Context: an optimization exercise on an open-source flow, tuned for a short achievable clock period and few clock cycles. The choices shown serve that exercise and are no tape-out recipe. RTL that was checked went through simulation tests only; none was proved equivalent to the original. Some runs may be left out. An edit can pass the tests and still lose a function that they never use. The RTL of runs 2 and 4 was laid out without a check of its function.

==> config.mk <==
export PLATFORM = sky130hd
export DESIGN_NAME = RV32Core
export DESIGN_NICKNAME = RV32Core
export VERILOG_FILES = /design/flow/design.v
export SDC_FILE = /design/flow/constraint.sdc
export NUM_CORES = 8
export LEC_CHECK = 0
export CAP_MARGIN = 20
export CORE_MARGIN = 2
export CORE_UTILIZATION = 45
export PLACE_DENSITY = 0.6
export SLEW_MARGIN = 20
==> constraint.sdc <==
create_clock -name core_clock -period 10.0 [get_ports {CPU_CLK}]
set_input_delay 2.0000 -clock core_clock [delete_from_list [all_inputs] [get_ports {CPU_CLK}]]
set_output_delay 2.0000 -clock core_clock [all_outputs]
set_load 0.01 [all_outputs]
==> design.v <==
`timescale 1ns / 1ps
`timescale 1ns / 1ps
 `timescale 1ns / 1ps
module ALU(input wire [31:0] Operand1,
           input wire [31:0] Operand2,
           input wire [3:0] AluContrl,
           output reg [31:0] AluOut);
always@(*)
begin
    case (AluContrl)
        4'd0:   AluOut = Operand1 << Operand2[4:0];
        4'd1:   AluOut = Operand1 >> Operand2[4:0];
        4'd2:   AluOut = $signed(Operand1) >>> Operand2[4:0];
        4'd3:   AluOut = Operand1 + Operand2;
        4'd4:   AluOut = Operand1 - Operand2;
        4'd5:   AluOut = Operand1 ^ Operand2;
        4'd6:    AluOut = Operand1 | Operand2;
        4'd7:   AluOut = Operand1 & Operand2;
        4'd8:   AluOut = $signed(Operand1) < $signed(Operand2) ? 32'b1 : 32'b0;
        4'd9:  AluOut = Operand1 < Operand2 ? 32'b1 : 32'b0;
        4'd10:   AluOut = Operand2;
        default:AluOut = 32'b0;
    endcase
end
endmodule
`timescale 1ns / 1ps
 `timescale 1ns / 1ps
module BranchDecisionMaking(
    input wire [2:0] BranchTypeE,
    input wire [31:0] Operand1,Operand2,
    output reg BranchE
    );
always@(*) begin
    case (BranchTypeE)
        3'd0: BranchE <= 1'b0;
        3'd1: BranchE <= ($signed(Operand1) == $signed(Operand2));
        3'd2: BranchE <= ($signed(Operand1) != $signed(Operand2));
        3'd3: BranchE <= ($signed(Operand1) < $signed(Operand2));
        3'd4: BranchE <= (Operand1 < Operand2);
        3'd5: BranchE <= ($signed(Operand1) >= $signed(Operand2));
        3'd6: BranchE <= (Operand1 >= Operand2);
        default: BranchE <= 0;
    endcase
end
endmodule
`timescale 1ns / 1ps
 `timescale 1ns / 1ps
module ControlUnit(
    input wire [6:0] Op,
    input wire [2:0] Fn3,
    input wire [6:0] Fn7,
    output wire JalD,
    output wire JalrD,
    output reg [2:0] RegWriteD,
    output wire MemToRegD,
    output reg [3:0] MemWriteD,
    output wire LoadNpcD,
    output reg [1:0] RegReadD,
    output reg [2:0] BranchTypeD,
    output reg [3:0] AluContrlD,
    output wire [1:0] AluSrc2D,
    output wire AluSrc1D,
    output reg [2:0] ImmType        
    );
assign JalD = (Op == 7'b1101111);
assign JalrD = (Op == 7'b1100111);
assign LoadNpcD = (Op == 7'b1101111 || Op == 7'b1100111);
assign AluSrc1D = (Op == 7'b0010111);    
assign AluSrc2D = (Op == 7'b0010011) && ((Fn3 == 3'b001) || (Fn3 == 3'b101)) ? 2'b01 : ( (Op == 7'b0110011 || Op == 7'b1100011 ) ? 2'b00 : 2'b10 );
assign MemToRegD= (Op == 7'b0000011);
always@(*) begin
    case (Op)
        7'b0110111:begin
            RegWriteD <= 3'd3;
            MemWriteD <= 4'b0000;
            RegReadD <= 2'b00;
            BranchTypeD <= 3'd0;
            AluContrlD <= 4'd10;
            ImmType <= 3'd4;
        end
        7'b0010111: begin
            RegWriteD <= 3'd3;
            MemWriteD <= 4'b0000;
            RegReadD <= 2'b00;
            BranchTypeD <= 3'd0;
            AluContrlD <= 4'd3;
            ImmType <= 3'd4;
        end
        7'b0010011: begin
            case (Fn3)
                3'b000: begin
                    RegWriteD <= 3'd3;
                    MemWriteD <= 4'b0000;
                    RegReadD <= 2'b10;    
                    BranchTypeD <= 3'd0;
                    AluContrlD <= 4'd3;
                    ImmType <= 3'd1;
                end
                3'b010: begin
                    RegWriteD <= 3'd3;
                    MemWriteD <= 4'b0000;
                    RegReadD <= 2'b10;    
                    BranchTypeD <= 3'd0;
                    AluContrlD <= 4'd8;
                    ImmType <= 3'd1;
                end
                3'b011: begin
                    RegWriteD <= 3'd3;
                    MemWriteD <= 4'b0000;
                    RegReadD <= 2'b10;    
                    BranchTypeD <= 3'd0;
                    AluContrlD <= 4'd9;
                    ImmType <= 3'd1;
                end
                3'b100: begin
                    RegWriteD <= 3'd3;
                    MemWriteD <= 4'b0000;
                    RegReadD <= 2'b10;    
                    BranchTypeD <= 3'd0;
                    AluContrlD <= 4'd5;
                    ImmType <= 3'd1;
                end
                3'b110: begin
                    RegWriteD <= 3'd3;
                    MemWriteD <= 4'b0000;
                    RegReadD <= 2'b10;    
                    BranchTypeD <= 3'd0;
                    AluContrlD <= 4'd6;
                    ImmType <= 3'd1;
                end
                3'b111: begin
                    RegWriteD <= 3'd3;
                    MemWriteD <= 4'b0000;
                    RegReadD <= 2'b10;    
                    BranchTypeD <= 3'd0;
                    AluContrlD <= 4'd7;
                    ImmType <= 3'd1;
                end
                3'b001: begin
                    RegWriteD <= 3'd3;
                    MemWriteD <= 4'b0000;
                    RegReadD <= 2'b10;    
                    BranchTypeD <= 3'd0;
                    AluContrlD <= 4'd0;
                    ImmType <= 3'd1;
                end
                3'b101: begin
                    case (Fn7)
                        7'b0000000: begin
                            RegWriteD <= 3'd3;
                            MemWriteD <= 4'b0000;
                            RegReadD <= 2'b10;    
                            BranchTypeD <= 3'd0;
                            AluContrlD <= 4'd1;
                            ImmType <= 3'd1;
                        end
                        7'b0100000: begin
                            RegWriteD <= 3'd3;
                            MemWriteD <= 4'b0000;
                            RegReadD <= 2'b10;    
                            BranchTypeD <= 3'd0;
                            AluContrlD <= 4'd2;
                            ImmType <= 3'd1;    
                        end 
                        default: begin
                            RegWriteD <= 3'b0;
                            MemWriteD <= 4'b0000;
                            RegReadD <= 2'b00;
                            BranchTypeD <= 3'd0;
                            AluContrlD <= 4'b0000;
                            ImmType <= 3'b000;
                        end 
                    endcase
                end     
                default: begin
                    RegWriteD <= 3'b0;
                    MemWriteD <= 4'b0000;
                    RegReadD <= 2'b00;
                    BranchTypeD <= 3'd0;
                    AluContrlD <= 4'b0000;
                    ImmType <= 3'b000;
                end 
            endcase
        end
        7'b0110011: begin
            case (Fn3)
                3'b000: begin
                    case (Fn7)
                        7'b0000000: begin
                            RegWriteD <= 3'd3;     
                            MemWriteD <= 4'b0000;
                            RegReadD <= 2'b11;    
                            BranchTypeD <= 3'd0;
                            AluContrlD <= 4'd3;
                            ImmType <= 3'd0;
                        end 
                        7'b0100000: begin
                            RegWriteD <= 3'd3;
                            MemWriteD <= 4'b0000;
                            RegReadD <= 2'b11;    
                            BranchTypeD <= 3'd0;
                            AluContrlD <= 4'd4;
                            ImmType <= 3'd0;
                        end
                        default: begin
                            RegWriteD <= 3'b0;
                            MemWriteD <= 4'b0000;
                            RegReadD <= 2'b00;
                            BranchTypeD <= 3'd0;
                            AluContrlD <= 4'b0000;
                            ImmType <= 3'b000;
                        end
                    endcase
                end
                3'b001: begin
                    RegWriteD <= 3'd3; 
                    MemWriteD <= 4'b0000;
                    RegReadD <= 2'b11;    
                    BranchTypeD <= 3'd0;
                    AluContrlD <= 4'd0;
                    ImmType <= 3'd0;
                end
                3'b010: begin
                    RegWriteD <= 3'd3;
                    MemWriteD <= 4'b0000;
                    RegReadD <= 2'b11;    
                    BranchTypeD <= 3'd0;
                    AluContrlD <= 4'd8;
                    ImmType <= 3'd0;
                end
                3'b011: begin
                    RegWriteD <= 3'd3;
                    MemWriteD <= 4'b0000;
                    RegReadD <= 2'b11;    
                    BranchTypeD <= 3'd0;
                    AluContrlD <= 4'd9;
                    ImmType <= 3'd0;
                end
                3'b100: begin
                    RegWriteD <= 3'd3;
                    MemWriteD <= 4'b0000;
                    RegReadD <= 2'b11;    
                    BranchTypeD <= 3'd0;
                    AluContrlD <= 4'd5;
                    ImmType <= 3'd0;
                end
                3'b101: begin
                    case (Fn7)
                        7'b0000000: begin
                            RegWriteD <= 3'd3;
                            MemWriteD <= 4'b0000;
                            RegReadD <= 2'b11;    
                            BranchTypeD <= 3'd0;
                            AluContrlD <= 4'd1;
                            ImmType <= 3'd0;
                        end 
                        7'b0100000: begin
                            RegWriteD <= 3'd3;
                            MemWriteD <= 4'b0000;
                            RegReadD <= 2'b11;    
                            BranchTypeD <= 3'd0;
                            AluContrlD <= 4'd2;
                            ImmType <= 3'd0;
                        end
                        default: begin
                            RegWriteD <= 3'b0;
                            MemWriteD <= 4'b0000;
                            RegReadD <= 2'b00;
                            BranchTypeD <= 3'd0;
                            AluContrlD <= 4'b0000;
                            ImmType <= 3'b000;
                        end
                    endcase
                end
                3'b110: begin
                    RegWriteD <= 3'd3;
                    MemWriteD <= 4'b0000;
                    RegReadD <= 2'b11;    
                    BranchTypeD <= 3'd0;
                    AluContrlD <= 4'd6;
                    ImmType <= 3'd0;
                end
                3'b111: begin
                    RegWriteD <= 3'd3;
                    MemWriteD <= 4'b0000;
                    RegReadD <= 2'b11;    
                    BranchTypeD <= 3'd0;
                    AluContrlD <= 4'd7;
                    ImmType <= 3'd0;
                end
                default: begin
                    RegWriteD <= 3'b0;
                    MemWriteD <= 4'b0000;
                    RegReadD <= 2'b00;
                    BranchTypeD <= 3'd0;
                    AluContrlD <= 4'b0000;
                    ImmType <= 3'b000;
                end
            endcase
        end
        7'b1101111: begin
            RegWriteD <= 3'd3;
            MemWriteD <= 4'b0000;
            RegReadD <= 2'b00;    
            BranchTypeD <= 3'd0;
            AluContrlD <= 4'd3;
            ImmType <= 3'd5;
        end
        7'b1100111: begin
            RegWriteD <= 3'd3;
            MemWriteD <= 4'b0000;
            RegReadD <= 2'b10;    
            BranchTypeD <= 3'd0;
            AluContrlD <= 4'd3;
            ImmType <= 3'd1;
        end 
        7'b1100011: begin
            case (Fn3)
                3'b000: begin
                    RegWriteD <= 3'b0;
                    MemWriteD <= 4'b0000;
                    RegReadD <= 2'b11;    
                    BranchTypeD <= 3'd1;
                    AluContrlD <= 4'd3;
                    ImmType <= 3'd3;
                end
                3'b001: begin
                    RegWriteD <= 3'b0;
                    MemWriteD <= 4'b0000;
                    RegReadD <= 2'b11;    
                    BranchTypeD <= 3'd2;
                    AluContrlD <= 4'd3;
                    ImmType <= 3'd3;
                end 
                3'b100: begin
                    RegWriteD <= 3'b0;
                    MemWriteD <= 4'b0000;
                    RegReadD <= 2'b11;    
                    BranchTypeD <= 3'd3;
                    AluContrlD <= 4'd3;
                    ImmType <= 3'd3;
                end
                3'b101: begin
                    RegWriteD <= 3'b0;
                    MemWriteD <= 4'b0000;
                    RegReadD <= 2'b11;    
                    BranchTypeD <= 3'd5;
                    AluContrlD <= 4'd3;
                    ImmType <= 3'd3;
                end
                3'b110: begin
                    RegWriteD <= 3'b0;
                    MemWriteD <= 4'b0000;
                    RegReadD <= 2'b11;    
                    BranchTypeD <= 3'd4;
                    AluContrlD <= 4'd3;
                    ImmType <= 3'd3;
                end
                3'b111: begin
                    RegWriteD <= 3'b0;
                    MemWriteD <= 4'b0000;
                    RegReadD <= 2'b11;    
                    BranchTypeD <= 3'd6;
                    AluContrlD <= 4'd3;
                    ImmType <= 3'd3;
                end
                default: begin
                    RegWriteD <= 3'b0;
                    MemWriteD <= 4'b0000;
                    RegReadD <= 2'b00;
                    BranchTypeD <= 3'd0;
                    AluContrlD <= 4'b0000;
                    ImmType <= 3'b000;
                end
            endcase
        end
        7'b0000011:begin
            case (Fn3)
                3'b000:begin
                    RegWriteD <= 3'd1;
                    MemWriteD <= 4'b0000;
                    RegReadD <= 2'b10;    
                    BranchTypeD <= 3'd0;
                    AluContrlD <= 4'd3;
                    ImmType <= 3'd1;
                end
                3'b001: begin
                    RegWriteD <= 3'd2;
                    MemWriteD <= 4'b0000;
                    RegReadD <= 2'b10;    
                    BranchTypeD <= 3'd0;
                    AluContrlD <= 4'd3;
                    ImmType <= 3'd1;
                end
                3'b010: begin
                    RegWriteD <= 3'd3;
                    MemWriteD <= 4'b0000;
                    RegReadD <= 2'b10;    
                    BranchTypeD <= 3'd0;
                    AluContrlD <= 4'd3;
                    ImmType <= 3'd1;
                end
                3'b100: begin
                    RegWriteD <= 3'd4;
                    MemWriteD <= 4'b0000;
                    RegReadD <= 2'b10;    
                    BranchTypeD <= 3'd0;
                    AluContrlD <= 4'd3;
                    ImmType <= 3'd1;
                end
                3'b101: begin
                    RegWriteD <= 3'd5;
                    MemWriteD <= 4'b0000;
                    RegReadD <= 2'b10;    
                    BranchTypeD <= 3'd0;
                    AluContrlD <= 4'd3;
                    ImmType <= 3'd1;
                end 
                default: begin
                    RegWriteD <= 3'b0;
                    MemWriteD <= 4'b0000;
                    RegReadD <= 2'b00;
                    BranchTypeD <= 3'd0;
                    AluContrlD <= 4'b0000;
                    ImmType <= 3'b000;
                end 
            endcase
        end
        7'b0100011: begin
            case (Fn3)
                3'b000: begin
                    RegWriteD <= 3'b0;
                    MemWriteD <= 4'b0001;
                    RegReadD <= 2'b11;    
                    BranchTypeD <= 3'd0;
                    AluContrlD <= 4'd3;
                    ImmType <= 3'd2;
                end
                3'b001: begin
                    RegWriteD <= 3'b0;
                    MemWriteD <= 4'b0011;
                    RegReadD <= 2'b11;    
                    BranchTypeD <= 3'd0;
                    AluContrlD <= 4'd3;
                    ImmType <= 3'd2;
                end
                3'b010: begin
                    RegWriteD <= 3'b0;
                    MemWriteD <= 4'b1111;
                    RegReadD <= 2'b11;    
                    BranchTypeD <= 3'd0;
                    AluContrlD <= 4'd3;
                    ImmType <= 3'd2;
                end 
                default: begin
                    RegWriteD <= 3'b0;
                    MemWriteD <= 4'b0000;
                    RegReadD <= 2'b00;
                    BranchTypeD <= 3'd0;
                    AluContrlD <= 4'b0000;
                    ImmType <= 3'b000;
                end
            endcase
        end
        default: begin
            RegWriteD <= 3'b0;
            MemWriteD <= 4'b0000;
            RegReadD <= 2'b00;
            BranchTypeD <= 3'd0;
            AluContrlD <= 4'b0000;
            ImmType <= 3'b000;
        end
    endcase
end
endmodule
`timescale 1ns / 1ps
 `timescale 1ns / 1ps
module DataExt(
    input wire [31:0] IN,
    input wire [1:0] LoadedBytesSelect,
    input wire [2:0] RegWriteW,
    output reg [31:0] OUT
    );
    always@(*) begin
        case (RegWriteW)
            3'd1: begin
                case (LoadedBytesSelect)
                    2'b00: OUT <= {{25{IN[7]}}, IN[6:0]};
                    2'b01: OUT <= {{25{IN[15]}}, IN[14:8]};
                    2'b10: OUT <= {{25{IN[23]}}, IN[22:16]};
                    2'b11: OUT <= {{25{IN[31]}}, IN[30:24]};  
                    default: OUT <= 32'b0;
                endcase
            end
            3'd2: begin
                case (LoadedBytesSelect)
                    2'b00: OUT <= {{17{IN[15]}}, IN[14:0]};
                    2'b10: OUT <= {{17{IN[31]}}, IN[30:16]};  
                    default: OUT <= 32'b0;
                endcase
            end
            3'd3: begin
                case (LoadedBytesSelect)
                    2'b00: OUT <= IN;  
                    default: OUT <= 32'b0;
                endcase  
            end
            3'd4: begin
                case (LoadedBytesSelect)
                    2'b00: OUT <= {{24'b0}, IN[7:0]};
                    2'b01: OUT <= {{24'b0}, IN[15:8]};
                    2'b10: OUT <= {{24'b0}, IN[23:16]};
                    2'b11: OUT <= {{24'b0}, IN[31:24]};  
                    default: OUT <= 32'b0;
                endcase
            end
            3'd5: begin
                case (LoadedBytesSelect)
                    2'b00: OUT <= {{16'b0}, IN[15:0]};
                    2'b10: OUT <= {{16'b0}, IN[31:16]};  
                    default: OUT <= 32'b0;
                endcase
            end 
            default: OUT <= 32'b0;
        endcase
    end   
endmodule
`timescale 1ns / 1ps
module EXSegReg(
    input wire clk,
    input wire en,
    input wire clear,
    input wire [31:0] PCD,
    output reg [31:0] PCE, 
    input wire [31:0] JalNPC,
    output reg [31:0] BrNPC, 
    input wire [31:0] ImmD,
    output reg [31:0] ImmE,
    input wire [4:0] RdD,
    output reg [4:0] RdE,
    input wire [4:0] Rs1D,
    output reg [4:0] Rs1E,
    input wire [4:0] Rs2D,
    output reg [4:0] Rs2E,
    input wire [31:0] RegOut1D,
    output reg [31:0] RegOut1E,
    input wire [31:0] RegOut2D,
    output reg [31:0] RegOut2E,
    input wire JalrD,
    output reg JalrE,
    input wire [2:0] RegWriteD,
    output reg [2:0] RegWriteE,
    input wire MemToRegD,
    output reg MemToRegE,
    input wire [3:0] MemWriteD,
    output reg [3:0] MemWriteE,
    input wire LoadNpcD,
    output reg LoadNpcE,
    input wire [1:0] RegReadD,
    output reg [1:0] RegReadE, 
    input wire [2:0] BranchTypeD,
    output reg [2:0] BranchTypeE,
    input wire [3:0] AluContrlD,
    output reg [3:0] AluContrlE,
    input wire AluSrc1D,
    output reg AluSrc1E,
    input wire [1:0] AluSrc2D,
    output reg [1:0] AluSrc2E
    );
    always@(posedge clk) begin
        if(en)
            if(clear)
                begin
                PCE<=32'b0; 
                BrNPC<=32'b0; 
                ImmE<=32'b0;
                RdE<=32'b0;
                Rs1E<=5'b0;
                Rs2E<=5'b0;
                RegOut1E<=32'b0;
                RegOut2E<=32'b0;
                JalrE<=1'b0;
                RegWriteE<=1'b0;
                MemToRegE<=1'b0;
                MemWriteE<=1'b0;
                LoadNpcE<=1'b0;
                RegReadE<=2'b00;
                BranchTypeE <= 3'b0;
                AluContrlE<=5'b0;
                AluSrc1E<=1'b0; 
                AluSrc2E<=2'b0;     
            end else begin
                PCE<=PCD; 
                BrNPC<=JalNPC; 
                ImmE<=ImmD;
                RdE<=RdD;
                Rs1E<=Rs1D;
                Rs2E<=Rs2D;
                RegOut1E<=RegOut1D;
                RegOut2E<=RegOut2D;
                JalrE<=JalrD;
                RegWriteE<=RegWriteD;
                MemToRegE<=MemToRegD;
                MemWriteE<=MemWriteD;
                LoadNpcE<=LoadNpcD;
                RegReadE<=RegReadD;
                BranchTypeE <= BranchTypeD;
                AluContrlE<=AluContrlD;
                AluSrc1E<=AluSrc1D;
                AluSrc2E<=AluSrc2D;         
            end
        end
endmodule
`timescale 1ns / 1ps
module HarzardUnit(
    input wire CpuRst, ICacheMiss, DCacheMiss, 
    input wire BranchE, JalrE, JalD, 
    input wire [4:0] Rs1D, Rs2D, Rs1E, Rs2E, RdE, RdM, RdW,
    input wire [1:0] RegReadE,
    input wire [2:0] RegWriteM, RegWriteW,
    input wire MemToRegE,
    output reg StallF, FlushF, StallD, FlushD, StallE, FlushE, StallM, FlushM, StallW, FlushW,
    output reg [1:0] Forward1E, Forward2E
    );
    always@(*) begin
        if((Rs1D == RdE || Rs2D == RdE) && MemToRegE == 1'b1) begin
            StallF <= 1'b1;
            StallD <= 1'b1;
            StallE <= 1'b0;
            StallM <= 1'b0;
            StallW <= 1'b0;
        end
        else begin
            StallF <= 1'b0;
            StallD <= 1'b0;
            StallE <= 1'b0;
            StallM <= 1'b0;
            StallW <= 1'b0;
        end
    end
    always@(*)begin
        if(CpuRst == 1'b1) begin
            FlushF <= 1'b1;
            FlushD <= 1'b1;
            FlushE <= 1'b1;
            FlushM <= 1'b1;
            FlushW <= 1'b1;
        end
        else if (BranchE || JalrE) begin
            FlushF <= 1'b0;
            FlushD <= 1'b1;
            FlushE <= 1'b1;
            FlushM <= 1'b0;
            FlushW <= 1'b0;
        end
        else if (JalD) begin
            FlushF <= 1'b0;
            FlushD <= 1'b1;
            FlushE <= 1'b0;
            FlushM <= 1'b0;
            FlushW <= 1'b0;
        end
        else if((Rs1D == RdE || Rs2D == RdE) && MemToRegE == 1'b1) begin
            FlushF <= 1'b0;
            FlushD <= 1'b0;
            FlushE <= 1'b1;
            FlushM <= 1'b0;
            FlushW <= 1'b0;
        end
        else begin
            FlushF <= 1'b0;
            FlushD <= 1'b0;
            FlushE <= 1'b0;
            FlushM <= 1'b0;
            FlushW <= 1'b0;
        end
    end
    always@(*) begin
        if(RegReadE[1]==1'b1 && Rs1E == RdM && RegWriteM != 3'b0 && Rs1E != 5'b0) 
            Forward1E <= 2'b10;
        else if(RegReadE[1]==1'b1 && Rs1E == RdW && RegWriteW != 3'b0 && Rs1E != 5'b0) 
            Forward1E <= 2'b01;
        else 
            Forward1E <= 2'b00;
        if(RegReadE[0]==1 && Rs2E == RdM && RegWriteM != 3'b0 && Rs2E != 5'b0) 
            Forward2E <= 2'b10;
        else if(RegReadE[0]==1 && Rs2E == RdW && RegWriteW != 3'b0 && Rs2E != 5'b0) 
            Forward2E <= 2'b01;
        else 
            Forward2E <= 2'b00;
    end    
endmodule
`timescale 1ns / 1ps
module IDSegReg(
    input wire clk,
    input wire clear,
    input wire en,
    input wire [31:0] RD_raw,
    output wire [31:0] RD,
    input wire [31:0] PCF,
    output reg [31:0] PCD 
    );
    always@(posedge clk)
        if(en)
            PCD <= clear ? 0: PCF;
    reg stall_ff;
    reg clear_ff;
    reg [31:0] RD_old;
    always @ (posedge clk)
    begin
        stall_ff<=~en;
        clear_ff<=clear;
        RD_old<=RD_raw;
    end    
    assign RD = stall_ff ? RD_old : (clear_ff ? 32'b0 : RD_raw );
endmodule
`timescale 1ns / 1ps
module IFSegReg(
    input wire clk,
    input wire en, clear,
    input wire [31:0] PC_In,
    output reg [31:0] PCF
    );
    always@(posedge clk)
        if(en) begin
            if(clear)
                PCF <= 0;
            else 
                PCF <= PC_In;
        end
endmodule
`timescale 1ns / 1ps
 `timescale 1ns / 1ps
module ImmOperandUnit(
    input wire [31:7] In,
    input wire [2:0] Type,
    output reg [31:0] Out
    );
    always@(*)
    begin
        case(Type)
            3'd1: Out <= {{21{In[31]}}, In[30:20]};
            3'd0: Out <= 32'b0;
            3'd2: Out <= { {21{In[31]}}, In[30:25], In[11:7] };
            3'd3: Out <= { {20{In[31]}}, In[7], In[30:25], In[11:8], 1'b0 };
            3'd4: Out <= { In[31:12], 12'b0 };
            3'd5: Out <= { {12{In[31]}}, In[19:12], In[20], In[30:21], 1'b0 };
            default:Out<=32'h00000000;
        endcase
    end
endmodule
`timescale 1ns / 1ps
module MEMSegReg(
    input wire clk,
    input wire en,
    input wire clear,
    input wire [31:0] AluOutE,
    output reg [31:0] AluOutM, 
    input wire [31:0] ForwardData2,
    output reg [31:0] StoreDataM, 
    input wire [4:0] RdE,
    output reg [4:0] RdM,
    input wire [31:0] PCE,
    output reg [31:0] PCM,
    input wire [2:0] RegWriteE,
    output reg [2:0] RegWriteM,
    input wire MemToRegE,
    output reg MemToRegM,
    input wire [3:0] MemWriteE,
    output reg [3:0] MemWriteM,
    input wire LoadNpcE,
    output reg LoadNpcM
    );
    always@(posedge clk)
        if(en) begin
            AluOutM    <= clear ?     0 : AluOutE;
            StoreDataM <= clear ?     0 : ForwardData2;
            RdM        <= clear ?  5'h0 : RdE;
            PCM        <= clear ?     0 : PCE;
            RegWriteM  <= clear ?  3'h0 : RegWriteE;
            MemToRegM  <= clear ?  1'b0 : MemToRegE;
            MemWriteM  <= clear ?  4'b0 : MemWriteE;
            LoadNpcM   <= clear ?     0 : LoadNpcE;
        end
endmodule
`timescale 1ns / 1ps
module NPC_Generator(input wire [31:0] PCF,
                     JalrTarget,
                     BranchTarget,
                     JalTarget,
                     input wire BranchE,
                     JalD,
                     JalrE,
                     output reg [31:0] PC_In);
always@(*)
begin
    if (BranchE == 1) begin
        PC_In <= BranchTarget;
    end
    else if (JalrE == 1) begin
        PC_In <= JalrTarget;
    end
    else if (JalD == 1) begin
        PC_In <= JalTarget;
    end
    else begin
        PC_In <= PCF + 4;
    end
end
endmodule
`timescale 1ns / 1ps
module RegisterFile(
    input wire clk,
    input wire rst,
    input wire WE3,
    input wire [4:0] A1,
    input wire [4:0] A2,
    input wire [4:0] A3,
    input wire [31:0] WD3,
    output wire [31:0] RD1,
    output wire [31:0] RD2
    );
    reg [31:0] RegFile[31:1];
    integer i;
    always@(negedge clk or posedge rst) 
    begin 
        if(rst)                                 for(i=1;i<32;i=i+1) RegFile[i][31:0]<=32'b0;
        else if( (WE3==1'b1) && (A3!=5'b0) )    RegFile[A3]<=WD3;   
    end
    assign RD1= (A1==5'b0)?32'b0:RegFile[A1];
    assign RD2= (A2==5'b0)?32'b0:RegFile[A2];
endmodule
`timescale 1ns / 1ps
module WBSegReg(
    input wire clk,
    input wire en,
    input wire clear,
    input wire [31:0] A,
    input wire [31:0] WD,
    input wire [3:0] WE,
    output wire [31:0] RD,
    output reg [1:0] LoadedBytesSelect,
    output wire [3:0] WE3,
    output wire [31:0] WD3,
    input wire [31:0] RD_raw,
    input wire [31:0] ResultM,
    output reg [31:0] ResultW, 
    input wire [4:0] RdM,
    output reg [4:0] RdW,
    input wire [2:0] RegWriteM,
    output reg [2:0] RegWriteW,
    input wire MemToRegM,
    output reg MemToRegW
    );
    always@(posedge clk)
        if(en) begin
            LoadedBytesSelect <= clear ? 2'b00 : A[1:0];
            RegWriteW         <= clear ?  1'b0 : RegWriteM;
            MemToRegW         <= clear ?  1'b0 : MemToRegM;
            ResultW           <= clear ?     0 : ResultM;
            RdW               <= clear ?  5'b0 : RdM;
        end
    assign WE3 = WE == 4'b1111 ? WE : WE << A[1:0];
    assign WD3 = WE == 4'b1111 ? WD : WD << (8*A[1:0]);
    reg stall_ff;
    reg clear_ff;
    reg [31:0] RD_old;
    always @ (posedge clk)
    begin
        stall_ff<=~en;
        clear_ff<=clear;
        RD_old<=RD_raw;
    end    
    assign RD = stall_ff ? RD_old : (clear_ff ? 32'b0 : RD_raw );
endmodule
`timescale 1ns / 1ps
module RV32Core(
    input wire CPU_CLK,
    input wire CPU_RST,
    output wire [31:0] IMEM_A,
    input wire [31:0] IMEM_RD,
    output wire [31:0] DMEM_A,
    output wire [31:0] DMEM_WD,
    output wire [3:0] DMEM_WE,
    input wire [31:0] DMEM_RD
    );
    wire StallF, FlushF, StallD, FlushD, StallE, FlushE, StallM, FlushM, StallW, FlushW;
    wire [31:0] PC_In;
    wire [31:0] PCF;
    wire [31:0] Instr, PCD;
    wire JalD, JalrD, LoadNpcD, MemToRegD, AluSrc1D;
    wire [2:0] RegWriteD;
    wire [3:0] MemWriteD;
    wire [1:0] RegReadD;
    wire [2:0] BranchTypeD;
    wire [3:0] AluContrlD;
    wire [1:0] AluSrc2D;
    wire [2:0] RegWriteW;
    wire [4:0] RdW;
    wire [31:0] RegWriteData;
    wire [31:0] DM_RD_Ext;
    wire [2:0] ImmType;
    wire [31:0] ImmD;
    wire [31:0] JalNPC;
    wire [31:0] BrNPC; 
    wire [31:0] ImmE;
    wire [6:0] OpCodeD, Funct7D;
    wire [2:0] Funct3D;
    wire [4:0] Rs1D, Rs2D, RdD;
    wire [4:0] Rs1E, Rs2E, RdE;
    wire [31:0] RegOut1D;
    wire [31:0] RegOut1E;
    wire [31:0] RegOut2D;
    wire [31:0] RegOut2E;
    wire JalrE;
    wire [2:0] RegWriteE;
    wire MemToRegE;
    wire [3:0] MemWriteE;
    wire LoadNpcE;
    wire [1:0] RegReadE;
    wire [2:0] BranchTypeE;
    wire [3:0] AluContrlE;
    wire AluSrc1E;
    wire [1:0] AluSrc2E;
    wire [31:0] Operand1;
    wire [31:0] Operand2;
    wire BranchE;
    wire [31:0] AluOutE;
    wire [31:0] AluOutM; 
    wire [31:0] ForwardData1;
    wire [31:0] ForwardData2;
    wire [31:0] PCE;
    wire [31:0] StoreDataM; 
    wire [4:0] RdM;
    wire [31:0] PCM;
    wire [2:0] RegWriteM;
    wire MemToRegM;
    wire [3:0] MemWriteM;
    wire LoadNpcM;
    wire [31:0] DM_RD;
    wire [31:0] ResultM;
    wire [31:0] ResultW;
    wire MemToRegW;
    wire [1:0] Forward1E;
    wire [1:0] Forward2E;
    wire [1:0] LoadedBytesSelect;
    assign {Funct7D, Rs2D, Rs1D, Funct3D, RdD, OpCodeD} = Instr;
    assign JalNPC=ImmD+PCD;
    assign ForwardData1 = Forward1E[1]?(AluOutM):( Forward1E[0]?RegWriteData:RegOut1E );
    assign Operand1 = AluSrc1E?PCE:ForwardData1;
    assign ForwardData2 = Forward2E[1]?(AluOutM):( Forward2E[0]?RegWriteData:RegOut2E );
    assign Operand2 = AluSrc2E[1]?(ImmE):( AluSrc2E[0]?Rs2E:ForwardData2 );
    assign ResultM = LoadNpcM ? (PCM+4) : AluOutM;
    assign RegWriteData = ~MemToRegW?ResultW:DM_RD_Ext;
    assign IMEM_A = PCF;
    assign DMEM_A = AluOutM;
    NPC_Generator NPC_Generator1(
        .PCF(PCF),
        .JalrTarget(AluOutE), 
        .BranchTarget(BrNPC), 
        .JalTarget(JalNPC),
        .BranchE(BranchE),
        .JalD(JalD),
        .JalrE(JalrE),
        .PC_In(PC_In)
    );
    IFSegReg IFSegReg1(
        .clk(CPU_CLK),
        .en(~StallF),
        .clear(FlushF), 
        .PC_In(PC_In),
        .PCF(PCF)
    );
    IDSegReg IDSegReg1(
        .clk(CPU_CLK),
        .clear(FlushD),
        .en(~StallD),
        .RD_raw(IMEM_RD),
        .RD(Instr),
        .PCF(PCF),
        .PCD(PCD) 
    );
    ControlUnit ControlUnit1(
        .Op(OpCodeD),
        .Fn3(Funct3D),
        .Fn7(Funct7D),
        .JalD(JalD),
        .JalrD(JalrD),
        .RegWriteD(RegWriteD),
        .MemToRegD(MemToRegD),
        .MemWriteD(MemWriteD),
        .LoadNpcD(LoadNpcD),
        .RegReadD(RegReadD),
        .BranchTypeD(BranchTypeD),
        .AluContrlD(AluContrlD),
        .AluSrc1D(AluSrc1D),
        .AluSrc2D(AluSrc2D),
        .ImmType(ImmType)
    );
    ImmOperandUnit ImmOperandUnit1(
        .In(Instr[31:7]),
        .Type(ImmType),
        .Out(ImmD)
    );
    RegisterFile RegisterFile1(
        .clk(CPU_CLK),
        .rst(CPU_RST),
        .WE3(|RegWriteW),
        .A1(Rs1D),
        .A2(Rs2D),
        .A3(RdW),
        .WD3(RegWriteData),
        .RD1(RegOut1D),
        .RD2(RegOut2D)
    );
    EXSegReg EXSegReg1(
        .clk(CPU_CLK),
        .en(~StallE),
        .clear(FlushE),
        .PCD(PCD),
        .PCE(PCE), 
        .JalNPC(JalNPC),
        .BrNPC(BrNPC), 
        .ImmD(ImmD),
        .ImmE(ImmE),
        .RdD(RdD),
        .RdE(RdE),
        .Rs1D(Rs1D),
        .Rs1E(Rs1E),
        .Rs2D(Rs2D),
        .Rs2E(Rs2E),
        .RegOut1D(RegOut1D),
        .RegOut1E(RegOut1E),
        .RegOut2D(RegOut2D),
        .RegOut2E(RegOut2E),
        .JalrD(JalrD),
        .JalrE(JalrE),
        .RegWriteD(RegWriteD),
        .RegWriteE(RegWriteE),
        .MemToRegD(MemToRegD),
        .MemToRegE(MemToRegE),
        .MemWriteD(MemWriteD),
        .MemWriteE(MemWriteE),
        .LoadNpcD(LoadNpcD),
        .LoadNpcE(LoadNpcE),
        .RegReadD(RegReadD),
        .RegReadE(RegReadE),
        .BranchTypeD(BranchTypeD),
        .BranchTypeE(BranchTypeE),
        .AluContrlD(AluContrlD),
        .AluContrlE(AluContrlE),
        .AluSrc1D(AluSrc1D),
        .AluSrc1E(AluSrc1E),
        .AluSrc2D(AluSrc2D),
        .AluSrc2E(AluSrc2E)
    	); 
    ALU ALU1(
        .Operand1(Operand1),
        .Operand2(Operand2),
        .AluContrl(AluContrlE),
        .AluOut(AluOutE)
    	);
    BranchDecisionMaking BranchDecisionMaking1(
        .BranchTypeE(BranchTypeE),
        .Operand1(Operand1),
        .Operand2(Operand2),
        .BranchE(BranchE)
        );
    MEMSegReg MEMSegReg1(
        .clk(CPU_CLK),
        .en(~StallM),
        .clear(FlushM),
        .AluOutE(AluOutE),
        .AluOutM(AluOutM), 
        .ForwardData2(ForwardData2),
        .StoreDataM(StoreDataM), 
        .RdE(RdE),
        .RdM(RdM),
        .PCE(PCE),
        .PCM(PCM),
        .RegWriteE(RegWriteE),
        .RegWriteM(RegWriteM),
        .MemToRegE(MemToRegE),
        .MemToRegM(MemToRegM),
        .MemWriteE(MemWriteE),
        .MemWriteM(MemWriteM),
        .LoadNpcE(LoadNpcE),
        .LoadNpcM(LoadNpcM)
    );
    WBSegReg WBSegReg1(
        .clk(CPU_CLK),
        .en(~StallW),
        .clear(FlushW),
        .A(AluOutM),
        .WD(StoreDataM),
        .WE(MemWriteM),
        .RD(DM_RD),
        .LoadedBytesSelect(LoadedBytesSelect),
        .WE3(DMEM_WE),
        .WD3(DMEM_WD),
        .RD_raw(DMEM_RD),
        .ResultM(ResultM),
        .ResultW(ResultW), 
        .RdM(RdM),
        .RdW(RdW),
        .RegWriteM(RegWriteM),
        .RegWriteW(RegWriteW),
        .MemToRegM(MemToRegM),
        .MemToRegW(MemToRegW)
    );
    DataExt DataExt1(
        .IN(DM_RD),
        .LoadedBytesSelect(LoadedBytesSelect),
        .RegWriteW(RegWriteW),
        .OUT(DM_RD_Ext)
    );
    HarzardUnit HarzardUnit1(
        .CpuRst(CPU_RST),
        .BranchE(BranchE),
        .JalrE(JalrE),
        .JalD(JalD),
        .Rs1D(Rs1D),
        .Rs2D(Rs2D),
        .Rs1E(Rs1E),
        .Rs2E(Rs2E),
        .RegReadE(RegReadE),
        .MemToRegE(MemToRegE),
        .RdE(RdE),
        .RdM(RdM),
        .RegWriteM(RegWriteM),
        .RdW(RdW),
        .RegWriteW(RegWriteW),
        .ICacheMiss(1'b0),
        .DCacheMiss(1'b0),
        .StallF(StallF),
        .FlushF(FlushF),
        .StallD(StallD),
        .FlushD(FlushD),
        .StallE(StallE),
        .FlushE(FlushE),
        .StallM(StallM),
        .FlushM(FlushM),
        .StallW(StallW),
        .FlushW(FlushW),
        .Forward1E(Forward1E),
        .Forward2E(Forward2E)
    	);    
endmodule
==> run.sh <==
#!/bin/bash
# synth_recipe.tcl (not shown) runs the flow's synth.tcl, then flattens the netlist and writes it again
# the make line also repeats each setting of config.mk as NAME=value (left out here)
make -C /OpenROAD-flow-scripts/flow DESIGN_CONFIG=/design/flow/config.mk WORK_HOME=/design/flow/orfs CLKGATE_MAP_FILE= SYNTH_SCRIPT=/design/flow/synth_recipe.tcl finish
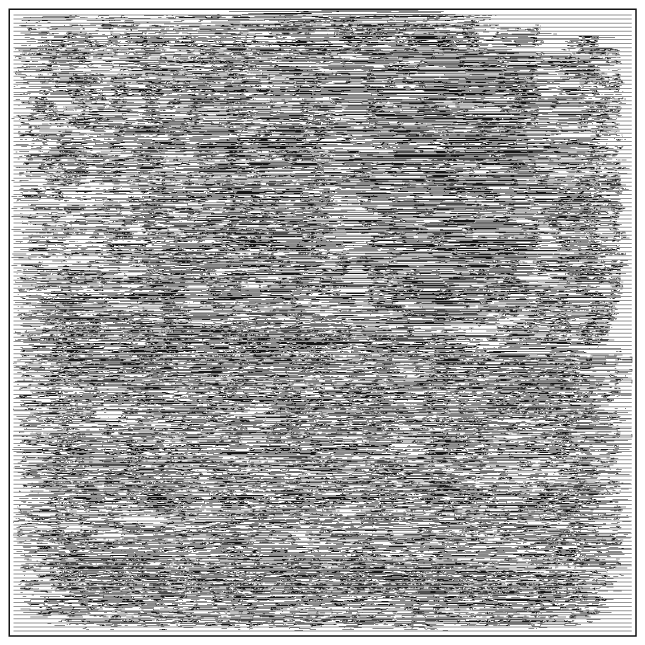
Run 1: the metal 1 layer
Drawn at 1.5 px/µm. Supply wires on this layer in gray.
The longest straight run is 187 µm. 8699 nets have wire on it. The layer holds 37% of the routed length. The wires run mostly horizontal. The layer carries 167 mm of wire.

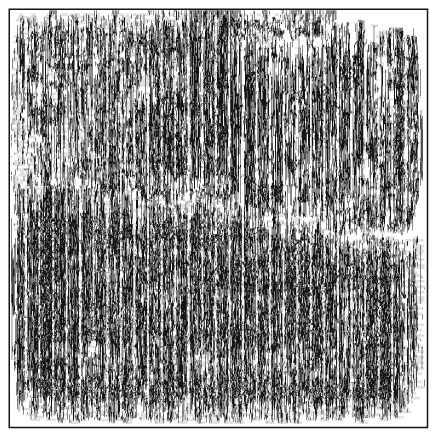
Run 1: M2 wires
Drawn at 1 px/µm.
The layer carries 172 mm of wire. The longest straight run is 117 µm. The wires run mostly vertical.
GR Util met2: 66.15%
via count of the routed design: 83020

==> flow_metrics.tcl, run 1 <==
set metrics [dict create \
    status "timing/DRC/antenna clean" \
    ios 166 \
    startpoint_type "primary input" \
    reg2reg_depth 8 \
    core-area_mm2 0.1693 \
    netlist_instances 8889 \
    grt_use_total_pct 50.42 \
    timing.critical_path.slowest_stage_cell "mux4_2" \
    final_core_util_pct 52.71 \
    critPathMaxFanout 31 \
    synth_edf_count 64 \
    synth_xor_area_share_pct 1.589 \
    routed_wl_mm 450.1 \
    hp-start "EXSegReg1.RegWriteE[1]$_SDFF_PP0_" \
    cts_tree "built" \
    synth_fa_ha_area_share_pct 2.200 \
    nNonClkInverters 135 \
    max_cap_viol_count 0 \
    hold_depth 1 \
    end_kind "flop" \
    n_antenna_cell 60 \
    multi_input_area_share_pct 44.36 \
    cts_setup_buffers 0 \
    grt_pass1_wl_mm 614.7 \
    worstPathRequired_ps 5540 \
    cts_hold_buf 0 \
    synth_top_family_by_area "compound AO/OA/AOI/OAI gates" \
    clk_latency_ps 850 \
    drtPass1Iterations 11 \
    r2r_setup_slack_ps 1180 \
    hold_violations 0 \
    top_layer "met5" \
    synth.cell_area_mm2 0.07667 \
    reg2reg_from "WBSegReg1.RegWriteW[2]$_SDFF_PP0_" \
    fillers 15850 \
    wl_met1_mm 167.4 \
    gr-usage-met3_pct 24.97 \
    use_met1_pct 65.02 \
    synth_seq_area_share_pct 44.88 \
    dp_hpwl_mm 295.8 \
    finalNonFillerCells 11370 \
    path_depth 7 \
    antenna_found_initial 38 \
    synth_seq_cells 1439 \
    yosys.cell_types.count 120 \
    multi_input_gates 6538 \
    nWellTaps 2218 \
    yosysMostFrequentCell "nand2_1" \
    whs_endpoint "MEMSegReg1.RegWriteM[1]$_SDFF_PP0_" \
    buffers 687 \
    place_area_mm2 0.08361 \
    synth.top_cell.area_share_pct 32.38 \
    fin_area_mm2 0.08923 \
    worstMarginPinSlew_ps 1375 \
    synth.area.mux_share_pct 1.102 \
    dpl.cell_count 11020 \
    fp-row-count 151 \
    die-area_mm2 0.1737 \
    maxSlewViolCount 0 \
    grt_max_degree 94 \
    crit_end "RegisterFile1.RegFile[10][12]$_DFFE_NP0P_" \
    synth_largest_area_cell "dfrtn_1" \
    finalSetupViolCount 0 \
    clkCellAreaFrac_pct 6.074 \
    yosys.area_share.simple_pct 16.71 \
    skew_ps 117.7 \
    area_growth_pct 16.39 \
    seq_area_mm2 0.03442 \
    slew_headroom_pct 8.366 \
    nonClkBufAreaFrac_pct 7.143 \
    rsz0062_at_grt "false" \
    fin_crit_sh_pct 90.16 \
    clkbuf_count 218 \
    detail-route-antenna-nets 0 \
    clk_pin_slew_ps 60 \
    slowest_delay_ps 620 \
    synth_common_cells "1064 x nand2_1, 995 x o21ai_0, 992 x dfrtn_1" \
    drive_above_1_share_pct 11.46 \
    nNetsFinal 9157 \
    place.gp.congestion 1.086 \
    critPathKind "in2reg" \
    drt_iter0_drc 15990 \
    fin_ws_ps 983.9 \
    largest_class "multi-input combinational cells" \
    wl_met2_mm 171.7 \
    clockRootBuffer "clkbuf_16" \
    drc 0 \
    reg2reg_to "RegisterFile1.RegFile[28][9]$_DFFE_NP0P_" \
    clock-sinks 1439 \
    grt.overflow.total 0 \
    initial_core_util_pct 45.29 \
    flops_and_latches 1439 \
    critPathBufInv 2 \
    die_w_um 416.8 \
    critPathArrivalTime_ps 4560 \
    met3_length_mm 72.98 \
    multi_input_area_mm2 0.03959 \
    critical_path.startpoint "DMEM_RD[23]" \
    viasPerCell 7.303 \
    mostFrequentLayoutCell "nand2_1" \
    synth_ff_type "dfrtn_1" \
    postSynthAreaPerCell_um2 8.625 \
    largest_reg_flops 992 \
    cts_buffers 157 \
    whs_ps 434.1 \
    cp_top_family "buffers and inverters" \
    synth_warnings 14 \
    final_cell_mix "1052 x nand2_1, 992 x dfrtn_1, 990 x o21ai_0" \
    tns_ps 0 \
    async_flop_share_pct 68.94 \
    pre_cts_ws_ps 309.1 \
    holdCritPathClass "reg2reg" \
    cts_buffer_depth 3 \
    wire_per_inst_um 39.59 \
    synth_compound_area_share_pct 28.83 \
    synth_area_leaders "dfrtn_1 32%, dfxtp_1 10%, o21ai_0 6.5%, a22oi_1 6.1%, nand2_1 5.2%" \
    die_y_um 416.8 \
    grt_pass1_vias 75760 \
    busiest_layer "met2" \
    cts_resized 0 \
    fmax_mhz 111.6 \
    regMostFlops "RegisterFile1.RegFile" \
]
Testbench counts for the RTL of run 1, summed over its fixed seeds: cycles 239,067.
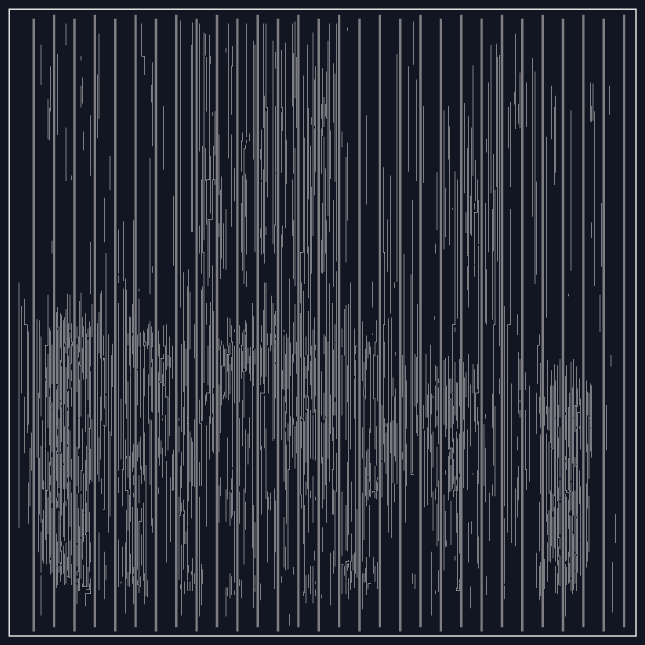
Run 1: M4 wires
Drawn at 1.5 px/µm. Supply wires on this layer in gray.
457 nets have wire on it. The layer holds 8.3% of the routed length. The longest straight run is 201 µm. The wires run mostly vertical. The layer carries 37.5 mm of wire.

Run 1, wires at chosen ports, followed through buffers:
Drawn at 1 px/µm.
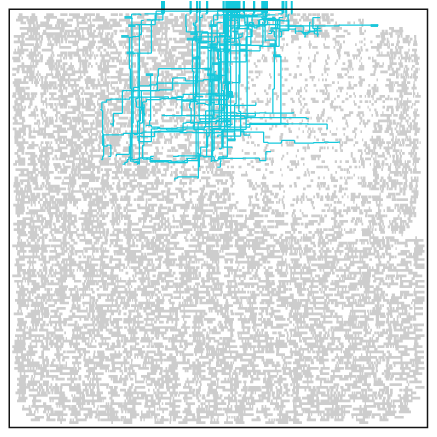

--- run 2 (changed files replaced; the others as in run 1) ---
==> design.v <==
`timescale 1ns / 1ps
`timescale 1ns / 1ps
module RV32Core(
    input wire CPU_CLK,
    input wire CPU_RST,
    output wire [31:0] IMEM_A,
    input wire [31:0] IMEM_RD,
    output wire [31:0] DMEM_A,
    output wire [31:0] DMEM_WD,
    output wire [3:0] DMEM_WE,
    input wire [31:0] DMEM_RD
    );
    wire clk = CPU_CLK;
    wire rst = CPU_RST;
    localparam NBTB = 4;
    reg [31:0] pc_f;           
    reg [31:0] imem_a_q;       
    reg        v_d;            
    reg [31:0] pc_d;
    reg        bh_d;           
    reg        hold_d;         
    reg [31:0] ir_hold;
    reg        v_e;
    reg [31:0] pc_e;
    reg [4:0]  rd_e;
    reg        wr_e;           
    reg        ld_e, st_e, br_e, jalr_e, jal_e;
    reg [2:0]  f3_e;
    reg [31:0] rv1_e, rv2_e, imm_e;
    reg [3:0]  fa_e, fb_e;     
    reg        bimm_e;         
    reg [31:0] pre_e;          
    reg        usepre_e;
    reg [3:0]  aop_e;          
    reg        pt_e;           
    reg [31:0] alt_e;          
    reg [31:0] bt_e;           
    reg        v_m;
    reg [31:0] res_m;
    reg [31:0] dmem_a_q;
    reg [31:0] dmem_wd_q;
    reg [3:0]  dmem_we_q;
    reg [4:0]  rd_m;
    reg        wr_m, ld_m;
    reg [2:0]  f3_m;
    reg [31:0] res_w;
    reg [4:0]  rd_w;
    reg        wr_w, ld_w;
    reg [2:0]  f3_w;
    reg [1:0]  a_w;
    reg [31:0] res_r;
    reg [4:0]  rd_r;
    reg        wr_r;
    reg [31:0] rf [1:31];
    reg [NBTB-1:0] btb_v;
    reg [29:0] btb_tag [0:NBTB-1];
    reg [29:0] btb_tgt [0:NBTB-1];
    reg [1:0]  btb_ptr;
    assign IMEM_A  = imem_a_q;
    assign DMEM_A  = dmem_a_q;
    assign DMEM_WD = dmem_wd_q;
    assign DMEM_WE = dmem_we_q;
    reg        btb_hit;
    reg [29:0] btb_t;
    integer bi;
    always @(*) begin
        btb_hit = 1'b0;
        btb_t = 30'd0;
        for (bi = 0; bi < NBTB; bi = bi + 1)
            if (btb_v[bi] && btb_tag[bi] == pc_f[31:2]) begin
                btb_hit = 1'b1;
                btb_t = btb_t | btb_tgt[bi];
            end
    end
    wire [31:0] pc_f4 = pc_f + 32'd4;
    wire [31:0] ir = hold_d ? ir_hold : IMEM_RD;
    wire [6:0] op = ir[6:0];
    wire [4:0] rd = ir[11:7];
    wire [2:0] f3 = ir[14:12];
    wire [4:0] rs1 = ir[19:15];
    wire [4:0] rs2 = ir[24:20];
    wire       f7b = ir[30];
    wire is_lui   = op == 7'b0110111;
    wire is_auipc = op == 7'b0010111;
    wire is_jal   = op == 7'b1101111;
    wire is_jalr  = op == 7'b1100111;
    wire is_br    = op == 7'b1100011;
    wire is_ld    = op == 7'b0000011;
    wire is_st    = op == 7'b0100011;
    wire is_opi   = op == 7'b0010011;
    wire is_op    = op == 7'b0110011;
    wire use1 = is_jalr | is_br | is_ld | is_st | is_opi | is_op;
    wire use2 = is_br | is_st | is_op;
    wire wr_d = (is_lui | is_auipc | is_jal | is_jalr | is_ld | is_opi | is_op) && rd != 5'd0;
    wire [31:0] imm_i = {{20{ir[31]}}, ir[31:20]};
    wire [31:0] imm_s = {{20{ir[31]}}, ir[31:25], ir[11:7]};
    wire [31:0] imm_b = {{19{ir[31]}}, ir[31], ir[7], ir[30:25], ir[11:8], 1'b0};
    wire [31:0] imm_u = {ir[31:12], 12'd0};
    wire [31:0] imm_j = {{11{ir[31]}}, ir[31], ir[19:12], ir[20], ir[30:21], 1'b0};
    wire [31:0] tgt_b = pc_d + imm_b;
    wire [31:0] tgt_j = pc_d + imm_j;
    wire [31:0] pc_d4 = pc_d + 32'd4;
    wire [31:0] auipc_v = pc_d + imm_u;
    wire [31:0] rv1 = (rs1 == 5'd0) ? 32'd0 : rf[rs1];
    wire [31:0] rv2 = (rs2 == 5'd0) ? 32'd0 : rf[rs2];
    wire m1 = v_e && wr_e && rd_e == rs1;   
    wire w1 = v_m && wr_m && rd_m == rs1;
    wire r1 = wr_w && rd_w == rs1;
    wire m2 = v_e && wr_e && rd_e == rs2;
    wire w2 = v_m && wr_m && rd_m == rs2;
    wire r2 = wr_w && rd_w == rs2;
    wire haz1 = use1 && ((m1 && ld_e) || (!m1 && w1 && ld_m));
    wire haz2 = use2 && ((m2 && ld_e) || (!m2 && w2 && ld_m));
    wire stall = v_d && (haz1 || haz2);
    wire [3:0] fa_d = (rs1 == 5'd0) ? 4'b1000 : m1 ? 4'b0001 : w1 ? 4'b0010 : r1 ? 4'b0100 : 4'b1000;
    wire [3:0] fb_d = (rs2 == 5'd0) ? 4'b1000 : m2 ? 4'b0001 : w2 ? 4'b0010 : r2 ? 4'b0100 : 4'b1000;
    localparam A_ADD = 4'd0, A_SUB = 4'd1, A_SLL = 4'd2, A_SLT = 4'd3, A_SLTU = 4'd4,
               A_XOR = 4'd5, A_SRL = 4'd6, A_SRA = 4'd7, A_OR = 4'd8, A_AND = 4'd9;
    reg [3:0] aop_d;
    always @(*) begin
        case (f3)
            3'd0: aop_d = (is_op && f7b) ? A_SUB : A_ADD;
            3'd1: aop_d = A_SLL;
            3'd2: aop_d = A_SLT;
            3'd3: aop_d = A_SLTU;
            3'd4: aop_d = A_XOR;
            3'd5: aop_d = f7b ? A_SRA : A_SRL;
            3'd6: aop_d = A_OR;
            default: aop_d = A_AND;
        endcase
        if (!(is_op || is_opi)) aop_d = A_ADD;
    end
    wire redir_d = v_d && !bh_d && (is_jal || (is_br && ir[31]));
    wire [31:0] tgt_d = is_jal ? tgt_j : tgt_b;
    wire pt_d = bh_d || is_jal || (is_br && ir[31]);
    wire [31:0] a = ({32{fa_e[0]}} & res_m) | ({32{fa_e[1]}} & res_w) | ({32{fa_e[2]}} & res_r) | ({32{fa_e[3]}} & rv1_e);
    wire [31:0] b = ({32{fb_e[0]}} & res_m) | ({32{fb_e[1]}} & res_w) | ({32{fb_e[2]}} & res_r) | ({32{fb_e[3]}} & rv2_e);
    wire [31:0] o2 = bimm_e ? imm_e : b;
    reg [31:0] alu;
    always @(*) begin
        case (aop_e)
            A_ADD:  alu = a + o2;
            A_SUB:  alu = a - o2;
            A_SLL:  alu = a << o2[4:0];
            A_SLT:  alu = {31'd0, $signed(a) < $signed(o2)};
            A_SLTU: alu = {31'd0, a < o2};
            A_XOR:  alu = a ^ o2;
            A_SRL:  alu = a >> o2[4:0];
            A_SRA:  alu = $signed(a) >>> o2[4:0];
            A_OR:   alu = a | o2;
            default: alu = a & o2;
        endcase
    end
    wire [31:0] res_e = usepre_e ? pre_e : alu;
    wire beq = a == b;
    wire blt = $signed(a) < $signed(b);
    wire bltu = a < b;
    reg taken;
    always @(*) begin
        case (f3_e)
            3'd0: taken = beq;
            3'd1: taken = !beq;
            3'd4: taken = blt;
            3'd5: taken = !blt;
            3'd6: taken = bltu;
            default: taken = !bltu;
        endcase
    end
    wire [31:0] jalr_t = (a + imm_e) & 32'hFFFFFFFE;
    wire misp_br = v_e && br_e && (taken != pt_e);
    wire misp_x = v_e && pt_e && !br_e && !jal_e;
    wire misp = misp_br || misp_x || (v_e && jalr_e);
    wire [31:0] tgt_e = jalr_e ? jalr_t : alt_e;
    wire [31:0] ea = a + imm_e;
    reg [3:0] we_e;
    reg [31:0] wd_e;
    always @(*) begin
        case (f3_e[1:0])
            2'd0: begin we_e = 4'b0001 << ea[1:0]; wd_e = {4{b[7:0]}}; end
            2'd1: begin we_e = ea[1] ? 4'b1100 : 4'b0011; wd_e = {2{b[15:0]}}; end
            default: begin we_e = 4'b1111; wd_e = b; end
        endcase
        if (!(v_e && st_e)) we_e = 4'b0000;
    end
    reg [31:0] ldv;
    always @(*) begin
        case (f3_w)
            3'd0: case (a_w)
                    2'd0: ldv = {{24{DMEM_RD[7]}}, DMEM_RD[7:0]};
                    2'd1: ldv = {{24{DMEM_RD[15]}}, DMEM_RD[15:8]};
                    2'd2: ldv = {{24{DMEM_RD[23]}}, DMEM_RD[23:16]};
                    default: ldv = {{24{DMEM_RD[31]}}, DMEM_RD[31:24]};
                  endcase
            3'd1: ldv = a_w[1] ? {{16{DMEM_RD[31]}}, DMEM_RD[31:16]} : {{16{DMEM_RD[15]}}, DMEM_RD[15:0]};
            3'd4: case (a_w)
                    2'd0: ldv = {24'd0, DMEM_RD[7:0]};
                    2'd1: ldv = {24'd0, DMEM_RD[15:8]};
                    2'd2: ldv = {24'd0, DMEM_RD[23:16]};
                    default: ldv = {24'd0, DMEM_RD[31:24]};
                  endcase
            3'd5: ldv = a_w[1] ? {16'd0, DMEM_RD[31:16]} : {16'd0, DMEM_RD[15:0]};
            default: ldv = DMEM_RD;
        endcase
    end
    wire [31:0] wdata = ld_w ? ldv : res_w;
    integer i;
    always @(posedge clk or posedge rst) begin
        if (rst) begin
            for (i = 1; i < 32; i = i + 1) rf[i] <= 32'd0;
        end else if (wr_w) begin
            rf[rd_w] <= wdata;
        end
    end
    wire adv_d = !stall;    
    always @(posedge clk) begin
        if (rst) begin
            pc_f <= 32'd0;
            imem_a_q <= 32'd0;
            v_d <= 1'b0;
            hold_d <= 1'b0;
            v_e <= 1'b0;
            v_m <= 1'b0;
            wr_w <= 1'b0;
            wr_r <= 1'b0;
            dmem_we_q <= 4'd0;
            btb_v <= {NBTB{1'b0}};
            btb_ptr <= 2'd0;
        end else begin
            begin : nextpc
                reg [31:0] npc;
                if (misp) npc = tgt_e;
                else if (stall) npc = pc_f;
                else if (redir_d) npc = tgt_d;
                else if (btb_hit) npc = {btb_t, 2'b00};
                else npc = pc_f4;
                pc_f <= npc;
                imem_a_q <= npc;
            end
            if (misp) begin
                v_d <= 1'b0;
                hold_d <= 1'b0;
            end else if (stall) begin
                hold_d <= 1'b1;
            end else begin
                v_d <= !redir_d;
                hold_d <= 1'b0;
                pc_d <= pc_f;
                bh_d <= btb_hit;
            end
            ir_hold <= ir;
            v_e <= v_d && !stall && !misp;
            v_m <= v_e;
            dmem_we_q <= we_e;   
            wr_w <= v_m && wr_m;
            wr_r <= wr_w;
            if (v_e && ((br_e && taken) || jal_e)) begin
                begin : upd
                    reg found;
                    integer k;
                    found = 1'b0;
                    for (k = 0; k < NBTB; k = k + 1)
                        if (btb_v[k] && btb_tag[k] == pc_e[31:2]) found = 1'b1;
                    if (!found) begin
                        btb_v[btb_ptr] <= 1'b1;
                        btb_ptr <= btb_ptr + 2'd1;
                    end
                end
            end
        end
    end
    always @(posedge clk) begin
        if (!stall) begin
            pc_e <= pc_d;
            rd_e <= rd;
            wr_e <= wr_d;
            ld_e <= is_ld;
            st_e <= is_st;
            br_e <= is_br;
            jalr_e <= is_jalr;
            jal_e <= is_jal;
            f3_e <= f3;
            rv1_e <= rv1;
            rv2_e <= rv2;
            imm_e <= is_st ? imm_s : imm_i;
            fa_e <= fa_d;
            fb_e <= fb_d;
            bimm_e <= !(is_op || is_br);
            pre_e <= is_lui ? imm_u : is_auipc ? auipc_v : pc_d4;
            usepre_e <= is_lui | is_auipc | is_jal | is_jalr;
            aop_e <= aop_d;
            pt_e <= pt_d;
            alt_e <= pt_d ? pc_d4 : tgt_b;
            bt_e <= is_jal ? tgt_j : tgt_b;
        end
        res_m <= res_e;
        dmem_a_q <= ea;
        dmem_wd_q <= wd_e;
        rd_m <= rd_e;
        wr_m <= wr_e;
        ld_m <= ld_e;
        f3_m <= f3_e;
        res_w <= res_m;
        rd_w <= rd_m;
        ld_w <= ld_m;
        f3_w <= f3_m;
        a_w <= dmem_a_q[1:0];
        res_r <= wdata;
        rd_r <= rd_w;
        if (v_e && ((br_e && taken) || jal_e)) begin
            begin : upd2
                reg found;
                integer k;
                found = 1'b0;
                for (k = 0; k < NBTB; k = k + 1)
                    if (btb_v[k] && btb_tag[k] == pc_e[31:2]) found = 1'b1;
                if (!found) begin
                    btb_tag[btb_ptr] <= pc_e[31:2];
                    btb_tgt[btb_ptr] <= bt_e[31:2];
                end
            end
        end
    end
endmodule
==> config.mk <==
export PLATFORM = sky130hd
export DESIGN_NAME = RV32Core
export DESIGN_NICKNAME = RV32Core
export VERILOG_FILES = /design/flow/design.v
export SDC_FILE = /design/flow/constraint.sdc
export NUM_CORES = 8
export LEC_CHECK = 0
export ABC_CLOCK_PERIOD_IN_PS = 3000
export CAP_MARGIN = 20
export CORE_MARGIN = 2
export CORE_UTILIZATION = 45
export PLACE_DENSITY = 0.6
export SETUP_SLACK_MARGIN = 5
export SLEW_MARGIN = 20
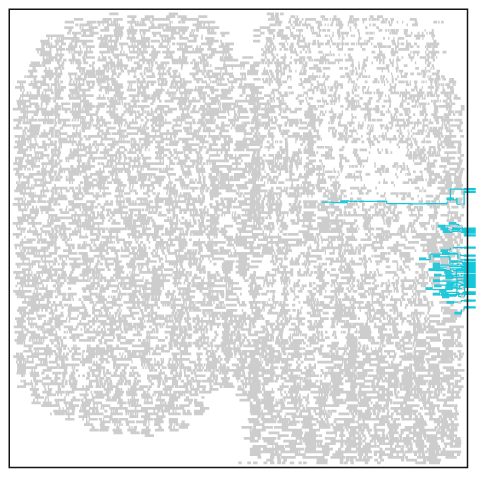
Run 2: wires at chosen ports, followed through buffers
Drawn at 1 px/µm.
Key: DMEM_A = cyan [bits 32, direction output, end cells 32, wire 809 µm]

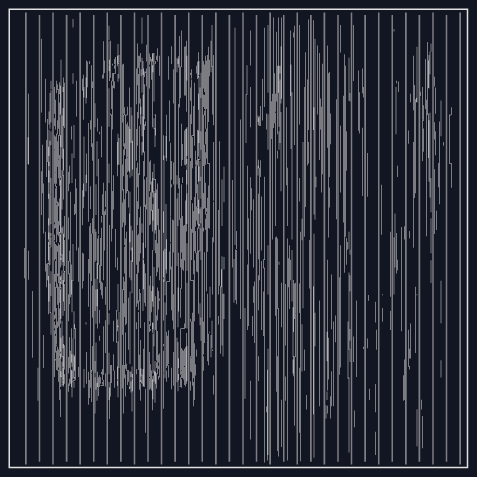
Run 2: M4 wires
Drawn at 1 px/µm. Supply wires on this layer in gray.
The longest straight run is 229 µm. The wires run mostly vertical. The layer holds 7.6% of the routed length. The layer carries 34.6 mm of wire. 450 nets have wire on it.
via count of the routed design: 87700
routed wire length: 452.9 mm

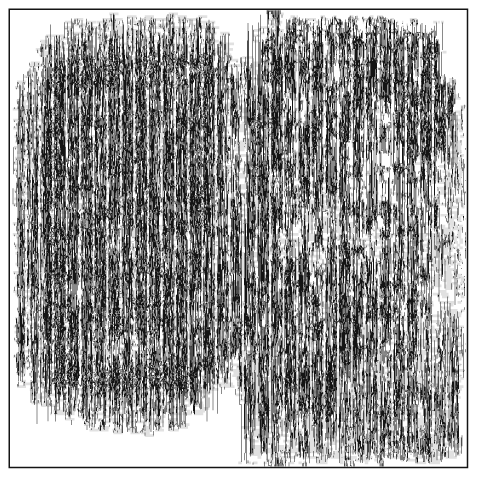
Run 2: M2 wires
Drawn at 1 px/µm.
The layer holds 41% of the routed length. The layer carries 186 mm of wire.
GR Util met2: 59.93%

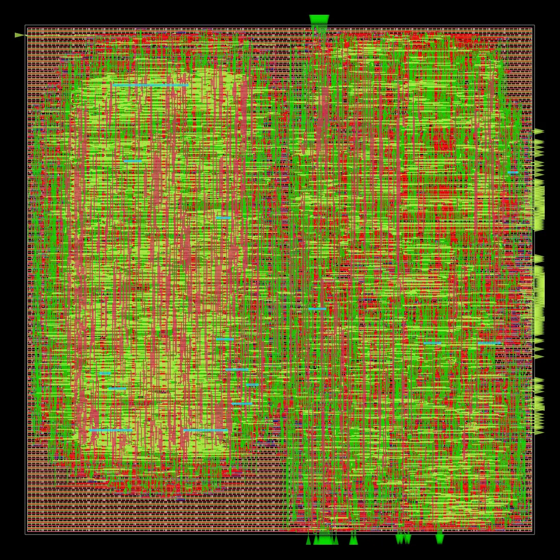
Run 2: signal routing as the flow saved it
highest routed metal layer: met5
Metal-1 WL: 168.0 mm
global-route usage over all layers: 41.83%
met2 WL: 185.9 mm
Avg WL per Cell: 36.00 µm

==> run 2 against run 1 <==
Compared with the run above: sequential share of layout area is 4.1 points higher; clock skew is 36 ps lower; still clean; sequential cell count is 315 higher; die area is 20% higher; largest cell class is now registers; worst hold slack worse by 100 ps; utilization is 0.56 points lower.
==> flow_metrics.tcl, run 2 <==
set metrics [dict create \
    status "timing/DRC/antenna clean" \
    slew_headroom_pct 13.16 \
    finalNonFillerCells 12580 \
    clockRootBuffer "clkbuf_16" \
    whs_ps 330.0 \
    startpoint_type "primary input" \
    met3_length_mm 64.01 \
    postSynthAreaPerCell_um2 9.450 \
    hold_depth 0 \
    grt_pass1_wl_mm 626.3 \
    synth_seq_area_share_pct 49.22 \
    cts_setup_buffers 85 \
    max_cap_viol_count 0 \
    cts_buffer_depth 3 \
    detail-route-antenna-nets 0 \
    end_kind "flop" \
    gr-usage-met3_pct 15.03 \
    use_met1_pct 54.34 \
    largest_class "registers" \
    synth_seq_cells 1754 \
    reg2reg_from "fb_e[0]$_SDFFCE_PP0N_" \
    async_flop_share_pct 56.56 \
    synth_common_cells "1463 x nand2_1, 1242 x o21ai_0, 992 x dfrtp_1" \
    clkCellAreaFrac_pct 6.015 \
    yosys.area_share.simple_pct 12.88 \
    whs_endpoint "f3_w[0]$_DFF_P_" \
    synth_xor_area_share_pct 4.043 \
    fin_crit_sh_pct 51.23 \
    hold_violations 0 \
    clkbuf_count 262 \
    nonClkBufAreaFrac_pct 4.880 \
    clock-sinks 1754 \
    cts_resized 204 \
    reg2reg_to "res_m[7]$_DFF_P_" \
    dp_hpwl_mm 283.2 \
    reg2reg_depth 14 \
    worstPathRequired_ps 10550 \
    buffers 557 \
    area_growth_pct 15.38 \
    yosys.cell_types.count 102 \
    fin_ws_ps 4877 \
    nNonClkInverters 232 \
    flops_and_latches 1754 \
    timing.critical_path.slowest_stage_cell "nor3_2" \
    grt_pass1_vias 81010 \
    skew_ps 81.19 \
    mostFrequentLayoutCell "nand2_1" \
    core-area_mm2 0.2042 \
    grt.overflow.total 0 \
    drc 0 \
    cts_hold_buf 0 \
    r2r_setup_slack_ps 5020 \
    multi_input_area_mm2 0.04511 \
    yosysMostFrequentCell "nand2_1" \
    synth.top_cell.area_share_pct 26.90 \
    crit_end "rv2_e[26]$_SDFFCE_PP0N_" \
    critPathArrivalTime_ps 5670 \
    antenna_found_initial 34 \
    grt_max_degree 172 \
    worstMarginPinSlew_ps 1303 \
    rsz0062_at_grt "true" \
    synth_top_family_by_area "compound AO/OA/AOI/OAI gates" \
    cts_tree "built" \
    clk_pin_slew_ps 60 \
    holdCritPathClass "reg2reg" \
    synth_warnings 2 \
    final_cell_mix "1424 x nand2_1, 1206 x o21ai_0, 992 x dfrtp_1" \
    clk_latency_ps 880 \
    cp_top_family "simple AND/OR/NAND/NOR gates" \
    viasPerCell 6.971 \
    synth_ff_type "dfrtp_1" \
    synth_fa_ha_area_share_pct 3.126 \
    fin_area_mm2 0.1065 \
    critPathBufInv 5 \
    largest_reg_flops 992 \
    seq_area_mm2 0.04543 \
    drtPass1Iterations 13 \
    nWellTaps 2688 \
    critPathMaxFanout 23 \
    die_y_um 456.9 \
    nNetsFinal 10010 \
    die_w_um 456.9 \
    synth_largest_area_cell "dfrtp_1" \
    multi_input_gates 6988 \
    drt_iter0_drc 16890 \
    n_antenna_cell 15 \
    finalSetupViolCount 0 \
]
Run 2, the metal 1 layer:
Drawn at 1.5 px/µm. Supply wires on this layer in gray.
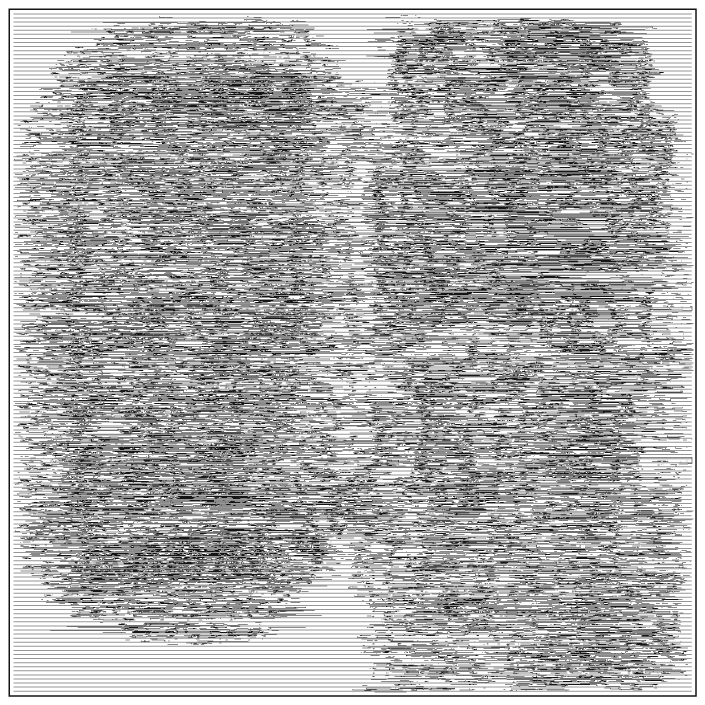

==> run 3: a larger rewrite; changed files in full <==
==> design.v <==
`timescale 1ns / 1ps
`timescale 1ns / 1ps
module RV32Core(
    input wire CPU_CLK,
    input wire CPU_RST,
    output wire [31:0] IMEM_A,
    input wire [31:0] IMEM_RD,
    output wire [31:0] DMEM_A,
    output wire [31:0] DMEM_WD,
    output wire [3:0] DMEM_WE,
    input wire [31:0] DMEM_RD
    );
    wire clk = CPU_CLK;
    wire rst = CPU_RST;
    localparam NBTB = 4;
    reg [31:0] pc_f;           
    reg        v_d;            
    reg [31:0] pc_d;
    reg        bh_d;           
    reg        v_e;
    reg [31:0] pc_e;
    reg [4:0]  rd_e;
    reg        wr_e;           
    reg        ld_e, st_e, br_e, jalr_e, jal_e;
    reg [2:0]  f3_e;
    reg [31:0] imm_e;
    reg [31:0] aA_1, aA_o, oA_1, oA_o;
    reg [31:0] aC_1, aC_o, bC_1, bC_o;
    reg [31:0] a_1, a_o, o_1, o_o;
    reg        s_add, s_sub, s_sll, s_srl, s_sra, s_slt, s_sltu, s_xor, s_or, s_and,
               s_imm, s_pcadd, s_pc4;
    reg        pt_e;           
    reg [31:0] res_m;
    reg [31:0] dmem_a_q;
    reg [31:0] dmem_wd_q;
    reg [3:0]  dmem_we_q;
    reg [4:0]  rd_m;
    reg        v_m, wr_m, ld_m;
    reg [2:0]  f3_m;
    reg [31:0] res_w;
    reg [4:0]  rd_w;
    reg        wr_w, ld_w;
    reg [2:0]  f3_w;
    reg [1:0]  a_w;
    reg [31:0] rf [1:31];
    reg [NBTB-1:0] btb_v;
    reg [29:0] btb_tag [0:NBTB-1];
    reg [29:0] btb_tgt [0:NBTB-1];
    reg [1:0]  btb_ptr;
    assign IMEM_A  = pc_f;
    assign DMEM_A  = dmem_a_q;
    assign DMEM_WD = dmem_wd_q;
    assign DMEM_WE = dmem_we_q;
    reg        btb_hit;
    reg [29:0] btb_t;
    integer bi;
    always @(*) begin
        btb_hit = 1'b0;
        btb_t = 30'd0;
        for (bi = 0; bi < NBTB; bi = bi + 1)
            if (btb_v[bi] && btb_tag[bi] == pc_f[31:2]) begin
                btb_hit = 1'b1;
                btb_t = btb_t | btb_tgt[bi];
            end
    end
    wire [31:0] pc_f4 = pc_f + 32'd4;
    wire [31:0] ir = IMEM_RD;
    wire [6:0] op = ir[6:0];
    wire [4:0] rd = ir[11:7];
    wire [2:0] f3 = ir[14:12];
    wire [4:0] rs1 = ir[19:15];
    wire [4:0] rs2 = ir[24:20];
    wire       f7b = ir[30];
    wire is_lui   = op == 7'b0110111;
    wire is_auipc = op == 7'b0010111;
    wire is_jal   = op == 7'b1101111;
    wire is_jalr  = op == 7'b1100111;
    wire is_br    = op == 7'b1100011;
    wire is_ld    = op == 7'b0000011;
    wire is_st    = op == 7'b0100011;
    wire is_opi   = op == 7'b0010011;
    wire is_op    = op == 7'b0110011;
    wire use1 = is_jalr | is_br | is_ld | is_st | is_opi | is_op;
    wire use2 = is_br | is_st | is_op;
    wire wr_d = (is_lui | is_auipc | is_jal | is_jalr | is_ld | is_opi | is_op) && rd != 5'd0;
    wire [31:0] imm_i = {{20{ir[31]}}, ir[31:20]};
    wire [31:0] imm_s = {{20{ir[31]}}, ir[31:25], ir[11:7]};
    wire [31:0] imm_b = {{19{ir[31]}}, ir[31], ir[7], ir[30:25], ir[11:8], 1'b0};
    wire [31:0] imm_u = {ir[31:12], 12'd0};
    wire [31:0] imm_j = {{11{ir[31]}}, ir[31], ir[19:12], ir[20], ir[30:21], 1'b0};
    wire [31:0] imm_d = is_st ? imm_s : is_br ? imm_b : (is_lui | is_auipc) ? imm_u : is_jal ? imm_j : imm_i;
    wire [12:0] bsum = {1'b0, pc_d[12:1]} + {1'b0, ir[31], ir[7], ir[30:25], ir[11:8]};
    wire [20:0] jsum = {1'b0, pc_d[20:1]} + {1'b0, ir[31], ir[19:12], ir[20], ir[30:21]};
    wire [18:0] bhi = pc_d[31:13];
    wire [18:0] bhi_m = bhi - 19'd1;
    wire [10:0] jhi = pc_d[31:21];
    wire [10:0] jhi_p = jhi + 11'd1;
    wire [10:0] jhi_m = jhi - 11'd1;
    wire [31:0] tgt_bb = {bsum[12] ? bhi : bhi_m, bsum[11:0], 1'b0};    
    wire [31:0] tgt_j  = {ir[31] ? (jsum[20] ? jhi : jhi_m) : (jsum[20] ? jhi_p : jhi), jsum[19:0], 1'b0};
    wire [31:0] tgt_d = is_jal ? tgt_j : tgt_bb;
    wire redir_d = v_d && !bh_d && (is_jal || (is_br && ir[31]));
    reg [31:0] rv1, rv2;
    integer ri;
    always @(*) begin
        rv1 = 32'd0;
        rv2 = 32'd0;
        for (ri = 1; ri < 32; ri = ri + 1) begin
            rv1 = rv1 | ({32{rs1 == ri}} & rf[ri]);
            rv2 = rv2 | ({32{rs2 == ri}} & rf[ri]);
        end
    end
    wire d1a = v_e && wr_e && rd_e == rs1;    
    wire d2a = v_m && wr_m && rd_m == rs1;
    wire d3a = wr_w && rd_w == rs1;
    wire d1b = v_e && wr_e && rd_e == rs2;
    wire d2b = v_m && wr_m && rd_m == rs2;
    wire d3b = wr_w && rd_w == rs2;
    wire haz1 = use1 && ((d1a && ld_e) || (!d1a && d2a && ld_m));
    wire haz2 = use2 && ((d1b && ld_e) || (!d1b && d2b && ld_m));
    wire stall = v_d && (haz1 || haz2);
    wire bimm = !(is_op || is_br);
    wire ga1 = d1a;
    wire ga2 = !d1a && d2a;
    wire ga3 = !d1a && !d2a && d3a;
    wire gar = !d1a && !d2a && !d3a;
    wire gb1 = d1b;
    wire gb2 = !d1b && d2b;
    wire gb3 = !d1b && !d2b && d3b;
    wire gbr = !d1b && !d2b && !d3b;
    wire [31:0] wdata;
    wire useA = is_ld | is_st | is_jalr | ((is_op | is_opi) & f3 == 3'd0);   
    wire useC = is_br;                                                       
    wire useS = is_br | is_st;                                               
    wire useM = (is_op | is_opi) & f3 != 3'd0;                               
    wire [31:0] vaA = ({32{ga2 & useA}} & res_m) | ({32{ga3 & useA}} & wdata) | ({32{gar & useA}} & rv1);
    wire [31:0] vaC = ({32{ga2 & useC}} & res_m) | ({32{ga3 & useC}} & wdata) | ({32{gar & useC}} & rv1);
    wire [31:0] vaM = ({32{ga2 & useM}} & res_m) | ({32{ga3 & useM}} & wdata) | ({32{gar & useM}} & rv1);
    wire [31:0] vbC = ({32{gb2 & useS}} & res_m) | ({32{gb3 & useS}} & wdata) | ({32{gbr & useS}} & rv2);
    wire [31:0] voA = bimm ? (imm_d & {32{useA}}) :
                      ({32{gb2 & useA}} & res_m) | ({32{gb3 & useA}} & wdata) | ({32{gbr & useA}} & rv2);
    wire [31:0] voM = bimm ? (imm_d & {32{useM}}) :
                      ({32{gb2 & useM}} & res_m) | ({32{gb3 & useM}} & wdata) | ({32{gbr & useM}} & rv2);
    wire pt_d = bh_d || redir_d;
    wire [31:0] aA = aA_1 | aA_o;
    wire [31:0] oA = oA_1 | oA_o;
    wire [31:0] aC = aC_1 | aC_o;
    wire [31:0] bC = bC_1 | bC_o;
    wire [31:0] a  = a_1 | a_o;
    wire [31:0] o2 = o_1 | o_o;
    wire [31:0] b  = bC;
    wire [31:0] sum  = aA + oA;
    wire [31:0] diff = aA - oA;
    wire [31:0] shl  = a << o2[4:0];
    wire [31:0] shr  = a >> o2[4:0];
    wire [31:0] sra  = $signed(a) >>> o2[4:0];
    wire        lts  = $signed(a) < $signed(o2);
    wire        ltu  = a < o2;
    wire [31:0] pcadd = pc_e + imm_e;
    wire [31:0] pc4   = pc_e + 32'd4;
    wire [31:0] oth_e = ({32{s_sll}} & shl) |
                        ({32{s_srl}} & shr) | ({32{s_sra}} & sra) | {31'd0, (s_slt & lts) | (s_sltu & ltu)} |
                        ({32{s_xor}} & (a ^ o2)) | ({32{s_or}} & (a | o2)) | ({32{s_and}} & (a & o2)) |
                        ({32{s_imm}} & imm_e) | ({32{s_pcadd}} & pcadd) | ({32{s_pc4}} & pc4);
    wire [31:0] res_e = s_add ? sum : s_sub ? diff : oth_e;
    wire beq = aC == bC;
    wire blt = $signed(aC) < $signed(bC);
    wire bltu = aC < bC;
    reg taken;
    always @(*) begin
        case (f3_e)
            3'd0: taken = beq;
            3'd1: taken = !beq;
            3'd4: taken = blt;
            3'd5: taken = !blt;
            3'd6: taken = bltu;
            default: taken = !bltu;
        endcase
    end
    wire act = br_e ? taken : jal_e;          
    wire misp = v_e && (jalr_e || act != pt_e);
    wire [31:0] tgt_e = jalr_e ? {sum[31:1], 1'b0} : pt_e ? pc4 : pcadd;
    reg [3:0] we_e;
    reg [31:0] wd_e;
    always @(*) begin
        case (f3_e[1:0])
            2'd0: begin we_e = 4'b0001 << sum[1:0]; wd_e = {4{b[7:0]}}; end
            2'd1: begin we_e = sum[1] ? 4'b1100 : 4'b0011; wd_e = {2{b[15:0]}}; end
            default: begin we_e = 4'b1111; wd_e = b; end
        endcase
        if (!(v_e && st_e)) we_e = 4'b0000;
    end
    reg [31:0] ldv;
    always @(*) begin
        case (f3_w)
            3'd0: case (a_w)
                    2'd0: ldv = {{24{DMEM_RD[7]}}, DMEM_RD[7:0]};
                    2'd1: ldv = {{24{DMEM_RD[15]}}, DMEM_RD[15:8]};
                    2'd2: ldv = {{24{DMEM_RD[23]}}, DMEM_RD[23:16]};
                    default: ldv = {{24{DMEM_RD[31]}}, DMEM_RD[31:24]};
                  endcase
            3'd1: ldv = a_w[1] ? {{16{DMEM_RD[31]}}, DMEM_RD[31:16]} : {{16{DMEM_RD[15]}}, DMEM_RD[15:0]};
            3'd4: case (a_w)
                    2'd0: ldv = {24'd0, DMEM_RD[7:0]};
                    2'd1: ldv = {24'd0, DMEM_RD[15:8]};
                    2'd2: ldv = {24'd0, DMEM_RD[23:16]};
                    default: ldv = {24'd0, DMEM_RD[31:24]};
                  endcase
            3'd5: ldv = a_w[1] ? {16'd0, DMEM_RD[31:16]} : {16'd0, DMEM_RD[15:0]};
            default: ldv = DMEM_RD;
        endcase
    end
    assign wdata = ld_w ? ldv : res_w;
    integer i;
    always @(posedge clk or posedge rst) begin
        if (rst) begin
            for (i = 1; i < 32; i = i + 1) rf[i] <= 32'd0;
        end else if (wr_w) begin
            rf[rd_w] <= wdata;
        end
    end
    wire take_d = redir_d && !stall && !misp;
    wire [31:0] npc_o = misp ? tgt_e : stall ? pc_d : btb_hit ? {btb_t, 2'b00} : pc_f4;
    wire btb_upd = v_e && act;
    always @(posedge clk) begin
        if (rst) begin
            pc_f <= 32'd0;
            v_d <= 1'b0;
            v_e <= 1'b0;
            v_m <= 1'b0;
            wr_w <= 1'b0;
            dmem_we_q <= 4'd0;
            btb_v <= {NBTB{1'b0}};
            btb_ptr <= 2'd0;
        end else begin
            pc_f <= take_d ? tgt_d : npc_o;
            v_d <= !(misp || stall || take_d);
            v_e <= v_d && !stall && !misp;
            v_m <= v_e;
            dmem_we_q <= we_e;    
            wr_w <= v_m && wr_m;
            if (btb_upd) begin : upd
                reg found;
                integer k;
                found = 1'b0;
                for (k = 0; k < NBTB; k = k + 1)
                    if (btb_v[k] && btb_tag[k] == pc_e[31:2]) found = 1'b1;
                if (!found) begin
                    btb_v[btb_ptr] <= 1'b1;
                    btb_ptr <= btb_ptr + 2'd1;
                end
            end
        end
    end
    always @(posedge clk) begin
        pc_d <= pc_f;
        bh_d <= btb_hit;
        pc_e <= pc_d;
        rd_e <= rd;
        wr_e <= wr_d;
        ld_e <= is_ld;
        st_e <= is_st;
        br_e <= is_br;
        jalr_e <= is_jalr;
        jal_e <= is_jal;
        f3_e <= f3;
        imm_e <= imm_d;
        aA_1 <= res_e & {32{ga1 & useA}};
        aA_o <= vaA;
        oA_1 <= res_e & {32{gb1 & !bimm & useA}};
        oA_o <= voA;
        aC_1 <= res_e & {32{ga1 & useC}};
        aC_o <= vaC;
        bC_1 <= res_e & {32{gb1 & useS}};
        bC_o <= vbC;
        a_1 <= res_e & {32{ga1 & useM}};
        a_o <= vaM;
        o_1 <= res_e & {32{gb1 & !bimm & useM}};
        o_o <= voM;
        s_add  <= (is_op && f3 == 3'd0 && !f7b) || (is_opi && f3 == 3'd0);
        s_sub  <= is_op && f3 == 3'd0 && f7b;
        s_sll  <= (is_op || is_opi) && f3 == 3'd1;
        s_slt  <= (is_op || is_opi) && f3 == 3'd2;
        s_sltu <= (is_op || is_opi) && f3 == 3'd3;
        s_xor  <= (is_op || is_opi) && f3 == 3'd4;
        s_srl  <= (is_op || is_opi) && f3 == 3'd5 && !f7b;
        s_sra  <= (is_op || is_opi) && f3 == 3'd5 && f7b;
        s_or   <= (is_op || is_opi) && f3 == 3'd6;
        s_and  <= (is_op || is_opi) && f3 == 3'd7;
        s_imm  <= is_lui;
        s_pcadd <= is_auipc;
        s_pc4  <= is_jal || is_jalr;
        pt_e <= pt_d;
        res_m <= res_e;
        dmem_a_q <= sum;
        dmem_wd_q <= wd_e;
        rd_m <= rd_e;
        wr_m <= wr_e;
        ld_m <= ld_e;
        f3_m <= f3_e;
        res_w <= res_m;
        rd_w <= rd_m;
        ld_w <= ld_m;
        f3_w <= f3_m;
        a_w <= dmem_a_q[1:0];
        if (btb_upd && !rst) begin : upd2
            reg found;
            integer k;
            found = 1'b0;
            for (k = 0; k < NBTB; k = k + 1)
                if (btb_v[k] && btb_tag[k] == pc_e[31:2]) found = 1'b1;
            if (!found) begin
                btb_tag[btb_ptr] <= pc_e[31:2];
                btb_tgt[btb_ptr] <= pcadd[31:2];
            end
        end
    end
endmodule
==> config.mk <==
export PLATFORM = sky130hd
export DESIGN_NAME = RV32Core
export DESIGN_NICKNAME = RV32Core
export VERILOG_FILES = /design/flow/design.v
export SDC_FILE = /design/flow/constraint.sdc
export NUM_CORES = 8
export LEC_CHECK = 0
export CAP_MARGIN = 20
export CORE_MARGIN = 2
export CORE_UTILIZATION = 45
export PLACE_DENSITY = 0.6
export SETUP_SLACK_MARGIN = 5
export SLEW_MARGIN = 20
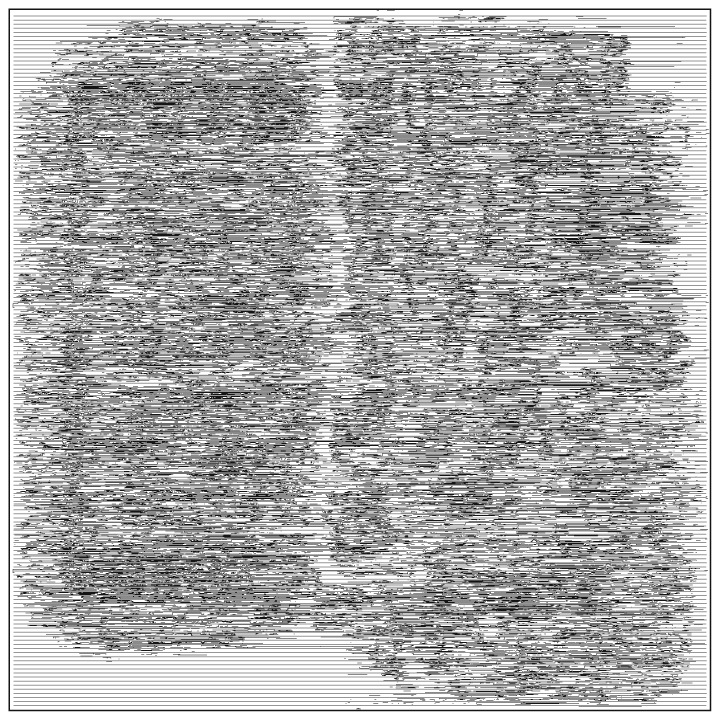
Run 3: the metal 1 layer
Drawn at 1.5 px/µm. Supply wires on this layer in gray.
The longest straight run is 123 µm. 9944 nets have wire on it. The wires run mostly horizontal. The layer carries 174 mm of wire.

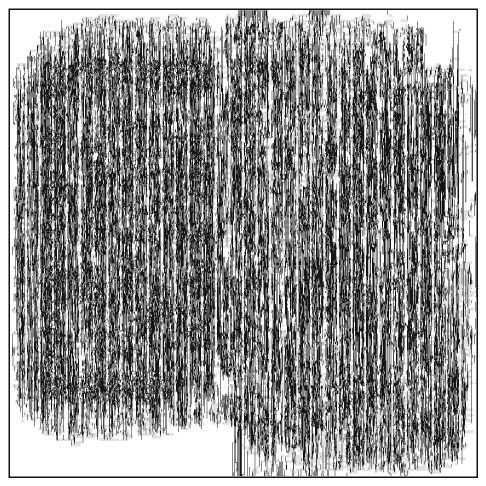
Run 3: M2 wires
Drawn at 1 px/µm.
The layer carries 205 mm of wire. The longest straight run is 144 µm. The layer holds 42% of the routed length. 8270 nets have wire on it. The wires run mostly vertical.

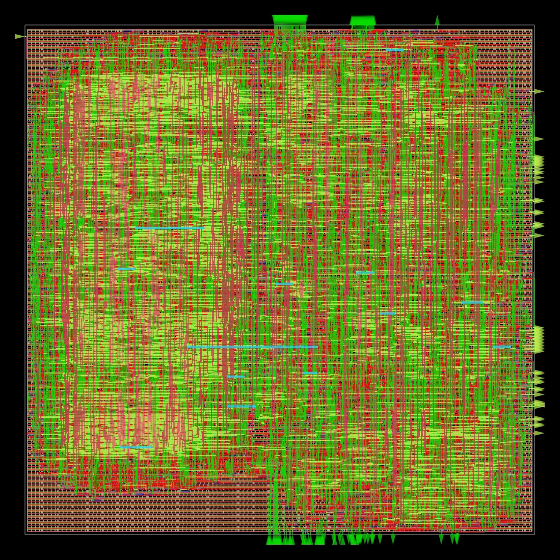
Run 3: signal routing as the flow saved it
DR WL met3: 64.39 mm
met2 WL: 205.2 mm

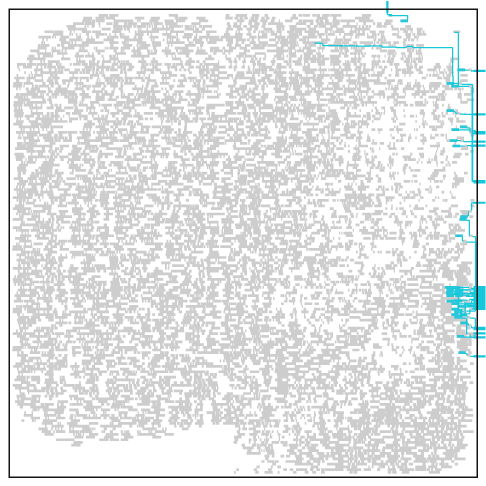
Run 3: wires at chosen ports, followed through buffers
Drawn at 1 px/µm.
Key: DMEM_A = cyan [bits 32, direction output, end cells 32, wire 1120 µm]
io pins: 166
I/O Buffers: 165

==> run 3 against run 2 <==
Compared with the run above: still clean; fmax is 1.7% higher; design area is 2.3% higher.
==> flow_metrics.tcl, run 3 <==
set metrics [dict create \
    yosys.area_share.simple_pct 14.27 \
    wl_met1_mm 174.5 \
    postSynthAreaPerCell_um2 9.281 \
    end_kind "flop" \
    slowest_delay_ps 720 \
    h-tree-depth 4 \
    seq_share_pct 42.34 \
    mostFrequentLayoutCell "nand2_1" \
    status "timing/DRC/antenna clean" \
    place.gp.congestion 1.011 \
    synth_edf_count 240 \
    clock-sinks 1936 \
    synth_xor_area_share_pct 3.686 \
    n_antenna_cell 59 \
    nonClkBufAreaFrac_pct 3.702 \
    antenna_found_initial 54 \
    dpl.cell_count 12790 \
    whs_endpoint "f3_w[2]$_DFF_P_" \
    buffers 466 \
    cpMostUsedCell "a222oi_1" \
    fin_crit_sh_pct 50.35 \
    flops_and_latches 1936 \
    final_core_util_pct 51.32 \
    top_layer "met5" \
    multi_input_area_share_pct 43.11 \
    cts_tree "built" \
    synth.area.mux_share_pct 1.885 \
    core-area_mm2 0.2123 \
    clk_pin_slew_ps 60 \
    wire_per_inst_um 37.05 \
    fin_area_mm2 0.1090 \
    synth_largest_area_cell "dfrtp_1" \
    fmax_mhz 198.6 \
    synth_fa_ha_area_share_pct 3.458 \
    synth_warnings 2 \
    grt_pass1_wl_mm 678.7 \
    hp-start "f3_m[2]$_DFF_P_" \
    crit_end "oA_o[28]$_DFF_P_" \
    clockRootBuffer "clkbuf_16" \
    nNetsFinal 10510 \
    critPathMaxFanout 23 \
    cp_cell_sequence "dlygate4sd2_1, nand3_1, nor2_4, buf_4, a222oi_1, nand4_1, or3_1, a222oi_1, o21ai_0" \
    critPathArrivalTime_ps 5790 \
    regMostFlops "rf" \
    initial_core_util_pct 45.33 \
    fin_crit_ps 5035 \
    dp_hpwl_mm 313.3 \
    reg2reg_depth 15 \
    nNonClkInverters 261 \
    rsz0062_at_grt "true" \
    tns_ps 0 \
    drive_above_1_share_pct 10.77 \
    place_area_mm2 0.1013 \
    grt.overflow.total 0 \
    synth_top_family_by_area "compound AO/OA/AOI/OAI gates" \
    synth_seq_cells 1936 \
    worstMarginPinSlew_ps 1293 \
    largest_class "multi-input combinational cells" \
    pre_cts_ws_ps 3386 \
    hold_depth 0 \
    drtPass1Iterations 14 \
    startpoint_type "primary input" \
    cts_hold_buf 0 \
    area_growth_pct 13.21 \
    synth_common_cells "1390 x nand2_1, 1327 x o21ai_0, 992 x dfrtp_1" \
    netlist_instances 10370 \
    use_met2_pct 63.91 \
    die_w_um 466.5 \
    use_met1_pct 53.89 \
    detail-route-antenna-nets 0 \
    grt_pass1_vias 86310 \
    synth_seq_area_share_pct 47.92 \
    critical_path.startpoint "IMEM_RD[24]" \
    viasPerCell 6.986 \
    whs_ps 328.8 \
    grt_max_degree 175 \
    cp_top_family "simple AND/OR/NAND/NOR gates" \
    synth.top_cell.area_share_pct 25.79 \
    fillers 19540 \
    synth_ff_type "dfrtp_1" \
    fp-row-count 169 \
    cts_setup_buffers 7 \
    worstPathRequired_ps 10750 \
    multi_input_gates 7317 \
    clkbuf_count 290 \
    path_depth 9 \
    critPathBufInv 2 \
    vias 92480 \
    final_cell_mix "1363 x nand2_1, 1324 x o21ai_0, 992 x dfrtp_1" \
    nWellTaps 2821 \
    clk_latency_ps 920 \
    yosys.cell_types.count 105 \
    busiest_layer "met2" \
    largest_reg_flops 992 \
    hold_violations 0 \
    reg2reg_from "o_o[1]$_DFF_P_" \
    critPathKind "in2reg" \
    fin_ws_ps 4965 \
    routed_wl_mm 490.5 \
    max_cap_viol_count 0 \
    drt_iter0_drc 17150 \
    cts_buffers 203 \
    seq_area_mm2 0.04613 \
    synth_compound_area_share_pct 24.27 \
    cts_buffer_depth 3 \
    r2r_setup_slack_ps 4990 \
    finalSetupViolCount 0 \
    async_flop_share_pct 51.24 \
    multi_input_area_mm2 0.04697 \
    holdCritPathClass "reg2reg" \
    drc 0 \
    clkCellAreaFrac_pct 6.543 \
    die_y_um 466.5 \
    slew_headroom_pct 13.80 \
    synth.cell_area_mm2 0.09624 \
    die-area_mm2 0.2176 \
    gr-usage-met3_pct 14.91 \
    synth_area_leaders "dfrtp_1 26%, dfxtp_1 15%, edfxtp_1 7.5%, o21ai_0 6.9%, a22oi_1 5.8%" \
    yosysMostFrequentCell "nand2_1" \
    maxSlewViolCount 0 \
    cts_resized 44 \
    top_regs "rf x992, btb_tag x120, btb_tgt x120" \
    skew_ps 64.78 \
    finalNonFillerCells 13240 \
    reg2reg_to "bC_1[0]$_DFF_P_" \
    timing.critical_path.slowest_stage_cell "buf_4" \
    grt_use_total_pct 43.90 \
]
Testbench counts for the RTL of run 3, summed over its fixed seeds: cycles 217,002.
Run 3, M4 wires:
Drawn at 1 px/µm. Supply wires on this layer in gray.
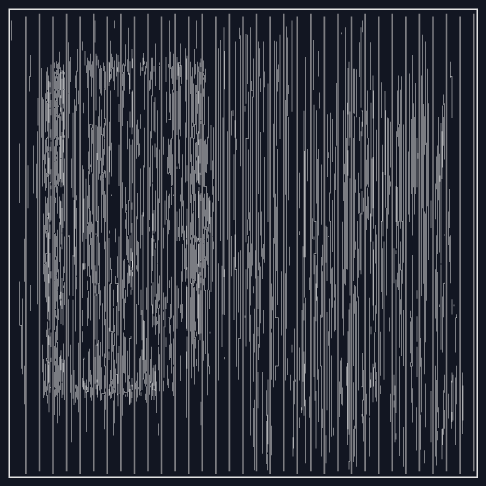

--- run 4 (changed files replaced; the others as in run 3) ---
removed: run.sh
==> design.v <==
`timescale 1ns / 1ps
`timescale 1ns / 1ps
module ALU(
    input wire [31:0] aA, oA, a, o2, imm, pc,
    input wire s_add, s_sub, s_sll, s_srl, s_sra, s_slt, s_sltu, s_xor, s_or, s_and,
               s_imm, s_pcadd, s_pc4,
    output wire [31:0] sum,
    output wire [31:0] pcadd,
    output wire [31:0] pc4,
    output wire [31:0] res
    );
    assign sum = aA + oA;
    wire [31:0] diff = aA - oA;
    wire [31:0] shl  = a << o2[4:0];
    wire [31:0] shr  = a >> o2[4:0];
    wire [31:0] sra  = $signed(a) >>> o2[4:0];
    wire        lts  = $signed(a) < $signed(o2);
    wire        ltu  = a < o2;
    assign pcadd = pc + imm;
    assign pc4   = pc + 32'd4;
    wire [31:0] oth = ({32{s_sll}} & shl) |
                      ({32{s_srl}} & shr) | ({32{s_sra}} & sra) | {31'd0, (s_slt & lts) | (s_sltu & ltu)} |
                      ({32{s_xor}} & (a ^ o2)) | ({32{s_or}} & (a | o2)) | ({32{s_and}} & (a & o2)) |
                      ({32{s_imm}} & imm) | ({32{s_pcadd}} & pcadd) | ({32{s_pc4}} & pc4);
    assign res = s_add ? sum : s_sub ? diff : oth;
endmodule
`timescale 1ns / 1ps
module BranchDecisionMaking(
    input wire [2:0] f3,
    input wire [31:0] a, b,
    output reg taken
    );
    wire beq = a == b;
    wire blt = $signed(a) < $signed(b);
    wire bltu = a < b;
    always @(*) begin
        case (f3)
            3'd0: taken = beq;
            3'd1: taken = !beq;
            3'd4: taken = blt;
            3'd5: taken = !blt;
            3'd6: taken = bltu;
            default: taken = !bltu;
        endcase
    end
endmodule
`timescale 1ns / 1ps
module DataExt(
    input wire [31:0] rd,
    input wire [2:0] f3,
    input wire [1:0] a,
    input wire ld,
    input wire [31:0] res,
    output wire [31:0] wdata
    );
    reg [31:0] ldv;
    always @(*) begin
        case (f3)
            3'd0: case (a)
                    2'd0: ldv = {{24{rd[7]}}, rd[7:0]};
                    2'd1: ldv = {{24{rd[15]}}, rd[15:8]};
                    2'd2: ldv = {{24{rd[23]}}, rd[23:16]};
                    default: ldv = {{24{rd[31]}}, rd[31:24]};
                  endcase
            3'd1: ldv = a[1] ? {{16{rd[31]}}, rd[31:16]} : {{16{rd[15]}}, rd[15:0]};
            3'd4: case (a)
                    2'd0: ldv = {24'd0, rd[7:0]};
                    2'd1: ldv = {24'd0, rd[15:8]};
                    2'd2: ldv = {24'd0, rd[23:16]};
                    default: ldv = {24'd0, rd[31:24]};
                  endcase
            3'd5: ldv = a[1] ? {16'd0, rd[31:16]} : {16'd0, rd[15:0]};
            default: ldv = rd;
        endcase
    end
    assign wdata = ld ? ldv : res;
endmodule
`timescale 1ns / 1ps
module NPC_Generator(
    input wire [31:0] pc,
    input wire [31:0] ir,
    output wire [31:0] tgt
    );
    wire [31:0] imm_j = {{11{ir[31]}}, ir[31], ir[19:12], ir[20], ir[30:21], 1'b0};
    wire [31:0] imm_b = {{19{ir[31]}}, ir[31], ir[7], ir[30:25], ir[11:8], 1'b0};
    assign tgt = pc + (ir[2] ? imm_j : imm_b);
endmodule
`timescale 1ns / 1ps
module RegisterFile(
    input wire [32*31-1:0] rf_flat,
    input wire [31:1] rf_v,
    input wire [31:0] oh1, oh2,
    output reg [31:0] rv1, rv2
    );
    integer ri;
    always @(*) begin
        rv1 = 32'd0;
        rv2 = 32'd0;
        for (ri = 1; ri < 32; ri = ri + 1) begin
            rv1 = rv1 | ({32{oh1[ri] & rf_v[ri]}} & rf_flat[32*(ri-1) +: 32]);
            rv2 = rv2 | ({32{oh2[ri] & rf_v[ri]}} & rf_flat[32*(ri-1) +: 32]);
        end
    end
endmodule
`timescale 1ns / 1ps
module RV32Core(
    input wire CPU_CLK,
    input wire CPU_RST,
    output wire [31:0] IMEM_A,
    input wire [31:0] IMEM_RD,
    output wire [31:0] DMEM_A,
    output wire [31:0] DMEM_WD,
    output wire [3:0] DMEM_WE,
    input wire [31:0] DMEM_RD
    );
    wire clk = CPU_CLK;
    wire rst = CPU_RST;
    localparam NBTB = 2;
    reg [31:0] pc_f;           
    reg        v_i;            
    reg [31:0] pc_i;
    reg        bh_i;           
    reg        skid_v;         
    reg [31:0] skid, skid_pc, skid_tgt;
    reg        skid_bh;
    reg        v_d;
    reg [31:0] pc_d;
    reg        bh_d;
    reg [31:0] oh1, oh2;       
    reg [4:0]  rs1_d, rs2_d, rd_d;
    reg [2:0]  f3_d;
    reg        ld_d, st_d, br_d, jalr_d, jal_d;
    reg        use1_d, use2_d, wr_d, bimm_d, useA_d, useC_d, useS_d, useM_d;
    reg        rdir_d;         
    reg [31:0] imm_d, tgt_d;
    reg        s_add_d, s_sub_d, s_sll_d, s_srl_d, s_sra_d, s_slt_d, s_sltu_d,
               s_xor_d, s_or_d, s_and_d, s_imm_d, s_pcadd_d, s_pc4_d;
    reg        v_e;
    reg [31:0] pc_e;
    reg [4:0]  rd_e;
    reg        wr_e;           
    reg        ld_e, st_e, br_e, jalr_e, jal_e;
    reg [2:0]  f3_e;
    reg [31:0] imm_e;
    reg [31:0] aA_1, aA_o, oA_1, oA_o;
    reg [31:0] aC_1, aC_o, bC_1, bC_o;
    reg [31:0] a_1, a_o, o_1, o_o;
    reg        s_add, s_sub, s_sll, s_srl, s_sra, s_slt, s_sltu, s_xor, s_or, s_and,
               s_imm, s_pcadd, s_pc4;
    reg        pt_e;           
    reg [31:0] res_m;
    reg [31:0] dmem_a_q;
    reg [31:0] dmem_wd_q;
    reg [3:0]  dmem_we_q;
    reg [4:0]  rd_m;
    reg        v_m, wr_m, ld_m;
    reg [2:0]  f3_m;
    reg [31:0] res_w;
    reg [4:0]  rd_w;
    reg        wr_w, ld_w;
    reg [2:0]  f3_w;
    reg [1:0]  a_w;
    reg [31:0] rf [1:31];
    reg [31:1] rf_v;           
    reg [NBTB-1:0] btb_v;
    reg [29:0] btb_tag [0:NBTB-1];
    reg [29:0] btb_tgt [0:NBTB-1];
    reg        btb_ptr;
    assign IMEM_A  = pc_f;
    assign DMEM_A  = dmem_a_q;
    assign DMEM_WD = dmem_wd_q;
    assign DMEM_WE = dmem_we_q;
    reg        btb_hit;
    reg [29:0] btb_t;
    integer bi;
    always @(*) begin
        btb_hit = 1'b0;
        btb_t = 30'd0;
        for (bi = 0; bi < NBTB; bi = bi + 1)
            if (btb_v[bi] && btb_tag[bi] == pc_f[31:2]) begin
                btb_hit = 1'b1;
                btb_t = btb_t | btb_tgt[bi];
            end
    end
    wire [31:0] pc_f4 = pc_f + 32'd4;
    wire [31:0] tgt_i;
    NPC_Generator npc_gen(.pc(pc_i), .ir(IMEM_RD), .tgt(tgt_i));
    wire        src_v   = skid_v | v_i;
    wire [31:0] ir      = skid_v ? skid : IMEM_RD;
    wire [31:0] src_pc  = skid_v ? skid_pc : pc_i;
    wire        src_bh  = skid_v ? skid_bh : bh_i;
    wire [31:0] src_tgt = skid_v ? skid_tgt : tgt_i;
    wire [6:0] op = ir[6:0];
    wire [4:0] rd = ir[11:7];
    wire [2:0] f3 = ir[14:12];
    wire [4:0] rs1 = ir[19:15];
    wire [4:0] rs2 = ir[24:20];
    wire       f7b = ir[30];
    wire is_lui   = op == 7'b0110111;
    wire is_auipc = op == 7'b0010111;
    wire is_jal   = op == 7'b1101111;
    wire is_jalr  = op == 7'b1100111;
    wire is_br    = op == 7'b1100011;
    wire is_ld    = op == 7'b0000011;
    wire is_st    = op == 7'b0100011;
    wire is_opi   = op == 7'b0010011;
    wire is_op    = op == 7'b0110011;
    wire [31:0] imm_i = {{20{ir[31]}}, ir[31:20]};
    wire [31:0] imm_s = {{20{ir[31]}}, ir[31:25], ir[11:7]};
    wire [31:0] imm_b = {{19{ir[31]}}, ir[31], ir[7], ir[30:25], ir[11:8], 1'b0};
    wire [31:0] imm_u = {ir[31:12], 12'd0};
    wire [31:0] imm_j = {{11{ir[31]}}, ir[31], ir[19:12], ir[20], ir[30:21], 1'b0};
    reg  [31:0] src_oh1, src_oh2;
    integer oi;
    always @(*) begin
        for (oi = 0; oi < 32; oi = oi + 1) begin
            src_oh1[oi] = rs1 == oi;
            src_oh2[oi] = rs2 == oi;
        end
    end
    wire [31:0] rv1, rv2;
    wire [32*31-1:0] rf_flat;
    genvar gi;
    generate
        for (gi = 1; gi < 32; gi = gi + 1) begin : rff
            assign rf_flat[32*(gi-1) +: 32] = rf[gi];
        end
    endgenerate
    RegisterFile rf_read(.rf_flat(rf_flat), .rf_v(rf_v), .oh1(oh1), .oh2(oh2), .rv1(rv1), .rv2(rv2));
    wire d1a = v_e && wr_e && rd_e == rs1_d;    
    wire d2a = v_m && wr_m && rd_m == rs1_d;
    wire d3a = wr_w && rd_w == rs1_d;
    wire d1b = v_e && wr_e && rd_e == rs2_d;
    wire d2b = v_m && wr_m && rd_m == rs2_d;
    wire d3b = wr_w && rd_w == rs2_d;
    wire haz1 = use1_d && ((d1a && ld_e) || (!d1a && d2a && ld_m));
    wire haz2 = use2_d && ((d1b && ld_e) || (!d1b && d2b && ld_m));
    wire stall = v_d && (haz1 || haz2);
    wire ga1 = d1a;
    wire ga2 = !d1a && d2a;
    wire ga3 = !d1a && !d2a && d3a;
    wire gar = !d1a && !d2a && !d3a;
    wire gb1 = d1b;
    wire gb2 = !d1b && d2b;
    wire gb3 = !d1b && !d2b && d3b;
    wire gbr = !d1b && !d2b && !d3b;
    wire [31:0] wdata;
    wire [31:0] vaA = ({32{ga2 & useA_d}} & res_m) | ({32{ga3 & useA_d}} & wdata) | ({32{gar & useA_d}} & rv1);
    wire [31:0] vaC = ({32{ga2 & useC_d}} & res_m) | ({32{ga3 & useC_d}} & wdata) | ({32{gar & useC_d}} & rv1);
    wire [31:0] vaM = ({32{ga2 & useM_d}} & res_m) | ({32{ga3 & useM_d}} & wdata) | ({32{gar & useM_d}} & rv1);
    wire [31:0] vbC = ({32{gb2 & useS_d}} & res_m) | ({32{gb3 & useS_d}} & wdata) | ({32{gbr & useS_d}} & rv2);
    wire [31:0] voA = bimm_d ? (imm_d & {32{useA_d}}) :
                      ({32{gb2 & useA_d}} & res_m) | ({32{gb3 & useA_d}} & wdata) | ({32{gbr & useA_d}} & rv2);
    wire [31:0] voM = bimm_d ? (imm_d & {32{useM_d}}) :
                      ({32{gb2 & useM_d}} & res_m) | ({32{gb3 & useM_d}} & wdata) | ({32{gbr & useM_d}} & rv2);
    wire redir_d = v_d && !bh_d && rdir_d;
    wire pt_d = bh_d || redir_d;    
    wire [31:0] aA = aA_1 | aA_o;
    wire [31:0] oA = oA_1 | oA_o;
    wire [31:0] aC = aC_1 | aC_o;
    wire [31:0] bC = bC_1 | bC_o;
    wire [31:0] a  = a_1 | a_o;
    wire [31:0] o2 = o_1 | o_o;
    wire [31:0] b  = bC;
    wire [31:0] sum, pcadd, pc4, res_e;
    ALU alu(.aA(aA), .oA(oA), .a(a), .o2(o2), .imm(imm_e), .pc(pc_e),
            .s_add(s_add), .s_sub(s_sub), .s_sll(s_sll), .s_srl(s_srl), .s_sra(s_sra),
            .s_slt(s_slt), .s_sltu(s_sltu), .s_xor(s_xor), .s_or(s_or), .s_and(s_and),
            .s_imm(s_imm), .s_pcadd(s_pcadd), .s_pc4(s_pc4),
            .sum(sum), .pcadd(pcadd), .pc4(pc4), .res(res_e));
    wire taken;
    BranchDecisionMaking bdm(.f3(f3_e), .a(aC), .b(bC), .taken(taken));
    wire act = br_e ? taken : jal_e;          
    wire misp = v_e && (jalr_e || act != pt_e);
    wire [31:0] tgt_e = jalr_e ? {sum[31:1], 1'b0} : pt_e ? pc4 : pcadd;
    reg [3:0] we_e;
    reg [31:0] wd_e;
    always @(*) begin
        case (f3_e[1:0])
            2'd0: begin we_e = 4'b0001 << sum[1:0]; wd_e = {4{b[7:0]}}; end
            2'd1: begin we_e = sum[1] ? 4'b1100 : 4'b0011; wd_e = {2{b[15:0]}}; end
            default: begin we_e = 4'b1111; wd_e = b; end
        endcase
        if (!(v_e && st_e)) we_e = 4'b0000;
    end
    DataExt dext(.rd(DMEM_RD), .f3(f3_w), .a(a_w), .ld(ld_w), .res(res_w), .wdata(wdata));
    always @(posedge clk) begin
        if (wr_w) rf[rd_w] <= wdata;
    end
    wire take_d = redir_d && !stall && !misp;
    wire btb_upd = v_e && act;
    always @(posedge clk) begin
        if (rst) begin
            pc_f <= 32'd0;
            v_i <= 1'b0;
            skid_v <= 1'b0;
            v_d <= 1'b0;
            v_e <= 1'b0;
            v_m <= 1'b0;
            wr_w <= 1'b0;
            dmem_we_q <= 4'd0;
            btb_v <= {NBTB{1'b0}};
            btb_ptr <= 1'b0;
            rf_v <= 31'd0;
        end else begin
            if (wr_w) rf_v[rd_w] <= 1'b1;
            pc_f <= misp ? tgt_e : take_d ? tgt_d : stall ? pc_f : btb_hit ? {btb_t, 2'b00} : pc_f4;
            v_i <= !(misp || take_d);
            if (misp || take_d) begin
                v_d <= 1'b0;
                skid_v <= 1'b0;
            end else if (stall) begin
                if (v_i) skid_v <= 1'b1;
            end else begin
                v_d <= src_v;
                skid_v <= 1'b0;
            end
            v_e <= v_d && !stall && !misp;
            v_m <= v_e;
            dmem_we_q <= we_e;    
            wr_w <= v_m && wr_m;
            if (btb_upd) begin : upd
                reg found;
                integer k;
                found = 1'b0;
                for (k = 0; k < NBTB; k = k + 1)
                    if (btb_v[k] && btb_tag[k] == pc_e[31:2]) found = 1'b1;
                if (!found) begin
                    btb_v[btb_ptr] <= 1'b1;
                    btb_ptr <= !btb_ptr;
                end
            end
        end
    end
    always @(posedge clk) begin
        pc_i <= pc_f;
        bh_i <= btb_hit;
        if (stall && !skid_v) begin
            skid <= IMEM_RD;
            skid_pc <= pc_i;
            skid_bh <= bh_i;
            skid_tgt <= tgt_i;
        end
        if (!stall) begin
            pc_d <= src_pc;
            bh_d <= src_bh;
            tgt_d <= src_tgt;
            oh1 <= src_oh1;
            oh2 <= src_oh2;
            rs1_d <= rs1;
            rs2_d <= rs2;
            rd_d <= rd;
            f3_d <= f3;
            ld_d <= is_ld;
            st_d <= is_st;
            br_d <= is_br;
            jalr_d <= is_jalr;
            jal_d <= is_jal;
            use1_d <= is_jalr | is_br | is_ld | is_st | is_opi | is_op;
            use2_d <= is_br | is_st | is_op;
            wr_d <= (is_lui | is_auipc | is_jal | is_jalr | is_ld | is_opi | is_op) && rd != 5'd0;
            bimm_d <= !(is_op || is_br);
            useA_d <= is_ld | is_st | is_jalr | ((is_op | is_opi) & f3 == 3'd0);   
            useC_d <= is_br;                                                       
            useS_d <= is_br | is_st;                                               
            useM_d <= (is_op | is_opi) & f3 != 3'd0;                               
            rdir_d <= is_jal || (is_br && ir[31]);
            imm_d <= is_st ? imm_s : is_br ? imm_b : (is_lui | is_auipc) ? imm_u : is_jal ? imm_j : imm_i;
            s_add_d  <= (is_op && f3 == 3'd0 && !f7b) || (is_opi && f3 == 3'd0);
            s_sub_d  <= is_op && f3 == 3'd0 && f7b;
            s_sll_d  <= (is_op || is_opi) && f3 == 3'd1;
            s_slt_d  <= (is_op || is_opi) && f3 == 3'd2;
            s_sltu_d <= (is_op || is_opi) && f3 == 3'd3;
            s_xor_d  <= (is_op || is_opi) && f3 == 3'd4;
            s_srl_d  <= (is_op || is_opi) && f3 == 3'd5 && !f7b;
            s_sra_d  <= (is_op || is_opi) && f3 == 3'd5 && f7b;
            s_or_d   <= (is_op || is_opi) && f3 == 3'd6;
            s_and_d  <= (is_op || is_opi) && f3 == 3'd7;
            s_imm_d  <= is_lui;
            s_pcadd_d <= is_auipc;
            s_pc4_d  <= is_jal || is_jalr;
        end
        pc_e <= pc_d;
        rd_e <= rd_d;
        wr_e <= wr_d;
        ld_e <= ld_d;
        st_e <= st_d;
        br_e <= br_d;
        jalr_e <= jalr_d;
        jal_e <= jal_d;
        f3_e <= f3_d;
        imm_e <= imm_d;
        aA_1 <= res_e & {32{ga1 & useA_d}};
        aA_o <= vaA;
        oA_1 <= res_e & {32{gb1 & !bimm_d & useA_d}};
        oA_o <= voA;
        aC_1 <= res_e & {32{ga1 & useC_d}};
        aC_o <= vaC;
        bC_1 <= res_e & {32{gb1 & useS_d}};
        bC_o <= vbC;
        a_1 <= res_e & {32{ga1 & useM_d}};
        a_o <= vaM;
        o_1 <= res_e & {32{gb1 & !bimm_d & useM_d}};
        o_o <= voM;
        s_add <= s_add_d;
        s_sub <= s_sub_d;
        s_sll <= s_sll_d;
        s_srl <= s_srl_d;
        s_sra <= s_sra_d;
        s_slt <= s_slt_d;
        s_sltu <= s_sltu_d;
        s_xor <= s_xor_d;
        s_or <= s_or_d;
        s_and <= s_and_d;
        s_imm <= s_imm_d;
        s_pcadd <= s_pcadd_d;
        s_pc4 <= s_pc4_d;
        pt_e <= pt_d;
        res_m <= res_e;
        dmem_a_q <= sum;
        dmem_wd_q <= wd_e;
        rd_m <= rd_e;
        wr_m <= wr_e;
        ld_m <= ld_e;
        f3_m <= f3_e;
        res_w <= res_m;
        rd_w <= rd_m;
        ld_w <= ld_m;
        f3_w <= f3_m;
        a_w <= dmem_a_q[1:0];
        if (btb_upd && !rst) begin : upd2
            reg found;
            integer k;
            found = 1'b0;
            for (k = 0; k < NBTB; k = k + 1)
                if (btb_v[k] && btb_tag[k] == pc_e[31:2]) found = 1'b1;
            if (!found) begin
                btb_tag[btb_ptr] <= pc_e[31:2];
                btb_tgt[btb_ptr] <= pcadd[31:2];
            end
        end
    end
endmodule
==> flow/run.sh <==
#!/bin/bash
set -euo pipefail
MARGIN=${MARGIN:-7}
bash standard.sh SETUP_SLACK_MARGIN=$MARGIN finish > standard_flow.log 2>&1
==> standard.sh <==
#!/bin/bash
# synth_recipe.tcl (not shown) runs the flow's synth.tcl, then flattens the netlist and writes it again
# the make line also repeats each setting of config.mk as NAME=value (left out here)
make -C /OpenROAD-flow-scripts/flow DESIGN_CONFIG=/design/flow/config.mk WORK_HOME=/design/flow/orfs CLKGATE_MAP_FILE= SYNTH_SCRIPT=/design/flow/synth_recipe.tcl "${@:-finish}"
==> config.mk <==
export PLATFORM = sky130hd
export DESIGN_NAME = RV32Core
export DESIGN_NICKNAME = RV32Core
export VERILOG_FILES = /design/flow/design.v
export SDC_FILE = /design/flow/constraint.sdc
export NUM_CORES = 8
export LEC_CHECK = 0
export CAP_MARGIN = 20
export CORE_MARGIN = 2
export CORE_UTILIZATION = 35
export PLACE_DENSITY = 0.55
export SLEW_MARGIN = 20
export SYNTH_HIERARCHICAL = 1
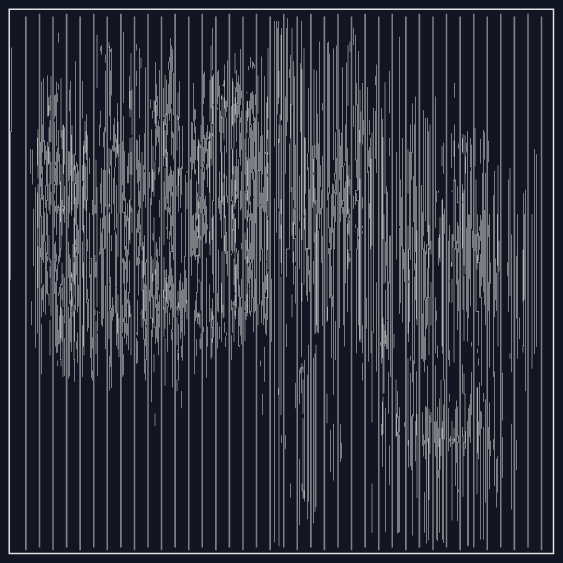
Run 4: M4 wires
Drawn at 1 px/µm. Supply wires on this layer in gray.
616 nets have wire on it. The layer carries 57.6 mm of wire. The wires run mostly vertical. The layer holds 11% of the routed length.

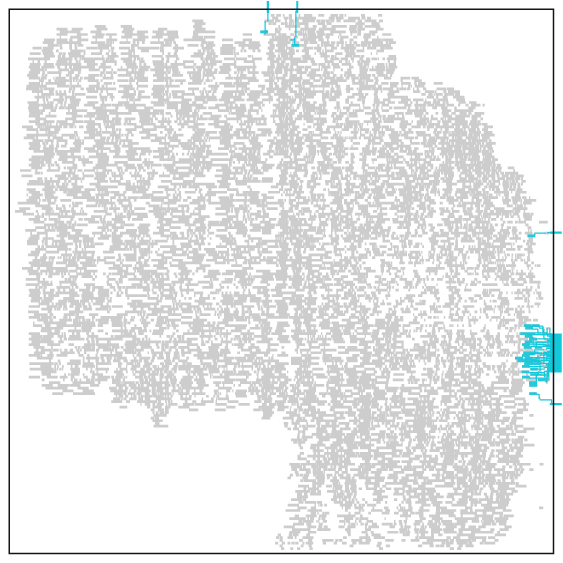
Run 4: wires at chosen ports, followed through buffers
Drawn at 1 px/µm.
Key: DMEM_A = cyan [bits 32, direction output, end cells 32, wire 797 µm]

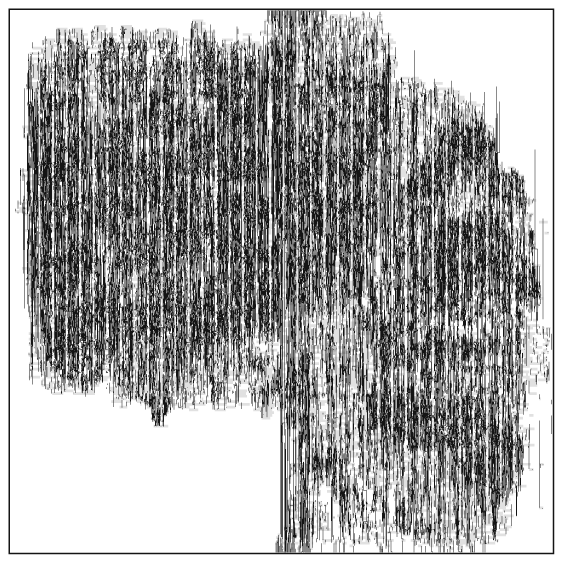
Run 4: M2 wires
Drawn at 1 px/µm.
The wires run mostly vertical. The layer carries 219 mm of wire. The layer holds 40% of the routed length. The longest straight run is 155 µm. 8747 nets have wire on it.
GR Util met2: 49.26%
via count of the routed design: 92850

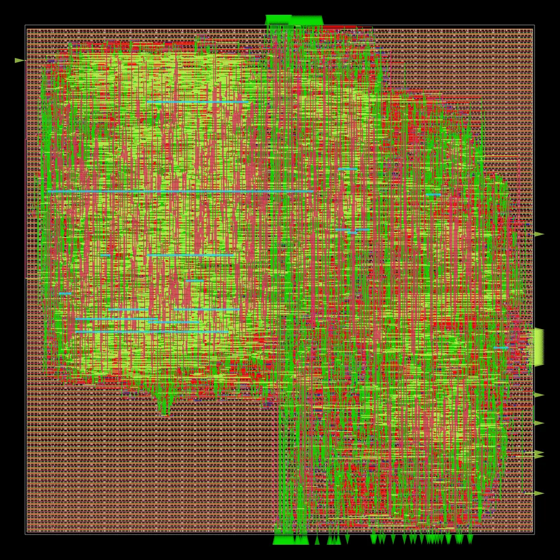
Run 4: signal routing as the flow saved it
Metal-1 WL: 184.5 mm
Avg WL per Cell: 39.06 µm
met2 WL: 219.2 mm
DR WL met3: 79.36 mm
routed wire length: 541.7 mm

==> run 4 against run 3 <==
Compared with the run above: still clean on timing, DRC and antenna; synthesized area rose by 5.5%; wire length rose by 10%; clock skew rose by 89 ps; global-route usage fell by 9.2 points; non-clock buffer count rose by 743; clock-buffer cell count rose by 3; worst setup slack improved by 960 ps; via count rose by 0.40%; critical endpoint is now pc_f[19]$_SDFFE_PP0P_; largest cell class is now registers.
==> flow_metrics.tcl, run 4 <==
set metrics [dict create \
    status "timing/DRC/antenna clean" \
    largest_class "registers" \
    drive_above_1_share_pct 30.34 \
    fin_area_mm2 0.1324 \
    synth.cell_area_mm2 0.1016 \
    fin_ws_ps 5927 \
    grt.overflow.total 0 \
    cp_top_family "compound AO/OA/AOI/OAI gates" \
    antenna_found_initial 54 \
    reg2reg_from "aC_1[9]$_DFF_P_" \
    hold_violations 0 \
    clkbuf_count 293 \
    multi_input_gates 5877 \
    busiest_layer "met2" \
    seq_area_mm2 0.05744 \
    critPathArrivalTime_ps 4890 \
    fp-row-count 197 \
    regMostFlops "rf" \
    critPathBufInv 3 \
    startpoint_type "flop" \
    place.gp.congestion 0.9973 \
    cts_setup_buffers 433 \
    synth_warnings 10 \
    postSynthAreaPerCell_um2 11.22 \
    initial_core_util_pct 35.21 \
    io_buffer_count 165 \
    netlist_instances 9051 \
    final_core_util_pct 45.90 \
    cts_resized 1850 \
    area_growth_pct 30.36 \
    die-area_mm2 0.2945 \
    finalSetupViolCount 0 \
    cp_cell_sequence "or2_4, ha_4, nand4_1, nor4_4, buf_4, o21ai_1, a31oi_2, o21ai_1, o311ai_1, buf_4, mux2i_4, xnor2_2, buf_4, o21a_4, a31oi_4, nand3_1, a21oi_1, o221a_2" \
    use_met1_pct 40.77 \
    cpMostUsedCell "buf_4" \
    final_cell_mix "1412 x edfxtp_1, 808 x nand3_1, 594 x buf_4" \
    clkCellAreaFrac_pct 6.031 \
    drtPass1Iterations 15 \
    whs_endpoint "jalr_e$_DFF_P_" \
    largest_reg_flops 992 \
    r2r_setup_slack_ps 5930 \
    nonClkBufAreaFrac_pct 10.41 \
    die_y_um 542.7 \
    top_layer "met5" \
    slowest_delay_ps 360 \
    clk_latency_ps 1000 \
    dp_hpwl_mm 323.7 \
    detail-route-antenna-nets 0 \
    clock-sinks 2146 \
    end_kind "flop" \
    cts_buffers 231 \
    hp-start "jalr_d$_DFFE_PN_" \
    timing.critical_path.slowest_stage_cell "a31oi_4" \
    crit_end "pc_f[19]$_SDFFE_PP0P_" \
    nWellTaps 3781 \
    critical_path.startpoint "aC_1[9]$_DFF_P_" \
    h-tree-depth 4 \
    fin_crit_ps 4073 \
    clk_pin_slew_ps 70 \
    cts_hold_buf 0 \
    holdCritPathClass "reg2reg" \
    grt_max_degree 82 \
    nNetsFinal 10160 \
    whs_ps 271.9 \
    multi_input_area_mm2 0.04688 \
]
Run 4, the metal 1 layer:
Drawn at 1 px/µm. Supply wires on this layer in gray.
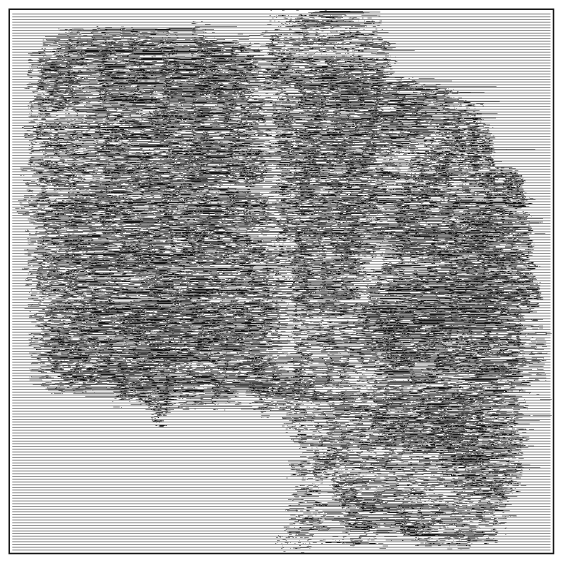

==> run 5: a larger rewrite; changed files in full <==
==> design.v <==
`timescale 1ns / 1ps
`timescale 1ns / 1ps
module Adder32(
    input wire [31:0] a, b,
    output wire [31:0] s
    );
    assign s = a + b;
endmodule
module Sub32(
    input wire [31:0] a, b,
    output wire [31:0] d
    );
    assign d = a - b;
endmodule
module ALU(
    input wire [31:0] aA, oA, a, o2,
    input wire [31:0] pre,        
    input wire s_add, s_sub, s_sll, s_srl, s_sra, s_slt, s_sltu, s_xor, s_or, s_and,
               s_pre,
    output wire [31:0] sum,
    output wire [31:0] rest       
    );
    wire [31:0] diff;
    Adder32 add(.a(aA), .b(oA), .s(sum));
    Sub32 sub(.a(aA), .b(oA), .d(diff));
    wire [31:0] shl  = a << o2[4:0];
    wire [31:0] shr  = a >> o2[4:0];
    wire [31:0] sra  = $signed(a) >>> o2[4:0];
    wire        lts  = $signed(a) < $signed(o2);
    wire        ltu  = a < o2;
    wire [31:0] oth = ({32{s_sll}} & shl) |
                      ({32{s_srl}} & shr) | ({32{s_sra}} & sra) | {31'd0, (s_slt & lts) | (s_sltu & ltu)} |
                      ({32{s_xor}} & (a ^ o2)) | ({32{s_or}} & (a | o2)) | ({32{s_and}} & (a & o2)) |
                      ({32{s_pre}} & pre);
    assign rest = s_sub ? diff : oth;
endmodule
`timescale 1ns / 1ps
module BranchDecisionMaking(
    input wire [2:0] f3,
    input wire [31:0] a, b,
    output reg taken
    );
    wire beq = a == b;
    wire blt = $signed(a) < $signed(b);
    wire bltu = a < b;
    always @(*) begin
        case (f3)
            3'd0: taken = beq;
            3'd1: taken = !beq;
            3'd4: taken = blt;
            3'd5: taken = !blt;
            3'd6: taken = bltu;
            default: taken = !bltu;
        endcase
    end
endmodule
`timescale 1ns / 1ps
module DataExt(
    input wire [31:0] rd,
    input wire [2:0] f3,
    input wire [1:0] a,
    input wire ld,
    input wire [31:0] res,
    output wire [31:0] wdata
    );
    reg [31:0] ldv;
    always @(*) begin
        case (f3)
            3'd0: case (a)
                    2'd0: ldv = {{24{rd[7]}}, rd[7:0]};
                    2'd1: ldv = {{24{rd[15]}}, rd[15:8]};
                    2'd2: ldv = {{24{rd[23]}}, rd[23:16]};
                    default: ldv = {{24{rd[31]}}, rd[31:24]};
                  endcase
            3'd1: ldv = a[1] ? {{16{rd[31]}}, rd[31:16]} : {{16{rd[15]}}, rd[15:0]};
            3'd4: case (a)
                    2'd0: ldv = {24'd0, rd[7:0]};
                    2'd1: ldv = {24'd0, rd[15:8]};
                    2'd2: ldv = {24'd0, rd[23:16]};
                    default: ldv = {24'd0, rd[31:24]};
                  endcase
            3'd5: ldv = a[1] ? {16'd0, rd[31:16]} : {16'd0, rd[15:0]};
            default: ldv = rd;
        endcase
    end
    assign wdata = ld ? ldv : res;
endmodule
`timescale 1ns / 1ps
module EXSegReg(
    input wire [31:0] sum, rest, res_m, wdata, rv, imm,
    input wire g_sum, g_rest, g_m, g_w, g_rv, g_imm,
    output wire [31:0] q
    );
    assign q = ({32{g_sum}} & sum) | ({32{g_rest}} & rest) | ({32{g_m}} & res_m) |
               ({32{g_w}} & wdata) | ({32{g_rv}} & rv) | ({32{g_imm}} & imm);
endmodule
`timescale 1ns / 1ps
module IFSegReg(
    input wire taken,
    input wire [31:0] npc_t, npc_n,
    output wire [31:0] npc
    );
    assign npc = taken ? npc_t : npc_n;
endmodule
`timescale 1ns / 1ps
module TargetLo(
    input wire [31:0] pc,           
    input wire [31:0] ir,           
    output wire [11:0] lo,          
    output wire [31:12] imm_hi      
    );
    wire [31:0] imm_j = {{11{ir[31]}}, ir[31], ir[19:12], ir[20], ir[30:21], 1'b0};
    wire [31:0] imm_b = {{19{ir[31]}}, ir[31], ir[7], ir[30:25], ir[11:8], 1'b0};
    wire [31:0] imm = ir[2] ? imm_j : imm_b;
    assign lo = {1'b0, pc[11:1]} + {1'b0, imm[11:1]};
    assign imm_hi = imm[31:12];
endmodule
module NPC_Generator(
    input wire [31:12] pc_hi,
    input wire [31:12] imm_hi,
    input wire [11:0] lo,
    output wire [31:0] tgt
    );
    assign tgt = {pc_hi + imm_hi + {19'd0, lo[11]}, lo[10:0], 1'b0};
endmodule
`timescale 1ns / 1ps
module RegisterFile(
    input wire [32*31-1:0] rf_flat,
    input wire [31:1] rf_v,
    input wire [31:0] oh1, oh2,
    output reg [31:0] rv1, rv2
    );
    integer ri;
    always @(*) begin
        rv1 = 32'd0;
        rv2 = 32'd0;
        for (ri = 1; ri < 32; ri = ri + 1) begin
            rv1 = rv1 | ({32{oh1[ri] & rf_v[ri]}} & rf_flat[32*(ri-1) +: 32]);
            rv2 = rv2 | ({32{oh2[ri] & rf_v[ri]}} & rf_flat[32*(ri-1) +: 32]);
        end
    end
endmodule
`timescale 1ns / 1ps
module RV32Core(
    input wire CPU_CLK,
    input wire CPU_RST,
    output wire [31:0] IMEM_A,
    input wire [31:0] IMEM_RD,
    output wire [31:0] DMEM_A,
    output wire [31:0] DMEM_WD,
    output wire [3:0] DMEM_WE,
    input wire [31:0] DMEM_RD
    );
    wire clk = CPU_CLK;
    wire rst = CPU_RST;
    localparam NBTB = 2;
    reg [31:0] pc_f;           
    reg        v_i;            
    reg [31:0] pc_i;
    reg        bh_i;           
    reg        skid_v;         
    reg [31:0] skid, skid_pc;
    reg [11:0] skid_lo;
    reg [31:12] skid_ihi;
    reg        skid_bh;
    reg        v_d;
    reg [31:0] pc_d;
    reg        bh_d;
    reg [31:0] oh1, oh2;       
    reg [4:0]  rs1_d, rs2_d, rd_d;
    reg [2:0]  f3_d;
    reg        ld_d, st_d, br_d, jalr_d, jal_d;
    reg        use1_d, use2_d, wr_d, bimm_d, useA_d, useC_d, useS_d, useM_d;
    reg        rdir_d;         
    reg [31:0] imm_d;
    reg [11:0] lo_d;           
    reg [31:12] ihi_d;         
    reg        s_add_d, s_sub_d, s_sll_d, s_srl_d, s_sra_d, s_slt_d, s_sltu_d,
               s_xor_d, s_or_d, s_and_d, s_imm_d, s_pcadd_d, s_pc4_d;
    reg        v_e;
    reg [31:0] pc_e;
    reg [4:0]  rd_e;
    reg        wr_e;           
    reg        ld_e, st_e, br_e, jalr_e, jal_e;
    reg [2:0]  f3_e;
    reg [31:0] imm_e;
    reg [31:0] aA, oA, aC, bC, a, o2;
    reg        s_add, s_sub, s_sll, s_srl, s_sra, s_slt, s_sltu, s_xor, s_or, s_and,
               s_pre;
    reg [31:0] pre_e;          
    reg [31:0] pc4_e;
    reg        pt_e;           
    reg [31:0] sum_m, rest_m;   
    reg        sadd_m;
    reg [31:0] dmem_a_q;
    reg [31:0] dmem_wd_q;
    reg [3:0]  dmem_we_q;
    reg [4:0]  rd_m;
    reg        v_m, wr_m, ld_m;
    reg [2:0]  f3_m;
    reg [31:0] res_w;
    reg [4:0]  rd_w;
    reg        wr_w, ld_w;
    reg [2:0]  f3_w;
    reg [1:0]  a_w;
    reg [31:0] rf [1:31];
    reg [31:1] rf_v;           
    reg [NBTB-1:0] btb_v;
    reg [29:0] btb_tag [0:NBTB-1];
    reg [29:0] btb_tgt [0:NBTB-1];
    reg        btb_ptr;
    assign IMEM_A  = pc_f;
    assign DMEM_A  = dmem_a_q;
    assign DMEM_WD = dmem_wd_q;
    assign DMEM_WE = dmem_we_q;
    reg        btb_hit;
    reg [29:0] btb_t;
    integer bi;
    always @(*) begin
        btb_hit = 1'b0;
        btb_t = 30'd0;
        for (bi = 0; bi < NBTB; bi = bi + 1)
            if (btb_v[bi] && btb_tag[bi] == pc_f[31:2]) begin
                btb_hit = 1'b1;
                btb_t = btb_t | btb_tgt[bi];
            end
    end
    wire [31:0] pc_f4 = pc_f + 32'd4;
    wire [11:0] lo_i;
    wire [31:12] ihi_i;
    wire [31:0] tgt_d;
    TargetLo tgt_lo(.pc(pc_i), .ir(IMEM_RD), .lo(lo_i), .imm_hi(ihi_i));
    NPC_Generator npc_gen(.pc_hi(pc_d[31:12]), .imm_hi(ihi_d), .lo(lo_d), .tgt(tgt_d));
    wire        src_v   = skid_v | v_i;
    wire [31:0] ir      = skid_v ? skid : IMEM_RD;
    wire [31:0] src_pc  = skid_v ? skid_pc : pc_i;
    wire        src_bh  = skid_v ? skid_bh : bh_i;
    wire [11:0] src_lo  = skid_v ? skid_lo : lo_i;
    wire [31:12] src_ihi = skid_v ? skid_ihi : ihi_i;
    wire [6:0] op = ir[6:0];
    wire [4:0] rd = ir[11:7];
    wire [2:0] f3 = ir[14:12];
    wire [4:0] rs1 = ir[19:15];
    wire [4:0] rs2 = ir[24:20];
    wire       f7b = ir[30];
    wire is_lui   = op == 7'b0110111;
    wire is_auipc = op == 7'b0010111;
    wire is_jal   = op == 7'b1101111;
    wire is_jalr  = op == 7'b1100111;
    wire is_br    = op == 7'b1100011;
    wire is_ld    = op == 7'b0000011;
    wire is_st    = op == 7'b0100011;
    wire is_opi   = op == 7'b0010011;
    wire is_op    = op == 7'b0110011;
    wire [31:0] imm_i = {{20{ir[31]}}, ir[31:20]};
    wire [31:0] imm_s = {{20{ir[31]}}, ir[31:25], ir[11:7]};
    wire [31:0] imm_b = {{19{ir[31]}}, ir[31], ir[7], ir[30:25], ir[11:8], 1'b0};
    wire [31:0] imm_u = {ir[31:12], 12'd0};
    wire [31:0] imm_j = {{11{ir[31]}}, ir[31], ir[19:12], ir[20], ir[30:21], 1'b0};
    reg  [31:0] src_oh1, src_oh2;
    integer oi;
    always @(*) begin
        for (oi = 0; oi < 32; oi = oi + 1) begin
            src_oh1[oi] = rs1 == oi;
            src_oh2[oi] = rs2 == oi;
        end
    end
    wire [31:0] rv1, rv2;
    wire [32*31-1:0] rf_flat;
    genvar gi;
    generate
        for (gi = 1; gi < 32; gi = gi + 1) begin : rff
            assign rf_flat[32*(gi-1) +: 32] = rf[gi];
        end
    endgenerate
    RegisterFile rf_read(.rf_flat(rf_flat), .rf_v(rf_v), .oh1(oh1), .oh2(oh2), .rv1(rv1), .rv2(rv2));
    wire d1a = v_e && wr_e && rd_e == rs1_d;    
    wire d2a = v_m && wr_m && rd_m == rs1_d;
    wire d3a = wr_w && rd_w == rs1_d;
    wire d1b = v_e && wr_e && rd_e == rs2_d;
    wire d2b = v_m && wr_m && rd_m == rs2_d;
    wire d3b = wr_w && rd_w == rs2_d;
    wire haz1 = use1_d && ((d1a && ld_e) || (!d1a && d2a && ld_m));
    wire haz2 = use2_d && ((d1b && ld_e) || (!d1b && d2b && ld_m));
    wire stall = v_d && (haz1 || haz2);
    wire ga1 = d1a;
    wire ga2 = !d1a && d2a;
    wire ga3 = !d1a && !d2a && d3a;
    wire gar = !d1a && !d2a && !d3a;
    wire gb1 = d1b;
    wire gb2 = !d1b && d2b;
    wire gb3 = !d1b && !d2b && d3b;
    wire gbr = !d1b && !d2b && !d3b;
    wire [31:0] wdata;
    wire [31:0] sum, pcadd, rest_e;    
    wire [31:0] res_m = sadd_m ? sum_m : rest_m;
    wire [31:0] aA_n, oA_n, aC_n, bC_n, a_n, o2_n;
    EXSegReg opAA(.sum(sum), .rest(rest_e), .res_m(res_m), .wdata(wdata), .rv(rv1), .imm(imm_d),
                  .g_sum(ga1 & useA_d & s_add), .g_rest(ga1 & useA_d & !s_add), .g_m(ga2 & useA_d),
                  .g_w(ga3 & useA_d), .g_rv(gar & useA_d), .g_imm(1'b0), .q(aA_n));
    EXSegReg opOA(.sum(sum), .rest(rest_e), .res_m(res_m), .wdata(wdata), .rv(rv2), .imm(imm_d),
                  .g_sum(gb1 & !bimm_d & useA_d & s_add), .g_rest(gb1 & !bimm_d & useA_d & !s_add),
                  .g_m(gb2 & !bimm_d & useA_d), .g_w(gb3 & !bimm_d & useA_d), .g_rv(gbr & !bimm_d & useA_d),
                  .g_imm(bimm_d & useA_d), .q(oA_n));
    EXSegReg opAC(.sum(sum), .rest(rest_e), .res_m(res_m), .wdata(wdata), .rv(rv1), .imm(imm_d),
                  .g_sum(ga1 & useC_d & s_add), .g_rest(ga1 & useC_d & !s_add), .g_m(ga2 & useC_d),
                  .g_w(ga3 & useC_d), .g_rv(gar & useC_d), .g_imm(1'b0), .q(aC_n));
    EXSegReg opBC(.sum(sum), .rest(rest_e), .res_m(res_m), .wdata(wdata), .rv(rv2), .imm(imm_d),
                  .g_sum(gb1 & useS_d & s_add), .g_rest(gb1 & useS_d & !s_add), .g_m(gb2 & useS_d),
                  .g_w(gb3 & useS_d), .g_rv(gbr & useS_d), .g_imm(1'b0), .q(bC_n));
    EXSegReg opAM(.sum(sum), .rest(rest_e), .res_m(res_m), .wdata(wdata), .rv(rv1), .imm(imm_d),
                  .g_sum(ga1 & useM_d & s_add), .g_rest(ga1 & useM_d & !s_add), .g_m(ga2 & useM_d),
                  .g_w(ga3 & useM_d), .g_rv(gar & useM_d), .g_imm(1'b0), .q(a_n));
    EXSegReg opOM(.sum(sum), .rest(rest_e), .res_m(res_m), .wdata(wdata), .rv(rv2), .imm(imm_d),
                  .g_sum(gb1 & !bimm_d & useM_d & s_add), .g_rest(gb1 & !bimm_d & useM_d & !s_add),
                  .g_m(gb2 & !bimm_d & useM_d), .g_w(gb3 & !bimm_d & useM_d), .g_rv(gbr & !bimm_d & useM_d),
                  .g_imm(bimm_d & useM_d), .q(o2_n));
    wire redir_d = v_d && !bh_d && rdir_d;
    wire [31:0] auipc_d, pc4_d;
    Adder32 addau(.a(pc_d), .b(imm_d), .s(auipc_d));
    assign pc4_d = pc_d + 32'd4;
    wire pt_d = bh_d || redir_d;    
    wire [31:0] b  = bC;
    wire [31:0] pc4 = pc4_e;
    ALU alu(.aA(aA), .oA(oA), .a(a), .o2(o2), .pre(pre_e),
            .s_add(s_add), .s_sub(s_sub), .s_sll(s_sll), .s_srl(s_srl), .s_sra(s_sra),
            .s_slt(s_slt), .s_sltu(s_sltu), .s_xor(s_xor), .s_or(s_or), .s_and(s_and),
            .s_pre(s_pre), .sum(sum), .rest(rest_e));
    Adder32 addpc(.a(pc_e), .b(imm_e), .s(pcadd));    
    wire taken;
    BranchDecisionMaking bdm(.f3(f3_e), .a(aC), .b(bC), .taken(taken));
    wire act = br_e ? taken : jal_e;          
    wire misp = v_e && (jalr_e || act != pt_e);
    reg [3:0] we_e;
    reg [31:0] wd_e;
    always @(*) begin
        case (f3_e[1:0])
            2'd0: begin we_e = 4'b0001 << sum[1:0]; wd_e = {4{b[7:0]}}; end
            2'd1: begin we_e = sum[1] ? 4'b1100 : 4'b0011; wd_e = {2{b[15:0]}}; end
            default: begin we_e = 4'b1111; wd_e = b; end
        endcase
        if (!(v_e && st_e)) we_e = 4'b0000;
    end
    DataExt dext(.rd(DMEM_RD), .f3(f3_w), .a(a_w), .ld(ld_w), .res(res_w), .wdata(wdata));
    always @(posedge clk) begin
        if (wr_w) rf[rd_w] <= wdata;
    end
    wire take_d0 = redir_d && !stall;
    wire take_d = take_d0 && !misp;
    wire [31:0] npc_d = take_d0 ? tgt_d : stall ? pc_f : btb_hit ? {btb_t, 2'b00} : pc_f4;
    wire [31:0] jalr_t = {sum[31:1], 1'b0};
    wire e_jalr = v_e && jalr_e;
    wire e_nb = v_e && !br_e;                  
    wire [31:0] npc_t = e_jalr ? jalr_t :
                        (v_e && br_e && !pt_e) ? pcadd :
                        (e_nb && jal_e && !pt_e) ? pcadd :
                        (e_nb && !jal_e && pt_e) ? pc4 : npc_d;
    wire [31:0] npc_n = e_jalr ? jalr_t :
                        (v_e && br_e && pt_e) ? pc4 :
                        (e_nb && jal_e && !pt_e) ? pcadd :
                        (e_nb && !jal_e && pt_e) ? pc4 : npc_d;
    wire [31:0] npc;
    IFSegReg npc_sel(.taken(taken), .npc_t(npc_t), .npc_n(npc_n), .npc(npc));
    reg btbu_v;
    reg [29:0] btbu_pc, btbu_tgt;
    always @(posedge clk) begin
        if (rst) begin
            pc_f <= 32'd0;
            v_i <= 1'b0;
            skid_v <= 1'b0;
            v_d <= 1'b0;
            v_e <= 1'b0;
            v_m <= 1'b0;
            wr_w <= 1'b0;
            dmem_we_q <= 4'd0;
            btb_v <= {NBTB{1'b0}};
            btb_ptr <= 1'b0;
            btbu_v <= 1'b0;
            rf_v <= 31'd0;
        end else begin
            if (wr_w) rf_v[rd_w] <= 1'b1;
            pc_f <= npc;
            v_i <= !(misp || take_d);
            if (misp || take_d) begin
                v_d <= 1'b0;
                skid_v <= 1'b0;
            end else if (stall) begin
                if (v_i) skid_v <= 1'b1;
            end else begin
                v_d <= src_v;
                skid_v <= 1'b0;
            end
            v_e <= v_d && !stall && !misp;
            v_m <= v_e;
            dmem_we_q <= we_e;    
            wr_w <= v_m && wr_m;
            btbu_v <= v_e && act;
            if (btbu_v) begin : upd
                reg found;
                integer k;
                found = 1'b0;
                for (k = 0; k < NBTB; k = k + 1)
                    if (btb_v[k] && btb_tag[k] == btbu_pc) found = 1'b1;
                if (!found) begin
                    btb_v[btb_ptr] <= 1'b1;
                    btb_ptr <= !btb_ptr;
                end
            end
        end
    end
    always @(posedge clk) begin
        pc_i <= pc_f;
        bh_i <= btb_hit;
        if (stall && !skid_v) begin
            skid <= IMEM_RD;
            skid_pc <= pc_i;
            skid_bh <= bh_i;
            skid_lo <= lo_i;
            skid_ihi <= ihi_i;
        end
        if (!stall) begin
            pc_d <= src_pc;
            bh_d <= src_bh;
            lo_d <= src_lo;
            ihi_d <= src_ihi;
            oh1 <= src_oh1;
            oh2 <= src_oh2;
            rs1_d <= rs1;
            rs2_d <= rs2;
            rd_d <= rd;
            f3_d <= f3;
            ld_d <= is_ld;
            st_d <= is_st;
            br_d <= is_br;
            jalr_d <= is_jalr;
            jal_d <= is_jal;
            use1_d <= is_jalr | is_br | is_ld | is_st | is_opi | is_op;
            use2_d <= is_br | is_st | is_op;
            wr_d <= (is_lui | is_auipc | is_jal | is_jalr | is_ld | is_opi | is_op) && rd != 5'd0;
            bimm_d <= !(is_op || is_br);
            useA_d <= is_ld | is_st | is_jalr | ((is_op | is_opi) & f3 == 3'd0);   
            useC_d <= is_br;                                                       
            useS_d <= is_br | is_st;                                               
            useM_d <= (is_op | is_opi) & f3 != 3'd0;                               
            rdir_d <= is_jal || (is_br && ir[31]);
            imm_d <= is_st ? imm_s : is_br ? imm_b : (is_lui | is_auipc) ? imm_u : is_jal ? imm_j : imm_i;
            s_add_d  <= (is_op && f3 == 3'd0 && !f7b) || (is_opi && f3 == 3'd0);
            s_sub_d  <= is_op && f3 == 3'd0 && f7b;
            s_sll_d  <= (is_op || is_opi) && f3 == 3'd1;
            s_slt_d  <= (is_op || is_opi) && f3 == 3'd2;
            s_sltu_d <= (is_op || is_opi) && f3 == 3'd3;
            s_xor_d  <= (is_op || is_opi) && f3 == 3'd4;
            s_srl_d  <= (is_op || is_opi) && f3 == 3'd5 && !f7b;
            s_sra_d  <= (is_op || is_opi) && f3 == 3'd5 && f7b;
            s_or_d   <= (is_op || is_opi) && f3 == 3'd6;
            s_and_d  <= (is_op || is_opi) && f3 == 3'd7;
            s_imm_d  <= is_lui;
            s_pcadd_d <= is_auipc;
            s_pc4_d  <= is_jal || is_jalr;
        end
        pc_e <= pc_d;
        rd_e <= rd_d;
        wr_e <= wr_d;
        ld_e <= ld_d;
        st_e <= st_d;
        br_e <= br_d;
        jalr_e <= jalr_d;
        jal_e <= jal_d;
        f3_e <= f3_d;
        imm_e <= imm_d;
        aA <= aA_n;
        oA <= oA_n;
        aC <= aC_n;
        bC <= bC_n;
        a  <= a_n;
        o2 <= o2_n;
        s_add <= s_add_d;
        s_sub <= s_sub_d;
        s_sll <= s_sll_d;
        s_srl <= s_srl_d;
        s_sra <= s_sra_d;
        s_slt <= s_slt_d;
        s_sltu <= s_sltu_d;
        s_xor <= s_xor_d;
        s_or <= s_or_d;
        s_and <= s_and_d;
        s_pre <= s_imm_d | s_pcadd_d | s_pc4_d;
        pre_e <= s_imm_d ? imm_d : s_pcadd_d ? auipc_d : pc4_d;
        pc4_e <= pc4_d;
        pt_e <= pt_d;
        sum_m <= sum;
        rest_m <= rest_e;
        sadd_m <= s_add;
        dmem_a_q <= sum;
        dmem_wd_q <= wd_e;
        rd_m <= rd_e;
        wr_m <= wr_e;
        ld_m <= ld_e;
        f3_m <= f3_e;
        res_w <= res_m;
        rd_w <= rd_m;
        ld_w <= ld_m;
        f3_w <= f3_m;
        a_w <= dmem_a_q[1:0];
        btbu_pc <= pc_e[31:2];
        btbu_tgt <= pcadd[31:2];
        if (btbu_v && !rst) begin : upd2
            reg found;
            integer k;
            found = 1'b0;
            for (k = 0; k < NBTB; k = k + 1)
                if (btb_v[k] && btb_tag[k] == btbu_pc) found = 1'b1;
            if (!found) begin
                btb_tag[btb_ptr] <= btbu_pc;
                btb_tgt[btb_ptr] <= btbu_tgt;
            end
        end
    end
endmodule
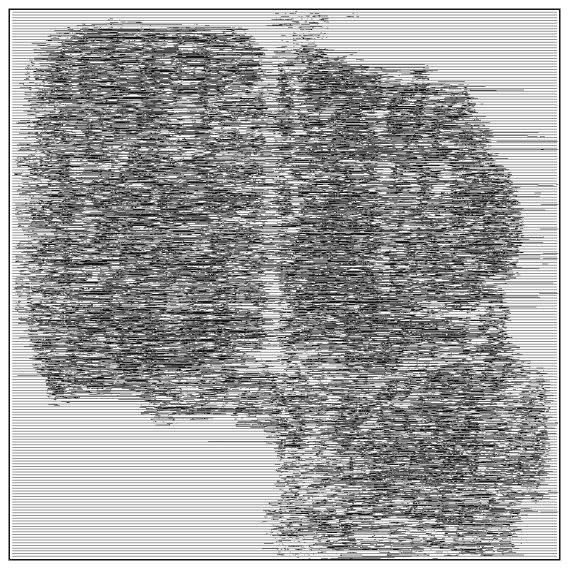
Run 5: the metal 1 layer
Drawn at 1 px/µm. Supply wires on this layer in gray.
The longest straight run is 115 µm. The layer holds 34% of the routed length. 9727 nets have wire on it. The wires run mostly horizontal. The layer carries 194 mm of wire.
via count of the routed design: 97450
met1 usage: 42.04%

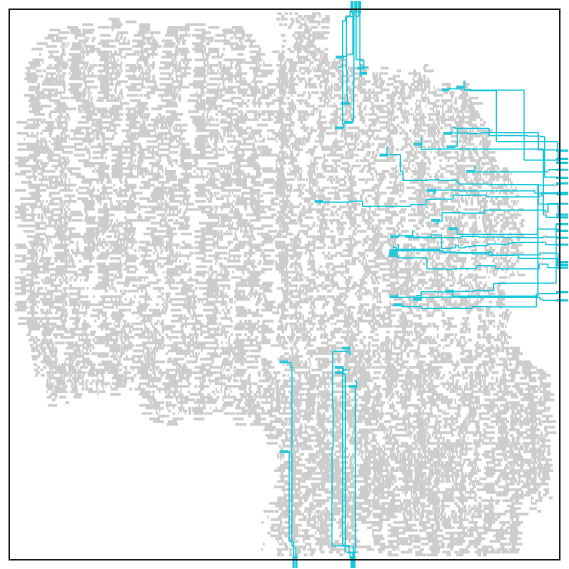
Run 5: wires at chosen ports, followed through buffers
Drawn at 1 px/µm.
Key: DMEM_A = cyan [bits 32, direction output, end cells 32, wire 5240 µm]

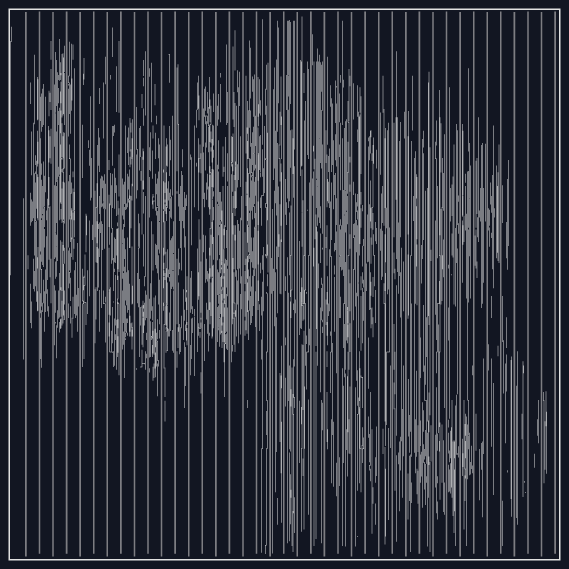
Run 5: M4 wires
Drawn at 1 px/µm. Supply wires on this layer in gray.
662 nets have wire on it. The longest straight run is 344 µm. The layer carries 63.1 mm of wire. The wires run mostly vertical.
routed wire length: 573.9 mm

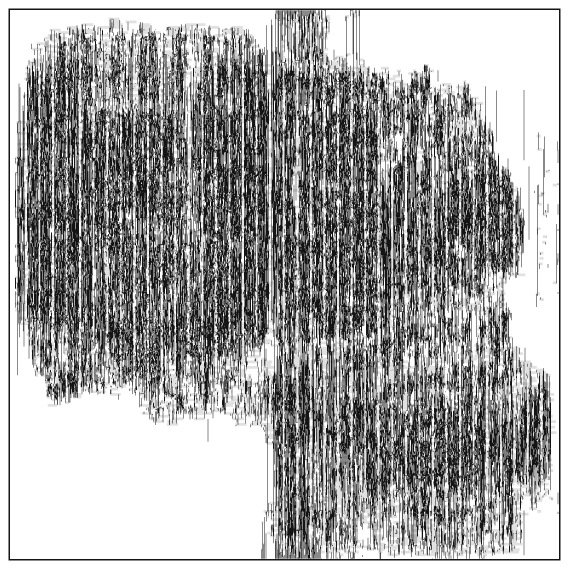
Run 5: M2 wires
Drawn at 1 px/µm.
The wires run mostly vertical. The longest straight run is 179 µm. The layer carries 232 mm of wire. 8895 nets have wire on it.
GR Util met2: 51.21%

==> run 5 against run 4 <==
Compared with the run above: clock-buffer cell count rose by 1; synthesized cell count rose by 3.0%; fmax rose by 11%; synthesized area rose by 2.4%; global-route usage rose by 1.5 points; sequential share of layout area fell by 0.53 points; non-clock buffer count fell by 157; critical endpoint is now rf_v[15]$_SDFFE_PP0P_; critical path depth fell by 4.
==> flow_metrics.tcl, run 5 <==
set metrics [dict create \
    clk_pin_slew_ps 60 \
    largest_reg_flops 992 \
    hold_depth 0 \
    seq_share_pct 42.86 \
    critical_path.startpoint "rd_w[0]$_DFF_P_" \
    cts_tree "built" \
    cpMostUsedCell "ha_4" \
    final_cell_mix "1412 x edfxtp_1, 1021 x nand3_1, 812 x a22oi_1" \
    r2r_setup_slack_ps 6340 \
    path_depth 14 \
    hp-start "f3_m[0]$_DFF_P_" \
    synth.cell_area_mm2 0.1040 \
    holdCritPathClass "reg2reg" \
    nNonClkInverters 235 \
    mostFrequentLayoutCell "edfxtp_1" \
    fin_crit_sh_pct 36.62 \
    crit_end "rf_v[15]$_SDFFE_PP0P_" \
    area_growth_pct 26.27 \
    cts_setup_buffers 347 \
    fin_ws_ps 6338 \
    core-area_mm2 0.2963 \
    wire_per_inst_um 40.63 \
    clock-sinks 2076 \
    gr-usage-met3_pct 15.16 \
    io_buffer_count 165 \
    end_kind "flop" \
    rsz0062_at_grt "true" \
    drtPass1Iterations 14 \
    postSynthAreaPerCell_um2 11.15 \
    die-area_mm2 0.3014 \
    initial_core_util_pct 35.09 \
    cp_cell_sequence "buf_8, clkinvlp_4, ha_4, nand2_4, or4_1, ha_4, or4b_4, nor3_2, nand4_1, or3_4, nor3b_4, buf_4, a21oi_1, nor2_1" \
    clkCellAreaFrac_pct 5.840 \
    drt_iter0_drc 17490 \
    place_area_mm2 0.1108 \
    drive_above_1_share_pct 27.63 \
    finalNonFillerCells 14130 \
    clk_latency_ps 980 \
    clockRootBuffer "clkbuf_16" \
    grt_use_total_pct 36.17 \
    nNetsFinal 10300 \
    final_core_util_pct 44.31 \
    clkbuf_count 294 \
    status "timing/DRC/antenna clean" \
    grt_max_degree 65 \
    worstMarginPinSlew_ps 1292 \
    tns_ps 0 \
    nWellTaps 3939 \
    antenna_found_initial 52 \
    multi_input_area_share_pct 38.42 \
    maxSlewViolCount 0 \
    fillers 27240 \
    top_regs "rf x992, btb_tag x60, btb_tgt x60" \
    die_y_um 549.0 \
    slew_headroom_pct 13.84 \
    multi_input_gates 6341 \
    dp_hpwl_mm 343.7 \
    cts_hold_buf 0 \
    reg2reg_from "rd_w[0]$_DFF_P_" \
    grt.overflow.total 0 \
    finalSetupViolCount 0 \
    nonClkBufAreaFrac_pct 8.272 \
    die_w_um 549.0 \
]
Testbench counts for the RTL of run 5, summed over its fixed seeds: cycles 228,080.
Run 5, signal routing as the flow saved it:
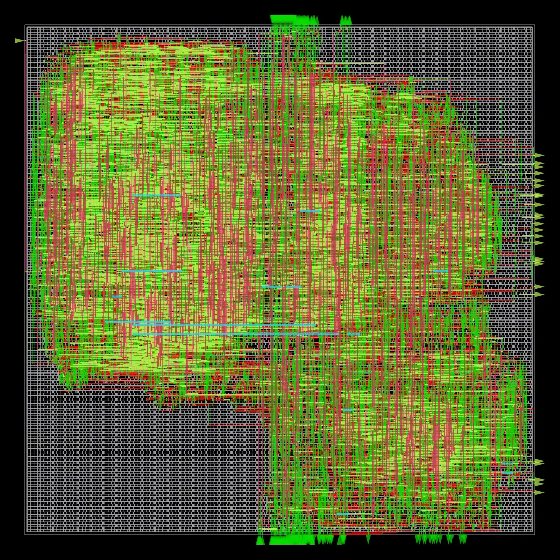

==> run 6, diff against run 5 <==
--- a/design.v
+++ b/design.v
@@ -126,7 +126,6 @@
 `timescale 1ns / 1ps
 module RegisterFile(
     input wire [32*31-1:0] rf_flat,
-    input wire [31:1] rf_v,
     input wire [31:0] oh1, oh2,
     output reg [31:0] rv1, rv2
     );
@@ -135,8 +134,8 @@
         rv1 = 32'd0;
         rv2 = 32'd0;
         for (ri = 1; ri < 32; ri = ri + 1) begin
-            rv1 = rv1 | ({32{oh1[ri] & rf_v[ri]}} & rf_flat[32*(ri-1) +: 32]);
-            rv2 = rv2 | ({32{oh2[ri] & rf_v[ri]}} & rf_flat[32*(ri-1) +: 32]);
+            rv1 = rv1 | ({32{oh1[ri]}} & rf_flat[32*(ri-1) +: 32]);
+            rv2 = rv2 | ({32{oh2[ri]}} & rf_flat[32*(ri-1) +: 32]);
         end
     end
 endmodule
@@ -201,10 +200,10 @@
     reg [31:0] res_w;
     reg [4:0]  rd_w;
     reg        wr_w, ld_w;
+    reg [31:1] wen_w;          
     reg [2:0]  f3_w;
     reg [1:0]  a_w;
     reg [31:0] rf [1:31];
-    reg [31:1] rf_v;           
     reg [NBTB-1:0] btb_v;
     reg [29:0] btb_tag [0:NBTB-1];
     reg [29:0] btb_tgt [0:NBTB-1];
@@ -273,7 +272,7 @@
             assign rf_flat[32*(gi-1) +: 32] = rf[gi];
         end
     endgenerate
-    RegisterFile rf_read(.rf_flat(rf_flat), .rf_v(rf_v), .oh1(oh1), .oh2(oh2), .rv1(rv1), .rv2(rv2));
+    RegisterFile rf_read(.rf_flat(rf_flat), .oh1(oh1), .oh2(oh2), .rv1(rv1), .rv2(rv2));
     wire d1a = v_e && wr_e && rd_e == rs1_d;    
     wire d2a = v_m && wr_m && rd_m == rs1_d;
     wire d3a = wr_w && rd_w == rs1_d;
@@ -342,8 +341,11 @@
         if (!(v_e && st_e)) we_e = 4'b0000;
     end
     DataExt dext(.rd(DMEM_RD), .f3(f3_w), .a(a_w), .ld(ld_w), .res(res_w), .wdata(wdata));
+    integer wi;
     always @(posedge clk) begin
-        if (wr_w) rf[rd_w] <= wdata;
+        for (wi = 1; wi < 32; wi = wi + 1)
+            if (rst) rf[wi] <= 32'd0;
+            else if (wen_w[wi]) rf[wi] <= wdata;
     end
     wire take_d0 = redir_d && !stall;
     wire take_d = take_d0 && !misp;
@@ -363,6 +365,7 @@
     IFSegReg npc_sel(.taken(taken), .npc_t(npc_t), .npc_n(npc_n), .npc(npc));
     reg btbu_v;
     reg [29:0] btbu_pc, btbu_tgt;
+    integer wj;
     always @(posedge clk) begin
         if (rst) begin
             pc_f <= 32'd0;
@@ -372,13 +375,12 @@
             v_e <= 1'b0;
             v_m <= 1'b0;
             wr_w <= 1'b0;
+            wen_w <= 31'd0;
             dmem_we_q <= 4'd0;
             btb_v <= {NBTB{1'b0}};
             btb_ptr <= 1'b0;
             btbu_v <= 1'b0;
-            rf_v <= 31'd0;
         end else begin
-            if (wr_w) rf_v[rd_w] <= 1'b1;
             pc_f <= npc;
             v_i <= !(misp || take_d);
             if (misp || take_d) begin
@@ -394,6 +396,8 @@
             v_m <= v_e;
             dmem_we_q <= we_e;    
             wr_w <= v_m && wr_m;
+            for (wj = 1; wj < 32; wj = wj + 1)
+                wen_w[wj] <= v_m && wr_m && rd_m == wj;
             btbu_v <= v_e && act;
             if (btbu_v) begin : upd
                 reg found;
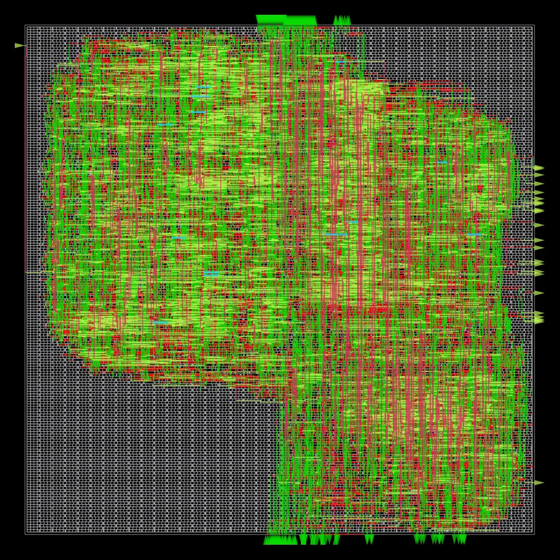
Run 6: signal routing as the flow saved it
Metal-1 WL: 190.7 mm
via count of the routed design: 96300
global-route usage over all layers: 30.39%
Avg WL per Cell: 32.10 µm
DR WL met3: 55.43 mm

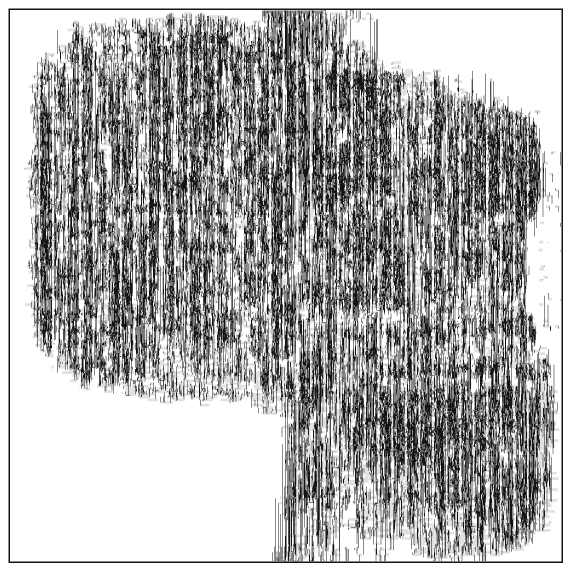
Run 6: M2 wires
Drawn at 1 px/µm.
The longest straight run is 145 µm. The layer carries 207 mm of wire. 9739 nets have wire on it. The wires run mostly vertical. The layer holds 42% of the routed length.

==> run 6 against run 5 <==
Compared with the run above: synthesized cell count is 15% higher; still clean; worst hold slack got worse by 16 ps; cell count increased by 7.8%; design area decreased by 0.35%; via count shrank 1.2%; wire length shrank 15%.
==> flow_metrics.tcl, run 6 <==
set metrics [dict create \
    largest_reg_flops 992 \
    cp_cell_sequence "inv_4, ha_4, or4_4, or4b_4, a211oi_4, o41ai_4, a211oi_2, o211ai_1, a32oi_4, buf_12, a22oi_2, nand3_1" \
    initial_core_util_pct 35.10 \
    grt_pass1_vias 89380 \
    clock-sinks 2076 \
    top_regs "rf x992, btb_tag x60, btb_tgt x60" \
    finalNonFillerCells 15230 \
    use_met2_pct 45.51 \
    nNetsFinal 11430 \
    final_core_util_pct 43.75 \
    hold_violations 0 \
    fin_crit_ps 3654 \
    cts_hold_buf 0 \
    fmax_mhz 273.7 \
    slowest_delay_ps 550 \
    cts_resized 1454 \
    nWellTaps 3958 \
    clk_pin_slew_ps 70 \
    fin_ws_ps 6346 \
    holdCritPathClass "reg2reg" \
    reg2reg_from "o2[13]$_DFF_P_" \
    fin_crit_sh_pct 36.54 \
    cts_tree "built" \
    dp_hpwl_mm 311.3 \
    drt_iter0_drc 14190 \
    netlist_instances 10730 \
    r2r_setup_slack_ps 6350 \
    startpoint_type "flop" \
    antenna_found_initial 44 \
    grt.overflow.total 0 \
    hp-start "ld_d$_DFFE_PN_" \
    h-tree-depth 4 \
    clockRootBuffer "clkbuf_16" \
    status "timing/DRC/antenna clean" \
    nNonClkInverters 234 \
    detail-route-antenna-nets 0 \
    ios 166 \
    core-area_mm2 0.2990 \
    drive_above_1_share_pct 23.64 \
    clk_latency_ps 970 \
    cts_buffers 229 \
    end_kind "flop" \
    io_buffer_count 165 \
    max_cap_viol_count 0 \
    die_w_um 551.6 \
    gr-usage-met3_pct 7.005 \
    timing.critical_path.slowest_stage_cell "or4b_4" \
    viasPerCell 6.323 \
    postSynthAreaPerCell_um2 9.784 \
    flops_and_latches 2076 \
    n_antenna_cell 11 \
    drc 0 \
    place_area_mm2 0.1105 \
    crit_end "aA[0]$_DFF_P_" \
    busiest_layer "met2" \
    reg2reg_to "aA[0]$_DFF_P_" \
    critPathKind "reg2reg" \
    critPathBufInv 2 \
    fillers 27980 \
    multi_input_gates 7562 \
    dpl.cell_count 14230 \
    critPathMaxFanout 7 \
    whs_ps 313.8 \
    finalSetupViolCount 0 \
    cts_buffer_depth 4 \
    die-area_mm2 0.3043 \
    clkbuf_count 314 \
    clkCellAreaFrac_pct 6.076 \
    buffers 966 \
    multi_input_area_mm2 0.06011 \
    reg2reg_depth 12 \
    mostFrequentLayoutCell "dfxtp_1" \
    use_met1_pct 39.81 \
    slew_headroom_pct 16.87 \
    fp-row-count 201 \
    maxSlewViolCount 0 \
    synth.cell_area_mm2 0.1050 \
    hold_depth 0 \
    seq_area_mm2 0.04627 \
    wl_met2_mm 206.6 \
    synth_warnings 11 \
    top_layer "met5" \
]
Testbench counts for the RTL of run 6, summed over its fixed seeds: cycles 228,080.
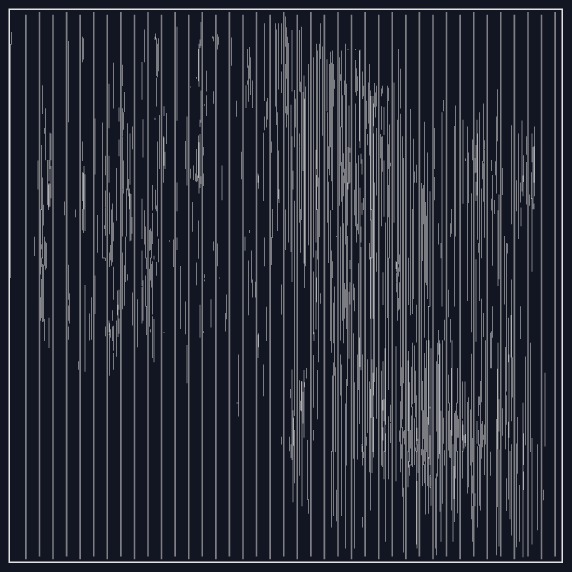
Run 6: M4 wires
Drawn at 1 px/µm. Supply wires on this layer in gray.
The layer carries 36.0 mm of wire. The longest straight run is 283 µm. 454 nets have wire on it. The layer holds 7.4% of the routed length.
routed wire length: 488.9 mm

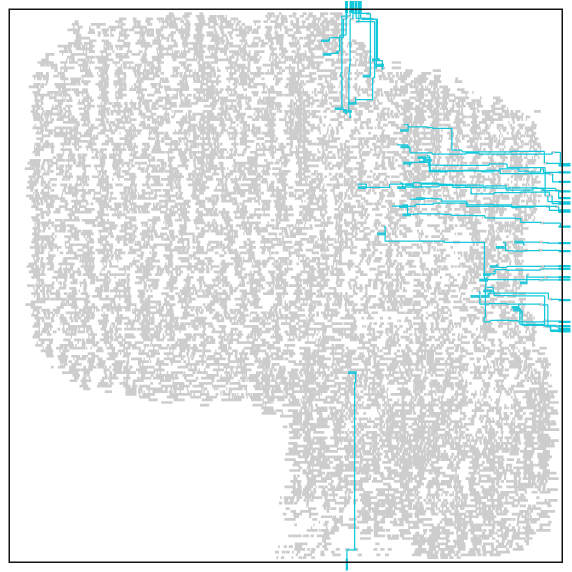
Run 6: wires at chosen ports, followed through buffers
Drawn at 1 px/µm.
Key: DMEM_A = cyan [bits 32, direction output, end cells 32, wire 3980 µm]

Run 6, the metal 1 layer:
Drawn at 1 px/µm. Supply wires on this layer in gray.
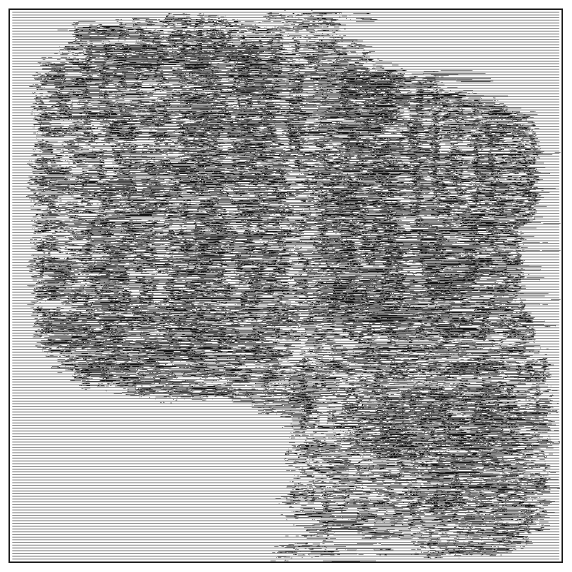

==> run 7, diff against run 6 <==
==> flow/run.sh (replaced) <==
#!/bin/bash
set -euo pipefail
MARGIN=${MARGIN:-6.6}
bash standard.sh SETUP_SLACK_MARGIN=$MARGIN finish > standard_flow.log 2>&1
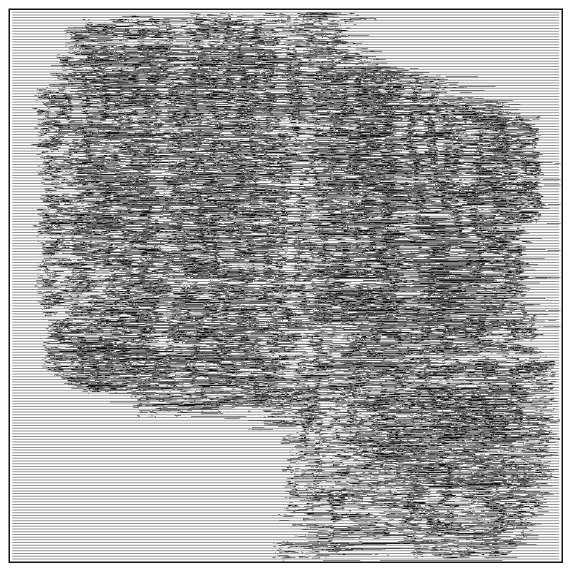
Run 7: the metal 1 layer
Drawn at 1 px/µm. Supply wires on this layer in gray.
The longest straight run is 143 µm. The wires run mostly horizontal.
met1 usage: 39.21%
routed wire length: 481.5 mm

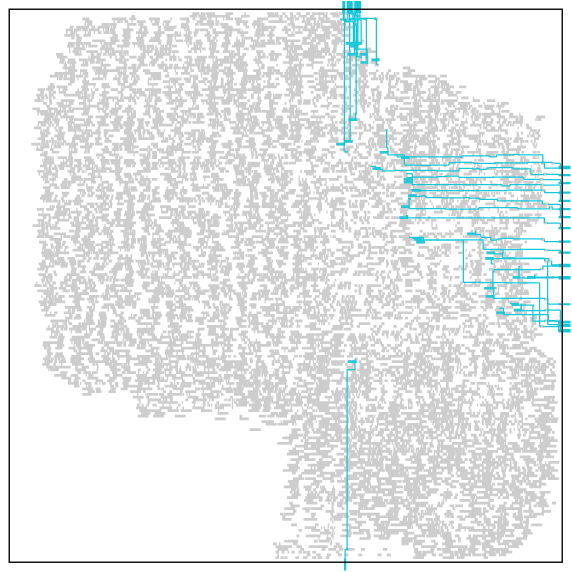
Run 7: wires at chosen ports, followed through buffers
Drawn at 1 px/µm.
Key: DMEM_A = cyan [bits 32, direction output, end cells 32, wire 3800 µm]

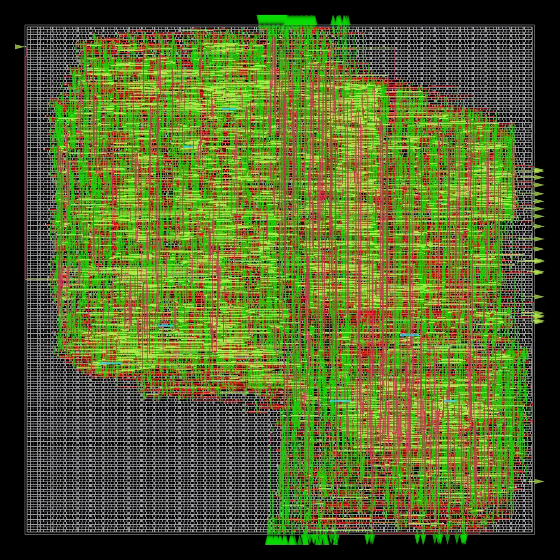
Run 7: signal routing as the flow saved it
global-route usage over all layers: 29.95%
DR WL met3: 51.62 mm
Metal-1 WL: 189.9 mm
Avg WL per Cell: 32.19 µm
met2 WL: 205.5 mm

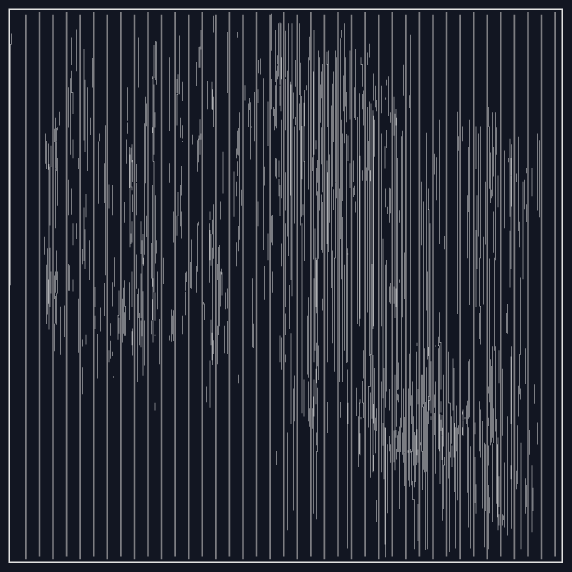
Run 7: M4 wires
Drawn at 1 px/µm. Supply wires on this layer in gray.
The layer holds 7.1% of the routed length. The longest straight run is 371 µm. The layer carries 34.3 mm of wire. 394 nets have wire on it.

==> run 7 against run 6 <==
Compared with the run above: still clean on timing, DRC and antenna; utilization is 2.0 points lower; worst setup slack better by 10 ps; via count is 2.4% lower; register-to-register slack hardly changed; cell count is 1.8% lower; critical endpoint is now bC[0]$_DFF_P_.
==> flow_metrics.tcl, run 7 <==
set metrics [dict create \
    status "timing/DRC/antenna clean" \
    clockRootBuffer "clkbuf_16" \
    top_regs "rf x992, btb_tag x60, btb_tgt x60" \
    holdCritPathClass "reg2reg" \
    use_met2_pct 45.03 \
    r2r_setup_slack_ps 6360 \
    cts_hold_buf 0 \
    reg2reg_from "a[13]$_DFF_P_" \
    slowest_delay_ps 520 \
    place.gp.congestion 0.9762 \
    drc 0 \
    worstMarginPinSlew_ps 1291 \
    multi_input_area_mm2 0.05779 \
    netlist_instances 10730 \
    die_w_um 551.6 \
    fin_area_mm2 0.1249 \
    clk_pin_slew_ps 60 \
    nNonClkInverters 235 \
    drive_above_1_share_pct 18.40 \
    cts_tree "built" \
    top_layer "met5" \
    hp-start "rd_e[2]$_DFF_P_" \
    detail-route-antenna-nets 0 \
    gr-usage-met3_pct 6.563 \
    end_kind "flop" \
    rsz0062_at_grt "true" \
    clkbuf_count 333 \
    cts_resized 978 \
    synth.cell_area_mm2 0.1050 \
    skew_ps 171.3 \
    busiest_layer "met2" \
    crit_end "bC[0]$_DFF_P_" \
    critPathMaxFanout 6 \
    critPathArrivalTime_ps 4510 \
    whs_endpoint "rd_m[2]$_DFF_P_" \
    dpl.cell_count 14220 \
    h-tree-depth 4 \
    finalSetupViolCount 0 \
    flops_and_latches 2076 \
    multi_input_area_share_pct 46.26 \
    largest_reg_flops 992 \
    finalNonFillerCells 14960 \
    critPathBufInv 4 \
    seq_area_mm2 0.04623 \
    clkCellAreaFrac_pct 6.266 \
    nNetsFinal 11160 \
    cts_setup_buffers 135 \
    cts_buffer_depth 4 \
    initial_core_util_pct 35.10 \
    buffers 705 \
    timing.critical_path.slowest_stage_cell "or4_4" \
    startpoint_type "flop" \
    slew_headroom_pct 13.02 \
    dp_hpwl_mm 308.6 \
    whs_ps 325.1 \
    cts_buffers 228 \
    grt.overflow.total 0 \
    fin_ws_ps 6356 \
    hold_violations 0 \
    worstPathRequired_ps 10860 \
]
Run 7, M2 wires:
Drawn at 1 px/µm.
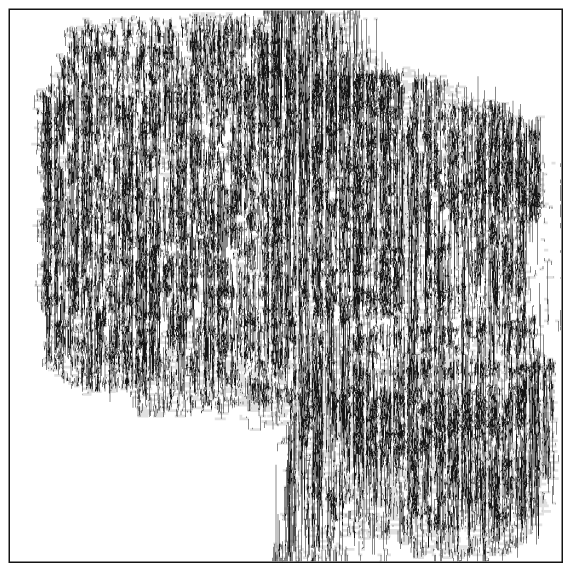

==> run 8, diff against run 7 <==
--- a/design.v
+++ b/design.v
@@ -12,6 +12,32 @@
     );
     assign d = a - b;
 endmodule
+module Shifter(
+    input wire [31:0] a,
+    input wire [4:0] sh,
+    input wire s_sll, s_srl, s_sra,
+    output wire [31:0] q
+    );
+    wire [31:0] shl = a << sh;
+    wire [31:0] shr = a >> sh;
+    wire [31:0] sra = $signed(a) >>> sh;
+    assign q = ({32{s_sll}} & shl) | ({32{s_srl}} & shr) | ({32{s_sra}} & sra);
+endmodule
+module SetLess(
+    input wire [31:0] a, b,
+    input wire s_slt, s_sltu,
+    output wire q
+    );
+    assign q = (s_slt & ($signed(a) < $signed(b))) | (s_sltu & (a < b));
+endmodule
+module ResultSel(
+    input wire [31:0] diff, shift, logic_r, pre,
+    input wire slt,
+    input wire s_sub, s_pre,
+    output wire [31:0] rest
+    );
+    assign rest = ({32{s_sub}} & diff) | shift | logic_r | ({32{s_pre}} & pre) | {31'd0, slt};
+endmodule
 module ALU(
     input wire [31:0] aA, oA, a, o2,
     input wire [31:0] pre,        
@@ -20,19 +46,15 @@
     output wire [31:0] sum,
     output wire [31:0] rest       
     );
-    wire [31:0] diff;
+    wire [31:0] diff, shift;
+    wire slt;
     Adder32 add(.a(aA), .b(oA), .s(sum));
     Sub32 sub(.a(aA), .b(oA), .d(diff));
-    wire [31:0] shl  = a << o2[4:0];
-    wire [31:0] shr  = a >> o2[4:0];
-    wire [31:0] sra  = $signed(a) >>> o2[4:0];
-    wire        lts  = $signed(a) < $signed(o2);
-    wire        ltu  = a < o2;
-    wire [31:0] oth = ({32{s_sll}} & shl) |
-                      ({32{s_srl}} & shr) | ({32{s_sra}} & sra) | {31'd0, (s_slt & lts) | (s_sltu & ltu)} |
-                      ({32{s_xor}} & (a ^ o2)) | ({32{s_or}} & (a | o2)) | ({32{s_and}} & (a & o2)) |
-                      ({32{s_pre}} & pre);
-    assign rest = s_sub ? diff : oth;
+    Shifter shu(.a(a), .sh(o2[4:0]), .s_sll(s_sll), .s_srl(s_srl), .s_sra(s_sra), .q(shift));
+    SetLess slu(.a(a), .b(o2), .s_slt(s_slt), .s_sltu(s_sltu), .q(slt));
+    wire [31:0] logic_r = ({32{s_xor}} & (a ^ o2)) | ({32{s_or}} & (a | o2)) | ({32{s_and}} & (a & o2));
+    ResultSel rsel(.diff(diff), .shift(shift), .logic_r(logic_r), .pre(pre), .slt(slt),
+                   .s_sub(s_sub), .s_pre(s_pre), .rest(rest));
 endmodule
 `timescale 1ns / 1ps
 module BranchDecisionMaking(
@@ -154,6 +176,8 @@
     wire rst = CPU_RST;
     localparam NBTB = 2;
     reg [31:0] pc_f;           
+    reg [31:0] pcn_f;          
+    wire [31:0] pcq = ~pcn_f;
     reg        v_i;            
     reg [31:0] pc_i;
     reg        bh_i;           
@@ -219,12 +243,12 @@
         btb_hit = 1'b0;
         btb_t = 30'd0;
         for (bi = 0; bi < NBTB; bi = bi + 1)
-            if (btb_v[bi] && btb_tag[bi] == pc_f[31:2]) begin
+            if (btb_v[bi] && btb_tag[bi] == pcq[31:2]) begin
                 btb_hit = 1'b1;
                 btb_t = btb_t | btb_tgt[bi];
             end
     end
-    wire [31:0] pc_f4 = pc_f + 32'd4;
+    wire [31:0] pc_f4 = pcq + 32'd4;
     wire [11:0] lo_i;
     wire [31:12] ihi_i;
     wire [31:0] tgt_d;
@@ -349,7 +373,7 @@
     end
     wire take_d0 = redir_d && !stall;
     wire take_d = take_d0 && !misp;
-    wire [31:0] npc_d = take_d0 ? tgt_d : stall ? pc_f : btb_hit ? {btb_t, 2'b00} : pc_f4;
+    wire [31:0] npc_d = take_d0 ? tgt_d : stall ? pcq : btb_hit ? {btb_t, 2'b00} : pc_f4;
     wire [31:0] jalr_t = {sum[31:1], 1'b0};
     wire e_jalr = v_e && jalr_e;
     wire e_nb = v_e && !br_e;                  
@@ -369,6 +393,7 @@
     always @(posedge clk) begin
         if (rst) begin
             pc_f <= 32'd0;
+            pcn_f <= 32'hFFFFFFFF;
             v_i <= 1'b0;
             skid_v <= 1'b0;
             v_d <= 1'b0;
@@ -382,6 +407,7 @@
             btbu_v <= 1'b0;
         end else begin
             pc_f <= npc;
+            pcn_f <= ~npc;
             v_i <= !(misp || take_d);
             if (misp || take_d) begin
                 v_d <= 1'b0;
@@ -413,7 +439,7 @@
         end
     end
     always @(posedge clk) begin
-        pc_i <= pc_f;
+        pc_i <= pcq;
         bh_i <= btb_hit;
         if (stall && !skid_v) begin
             skid <= IMEM_RD;
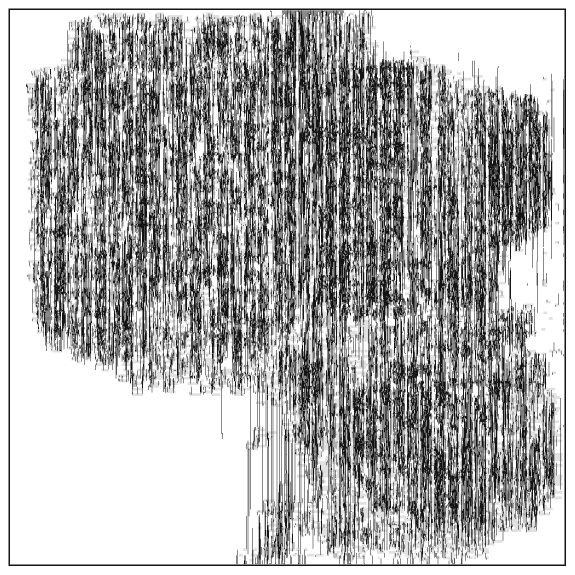
Run 8: M2 wires
Drawn at 1 px/µm.
The wires run mostly vertical. The layer carries 209 mm of wire. The longest straight run is 183 µm. 9426 nets have wire on it.
routed wire length: 489.1 mm
GR Util met2: 45.49%
via count of the routed design: 95190

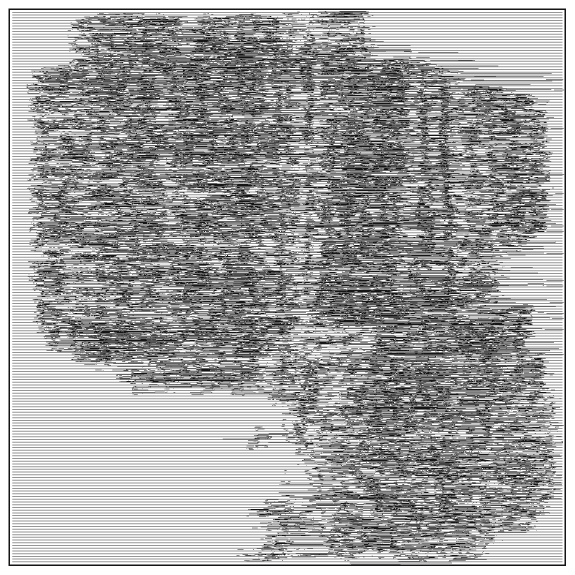
Run 8: the metal 1 layer
Drawn at 1 px/µm. Supply wires on this layer in gray.
The longest straight run is 152 µm. The wires run mostly horizontal.

==> run 8 against run 7 <==
Compared with the run above: still clean; fmax up 5.6%; critical path depth unchanged; design area up 0.25%; first-iteration DRC count up 9.3%; synthesized cell count up 1.0%; critical path type unchanged.
==> flow_metrics.tcl, run 8 <==
set metrics [dict create \
    status "timing/DRC/antenna clean" \
    cts_buffer_depth 4 \
    die_w_um 554.6 \
    hp-start "rd_d[1]$_DFFE_PN_" \
    maxSlewViolCount 0 \
    path_depth 14 \
    die_y_um 554.6 \
    n_antenna_cell 21 \
    core-area_mm2 0.3023 \
    critPathMaxFanout 13 \
    synth_warnings 11 \
    drt_iter0_drc 14120 \
    holdCritPathClass "reg2reg" \
    fp-row-count 202 \
    use_met1_pct 38.93 \
    finalNonFillerCells 15040 \
    ios 166 \
    finalSetupViolCount 0 \
    reg2reg_from "rs1_d[4]$_DFFE_PN_" \
    critPathArrivalTime_ps 4190 \
    wire_per_inst_um 32.52 \
    initial_core_util_pct 35.10 \
    gr-usage-met3_pct 7.817 \
    final_core_util_pct 41.43 \
    area_growth_pct 18.04 \
    hold_depth 0 \
    fin_crit_ps 3449 \
    skew_ps 150.1 \
    tns_ps 0 \
    multi_input_area_share_pct 46.21 \
    flops_and_latches 2108 \
    slew_headroom_pct 14.62 \
    fmax_mhz 289.9 \
    cts_resized 967 \
    die-area_mm2 0.3075 \
    final_cell_mix "1487 x dfxtp_1, 1394 x a22oi_1, 1322 x nor2_1" \
    r2r_setup_slack_ps 6550 \
    nonClkBufAreaFrac_pct 5.103 \
    fin_ws_ps 6551 \
    cp_top_family "simple AND/OR/NAND/NOR gates" \
    clock-sinks 2108 \
    worstPathRequired_ps 10740 \
    max_cap_viol_count 0 \
    cts_tree "built" \
    nNonClkInverters 299 \
    rsz0062_at_grt "true" \
    nWellTaps 3978 \
    clkCellAreaFrac_pct 6.319 \
    postSynthAreaPerCell_um2 9.792 \
    clk_pin_slew_ps 60 \
    worstMarginPinSlew_ps 1281 \
    busiest_layer "met2" \
    drtPass1Iterations 10 \
    top_layer "met5" \
    antenna_found_initial 45 \
    grt.overflow.total 0 \
    drc 0 \
    largest_reg_flops 992 \
    dp_hpwl_mm 314.0 \
    largest_class "multi-input combinational cells" \
    viasPerCell 6.329 \
    mostFrequentLayoutCell "dfxtp_1" \
    cts_setup_buffers 129 \
    grt_pass1_wl_mm 676.0 \
    top_regs "rf x992, btb_tag x60, btb_tgt x60" \
    clkbuf_count 325 \
    multi_input_gates 7569 \
    critPathKind "reg2reg" \
    reg2reg_depth 14 \
    h-tree-depth 4 \
    wl_met2_mm 209.1 \
    multi_input_area_mm2 0.05787 \
    clockRootBuffer "clkbuf_16" \
    nNetsFinal 11210 \
    whs_ps 322.2 \
    regMostFlops "rf" \
]
Testbench counts for the RTL of run 8, summed over its fixed seeds: cycles 228,080.
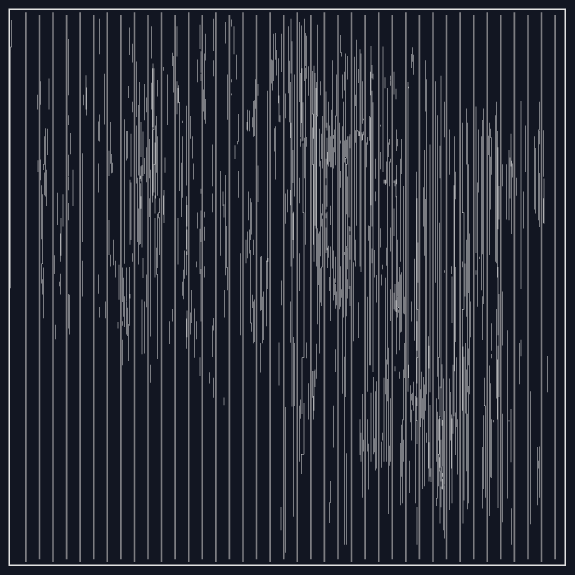
Run 8: M4 wires
Drawn at 1 px/µm. Supply wires on this layer in gray.
The longest straight run is 365 µm. The layer holds 6.9% of the routed length. The layer carries 33.8 mm of wire. 369 nets have wire on it. The wires run mostly vertical.

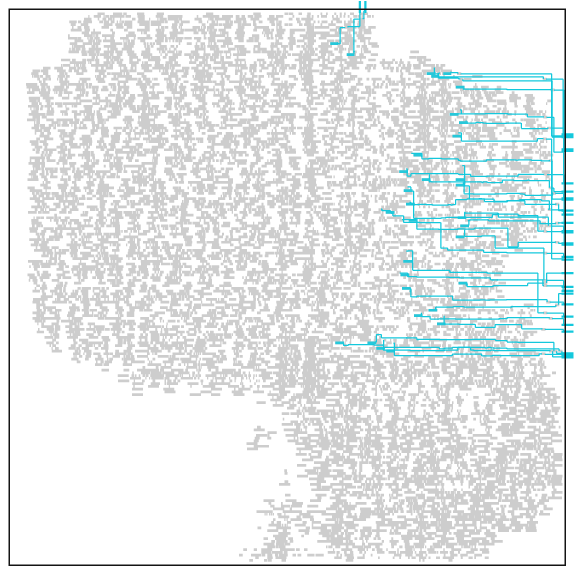
Run 8: wires at chosen ports, followed through buffers
Drawn at 1 px/µm.
Key: DMEM_A = cyan [bits 32, direction output, end cells 32, wire 5370 µm]

Run 8, signal routing as the flow saved it:
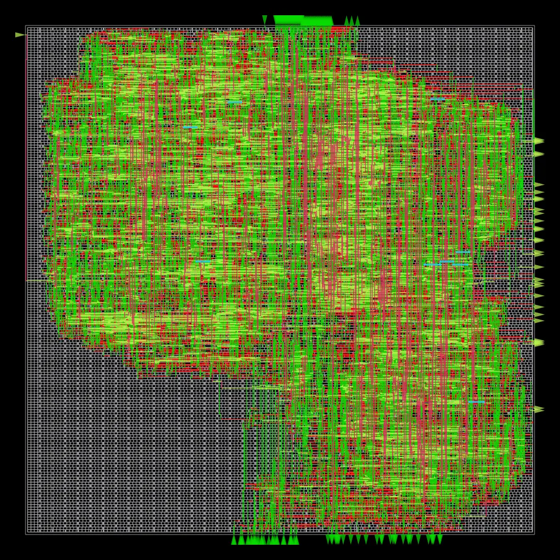

==> run 9, diff against run 8 <==
==> flow/run.sh (replaced) <==
#!/bin/bash
set -euo pipefail
MARGIN=${MARGIN:-6.4}
bash standard.sh SETUP_SLACK_MARGIN=$MARGIN finish > standard_flow.log 2>&1
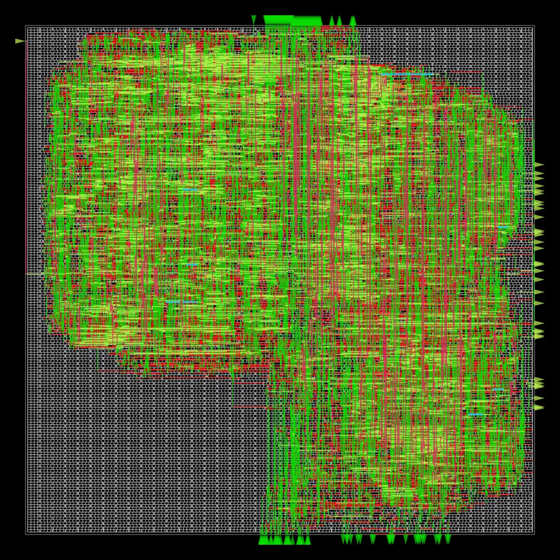
Run 9: signal routing as the flow saved it
global-route usage over all layers: 28.93%
DR WL met3: 47.33 mm
Avg WL per Cell: 31.40 µm

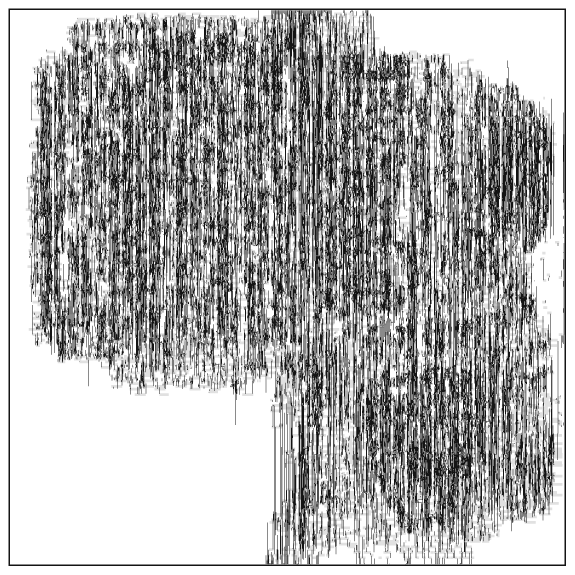
Run 9: M2 wires
Drawn at 1 px/µm.
The layer carries 204 mm of wire. The wires run mostly vertical. 9261 nets have wire on it. The longest straight run is 173 µm.

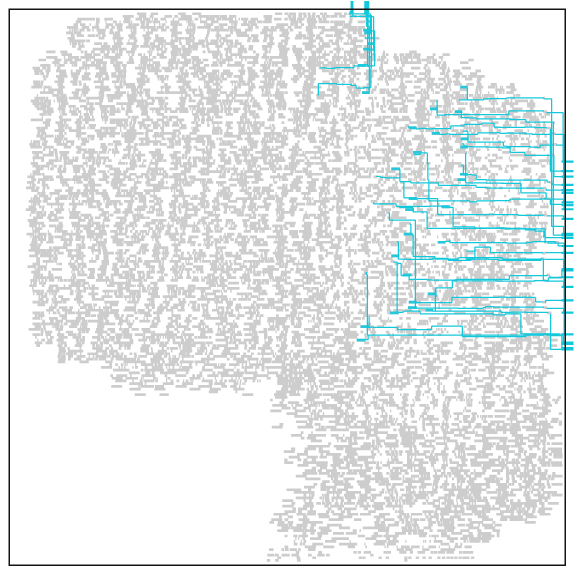
Run 9: wires at chosen ports, followed through buffers
Drawn at 1 px/µm.
Key: DMEM_A = cyan [bits 32, direction output, end cells 32, wire 5720 µm]

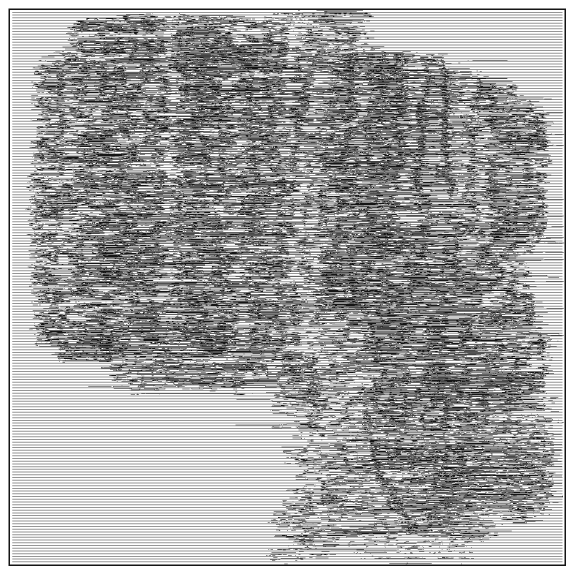
Run 9: the metal 1 layer
Drawn at 1 px/µm. Supply wires on this layer in gray.
The layer holds 40% of the routed length. 10587 nets have wire on it. The layer carries 189 mm of wire. The longest straight run is 126 µm.

==> run 9 against run 8 <==
Compared with the run above: clock skew fell by 33 ps; largest cell class unchanged; die area did not move; clock-buffer cell count fell by 1; still clean.
==> flow_metrics.tcl, run 9 <==
set metrics [dict create \
    clk_pin_slew_ps 60 \
    skew_ps 117.6 \
    fillers 29190 \
    rsz0062_at_grt "true" \
    grt.overflow.total 0 \
    ios 166 \
    dp_hpwl_mm 316.1 \
    synth_warnings 11 \
    core-area_mm2 0.3023 \
    routed_wl_mm 468.7 \
    slowest_delay_ps 710 \
    wl_met1_mm 188.9 \
    crit_end "a[5]$_DFF_P_" \
    critPathBufInv 1 \
    multi_input_gates 7567 \
    gr-usage-met3_pct 6.300 \
    drc 0 \
    vias 93210 \
    seq_share_pct 38.13 \
    use_met2_pct 44.58 \
    max_cap_viol_count 0 \
    fp-row-count 202 \
    path_depth 7 \
    detail-route-antenna-nets 0 \
    area_growth_pct 15.28 \
    worstPathRequired_ps 10680 \
    fmax_mhz 273.9 \
    drive_above_1_share_pct 14.10 \
    drtPass1Iterations 11 \
    busiest_layer "met2" \
    clk_latency_ps 970 \
    startpoint_type "primary input" \
    place.gp.congestion 0.9953 \
    nNetsFinal 11080 \
    hp-start "pc_e[5]$_DFF_P_" \
    reg2reg_from "pc_d[14]$_DFFE_PN_" \
    nonClkBufAreaFrac_pct 4.099 \
    antenna_found_initial 53 \
    cts_setup_buffers 53 \
    place_area_mm2 0.1114 \
    die-area_mm2 0.3075 \
    cts_buffer_depth 4 \
    whs_ps 295.3 \
    largest_class "multi-input combinational cells" \
    final_core_util_pct 40.46 \
    drt_iter0_drc 13950 \
    status "timing/DRC/antenna clean" \
    tns_ps 0 \
    fin_crit_sh_pct 36.50 \
    cts_buffers 231 \
    worstMarginPinSlew_ps 1281 \
    h-tree-depth 4 \
    end_kind "flop" \
    grt_pass1_wl_mm 653.2 \
    cp_top_family "buffers and inverters" \
    clkbuf_count 324 \
    flops_and_latches 2108 \
    slew_headroom_pct 12.18 \
    netlist_instances 10840 \
    io_buffer_count 165 \
    seq_area_mm2 0.04663 \
    fin_area_mm2 0.1223 \
    pre_cts_ws_ps 4857 \
    regMostFlops "rf" \
    die_w_um 554.6 \
    wl_met2_mm 204.0 \
    mostFrequentLayoutCell "dfxtp_1" \
    finalSetupViolCount 0 \
    fin_crit_ps 3650 \
    fin_ws_ps 6350 \
    die_y_um 554.6 \
    cts_tree "built" \
    whs_endpoint "btbu_pc[3]$_DFF_P_" \
    synth.cell_area_mm2 0.1061 \
    critical_path.startpoint "DMEM_RD[29]" \
    critPathKind "in2reg" \
    clkCellAreaFrac_pct 6.632 \
    reg2reg_to "pc_f[30]$_SDFF_PP0_" \
    grt_max_degree 183 \
    cts_resized 381 \
    buffers 520 \
    hold_depth 0 \
    timing.critical_path.slowest_stage_cell "clkdlybuf4s50_1" \
    top_regs "rf x992, btb_tag x60, btb_tgt x60" \
    dpl.cell_count 14350 \
    postSynthAreaPerCell_um2 9.792 \
    clock-sinks 2108 \
    r2r_setup_slack_ps 6370 \
]
Run 9, M4 wires:
Drawn at 1 px/µm. Supply wires on this layer in gray.
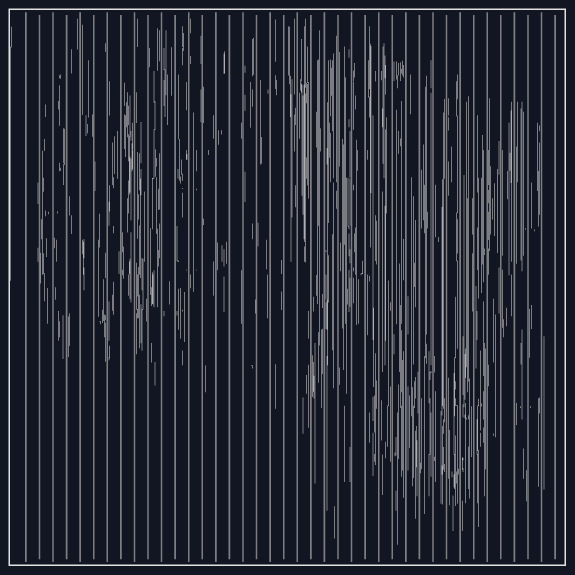

==> run 10, diff against run 9 <==
--- a/design.v
+++ b/design.v
@@ -117,12 +117,43 @@
                ({32{g_w}} & wdata) | ({32{g_rv}} & rv) | ({32{g_imm}} & imm);
 endmodule
 `timescale 1ns / 1ps
+module HarzardUnit(
+    input wire [4:0] rs1, rs2, rd_e, rd_m, rd_w,
+    input wire v_d, v_e, wr_e, ld_e, v_m, wr_m, ld_m, wr_w,
+    input wire use1, use2,
+    output wire stall,
+    output wire ga1, ga2, ga3, gar, gb1, gb2, gb3, gbr
+    );
+    wire d1a = v_e && wr_e && rd_e == rs1;    
+    wire d2a = v_m && wr_m && rd_m == rs1;
+    wire d3a = wr_w && rd_w == rs1;
+    wire d1b = v_e && wr_e && rd_e == rs2;
+    wire d2b = v_m && wr_m && rd_m == rs2;
+    wire d3b = wr_w && rd_w == rs2;
+    wire haz1 = use1 && ((d1a && ld_e) || (!d1a && d2a && ld_m));
+    wire haz2 = use2 && ((d1b && ld_e) || (!d1b && d2b && ld_m));
+    assign stall = v_d && (haz1 || haz2);
+    assign ga1 = d1a;
+    assign ga2 = !d1a && d2a;
+    assign ga3 = !d1a && !d2a && d3a;
+    assign gar = !d1a && !d2a && !d3a;
+    assign gb1 = d1b;
+    assign gb2 = !d1b && d2b;
+    assign gb3 = !d1b && !d2b && d3b;
+    assign gbr = !d1b && !d2b && !d3b;
+endmodule
+`timescale 1ns / 1ps
 module IFSegReg(
     input wire taken,
-    input wire [31:0] npc_t, npc_n,
+    input wire sel_t, sel_n,           
+    input wire [31:0] npc_t, npc_n,    
+    input wire stall,
+    input wire [31:0] pc_hold,         
+    input wire [31:0] npc_ns,          
     output wire [31:0] npc
     );
-    assign npc = taken ? npc_t : npc_n;
+    wire [31:0] npc_d = stall ? pc_hold : npc_ns;
+    assign npc = taken ? (sel_t ? npc_t : npc_d) : (sel_n ? npc_n : npc_d);
 endmodule
 `timescale 1ns / 1ps
 module TargetLo(
@@ -297,23 +328,11 @@
         end
     endgenerate
     RegisterFile rf_read(.rf_flat(rf_flat), .oh1(oh1), .oh2(oh2), .rv1(rv1), .rv2(rv2));
-    wire d1a = v_e && wr_e && rd_e == rs1_d;    
-    wire d2a = v_m && wr_m && rd_m == rs1_d;
-    wire d3a = wr_w && rd_w == rs1_d;
-    wire d1b = v_e && wr_e && rd_e == rs2_d;
-    wire d2b = v_m && wr_m && rd_m == rs2_d;
-    wire d3b = wr_w && rd_w == rs2_d;
-    wire haz1 = use1_d && ((d1a && ld_e) || (!d1a && d2a && ld_m));
-    wire haz2 = use2_d && ((d1b && ld_e) || (!d1b && d2b && ld_m));
-    wire stall = v_d && (haz1 || haz2);
-    wire ga1 = d1a;
-    wire ga2 = !d1a && d2a;
-    wire ga3 = !d1a && !d2a && d3a;
-    wire gar = !d1a && !d2a && !d3a;
-    wire gb1 = d1b;
-    wire gb2 = !d1b && d2b;
-    wire gb3 = !d1b && !d2b && d3b;
-    wire gbr = !d1b && !d2b && !d3b;
+    wire stall, ga1, ga2, ga3, gar, gb1, gb2, gb3, gbr;
+    HarzardUnit hz(.rs1(rs1_d), .rs2(rs2_d), .rd_e(rd_e), .rd_m(rd_m), .rd_w(rd_w),
+                   .v_d(v_d), .v_e(v_e), .wr_e(wr_e), .ld_e(ld_e), .v_m(v_m), .wr_m(wr_m),
+                   .ld_m(ld_m), .wr_w(wr_w), .use1(use1_d), .use2(use2_d), .stall(stall),
+                   .ga1(ga1), .ga2(ga2), .ga3(ga3), .gar(gar), .gb1(gb1), .gb2(gb2), .gb3(gb3), .gbr(gbr));
     wire [31:0] wdata;
     wire [31:0] sum, pcadd, rest_e;    
     wire [31:0] res_m = sadd_m ? sum_m : rest_m;
@@ -373,20 +392,19 @@
     end
     wire take_d0 = redir_d && !stall;
     wire take_d = take_d0 && !misp;
-    wire [31:0] npc_d = take_d0 ? tgt_d : stall ? pcq : btb_hit ? {btb_t, 2'b00} : pc_f4;
+    wire [31:0] npc_ns = redir_d ? tgt_d : btb_hit ? {btb_t, 2'b00} : pc_f4;
     wire [31:0] jalr_t = {sum[31:1], 1'b0};
     wire e_jalr = v_e && jalr_e;
     wire e_nb = v_e && !br_e;                  
-    wire [31:0] npc_t = e_jalr ? jalr_t :
-                        (v_e && br_e && !pt_e) ? pcadd :
-                        (e_nb && jal_e && !pt_e) ? pcadd :
-                        (e_nb && !jal_e && pt_e) ? pc4 : npc_d;
-    wire [31:0] npc_n = e_jalr ? jalr_t :
-                        (v_e && br_e && pt_e) ? pc4 :
-                        (e_nb && jal_e && !pt_e) ? pcadd :
-                        (e_nb && !jal_e && pt_e) ? pc4 : npc_d;
+    wire e_jn = e_nb && jal_e && !pt_e;        
+    wire e_xp = e_nb && !jal_e && pt_e;        
+    wire sel_t = e_jalr | (v_e && br_e && !pt_e) | e_jn | e_xp;
+    wire sel_n = e_jalr | (v_e && br_e && pt_e) | e_jn | e_xp;
+    wire [31:0] npc_t = e_jalr ? jalr_t : e_xp ? pc4 : pcadd;
+    wire [31:0] npc_n = e_jalr ? jalr_t : e_jn ? pcadd : pc4;
     wire [31:0] npc;
-    IFSegReg npc_sel(.taken(taken), .npc_t(npc_t), .npc_n(npc_n), .npc(npc));
+    IFSegReg npc_sel(.taken(taken), .sel_t(sel_t), .sel_n(sel_n), .npc_t(npc_t), .npc_n(npc_n),
+                     .stall(stall), .pc_hold(pcq), .npc_ns(npc_ns), .npc(npc));
     reg btbu_v;
     reg [29:0] btbu_pc, btbu_tgt;
     integer wj;
==> flow/run.sh (replaced) <==
#!/bin/bash
set -euo pipefail
MARGIN=${MARGIN:-6.6}
bash standard.sh SETUP_SLACK_MARGIN=$MARGIN finish > standard_flow.log 2>&1
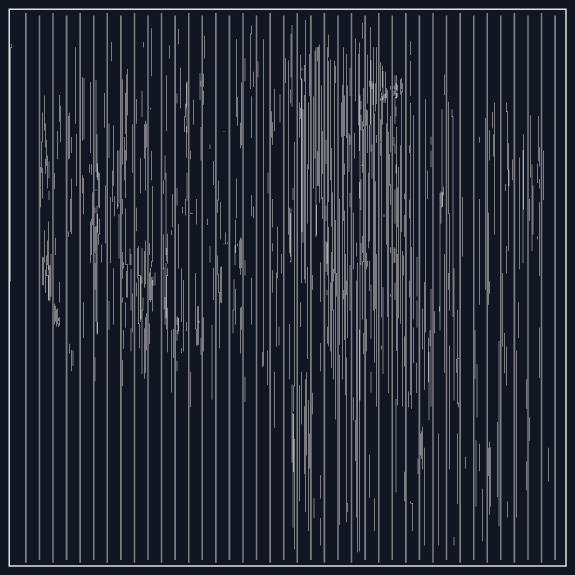
Run 10: M4 wires
Drawn at 1 px/µm. Supply wires on this layer in gray.
The wires run mostly vertical. The longest straight run is 326 µm. The layer carries 28.5 mm of wire. The layer holds 6.1% of the routed length.
routed wire length: 465.7 mm
via count of the routed design: 93120

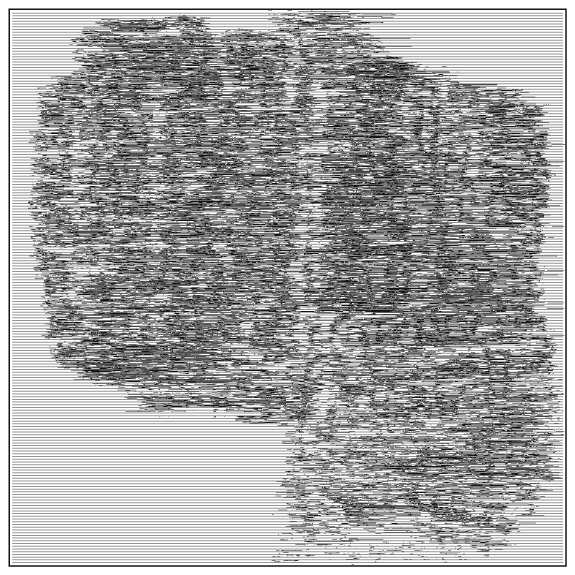
Run 10: the metal 1 layer
Drawn at 1 px/µm. Supply wires on this layer in gray.
The wires run mostly horizontal. The layer holds 40% of the routed length. 10621 nets have wire on it. The layer carries 184 mm of wire.
met1 usage: 36.96%

==> run 10 against run 9 <==
Compared with the run above: largest cell class unchanged; first-iteration DRC count is 13% lower; critical path type is now reg2out; sequential share of layout area is 0.11 points lower; global-route usage is 0.19 points lower; sequential cell count stayed put.
==> flow_metrics.tcl, run 10 <==
set metrics [dict create \
    final_cell_mix "1510 x dfxtp_1, 1372 x a22oi_1, 1351 x nor2_1" \
    whs_endpoint "btbu_pc[1]$_DFF_P_" \
    hold_depth 0 \
    dpl.cell_count 14370 \
    reg2reg_from "oA[12]$_DFF_P_" \
    nonClkBufAreaFrac_pct 4.287 \
    regMostFlops "rf" \
    synth.cell_area_mm2 0.1064 \
    pre_cts_ws_ps 4752 \
    multi_input_gates 7612 \
    clk_pin_slew_ps 60 \
    critical_path.startpoint "dmem_a_q[30]$_DFF_P_" \
    nNetsFinal 11140 \
    drt_iter0_drc 12180 \
    busiest_layer "met2" \
    wl_met1_mm 184.4 \
    skew_ps 167.0 \
    final_core_util_pct 40.68 \
    clockRootBuffer "clkbuf_16" \
    flops_and_latches 2108 \
    clkCellAreaFrac_pct 6.294 \
    largest_class "multi-input combinational cells" \
    synth_warnings 11 \
    gr-usage-met3_pct 7.467 \
    reg2reg_to "o2[31]$_DFF_P_" \
    detail-route-antenna-nets 0 \
    critPathKind "reg2out" \
    seq_area_mm2 0.04678 \
    path_depth 1 \
    status "timing/DRC/antenna clean" \
    drtPass1Iterations 10 \
    r2r_setup_slack_ps 6510 \
    die-area_mm2 0.3084 \
    fillers 29050 \
    fin_crit_ps 3502 \
    buffers 530 \
    crit_end "DMEM_A[30]" \
    multi_input_area_mm2 0.05710 \
    die_w_um 555.3 \
    top_regs "rf x992, btb_tag x60, btb_tgt x60" \
    wl_met2_mm 203.4 \
    wire_per_inst_um 31.12 \
    postSynthAreaPerCell_um2 9.760 \
    finalNonFillerCells 14960 \
    cp_cell_sequence "buf_6" \
    critPathBufInv 1 \
    drive_above_1_share_pct 16.07 \
    nNonClkInverters 303 \
    clkbuf_count 329 \
    whs_ps 293.6 \
    viasPerCell 6.224 \
    cp_top_family "flip-flops" \
    grt.overflow.total 0 \
    maxSlewViolCount 0 \
    grt_pass1_vias 87850 \
    finalSetupViolCount 0 \
    fin_ws_ps 6498 \
    place_area_mm2 0.1114 \
    seq_share_pct 38.02 \
    reg2reg_depth 14 \
    grt_max_degree 239 \
    cts_setup_buffers 71 \
    clk_latency_ps 990 \
    core-area_mm2 0.3025 \
    critPathArrivalTime_ps 1500 \
    fin_crit_sh_pct 35.02 \
    cts_hold_buf 0 \
    hp-start "pc_e[3]$_DFF_P_" \
    met3_length_mm 49.08 \
    startpoint_type "flop" \
    ios 166 \
    worstPathRequired_ps 8000 \
    fp-row-count 202 \
    timing.critical_path.slowest_stage_cell "dfxtp_4" \
    mostFrequentLayoutCell "dfxtp_1" \
    netlist_instances 10900 \
    io_buffer_count 165 \
    fmax_mhz 285.5 \
    h-tree-depth 4 \
    tns_ps 0 \
    cts_buffer_depth 4 \
]
Testbench counts for the RTL of run 10, summed over its fixed seeds: cycles 228,080.
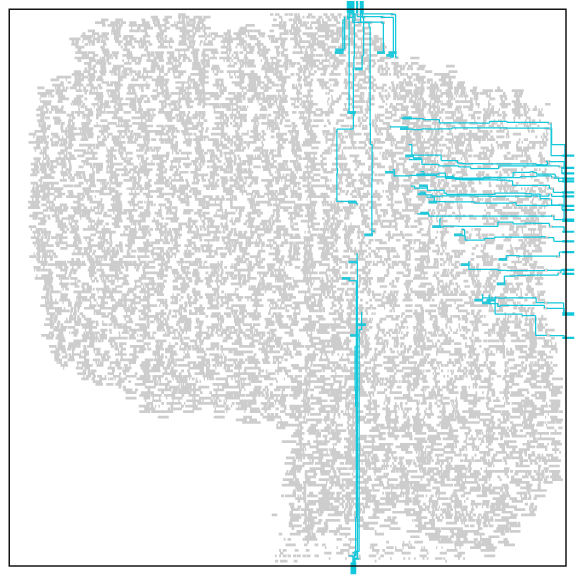
Run 10: wires at chosen ports, followed through buffers
Drawn at 1 px/µm.
Key: DMEM_A = cyan [bits 32, direction output, end cells 32, wire 4860 µm]

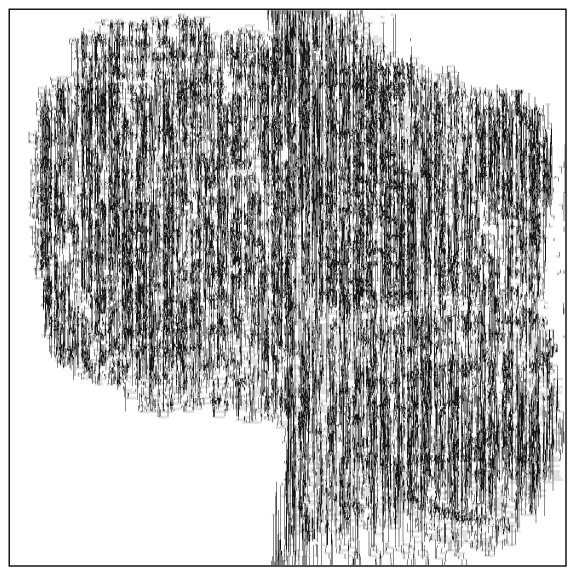
Run 10: M2 wires
Drawn at 1 px/µm.
The layer carries 203 mm of wire. The layer holds 44% of the routed length. The longest straight run is 187 µm.
GR Util met2: 44.04%

Run 10, signal routing as the flow saved it:
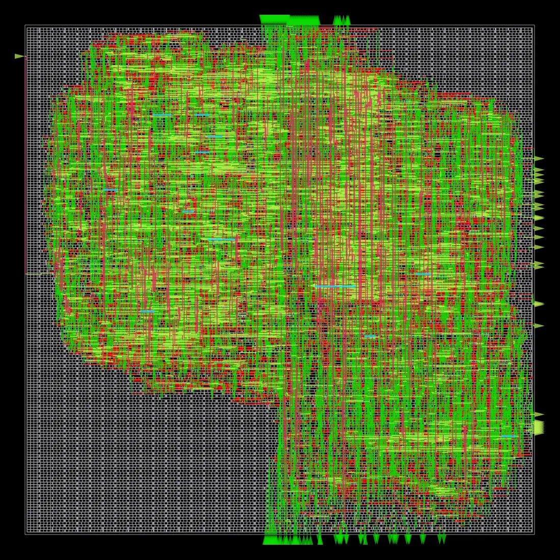

==> run 11, diff against run 10 <==
==> flow/run.sh (replaced) <==
#!/bin/bash
set -euo pipefail
MARGIN=${MARGIN:-6.8}
bash standard.sh SETUP_SLACK_MARGIN=$MARGIN finish > standard_flow.log 2>&1
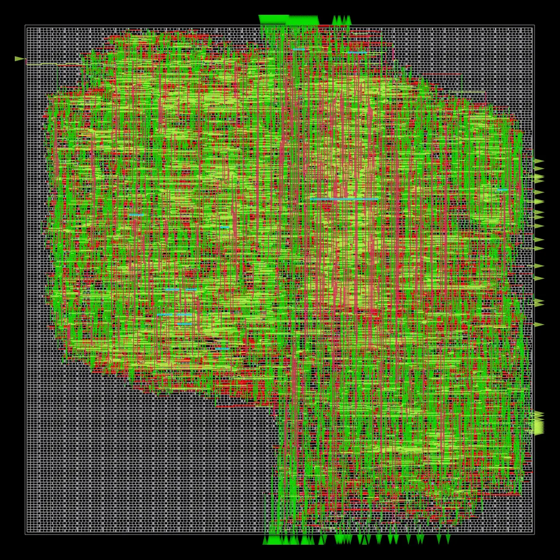
Run 11: signal routing as the flow saved it
met2 WL: 207.8 mm
Metal-1 WL: 190.1 mm

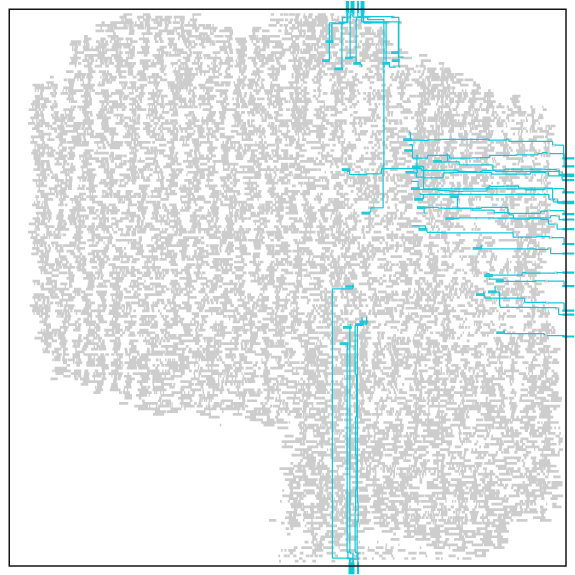
Run 11: wires at chosen ports, followed through buffers
Drawn at 1 px/µm.
Key: DMEM_A = cyan [bits 32, direction output, end cells 32, wire 4680 µm]

==> run 11 against run 10 <==
Compared with the run above: sequential cell count did not move; worst setup slack improved by 26 ps; critical path depth did not move; sequential share of layout area fell by 1.2 points; utilization rose by 1.4 points; highest routed layer unchanged; via count rose by 1.6%; non-clock buffer count rose by 164.
==> flow_metrics.tcl, run 11 <==
set metrics [dict create \
    reg2reg_to "pc_f[27]$_SDFF_PP0_" \
    cp_cell_sequence "buf_6" \
    fin_ws_ps 6524 \
    mostFrequentLayoutCell "dfxtp_1" \
    finalSetupViolCount 0 \
    antenna_found_initial 46 \
    critPathBufInv 1 \
    cts_buffer_depth 4 \
    grt.overflow.total 0 \
    drc 0 \
    skew_ps 134.8 \
    nNonClkInverters 303 \
    cts_hold_buf 0 \
    r2r_setup_slack_ps 6590 \
    grt_pass1_wl_mm 668.7 \
    top_layer "met5" \
    end_kind "output port" \
    hp-start "f3_m[1]$_DFF_P_" \
    clockRootBuffer "clkbuf_16" \
    grt_max_degree 241 \
    buffers 694 \
    critical_path.startpoint "dmem_a_q[12]$_DFF_P_" \
    finalNonFillerCells 15160 \
    whs_ps 333.1 \
    drt_iter0_drc 13060 \
    gr-usage-met3_pct 7.428 \
    final_cell_mix "1446 x dfxtp_1, 1337 x nor2_1, 1289 x a22oi_1" \
    die_y_um 555.3 \
    fp-row-count 202 \
    cp_top_family "flip-flops" \
    busiest_layer "met2" \
    die-area_mm2 0.3084 \
    hold_depth 0 \
    path_depth 1 \
    ios 166 \
    dp_hpwl_mm 310.9 \
    slowest_delay_ps 440 \
    largest_reg_flops 992 \
    place_area_mm2 0.1116 \
    multi_input_area_share_pct 46.46 \
    detail-route-antenna-nets 0 \
    fin_crit_ps 3476 \
    area_growth_pct 19.76 \
    maxSlewViolCount 0 \
    die_w_um 555.3 \
    initial_core_util_pct 35.16 \
    nWellTaps 3978 \
    reg2reg_from "aA[12]$_DFF_P_" \
    clock-sinks 2108 \
    cts_setup_buffers 170 \
    drive_above_1_share_pct 20.57 \
    critPathKind "reg2out" \
    worstMarginPinSlew_ps 1311 \
    fillers 28660 \
    drtPass1Iterations 9 \
    nonClkBufAreaFrac_pct 5.574 \
    status "timing/DRC/antenna clean" \
    timing.critical_path.slowest_stage_cell "dfxtp_4" \
    cts_tree "built" \
    seq_share_pct 36.85 \
    cts_buffers 233 \
    max_cap_viol_count 0 \
    multi_input_area_mm2 0.05918 \
    n_antenna_cell 22 \
    seq_area_mm2 0.04694 \
    whs_endpoint "f3_w[1]$_DFF_P_" \
    dpl.cell_count 14380 \
    clkCellAreaFrac_pct 6.275 \
    rsz0062_at_grt "true" \
    slew_headroom_pct 12.63 \
    place.gp.congestion 0.9839 \
    largest_class "multi-input combinational cells" \
    fin_crit_sh_pct 34.76 \
    netlist_instances 10900 \
    postSynthAreaPerCell_um2 9.760 \
    wire_per_inst_um 31.78 \
    hold_violations 0 \
    critPathMaxFanout 2 \
    worstPathRequired_ps 8000 \
    synth_warnings 11 \
    holdCritPathClass "reg2reg" \
    clk_pin_slew_ps 60 \
    grt_pass1_vias 89550 \
    pre_cts_ws_ps 4768 \
    grt_use_total_pct 29.68 \
    io_buffer_count 165 \
    multi_input_gates 7615 \
    synth.cell_area_mm2 0.1064 \
    regMostFlops "rf" \
    cts_resized 1232 \
    met3_length_mm 51.46 \
    crit_end "DMEM_A[12]" \
    top_regs "rf x992, btb_tag x60, btb_tgt x60" \
    final_core_util_pct 42.11 \
    clk_latency_ps 980 \
    flops_and_latches 2108 \
    fin_area_mm2 0.1274 \
    viasPerCell 6.240 \
    critPathArrivalTime_ps 1480 \
    clkbuf_count 311 \
    tns_ps 0 \
    fmax_mhz 287.7 \
    core-area_mm2 0.3025 \
    nNetsFinal 11310 \
    startpoint_type "flop" \
    reg2reg_depth 18 \
    h-tree-depth 4 \
]
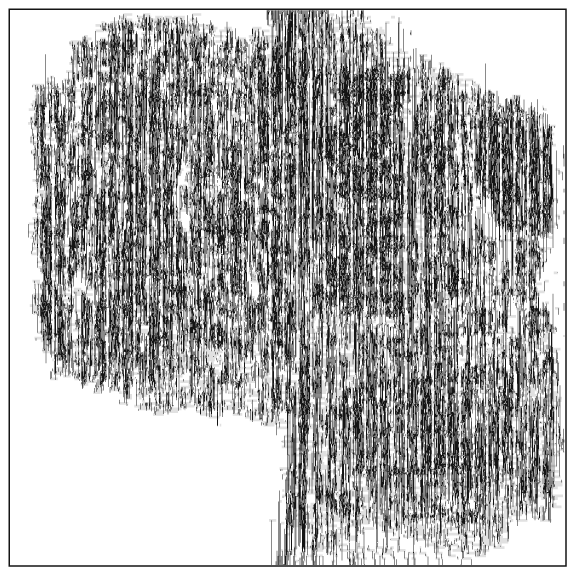
Run 11: M2 wires
Drawn at 1 px/µm.
The wires run mostly vertical. The longest straight run is 201 µm. The layer carries 208 mm of wire.
via count of the routed design: 94580
GR Util met2: 45.04%
routed wire length: 481.6 mm

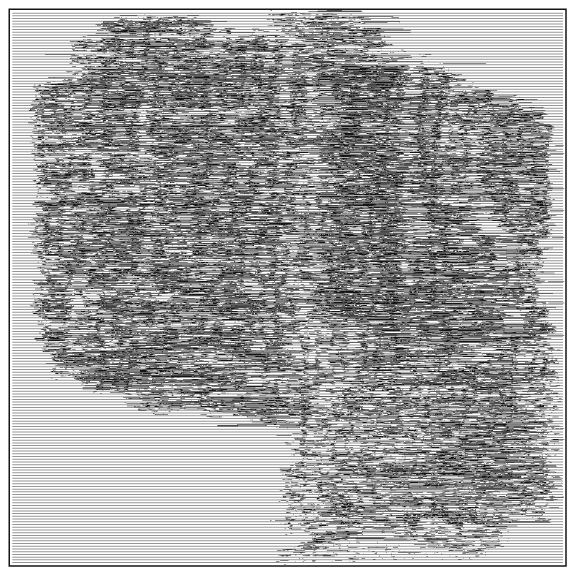
Run 11: the metal 1 layer
Drawn at 1 px/µm. Supply wires on this layer in gray.
10783 nets have wire on it. The wires run mostly horizontal.
met1 usage: 38.22%

Run 11, M4 wires:
Drawn at 1 px/µm. Supply wires on this layer in gray.
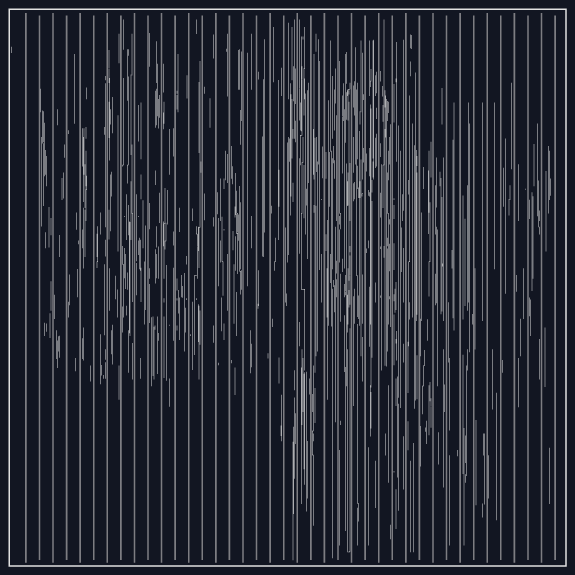

==> run 12, diff against run 11 <==
--- a/config.mk
+++ b/config.mk
@@ -7,7 +7,7 @@
 export LEC_CHECK = 0
 export CAP_MARGIN = 20
 export CORE_MARGIN = 2
-export CORE_UTILIZATION = 35
-export PLACE_DENSITY = 0.55
+export CORE_UTILIZATION = 50
+export PLACE_DENSITY = 0.65
 export SLEW_MARGIN = 20
 export SYNTH_HIERARCHICAL = 1
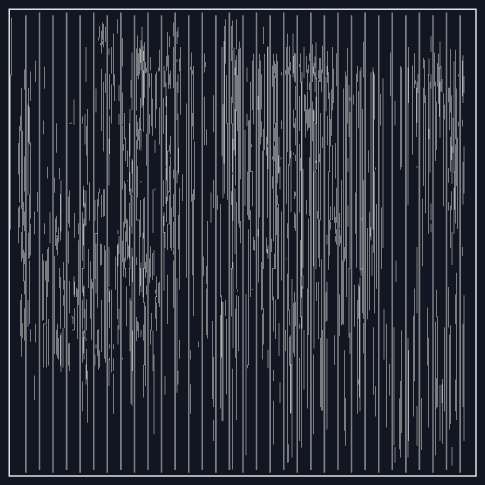
Run 12: M4 wires
Drawn at 1 px/µm. Supply wires on this layer in gray.
The layer carries 35.2 mm of wire. The wires run mostly vertical. 457 nets have wire on it.
routed wire length: 455.9 mm
via count of the routed design: 95220

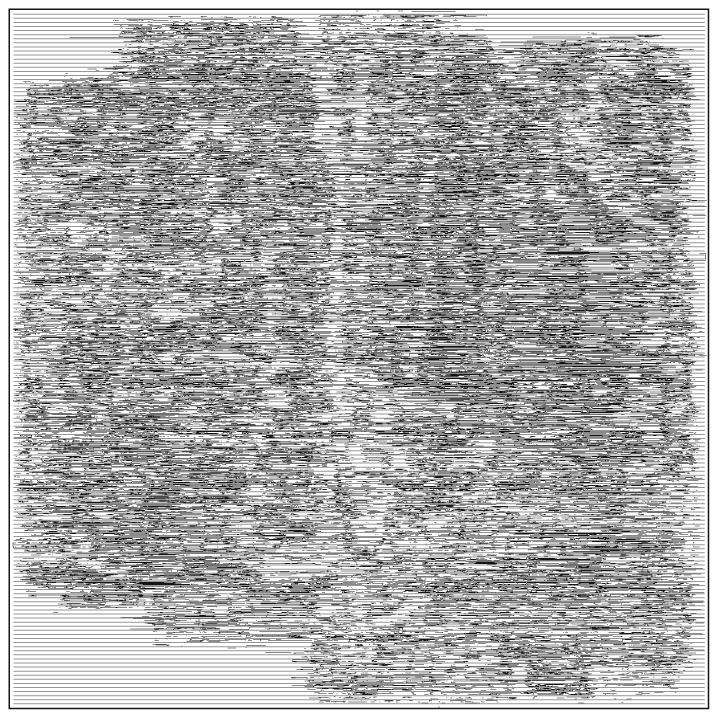
Run 12: the metal 1 layer
Drawn at 1.5 px/µm. Supply wires on this layer in gray.
10733 nets have wire on it. The layer holds 37% of the routed length.
met1 usage: 50.57%

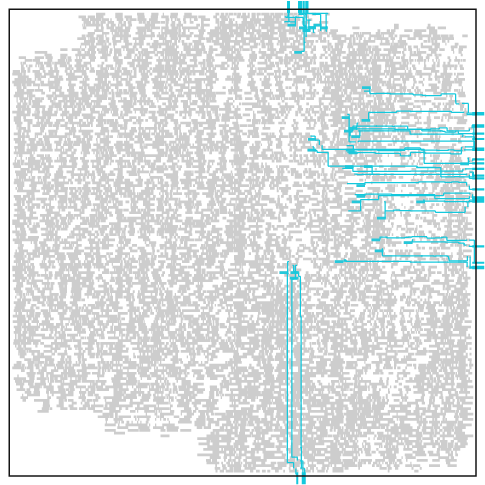
Run 12: wires at chosen ports, followed through buffers
Drawn at 1 px/µm.
Key: DMEM_A = cyan [bits 32, direction output, end cells 32, wire 3750 µm]

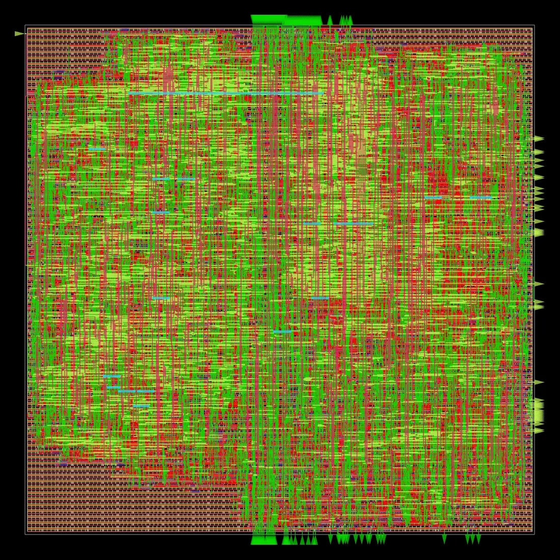
Run 12: signal routing as the flow saved it
Avg WL per Cell: 32.72 µm
global-route usage over all layers: 40.08%
DR WL met3: 55.14 mm
met2 WL: 194.7 mm
Metal-1 WL: 170.5 mm

==> run 12 against run 11 <==
Compared with the run above: first-iteration DRC count grew 8.9%; global-route usage grew 10 points; clock-buffer cell count grew 4; utilization grew 17 points; worst hold slack lost 6.2 ps; cell count shrank 8.1%; largest cell class unchanged; register-to-register slack gained 70 ps; via count grew 0.68%; highest routed layer unchanged; synthesized area is the same.
==> flow_metrics.tcl, run 12 <==
set metrics [dict create \
    status "timing/DRC/antenna clean" \
    top_regs "rf x992, btb_tag x60, btb_tgt x60" \
    final_cell_mix "1467 x dfxtp_1, 1336 x nor2_1, 1334 x a22oi_1" \
    nWellTaps 2821 \
    fmax_mhz 294.5 \
    holdCritPathClass "reg2reg" \
    reg2reg_from "oA[0]$_DFF_P_" \
    die_w_um 465.2 \
    cp_top_family "flip-flops" \
    whs_ps 326.9 \
    clk_latency_ps 900 \
    io_buffer_count 165 \
    nNonClkInverters 304 \
    slowest_delay_ps 420 \
    grt.overflow.total 0 \
    hp-start "f3_d[2]$_DFFE_PN_" \
    initial_core_util_pct 50.21 \
    h-tree-depth 4 \
    multi_input_area_share_pct 47.10 \
    drc 0 \
    place_area_mm2 0.1099 \
    worstMarginPinSlew_ps 1154 \
    grt_pass1_vias 89490 \
    postSynthAreaPerCell_um2 9.760 \
    finalNonFillerCells 13930 \
    path_depth 1 \
    cts_resized 1128 \
    cts_buffers 220 \
    grt_max_degree 200 \
    r2r_setup_slack_ps 6660 \
    buffers 659 \
    seq_share_pct 37.63 \
    use_met2_pct 60.18 \
    grt_pass1_wl_mm 639.0 \
    clockRootBuffer "clkbuf_16" \
    cts_tree "built" \
    drt_iter0_drc 14220 \
    ios 166 \
    critPathKind "reg2out" \
    rsz0062_at_grt "true" \
    maxSlewViolCount 0 \
    timing.critical_path.slowest_stage_cell "dfxtp_4" \
    cp_cell_sequence "buf_6" \
    gr-usage-met3_pct 11.46 \
    pre_cts_ws_ps 4859 \
    die_y_um 465.2 \
    clkbuf_count 315 \
    clk_pin_slew_ps 60 \
    startpoint_type "flop" \
    fp-row-count 169 \
    skew_ps 68.62 \
    multi_input_area_mm2 0.05867 \
    hold_violations 0 \
    fin_crit_ps 3395 \
    viasPerCell 6.834 \
    worstPathRequired_ps 8000 \
    largest_class "multi-input combinational cells" \
    crit_end "DMEM_A[3]" \
    nonClkBufAreaFrac_pct 5.394 \
    synth.cell_area_mm2 0.1064 \
    core-area_mm2 0.2119 \
    dp_hpwl_mm 295.5 \
    critical_path.startpoint "dmem_a_q[3]$_DFF_P_" \
    reg2reg_to "pcn_f[18]$_SDFF_PP1_" \
    max_cap_viol_count 0 \
    whs_endpoint "f3_e[2]$_DFF_P_" \
    area_growth_pct 17.10 \
    drtPass1Iterations 10 \
    end_kind "output port" \
    hold_depth 0 \
    top_layer "met5" \
    fin_ws_ps 6605 \
    drive_above_1_share_pct 19.43 \
    seq_area_mm2 0.04687 \
    regMostFlops "rf" \
    multi_input_gates 7615 \
    clock-sinks 2108 \
    netlist_instances 10900 \
    die-area_mm2 0.2165 \
    busiest_layer "met2" \
    antenna_found_initial 40 \
    critPathArrivalTime_ps 1400 \
    tns_ps 0 \
    largest_reg_flops 992 \
    cts_buffer_depth 3 \
    dpl.cell_count 13210 \
    fillers 17880 \
    mostFrequentLayoutCell "dfxtp_1" \
    synth_warnings 11 \
    n_antenna_cell 12 \
    nNetsFinal 11260 \
    clkCellAreaFrac_pct 6.092 \
    flops_and_latches 2108 \
    detail-route-antenna-nets 0 \
    reg2reg_depth 14 \
    critPathMaxFanout 2 \
    slew_headroom_pct 20.84 \
    fin_crit_sh_pct 33.95 \
    place.gp.congestion 1.009 \
    cts_hold_buf 0 \
    fin_area_mm2 0.1246 \
    cts_setup_buffers 160 \
    critPathBufInv 1 \
    finalSetupViolCount 0 \
    final_core_util_pct 58.79 \
]
Run 12, M2 wires:
Drawn at 1 px/µm.
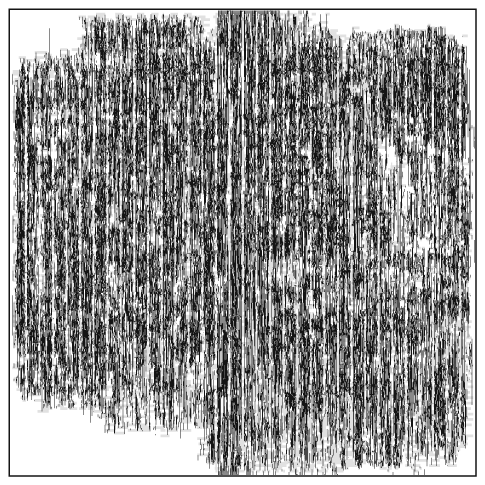

==> run 13, diff against run 12 <==
--- a/config.mk
+++ b/config.mk
@@ -7,7 +7,7 @@
 export LEC_CHECK = 0
 export CAP_MARGIN = 20
 export CORE_MARGIN = 2
-export CORE_UTILIZATION = 50
-export PLACE_DENSITY = 0.65
+export CORE_UTILIZATION = 42
+export PLACE_DENSITY = 0.6
 export SLEW_MARGIN = 20
 export SYNTH_HIERARCHICAL = 1
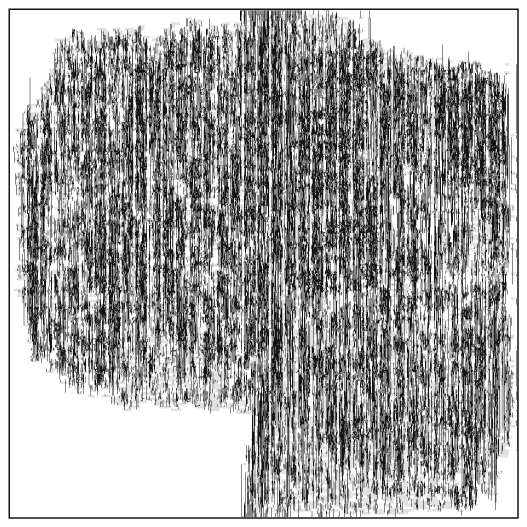
Run 13: M2 wires
Drawn at 1 px/µm.
The wires run mostly vertical. The layer carries 196 mm of wire. The longest straight run is 165 µm.

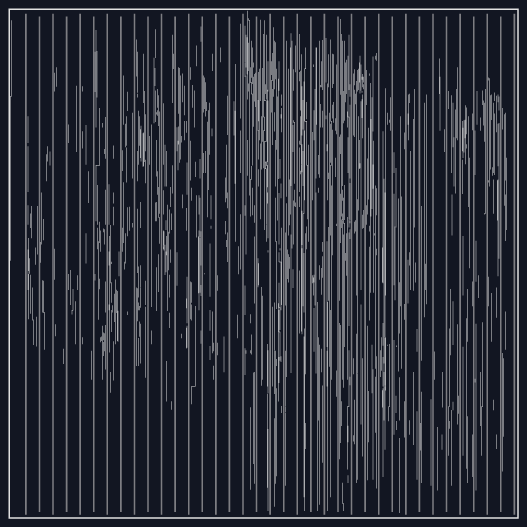
Run 13: M4 wires
Drawn at 1 px/µm. Supply wires on this layer in gray.
The longest straight run is 254 µm. 451 nets have wire on it. The wires run mostly vertical. The layer holds 7.4% of the routed length. The layer carries 34.6 mm of wire.

==> run 13 against run 12 <==
Compared with the run above: wire length increased by 2.5%; worst hold slack better by 4.5 ps; sequential cell count unchanged; clock-buffer cell count increased by 12; sequential share of layout area decreased by 0.48 points; non-clock buffer count grew 22; synthesized cell count unchanged; cell count grew 4.0%; utilization decreased by 8.6 points; die area is 19% higher; fmax shrank 3.3%; critical path type is now reg2reg; critical endpoint is now a[28]$_DFF_P_.
==> flow_metrics.tcl, run 13 <==
set metrics [dict create \
    grt_pass1_vias 88510 \
    hp-start "f3_m[1]$_DFF_P_" \
    detail-route-antenna-nets 0 \
    cts_setup_buffers 143 \
    largest_class "multi-input combinational cells" \
    gr-usage-met3_pct 9.276 \
    startpoint_type "flop" \
    pre_cts_ws_ps 4779 \
    tns_ps 0 \
    max_cap_viol_count 0 \
    worstMarginPinSlew_ps 1175 \
    top_regs "rf x992, btb_tag x60, btb_tgt x60" \
    clk_pin_slew_ps 60 \
    grt_max_degree 212 \
    busiest_layer "met2" \
    clk_latency_ps 940 \
    fillers 22580 \
    final_core_util_pct 50.17 \
    cpMostUsedCell "buf_4" \
    cp_top_family "simple AND/OR/NAND/NOR gates" \
    core-area_mm2 0.2516 \
    cts_buffers 225 \
    regMostFlops "rf" \
    use_met1_pct 44.22 \
    fin_ws_ps 6487 \
    nWellTaps 3348 \
    met3_length_mm 55.24 \
    dpl.cell_count 13730 \
    skew_ps 97.06 \
    cp_cell_sequence "inv_2, ha_4, fa_2, nor2b_4, o2111ai_4, a211oi_2, buf_4, o211ai_1, buf_4, nand4_1, buf_4, nand3_2, a31oi_1, xor2_1, nand2_1, nand2_4, a22oi_2, nand3_2" \
    finalSetupViolCount 0 \
    ios 166 \
    area_growth_pct 18.68 \
    h-tree-depth 4 \
    rsz0062_at_grt "true" \
    die_w_um 507.3 \
    synth.cell_area_mm2 0.1064 \
    die-area_mm2 0.2573 \
    seq_area_mm2 0.04691 \
    critPathBufInv 4 \
    reg2reg_to "a[28]$_DFF_P_" \
    critPathArrivalTime_ps 4340 \
    hold_violations 0 \
    multi_input_area_mm2 0.05913 \
    buffers 681 \
    maxSlewViolCount 0 \
    place.gp.congestion 0.9897 \
    status "timing/DRC/antenna clean" \
    r2r_setup_slack_ps 6490 \
    cts_resized 1055 \
    drt_iter0_drc 14580 \
    clock-sinks 2108 \
    clockRootBuffer "clkbuf_16" \
    reg2reg_depth 18 \
    whs_ps 331.4 \
    drtPass1Iterations 9 \
    finalNonFillerCells 14490 \
    mostFrequentLayoutCell "dfxtp_1" \
    clkbuf_count 327 \
    postSynthAreaPerCell_um2 9.760 \
    grt.overflow.total 0 \
    critical_path.startpoint "aA[0]$_DFF_P_" \
    fin_crit_ps 3513 \
    whs_endpoint "f3_w[1]$_DFF_P_" \
    fin_area_mm2 0.1262 \
    vias 95040 \
    seq_share_pct 37.15 \
    n_antenna_cell 11 \
    critPathMaxFanout 7 \
    slowest_delay_ps 420 \
    place_area_mm2 0.1105 \
    timing.critical_path.slowest_stage_cell "fa_2" \
    fp-row-count 184 \
    multi_input_area_share_pct 46.83 \
    drc 0 \
    critPathKind "reg2reg" \
    top_layer "met5" \
    largest_reg_flops 992 \
    reg2reg_from "aA[0]$_DFF_P_" \
    slew_headroom_pct 20.10 \
    nonClkBufAreaFrac_pct 5.555 \
    fin_crit_sh_pct 35.13 \
    cts_hold_buf 0 \
    dp_hpwl_mm 296.7 \
    netlist_instances 10900 \
    grt_pass1_wl_mm 646.7 \
    initial_core_util_pct 42.27 \
    antenna_found_initial 35 \
    die_y_um 507.3 \
    crit_end "a[28]$_DFF_P_" \
    worstPathRequired_ps 10830 \
    nNetsFinal 11300 \
    end_kind "flop" \
    wl_met1_mm 181.2 \
    multi_input_gates 7621 \
    nNonClkInverters 303 \
    holdCritPathClass "reg2reg" \
    path_depth 18 \
    synth_warnings 11 \
    viasPerCell 6.559 \
    flops_and_latches 2108 \
    io_buffer_count 165 \
    drive_above_1_share_pct 20.20 \
    final_cell_mix "1456 x dfxtp_1, 1332 x nor2_1, 1291 x a22oi_1" \
    cts_buffer_depth 3 \
    clkCellAreaFrac_pct 6.206 \
    cts_tree "built" \
    hold_depth 0 \
    use_met2_pct 50.47 \
    fmax_mhz 284.7 \
]
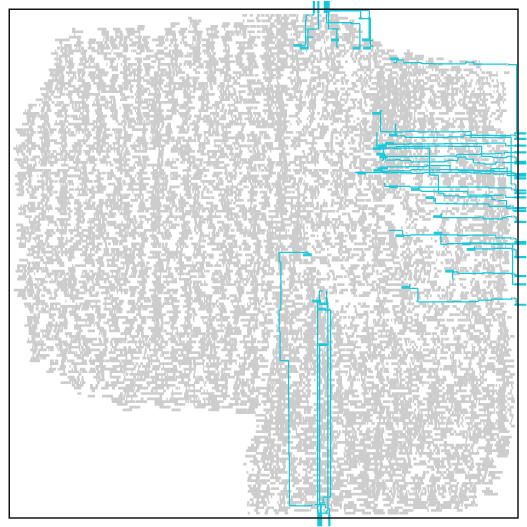
Run 13: wires at chosen ports, followed through buffers
Drawn at 1 px/µm.
Key: DMEM_A = cyan [bits 32, direction output, end cells 32, wire 4440 µm]

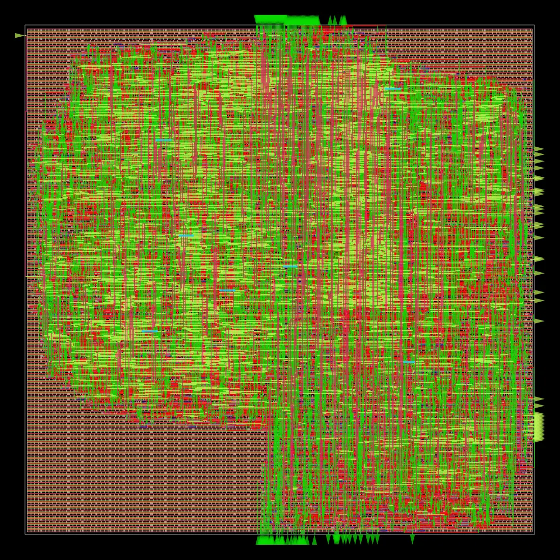
Run 13: signal routing as the flow saved it
met2 WL: 196.1 mm
Avg WL per Cell: 32.24 µm
global-route usage over all layers: 34.15%
routed wire length: 467.2 mm

Run 13, the metal 1 layer:
Drawn at 1.5 px/µm. Supply wires on this layer in gray.
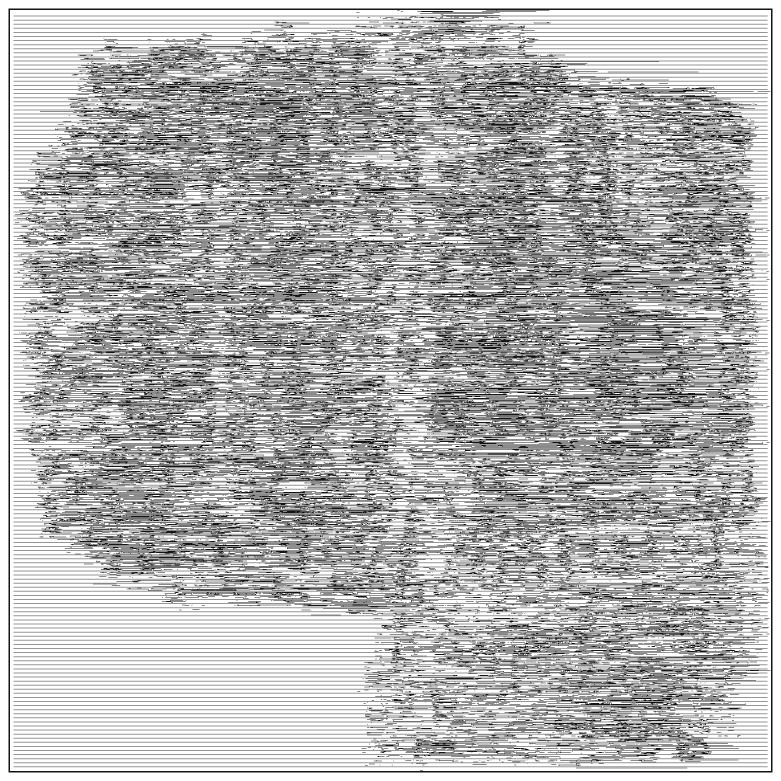

==> run 14, diff against run 13 <==
--- a/design.v
+++ b/design.v
@@ -159,22 +159,22 @@
 module TargetLo(
     input wire [31:0] pc,           
     input wire [31:0] ir,           
-    output wire [11:0] lo,          
-    output wire [31:12] imm_hi      
+    output wire [6:0] lo,           
+    output wire [31:7] imm_hi       
     );
     wire [31:0] imm_j = {{11{ir[31]}}, ir[31], ir[19:12], ir[20], ir[30:21], 1'b0};
     wire [31:0] imm_b = {{19{ir[31]}}, ir[31], ir[7], ir[30:25], ir[11:8], 1'b0};
     wire [31:0] imm = ir[2] ? imm_j : imm_b;
-    assign lo = {1'b0, pc[11:1]} + {1'b0, imm[11:1]};
-    assign imm_hi = imm[31:12];
+    assign lo = {1'b0, pc[6:1]} + {1'b0, imm[6:1]};
+    assign imm_hi = imm[31:7];
 endmodule
 module NPC_Generator(
-    input wire [31:12] pc_hi,
-    input wire [31:12] imm_hi,
-    input wire [11:0] lo,
+    input wire [31:7] pc_hi,
+    input wire [31:7] imm_hi,
+    input wire [6:0] lo,
     output wire [31:0] tgt
     );
-    assign tgt = {pc_hi + imm_hi + {19'd0, lo[11]}, lo[10:0], 1'b0};
+    assign tgt = {pc_hi + imm_hi + {24'd0, lo[6]}, lo[5:0], 1'b0};
 endmodule
 `timescale 1ns / 1ps
 module RegisterFile(
@@ -214,8 +214,8 @@
     reg        bh_i;           
     reg        skid_v;         
     reg [31:0] skid, skid_pc;
-    reg [11:0] skid_lo;
-    reg [31:12] skid_ihi;
+    reg [6:0]  skid_lo;
+    reg [31:7] skid_ihi;
     reg        skid_bh;
     reg        v_d;
     reg [31:0] pc_d;
@@ -227,8 +227,8 @@
     reg        use1_d, use2_d, wr_d, bimm_d, useA_d, useC_d, useS_d, useM_d;
     reg        rdir_d;         
     reg [31:0] imm_d;
-    reg [11:0] lo_d;           
-    reg [31:12] ihi_d;         
+    reg [6:0]  lo_d;            
+    reg [31:7] ihi_d;          
     reg        s_add_d, s_sub_d, s_sll_d, s_srl_d, s_sra_d, s_slt_d, s_sltu_d,
                s_xor_d, s_or_d, s_and_d, s_imm_d, s_pcadd_d, s_pc4_d;
     reg        v_e;
@@ -280,17 +280,17 @@
             end
     end
     wire [31:0] pc_f4 = pcq + 32'd4;
-    wire [11:0] lo_i;
-    wire [31:12] ihi_i;
+    wire [6:0] lo_i;
+    wire [31:7] ihi_i;
     wire [31:0] tgt_d;
     TargetLo tgt_lo(.pc(pc_i), .ir(IMEM_RD), .lo(lo_i), .imm_hi(ihi_i));
-    NPC_Generator npc_gen(.pc_hi(pc_d[31:12]), .imm_hi(ihi_d), .lo(lo_d), .tgt(tgt_d));
+    NPC_Generator npc_gen(.pc_hi(pc_d[31:7]), .imm_hi(ihi_d), .lo(lo_d), .tgt(tgt_d));
     wire        src_v   = skid_v | v_i;
     wire [31:0] ir      = skid_v ? skid : IMEM_RD;
     wire [31:0] src_pc  = skid_v ? skid_pc : pc_i;
     wire        src_bh  = skid_v ? skid_bh : bh_i;
-    wire [11:0] src_lo  = skid_v ? skid_lo : lo_i;
-    wire [31:12] src_ihi = skid_v ? skid_ihi : ihi_i;
+    wire [6:0] src_lo  = skid_v ? skid_lo : lo_i;
+    wire [31:7] src_ihi = skid_v ? skid_ihi : ihi_i;
     wire [6:0] op = ir[6:0];
     wire [4:0] rd = ir[11:7];
     wire [2:0] f3 = ir[14:12];
--- a/config.mk
+++ b/config.mk
@@ -7,7 +7,7 @@
 export LEC_CHECK = 0
 export CAP_MARGIN = 20
 export CORE_MARGIN = 2
-export CORE_UTILIZATION = 42
-export PLACE_DENSITY = 0.6
+export CORE_UTILIZATION = 50
+export PLACE_DENSITY = 0.65
 export SLEW_MARGIN = 20
 export SYNTH_HIERARCHICAL = 1
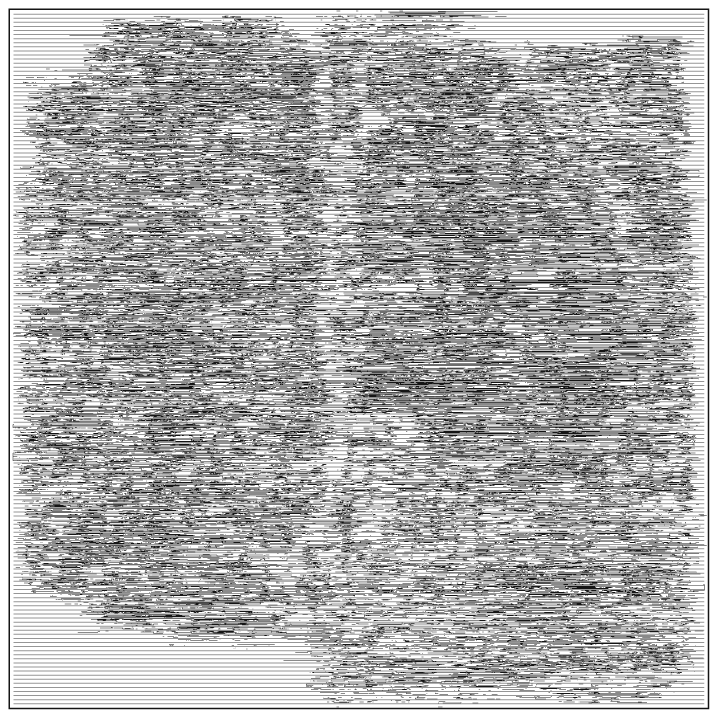
Run 14: the metal 1 layer
Drawn at 1.5 px/µm. Supply wires on this layer in gray.
The layer carries 171 mm of wire. The wires run mostly horizontal. The layer holds 37% of the routed length. The longest straight run is 92.9 µm. 10637 nets have wire on it.

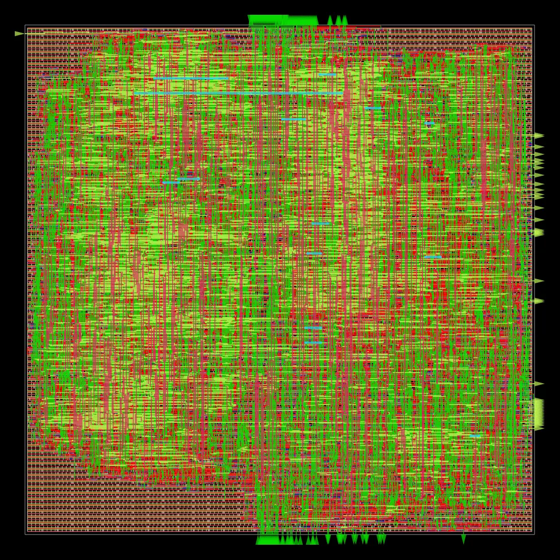
Run 14: signal routing as the flow saved it
Metal-1 WL: 171.4 mm
DR WL met3: 59.20 mm

==> run 14 against run 13 <==
Compared with the run above: non-clock buffer count shrank 69; critical path depth shrank 2; utilization grew 8.2 points; critical path type unchanged; sequential cell count is the same; worst hold slack lost 8.8 ps; highest routed layer unchanged; worst setup slack lost 180 ps; design area shrank 2.1%.
==> flow_metrics.tcl, run 14 <==
set metrics [dict create \
    status "timing/DRC/antenna clean" \
    nWellTaps 2821 \
    final_core_util_pct 58.40 \
    fmax_mhz 271.1 \
    largest_reg_flops 992 \
    clockRootBuffer "clkbuf_16" \
    cts_buffers 219 \
    grt.overflow.total 0 \
    critPathArrivalTime_ps 4470 \
    drtPass1Iterations 12 \
    use_met1_pct 50.01 \
    initial_core_util_pct 50.25 \
    die_y_um 465.2 \
    grt_max_degree 108 \
    slew_headroom_pct 14.19 \
    synth_warnings 11 \
    clkCellAreaFrac_pct 6.249 \
    flops_and_latches 2108 \
    timing.critical_path.slowest_stage_cell "fa_2" \
    area_growth_pct 16.23 \
    detail-route-antenna-nets 0 \
    fin_area_mm2 0.1236 \
    postSynthAreaPerCell_um2 9.769 \
    h-tree-depth 4 \
    reg2reg_depth 16 \
    cp_top_family "compound AO/OA/AOI/OAI gates" \
    finalNonFillerCells 13880 \
    drive_above_1_share_pct 18.17 \
    ios 166 \
    maxSlewViolCount 0 \
    largest_class "multi-input combinational cells" \
    clock-sinks 2108 \
    top_layer "met5" \
    critPathMaxFanout 3 \
    final_cell_mix "1491 x dfxtp_1, 1343 x nor2_1, 1317 x a22oi_1" \
    hp-start "s_slt_d$_DFFE_PN_" \
    worstPathRequired_ps 10780 \
    holdCritPathClass "reg2reg" \
    cts_hold_buf 0 \
    crit_end "pc_f[29]$_SDFF_PP0_" \
    critPathKind "reg2reg" \
    end_kind "flop" \
    cts_resized 979 \
    top_regs "rf x992, btb_tag x60, btb_tgt x60" \
    critical_path.startpoint "pc_d[7]$_DFFE_PN_" \
    place_area_mm2 0.1099 \
    busiest_layer "met2" \
    grt_pass1_vias 89620 \
    cpMostUsedCell "fa_2" \
    fin_crit_sh_pct 36.88 \
    critPathBufInv 1 \
    n_antenna_cell 16 \
    grt_use_total_pct 40.73 \
    slowest_delay_ps 440 \
    grt_pass1_wl_mm 646.4 \
    vias 95740 \
    synth.cell_area_mm2 0.1064 \
    core-area_mm2 0.2117 \
    fp-row-count 169 \
    max_cap_viol_count 0 \
    viasPerCell 6.898 \
    pre_cts_ws_ps 5050 \
    cts_buffer_depth 3 \
    multi_input_area_mm2 0.05809 \
    path_depth 16 \
    nonClkBufAreaFrac_pct 5.069 \
    reg2reg_to "pc_f[29]$_SDFF_PP0_" \
    die-area_mm2 0.2164 \
    regMostFlops "rf" \
    tns_ps 0 \
    dpl.cell_count 13200 \
    drc 0 \
    fillers 17960 \
    clk_pin_slew_ps 60 \
    whs_ps 322.6 \
    netlist_instances 10890 \
    rsz0062_at_grt "true" \
    nNonClkInverters 297 \
    mostFrequentLayoutCell "dfxtp_1" \
    hold_violations 0 \
    finalSetupViolCount 0 \
    multi_input_gates 7610 \
    wl_met2_mm 195.8 \
    seq_share_pct 37.89 \
    cts_setup_buffers 114 \
    reg2reg_from "pc_d[7]$_DFFE_PN_" \
    nNetsFinal 11200 \
    multi_input_area_share_pct 46.99 \
    startpoint_type "flop" \
    die_w_um 465.2 \
    worstMarginPinSlew_ps 1287 \
    fin_ws_ps 6312 \
]
Testbench counts for the RTL of run 14, summed over its fixed seeds: cycles 228,080.
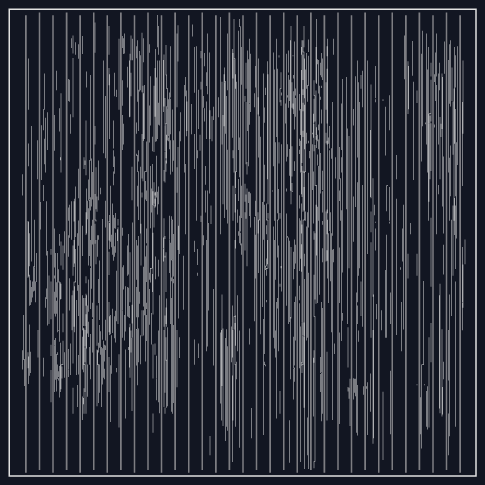
Run 14: M4 wires
Drawn at 1 px/µm. Supply wires on this layer in gray.
The longest straight run is 217 µm. The wires run mostly vertical. 462 nets have wire on it. The layer carries 38.5 mm of wire. The layer holds 8.3% of the routed length.

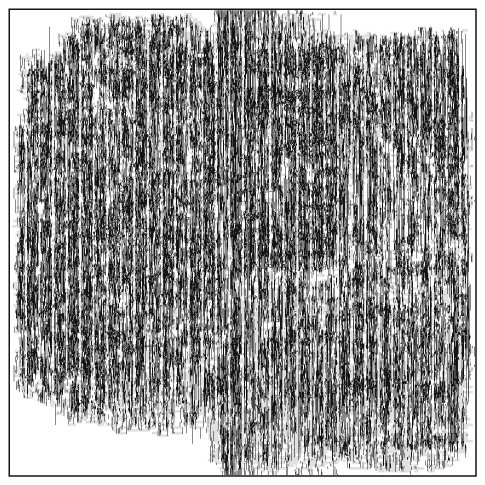
Run 14: M2 wires
Drawn at 1 px/µm.
The wires run mostly vertical. 9400 nets have wire on it.
GR Util met2: 60.41%
routed wire length: 465.3 mm

Run 14, wires at chosen ports, followed through buffers:
Drawn at 1 px/µm.
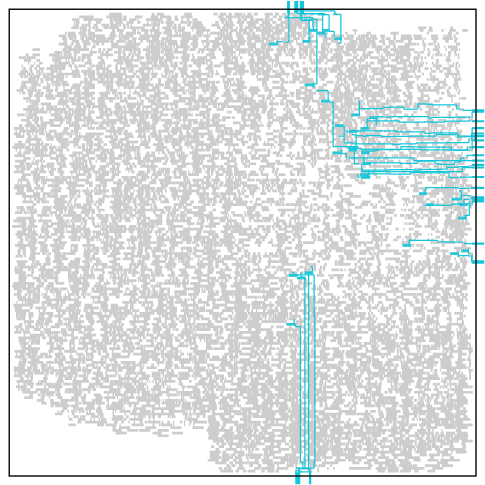

==> run 15, diff against run 14 <==
--- a/config.mk
+++ b/config.mk
@@ -7,7 +7,7 @@
 export LEC_CHECK = 0
 export CAP_MARGIN = 20
 export CORE_MARGIN = 2
-export CORE_UTILIZATION = 50
-export PLACE_DENSITY = 0.65
+export CORE_UTILIZATION = 58
+export PLACE_DENSITY = 0.7
 export SLEW_MARGIN = 20
 export SYNTH_HIERARCHICAL = 1
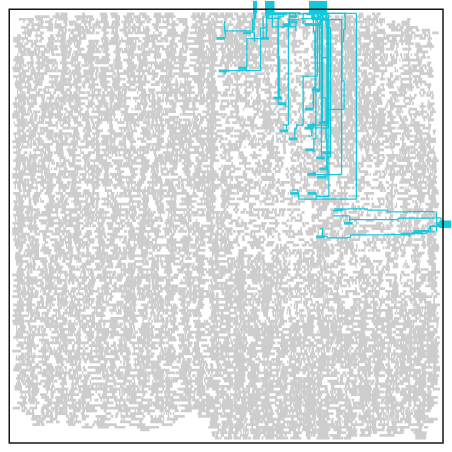
Run 15: wires at chosen ports, followed through buffers
Drawn at 1 px/µm.
Key: DMEM_A = cyan [bits 32, direction output, end cells 32, wire 3760 µm]

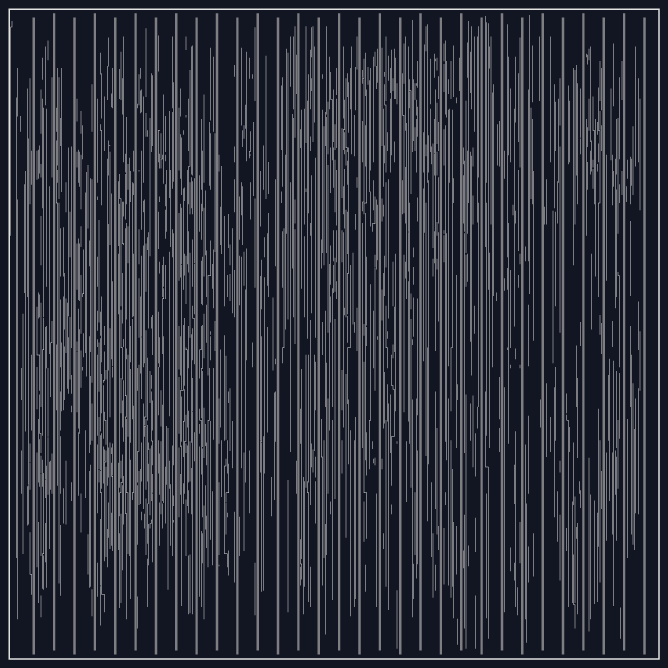
Run 15: M4 wires
Drawn at 1.5 px/µm. Supply wires on this layer in gray.
The longest straight run is 307 µm. 590 nets have wire on it. The layer holds 11% of the routed length. The wires run mostly vertical.
routed wire length: 460.4 mm
via count of the routed design: 96440

==> run 15 against run 14 <==
Compared with the run above: utilization rose by 8.8 points; via count grew 0.73%; still clean on timing, DRC and antenna; critical path type unchanged; die area shrank 14%.
==> flow_metrics.tcl, run 15 <==
set metrics [dict create \
    status "timing/DRC/antenna clean" \
    drive_above_1_share_pct 18.19 \
    use_met2_pct 68.96 \
    clockRootBuffer "clkbuf_16" \
    wl_met1_mm 158.4 \
    max_cap_viol_count 0 \
    fin_ws_ps 6408 \
    hold_violations 0 \
    pre_cts_ws_ps 4585 \
    synth_warnings 11 \
    nNonClkInverters 298 \
    critPathBufInv 1 \
    rsz0062_at_grt "true" \
    dpl.cell_count 12760 \
    cts_resized 1010 \
    seq_share_pct 38.16 \
    whs_endpoint "f3_w[1]$_DFF_P_" \
    fmax_mhz 278.4 \
    fin_crit_sh_pct 35.92 \
    cts_tree "built" \
    nonClkBufAreaFrac_pct 5.228 \
    seq_area_mm2 0.04687 \
    clock-sinks 2108 \
    end_kind "flop" \
    gr-usage-met3_pct 15.49 \
    critPathArrivalTime_ps 4370 \
    reg2reg_depth 16 \
    met3_length_mm 61.78 \
    critical_path.startpoint "lo_d[6]$_DFFE_PN_" \
    drtPass1Iterations 13 \
    clkbuf_count 306 \
    crit_end "pc_f[25]$_SDFF_PP0_" \
    nNetsFinal 11210 \
    busiest_layer "met2" \
    largest_reg_flops 992 \
    grt_use_total_pct 47.15 \
    wl_met2_mm 190.8 \
    antenna_found_initial 34 \
    ios 166 \
    place.gp.congestion 1.063 \
    flops_and_latches 2108 \
    dp_hpwl_mm 293.8 \
    io_buffer_count 165 \
    timing.critical_path.slowest_stage_cell "fa_2" \
    die_w_um 432.2 \
    multi_input_area_share_pct 47.15 \
    cpMostUsedCell "fa_2" \
    top_regs "rf x992, btb_tag x60, btb_tgt x60" \
    drt_iter0_drc 15040 \
    critPathKind "reg2reg" \
    clk_latency_ps 900 \
    clk_pin_slew_ps 60 \
    startpoint_type "flop" \
    netlist_instances 10890 \
    cp_top_family "compound AO/OA/AOI/OAI gates" \
    cts_buffers 215 \
    die_y_um 432.2 \
    holdCritPathClass "reg2reg" \
    final_core_util_pct 67.24 \
    postSynthAreaPerCell_um2 9.769 \
    nWellTaps 2385 \
    grt_max_degree 215 \
    slew_headroom_pct 22.18 \
    hold_depth 0 \
    whs_ps 324.1 \
    r2r_setup_slack_ps 6410 \
    fin_area_mm2 0.1228 \
    worstPathRequired_ps 10770 \
    tns_ps 0 \
    initial_core_util_pct 58.22 \
    buffers 624 \
    top_layer "met5" \
    finalSetupViolCount 0 \
    fillers 14140 \
    cts_hold_buf 0 \
    cts_buffer_depth 3 \
    hp-start "f3_m[1]$_DFF_P_" \
    multi_input_gates 7608 \
]
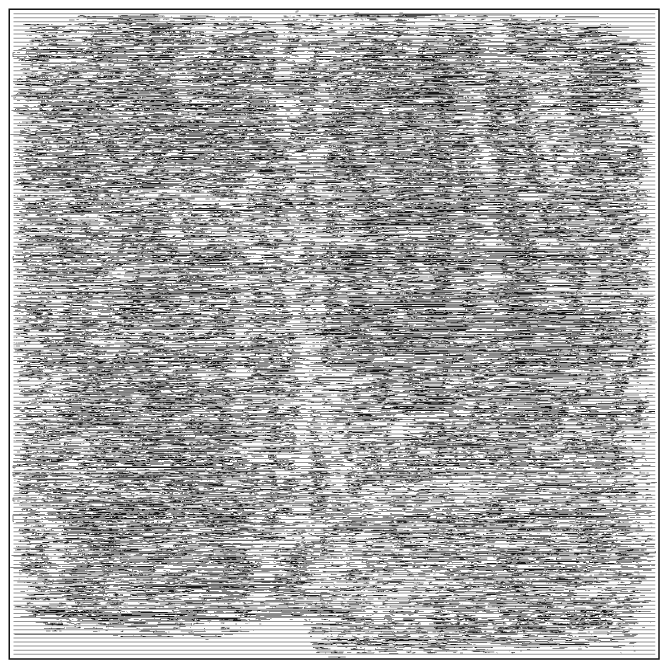
Run 15: the metal 1 layer
Drawn at 1.5 px/µm. Supply wires on this layer in gray.
10688 nets have wire on it. The layer holds 34% of the routed length. The layer carries 158 mm of wire. The longest straight run is 139 µm.
met1 usage: 55.86%

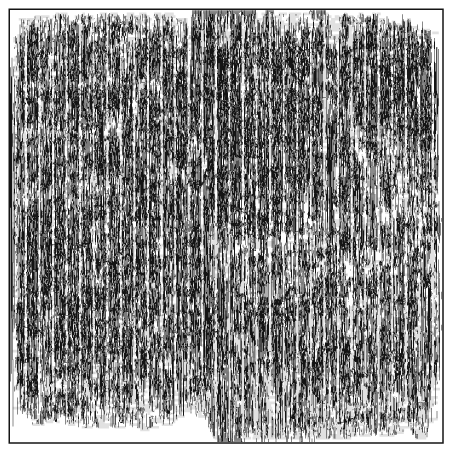
Run 15: M2 wires
Drawn at 1 px/µm.
The longest straight run is 297 µm. The layer carries 191 mm of wire.

==> re-timing with driven ports <==
No port has a modelled driver above. Below, the same layouts with a new extraction and two added sets of constraints.
Step 1: set_driving_cell puts a clkbuf_16 on CPU_CLK and a buf_2 on each other input, an assumption about the parent block.
Step 2 moves the port delays by t, midway between the first and last clock arrival at a register: inputs arrive t later, outputs are due t later. That takes back most of the time a late clock gives input paths.
Slacks: no drivers / after step 1 / after step 2; pairs: no drivers / after step 1.
| run | shift t [ns] | slack for setup (ns) | worst hold slack (ns) | clock arrival spread, ns | cell pins on the clock port's net |
|---|---|---|---|---|---|
| run 2 | 0.940 | 4.877 / 4.944 / 4.004 | 0.330 / 0.330 / 0.330 | 0.084 / 0.084 | 1 |
| run 3 | 0.987 | 4.965 / 4.991 / 4.010 | 0.329 / 0.329 / 0.329 | 0.071 / 0.071 | 1 |
| run 4 | 1.022 | 5.927 / 5.927 / 5.010 | 0.272 / 0.272 / 0.272 | 0.157 / 0.157 | 1 |
| run 5 | 1.038 | 6.338 / 6.338 / 5.776 | 0.330 / 0.330 / 0.330 | 0.102 / 0.102 | 1 |
| run 6 | 0.992 | 6.346 / 6.336 / 5.644 | 0.314 / 0.314 / 0.314 | 0.154 / 0.154 | 1 |
| run 7 | 0.993 | 6.356 / 6.307 / 5.646 | 0.325 / 0.325 / 0.325 | 0.174 / 0.174 | 1 |
| run 8 | 1.002 | 6.551 / 6.466 / 5.629 | 0.322 / 0.322 / 0.322 | 0.177 / 0.177 | 1 |
| run 9 | 1.008 | 6.350 / 6.318 / 5.415 | 0.295 / 0.295 / 0.295 | 0.118 / 0.118 | 1 |
| run 10 | 1.002 | 6.498 / 6.400 / 5.602 | 0.294 / 0.294 / 0.294 | 0.171 / 0.170 | 1 |
| run 11 | 1.024 | 6.524 / 6.410 / 5.659 | 0.333 / 0.333 / 0.333 | 0.142 / 0.141 | 1 |
| run 12 | 0.956 | 6.605 / 6.513 / 5.709 | 0.327 / 0.327 / 0.327 | 0.069 / 0.068 | 1 |
| run 13 | 0.986 | 6.487 / 6.438 / 5.750 | 0.331 / 0.331 / 0.331 | 0.101 / 0.101 | 1 |
| run 14 | 0.965 | 6.312 / 6.312 / 5.805 | 0.323 / 0.323 / 0.323 | 0.102 / 0.102 | 1 |
| run 15 | 0.975 | 6.408 / 6.408 / 5.793 | 0.324 / 0.324 / 0.324 | 0.054 / 0.054 | 1 |
After both steps setup and hold are still met in every run listed. The setup slack of run 3, which loses most, moves by +0.026 ns with the drivers and by -0.955 ns with both steps.
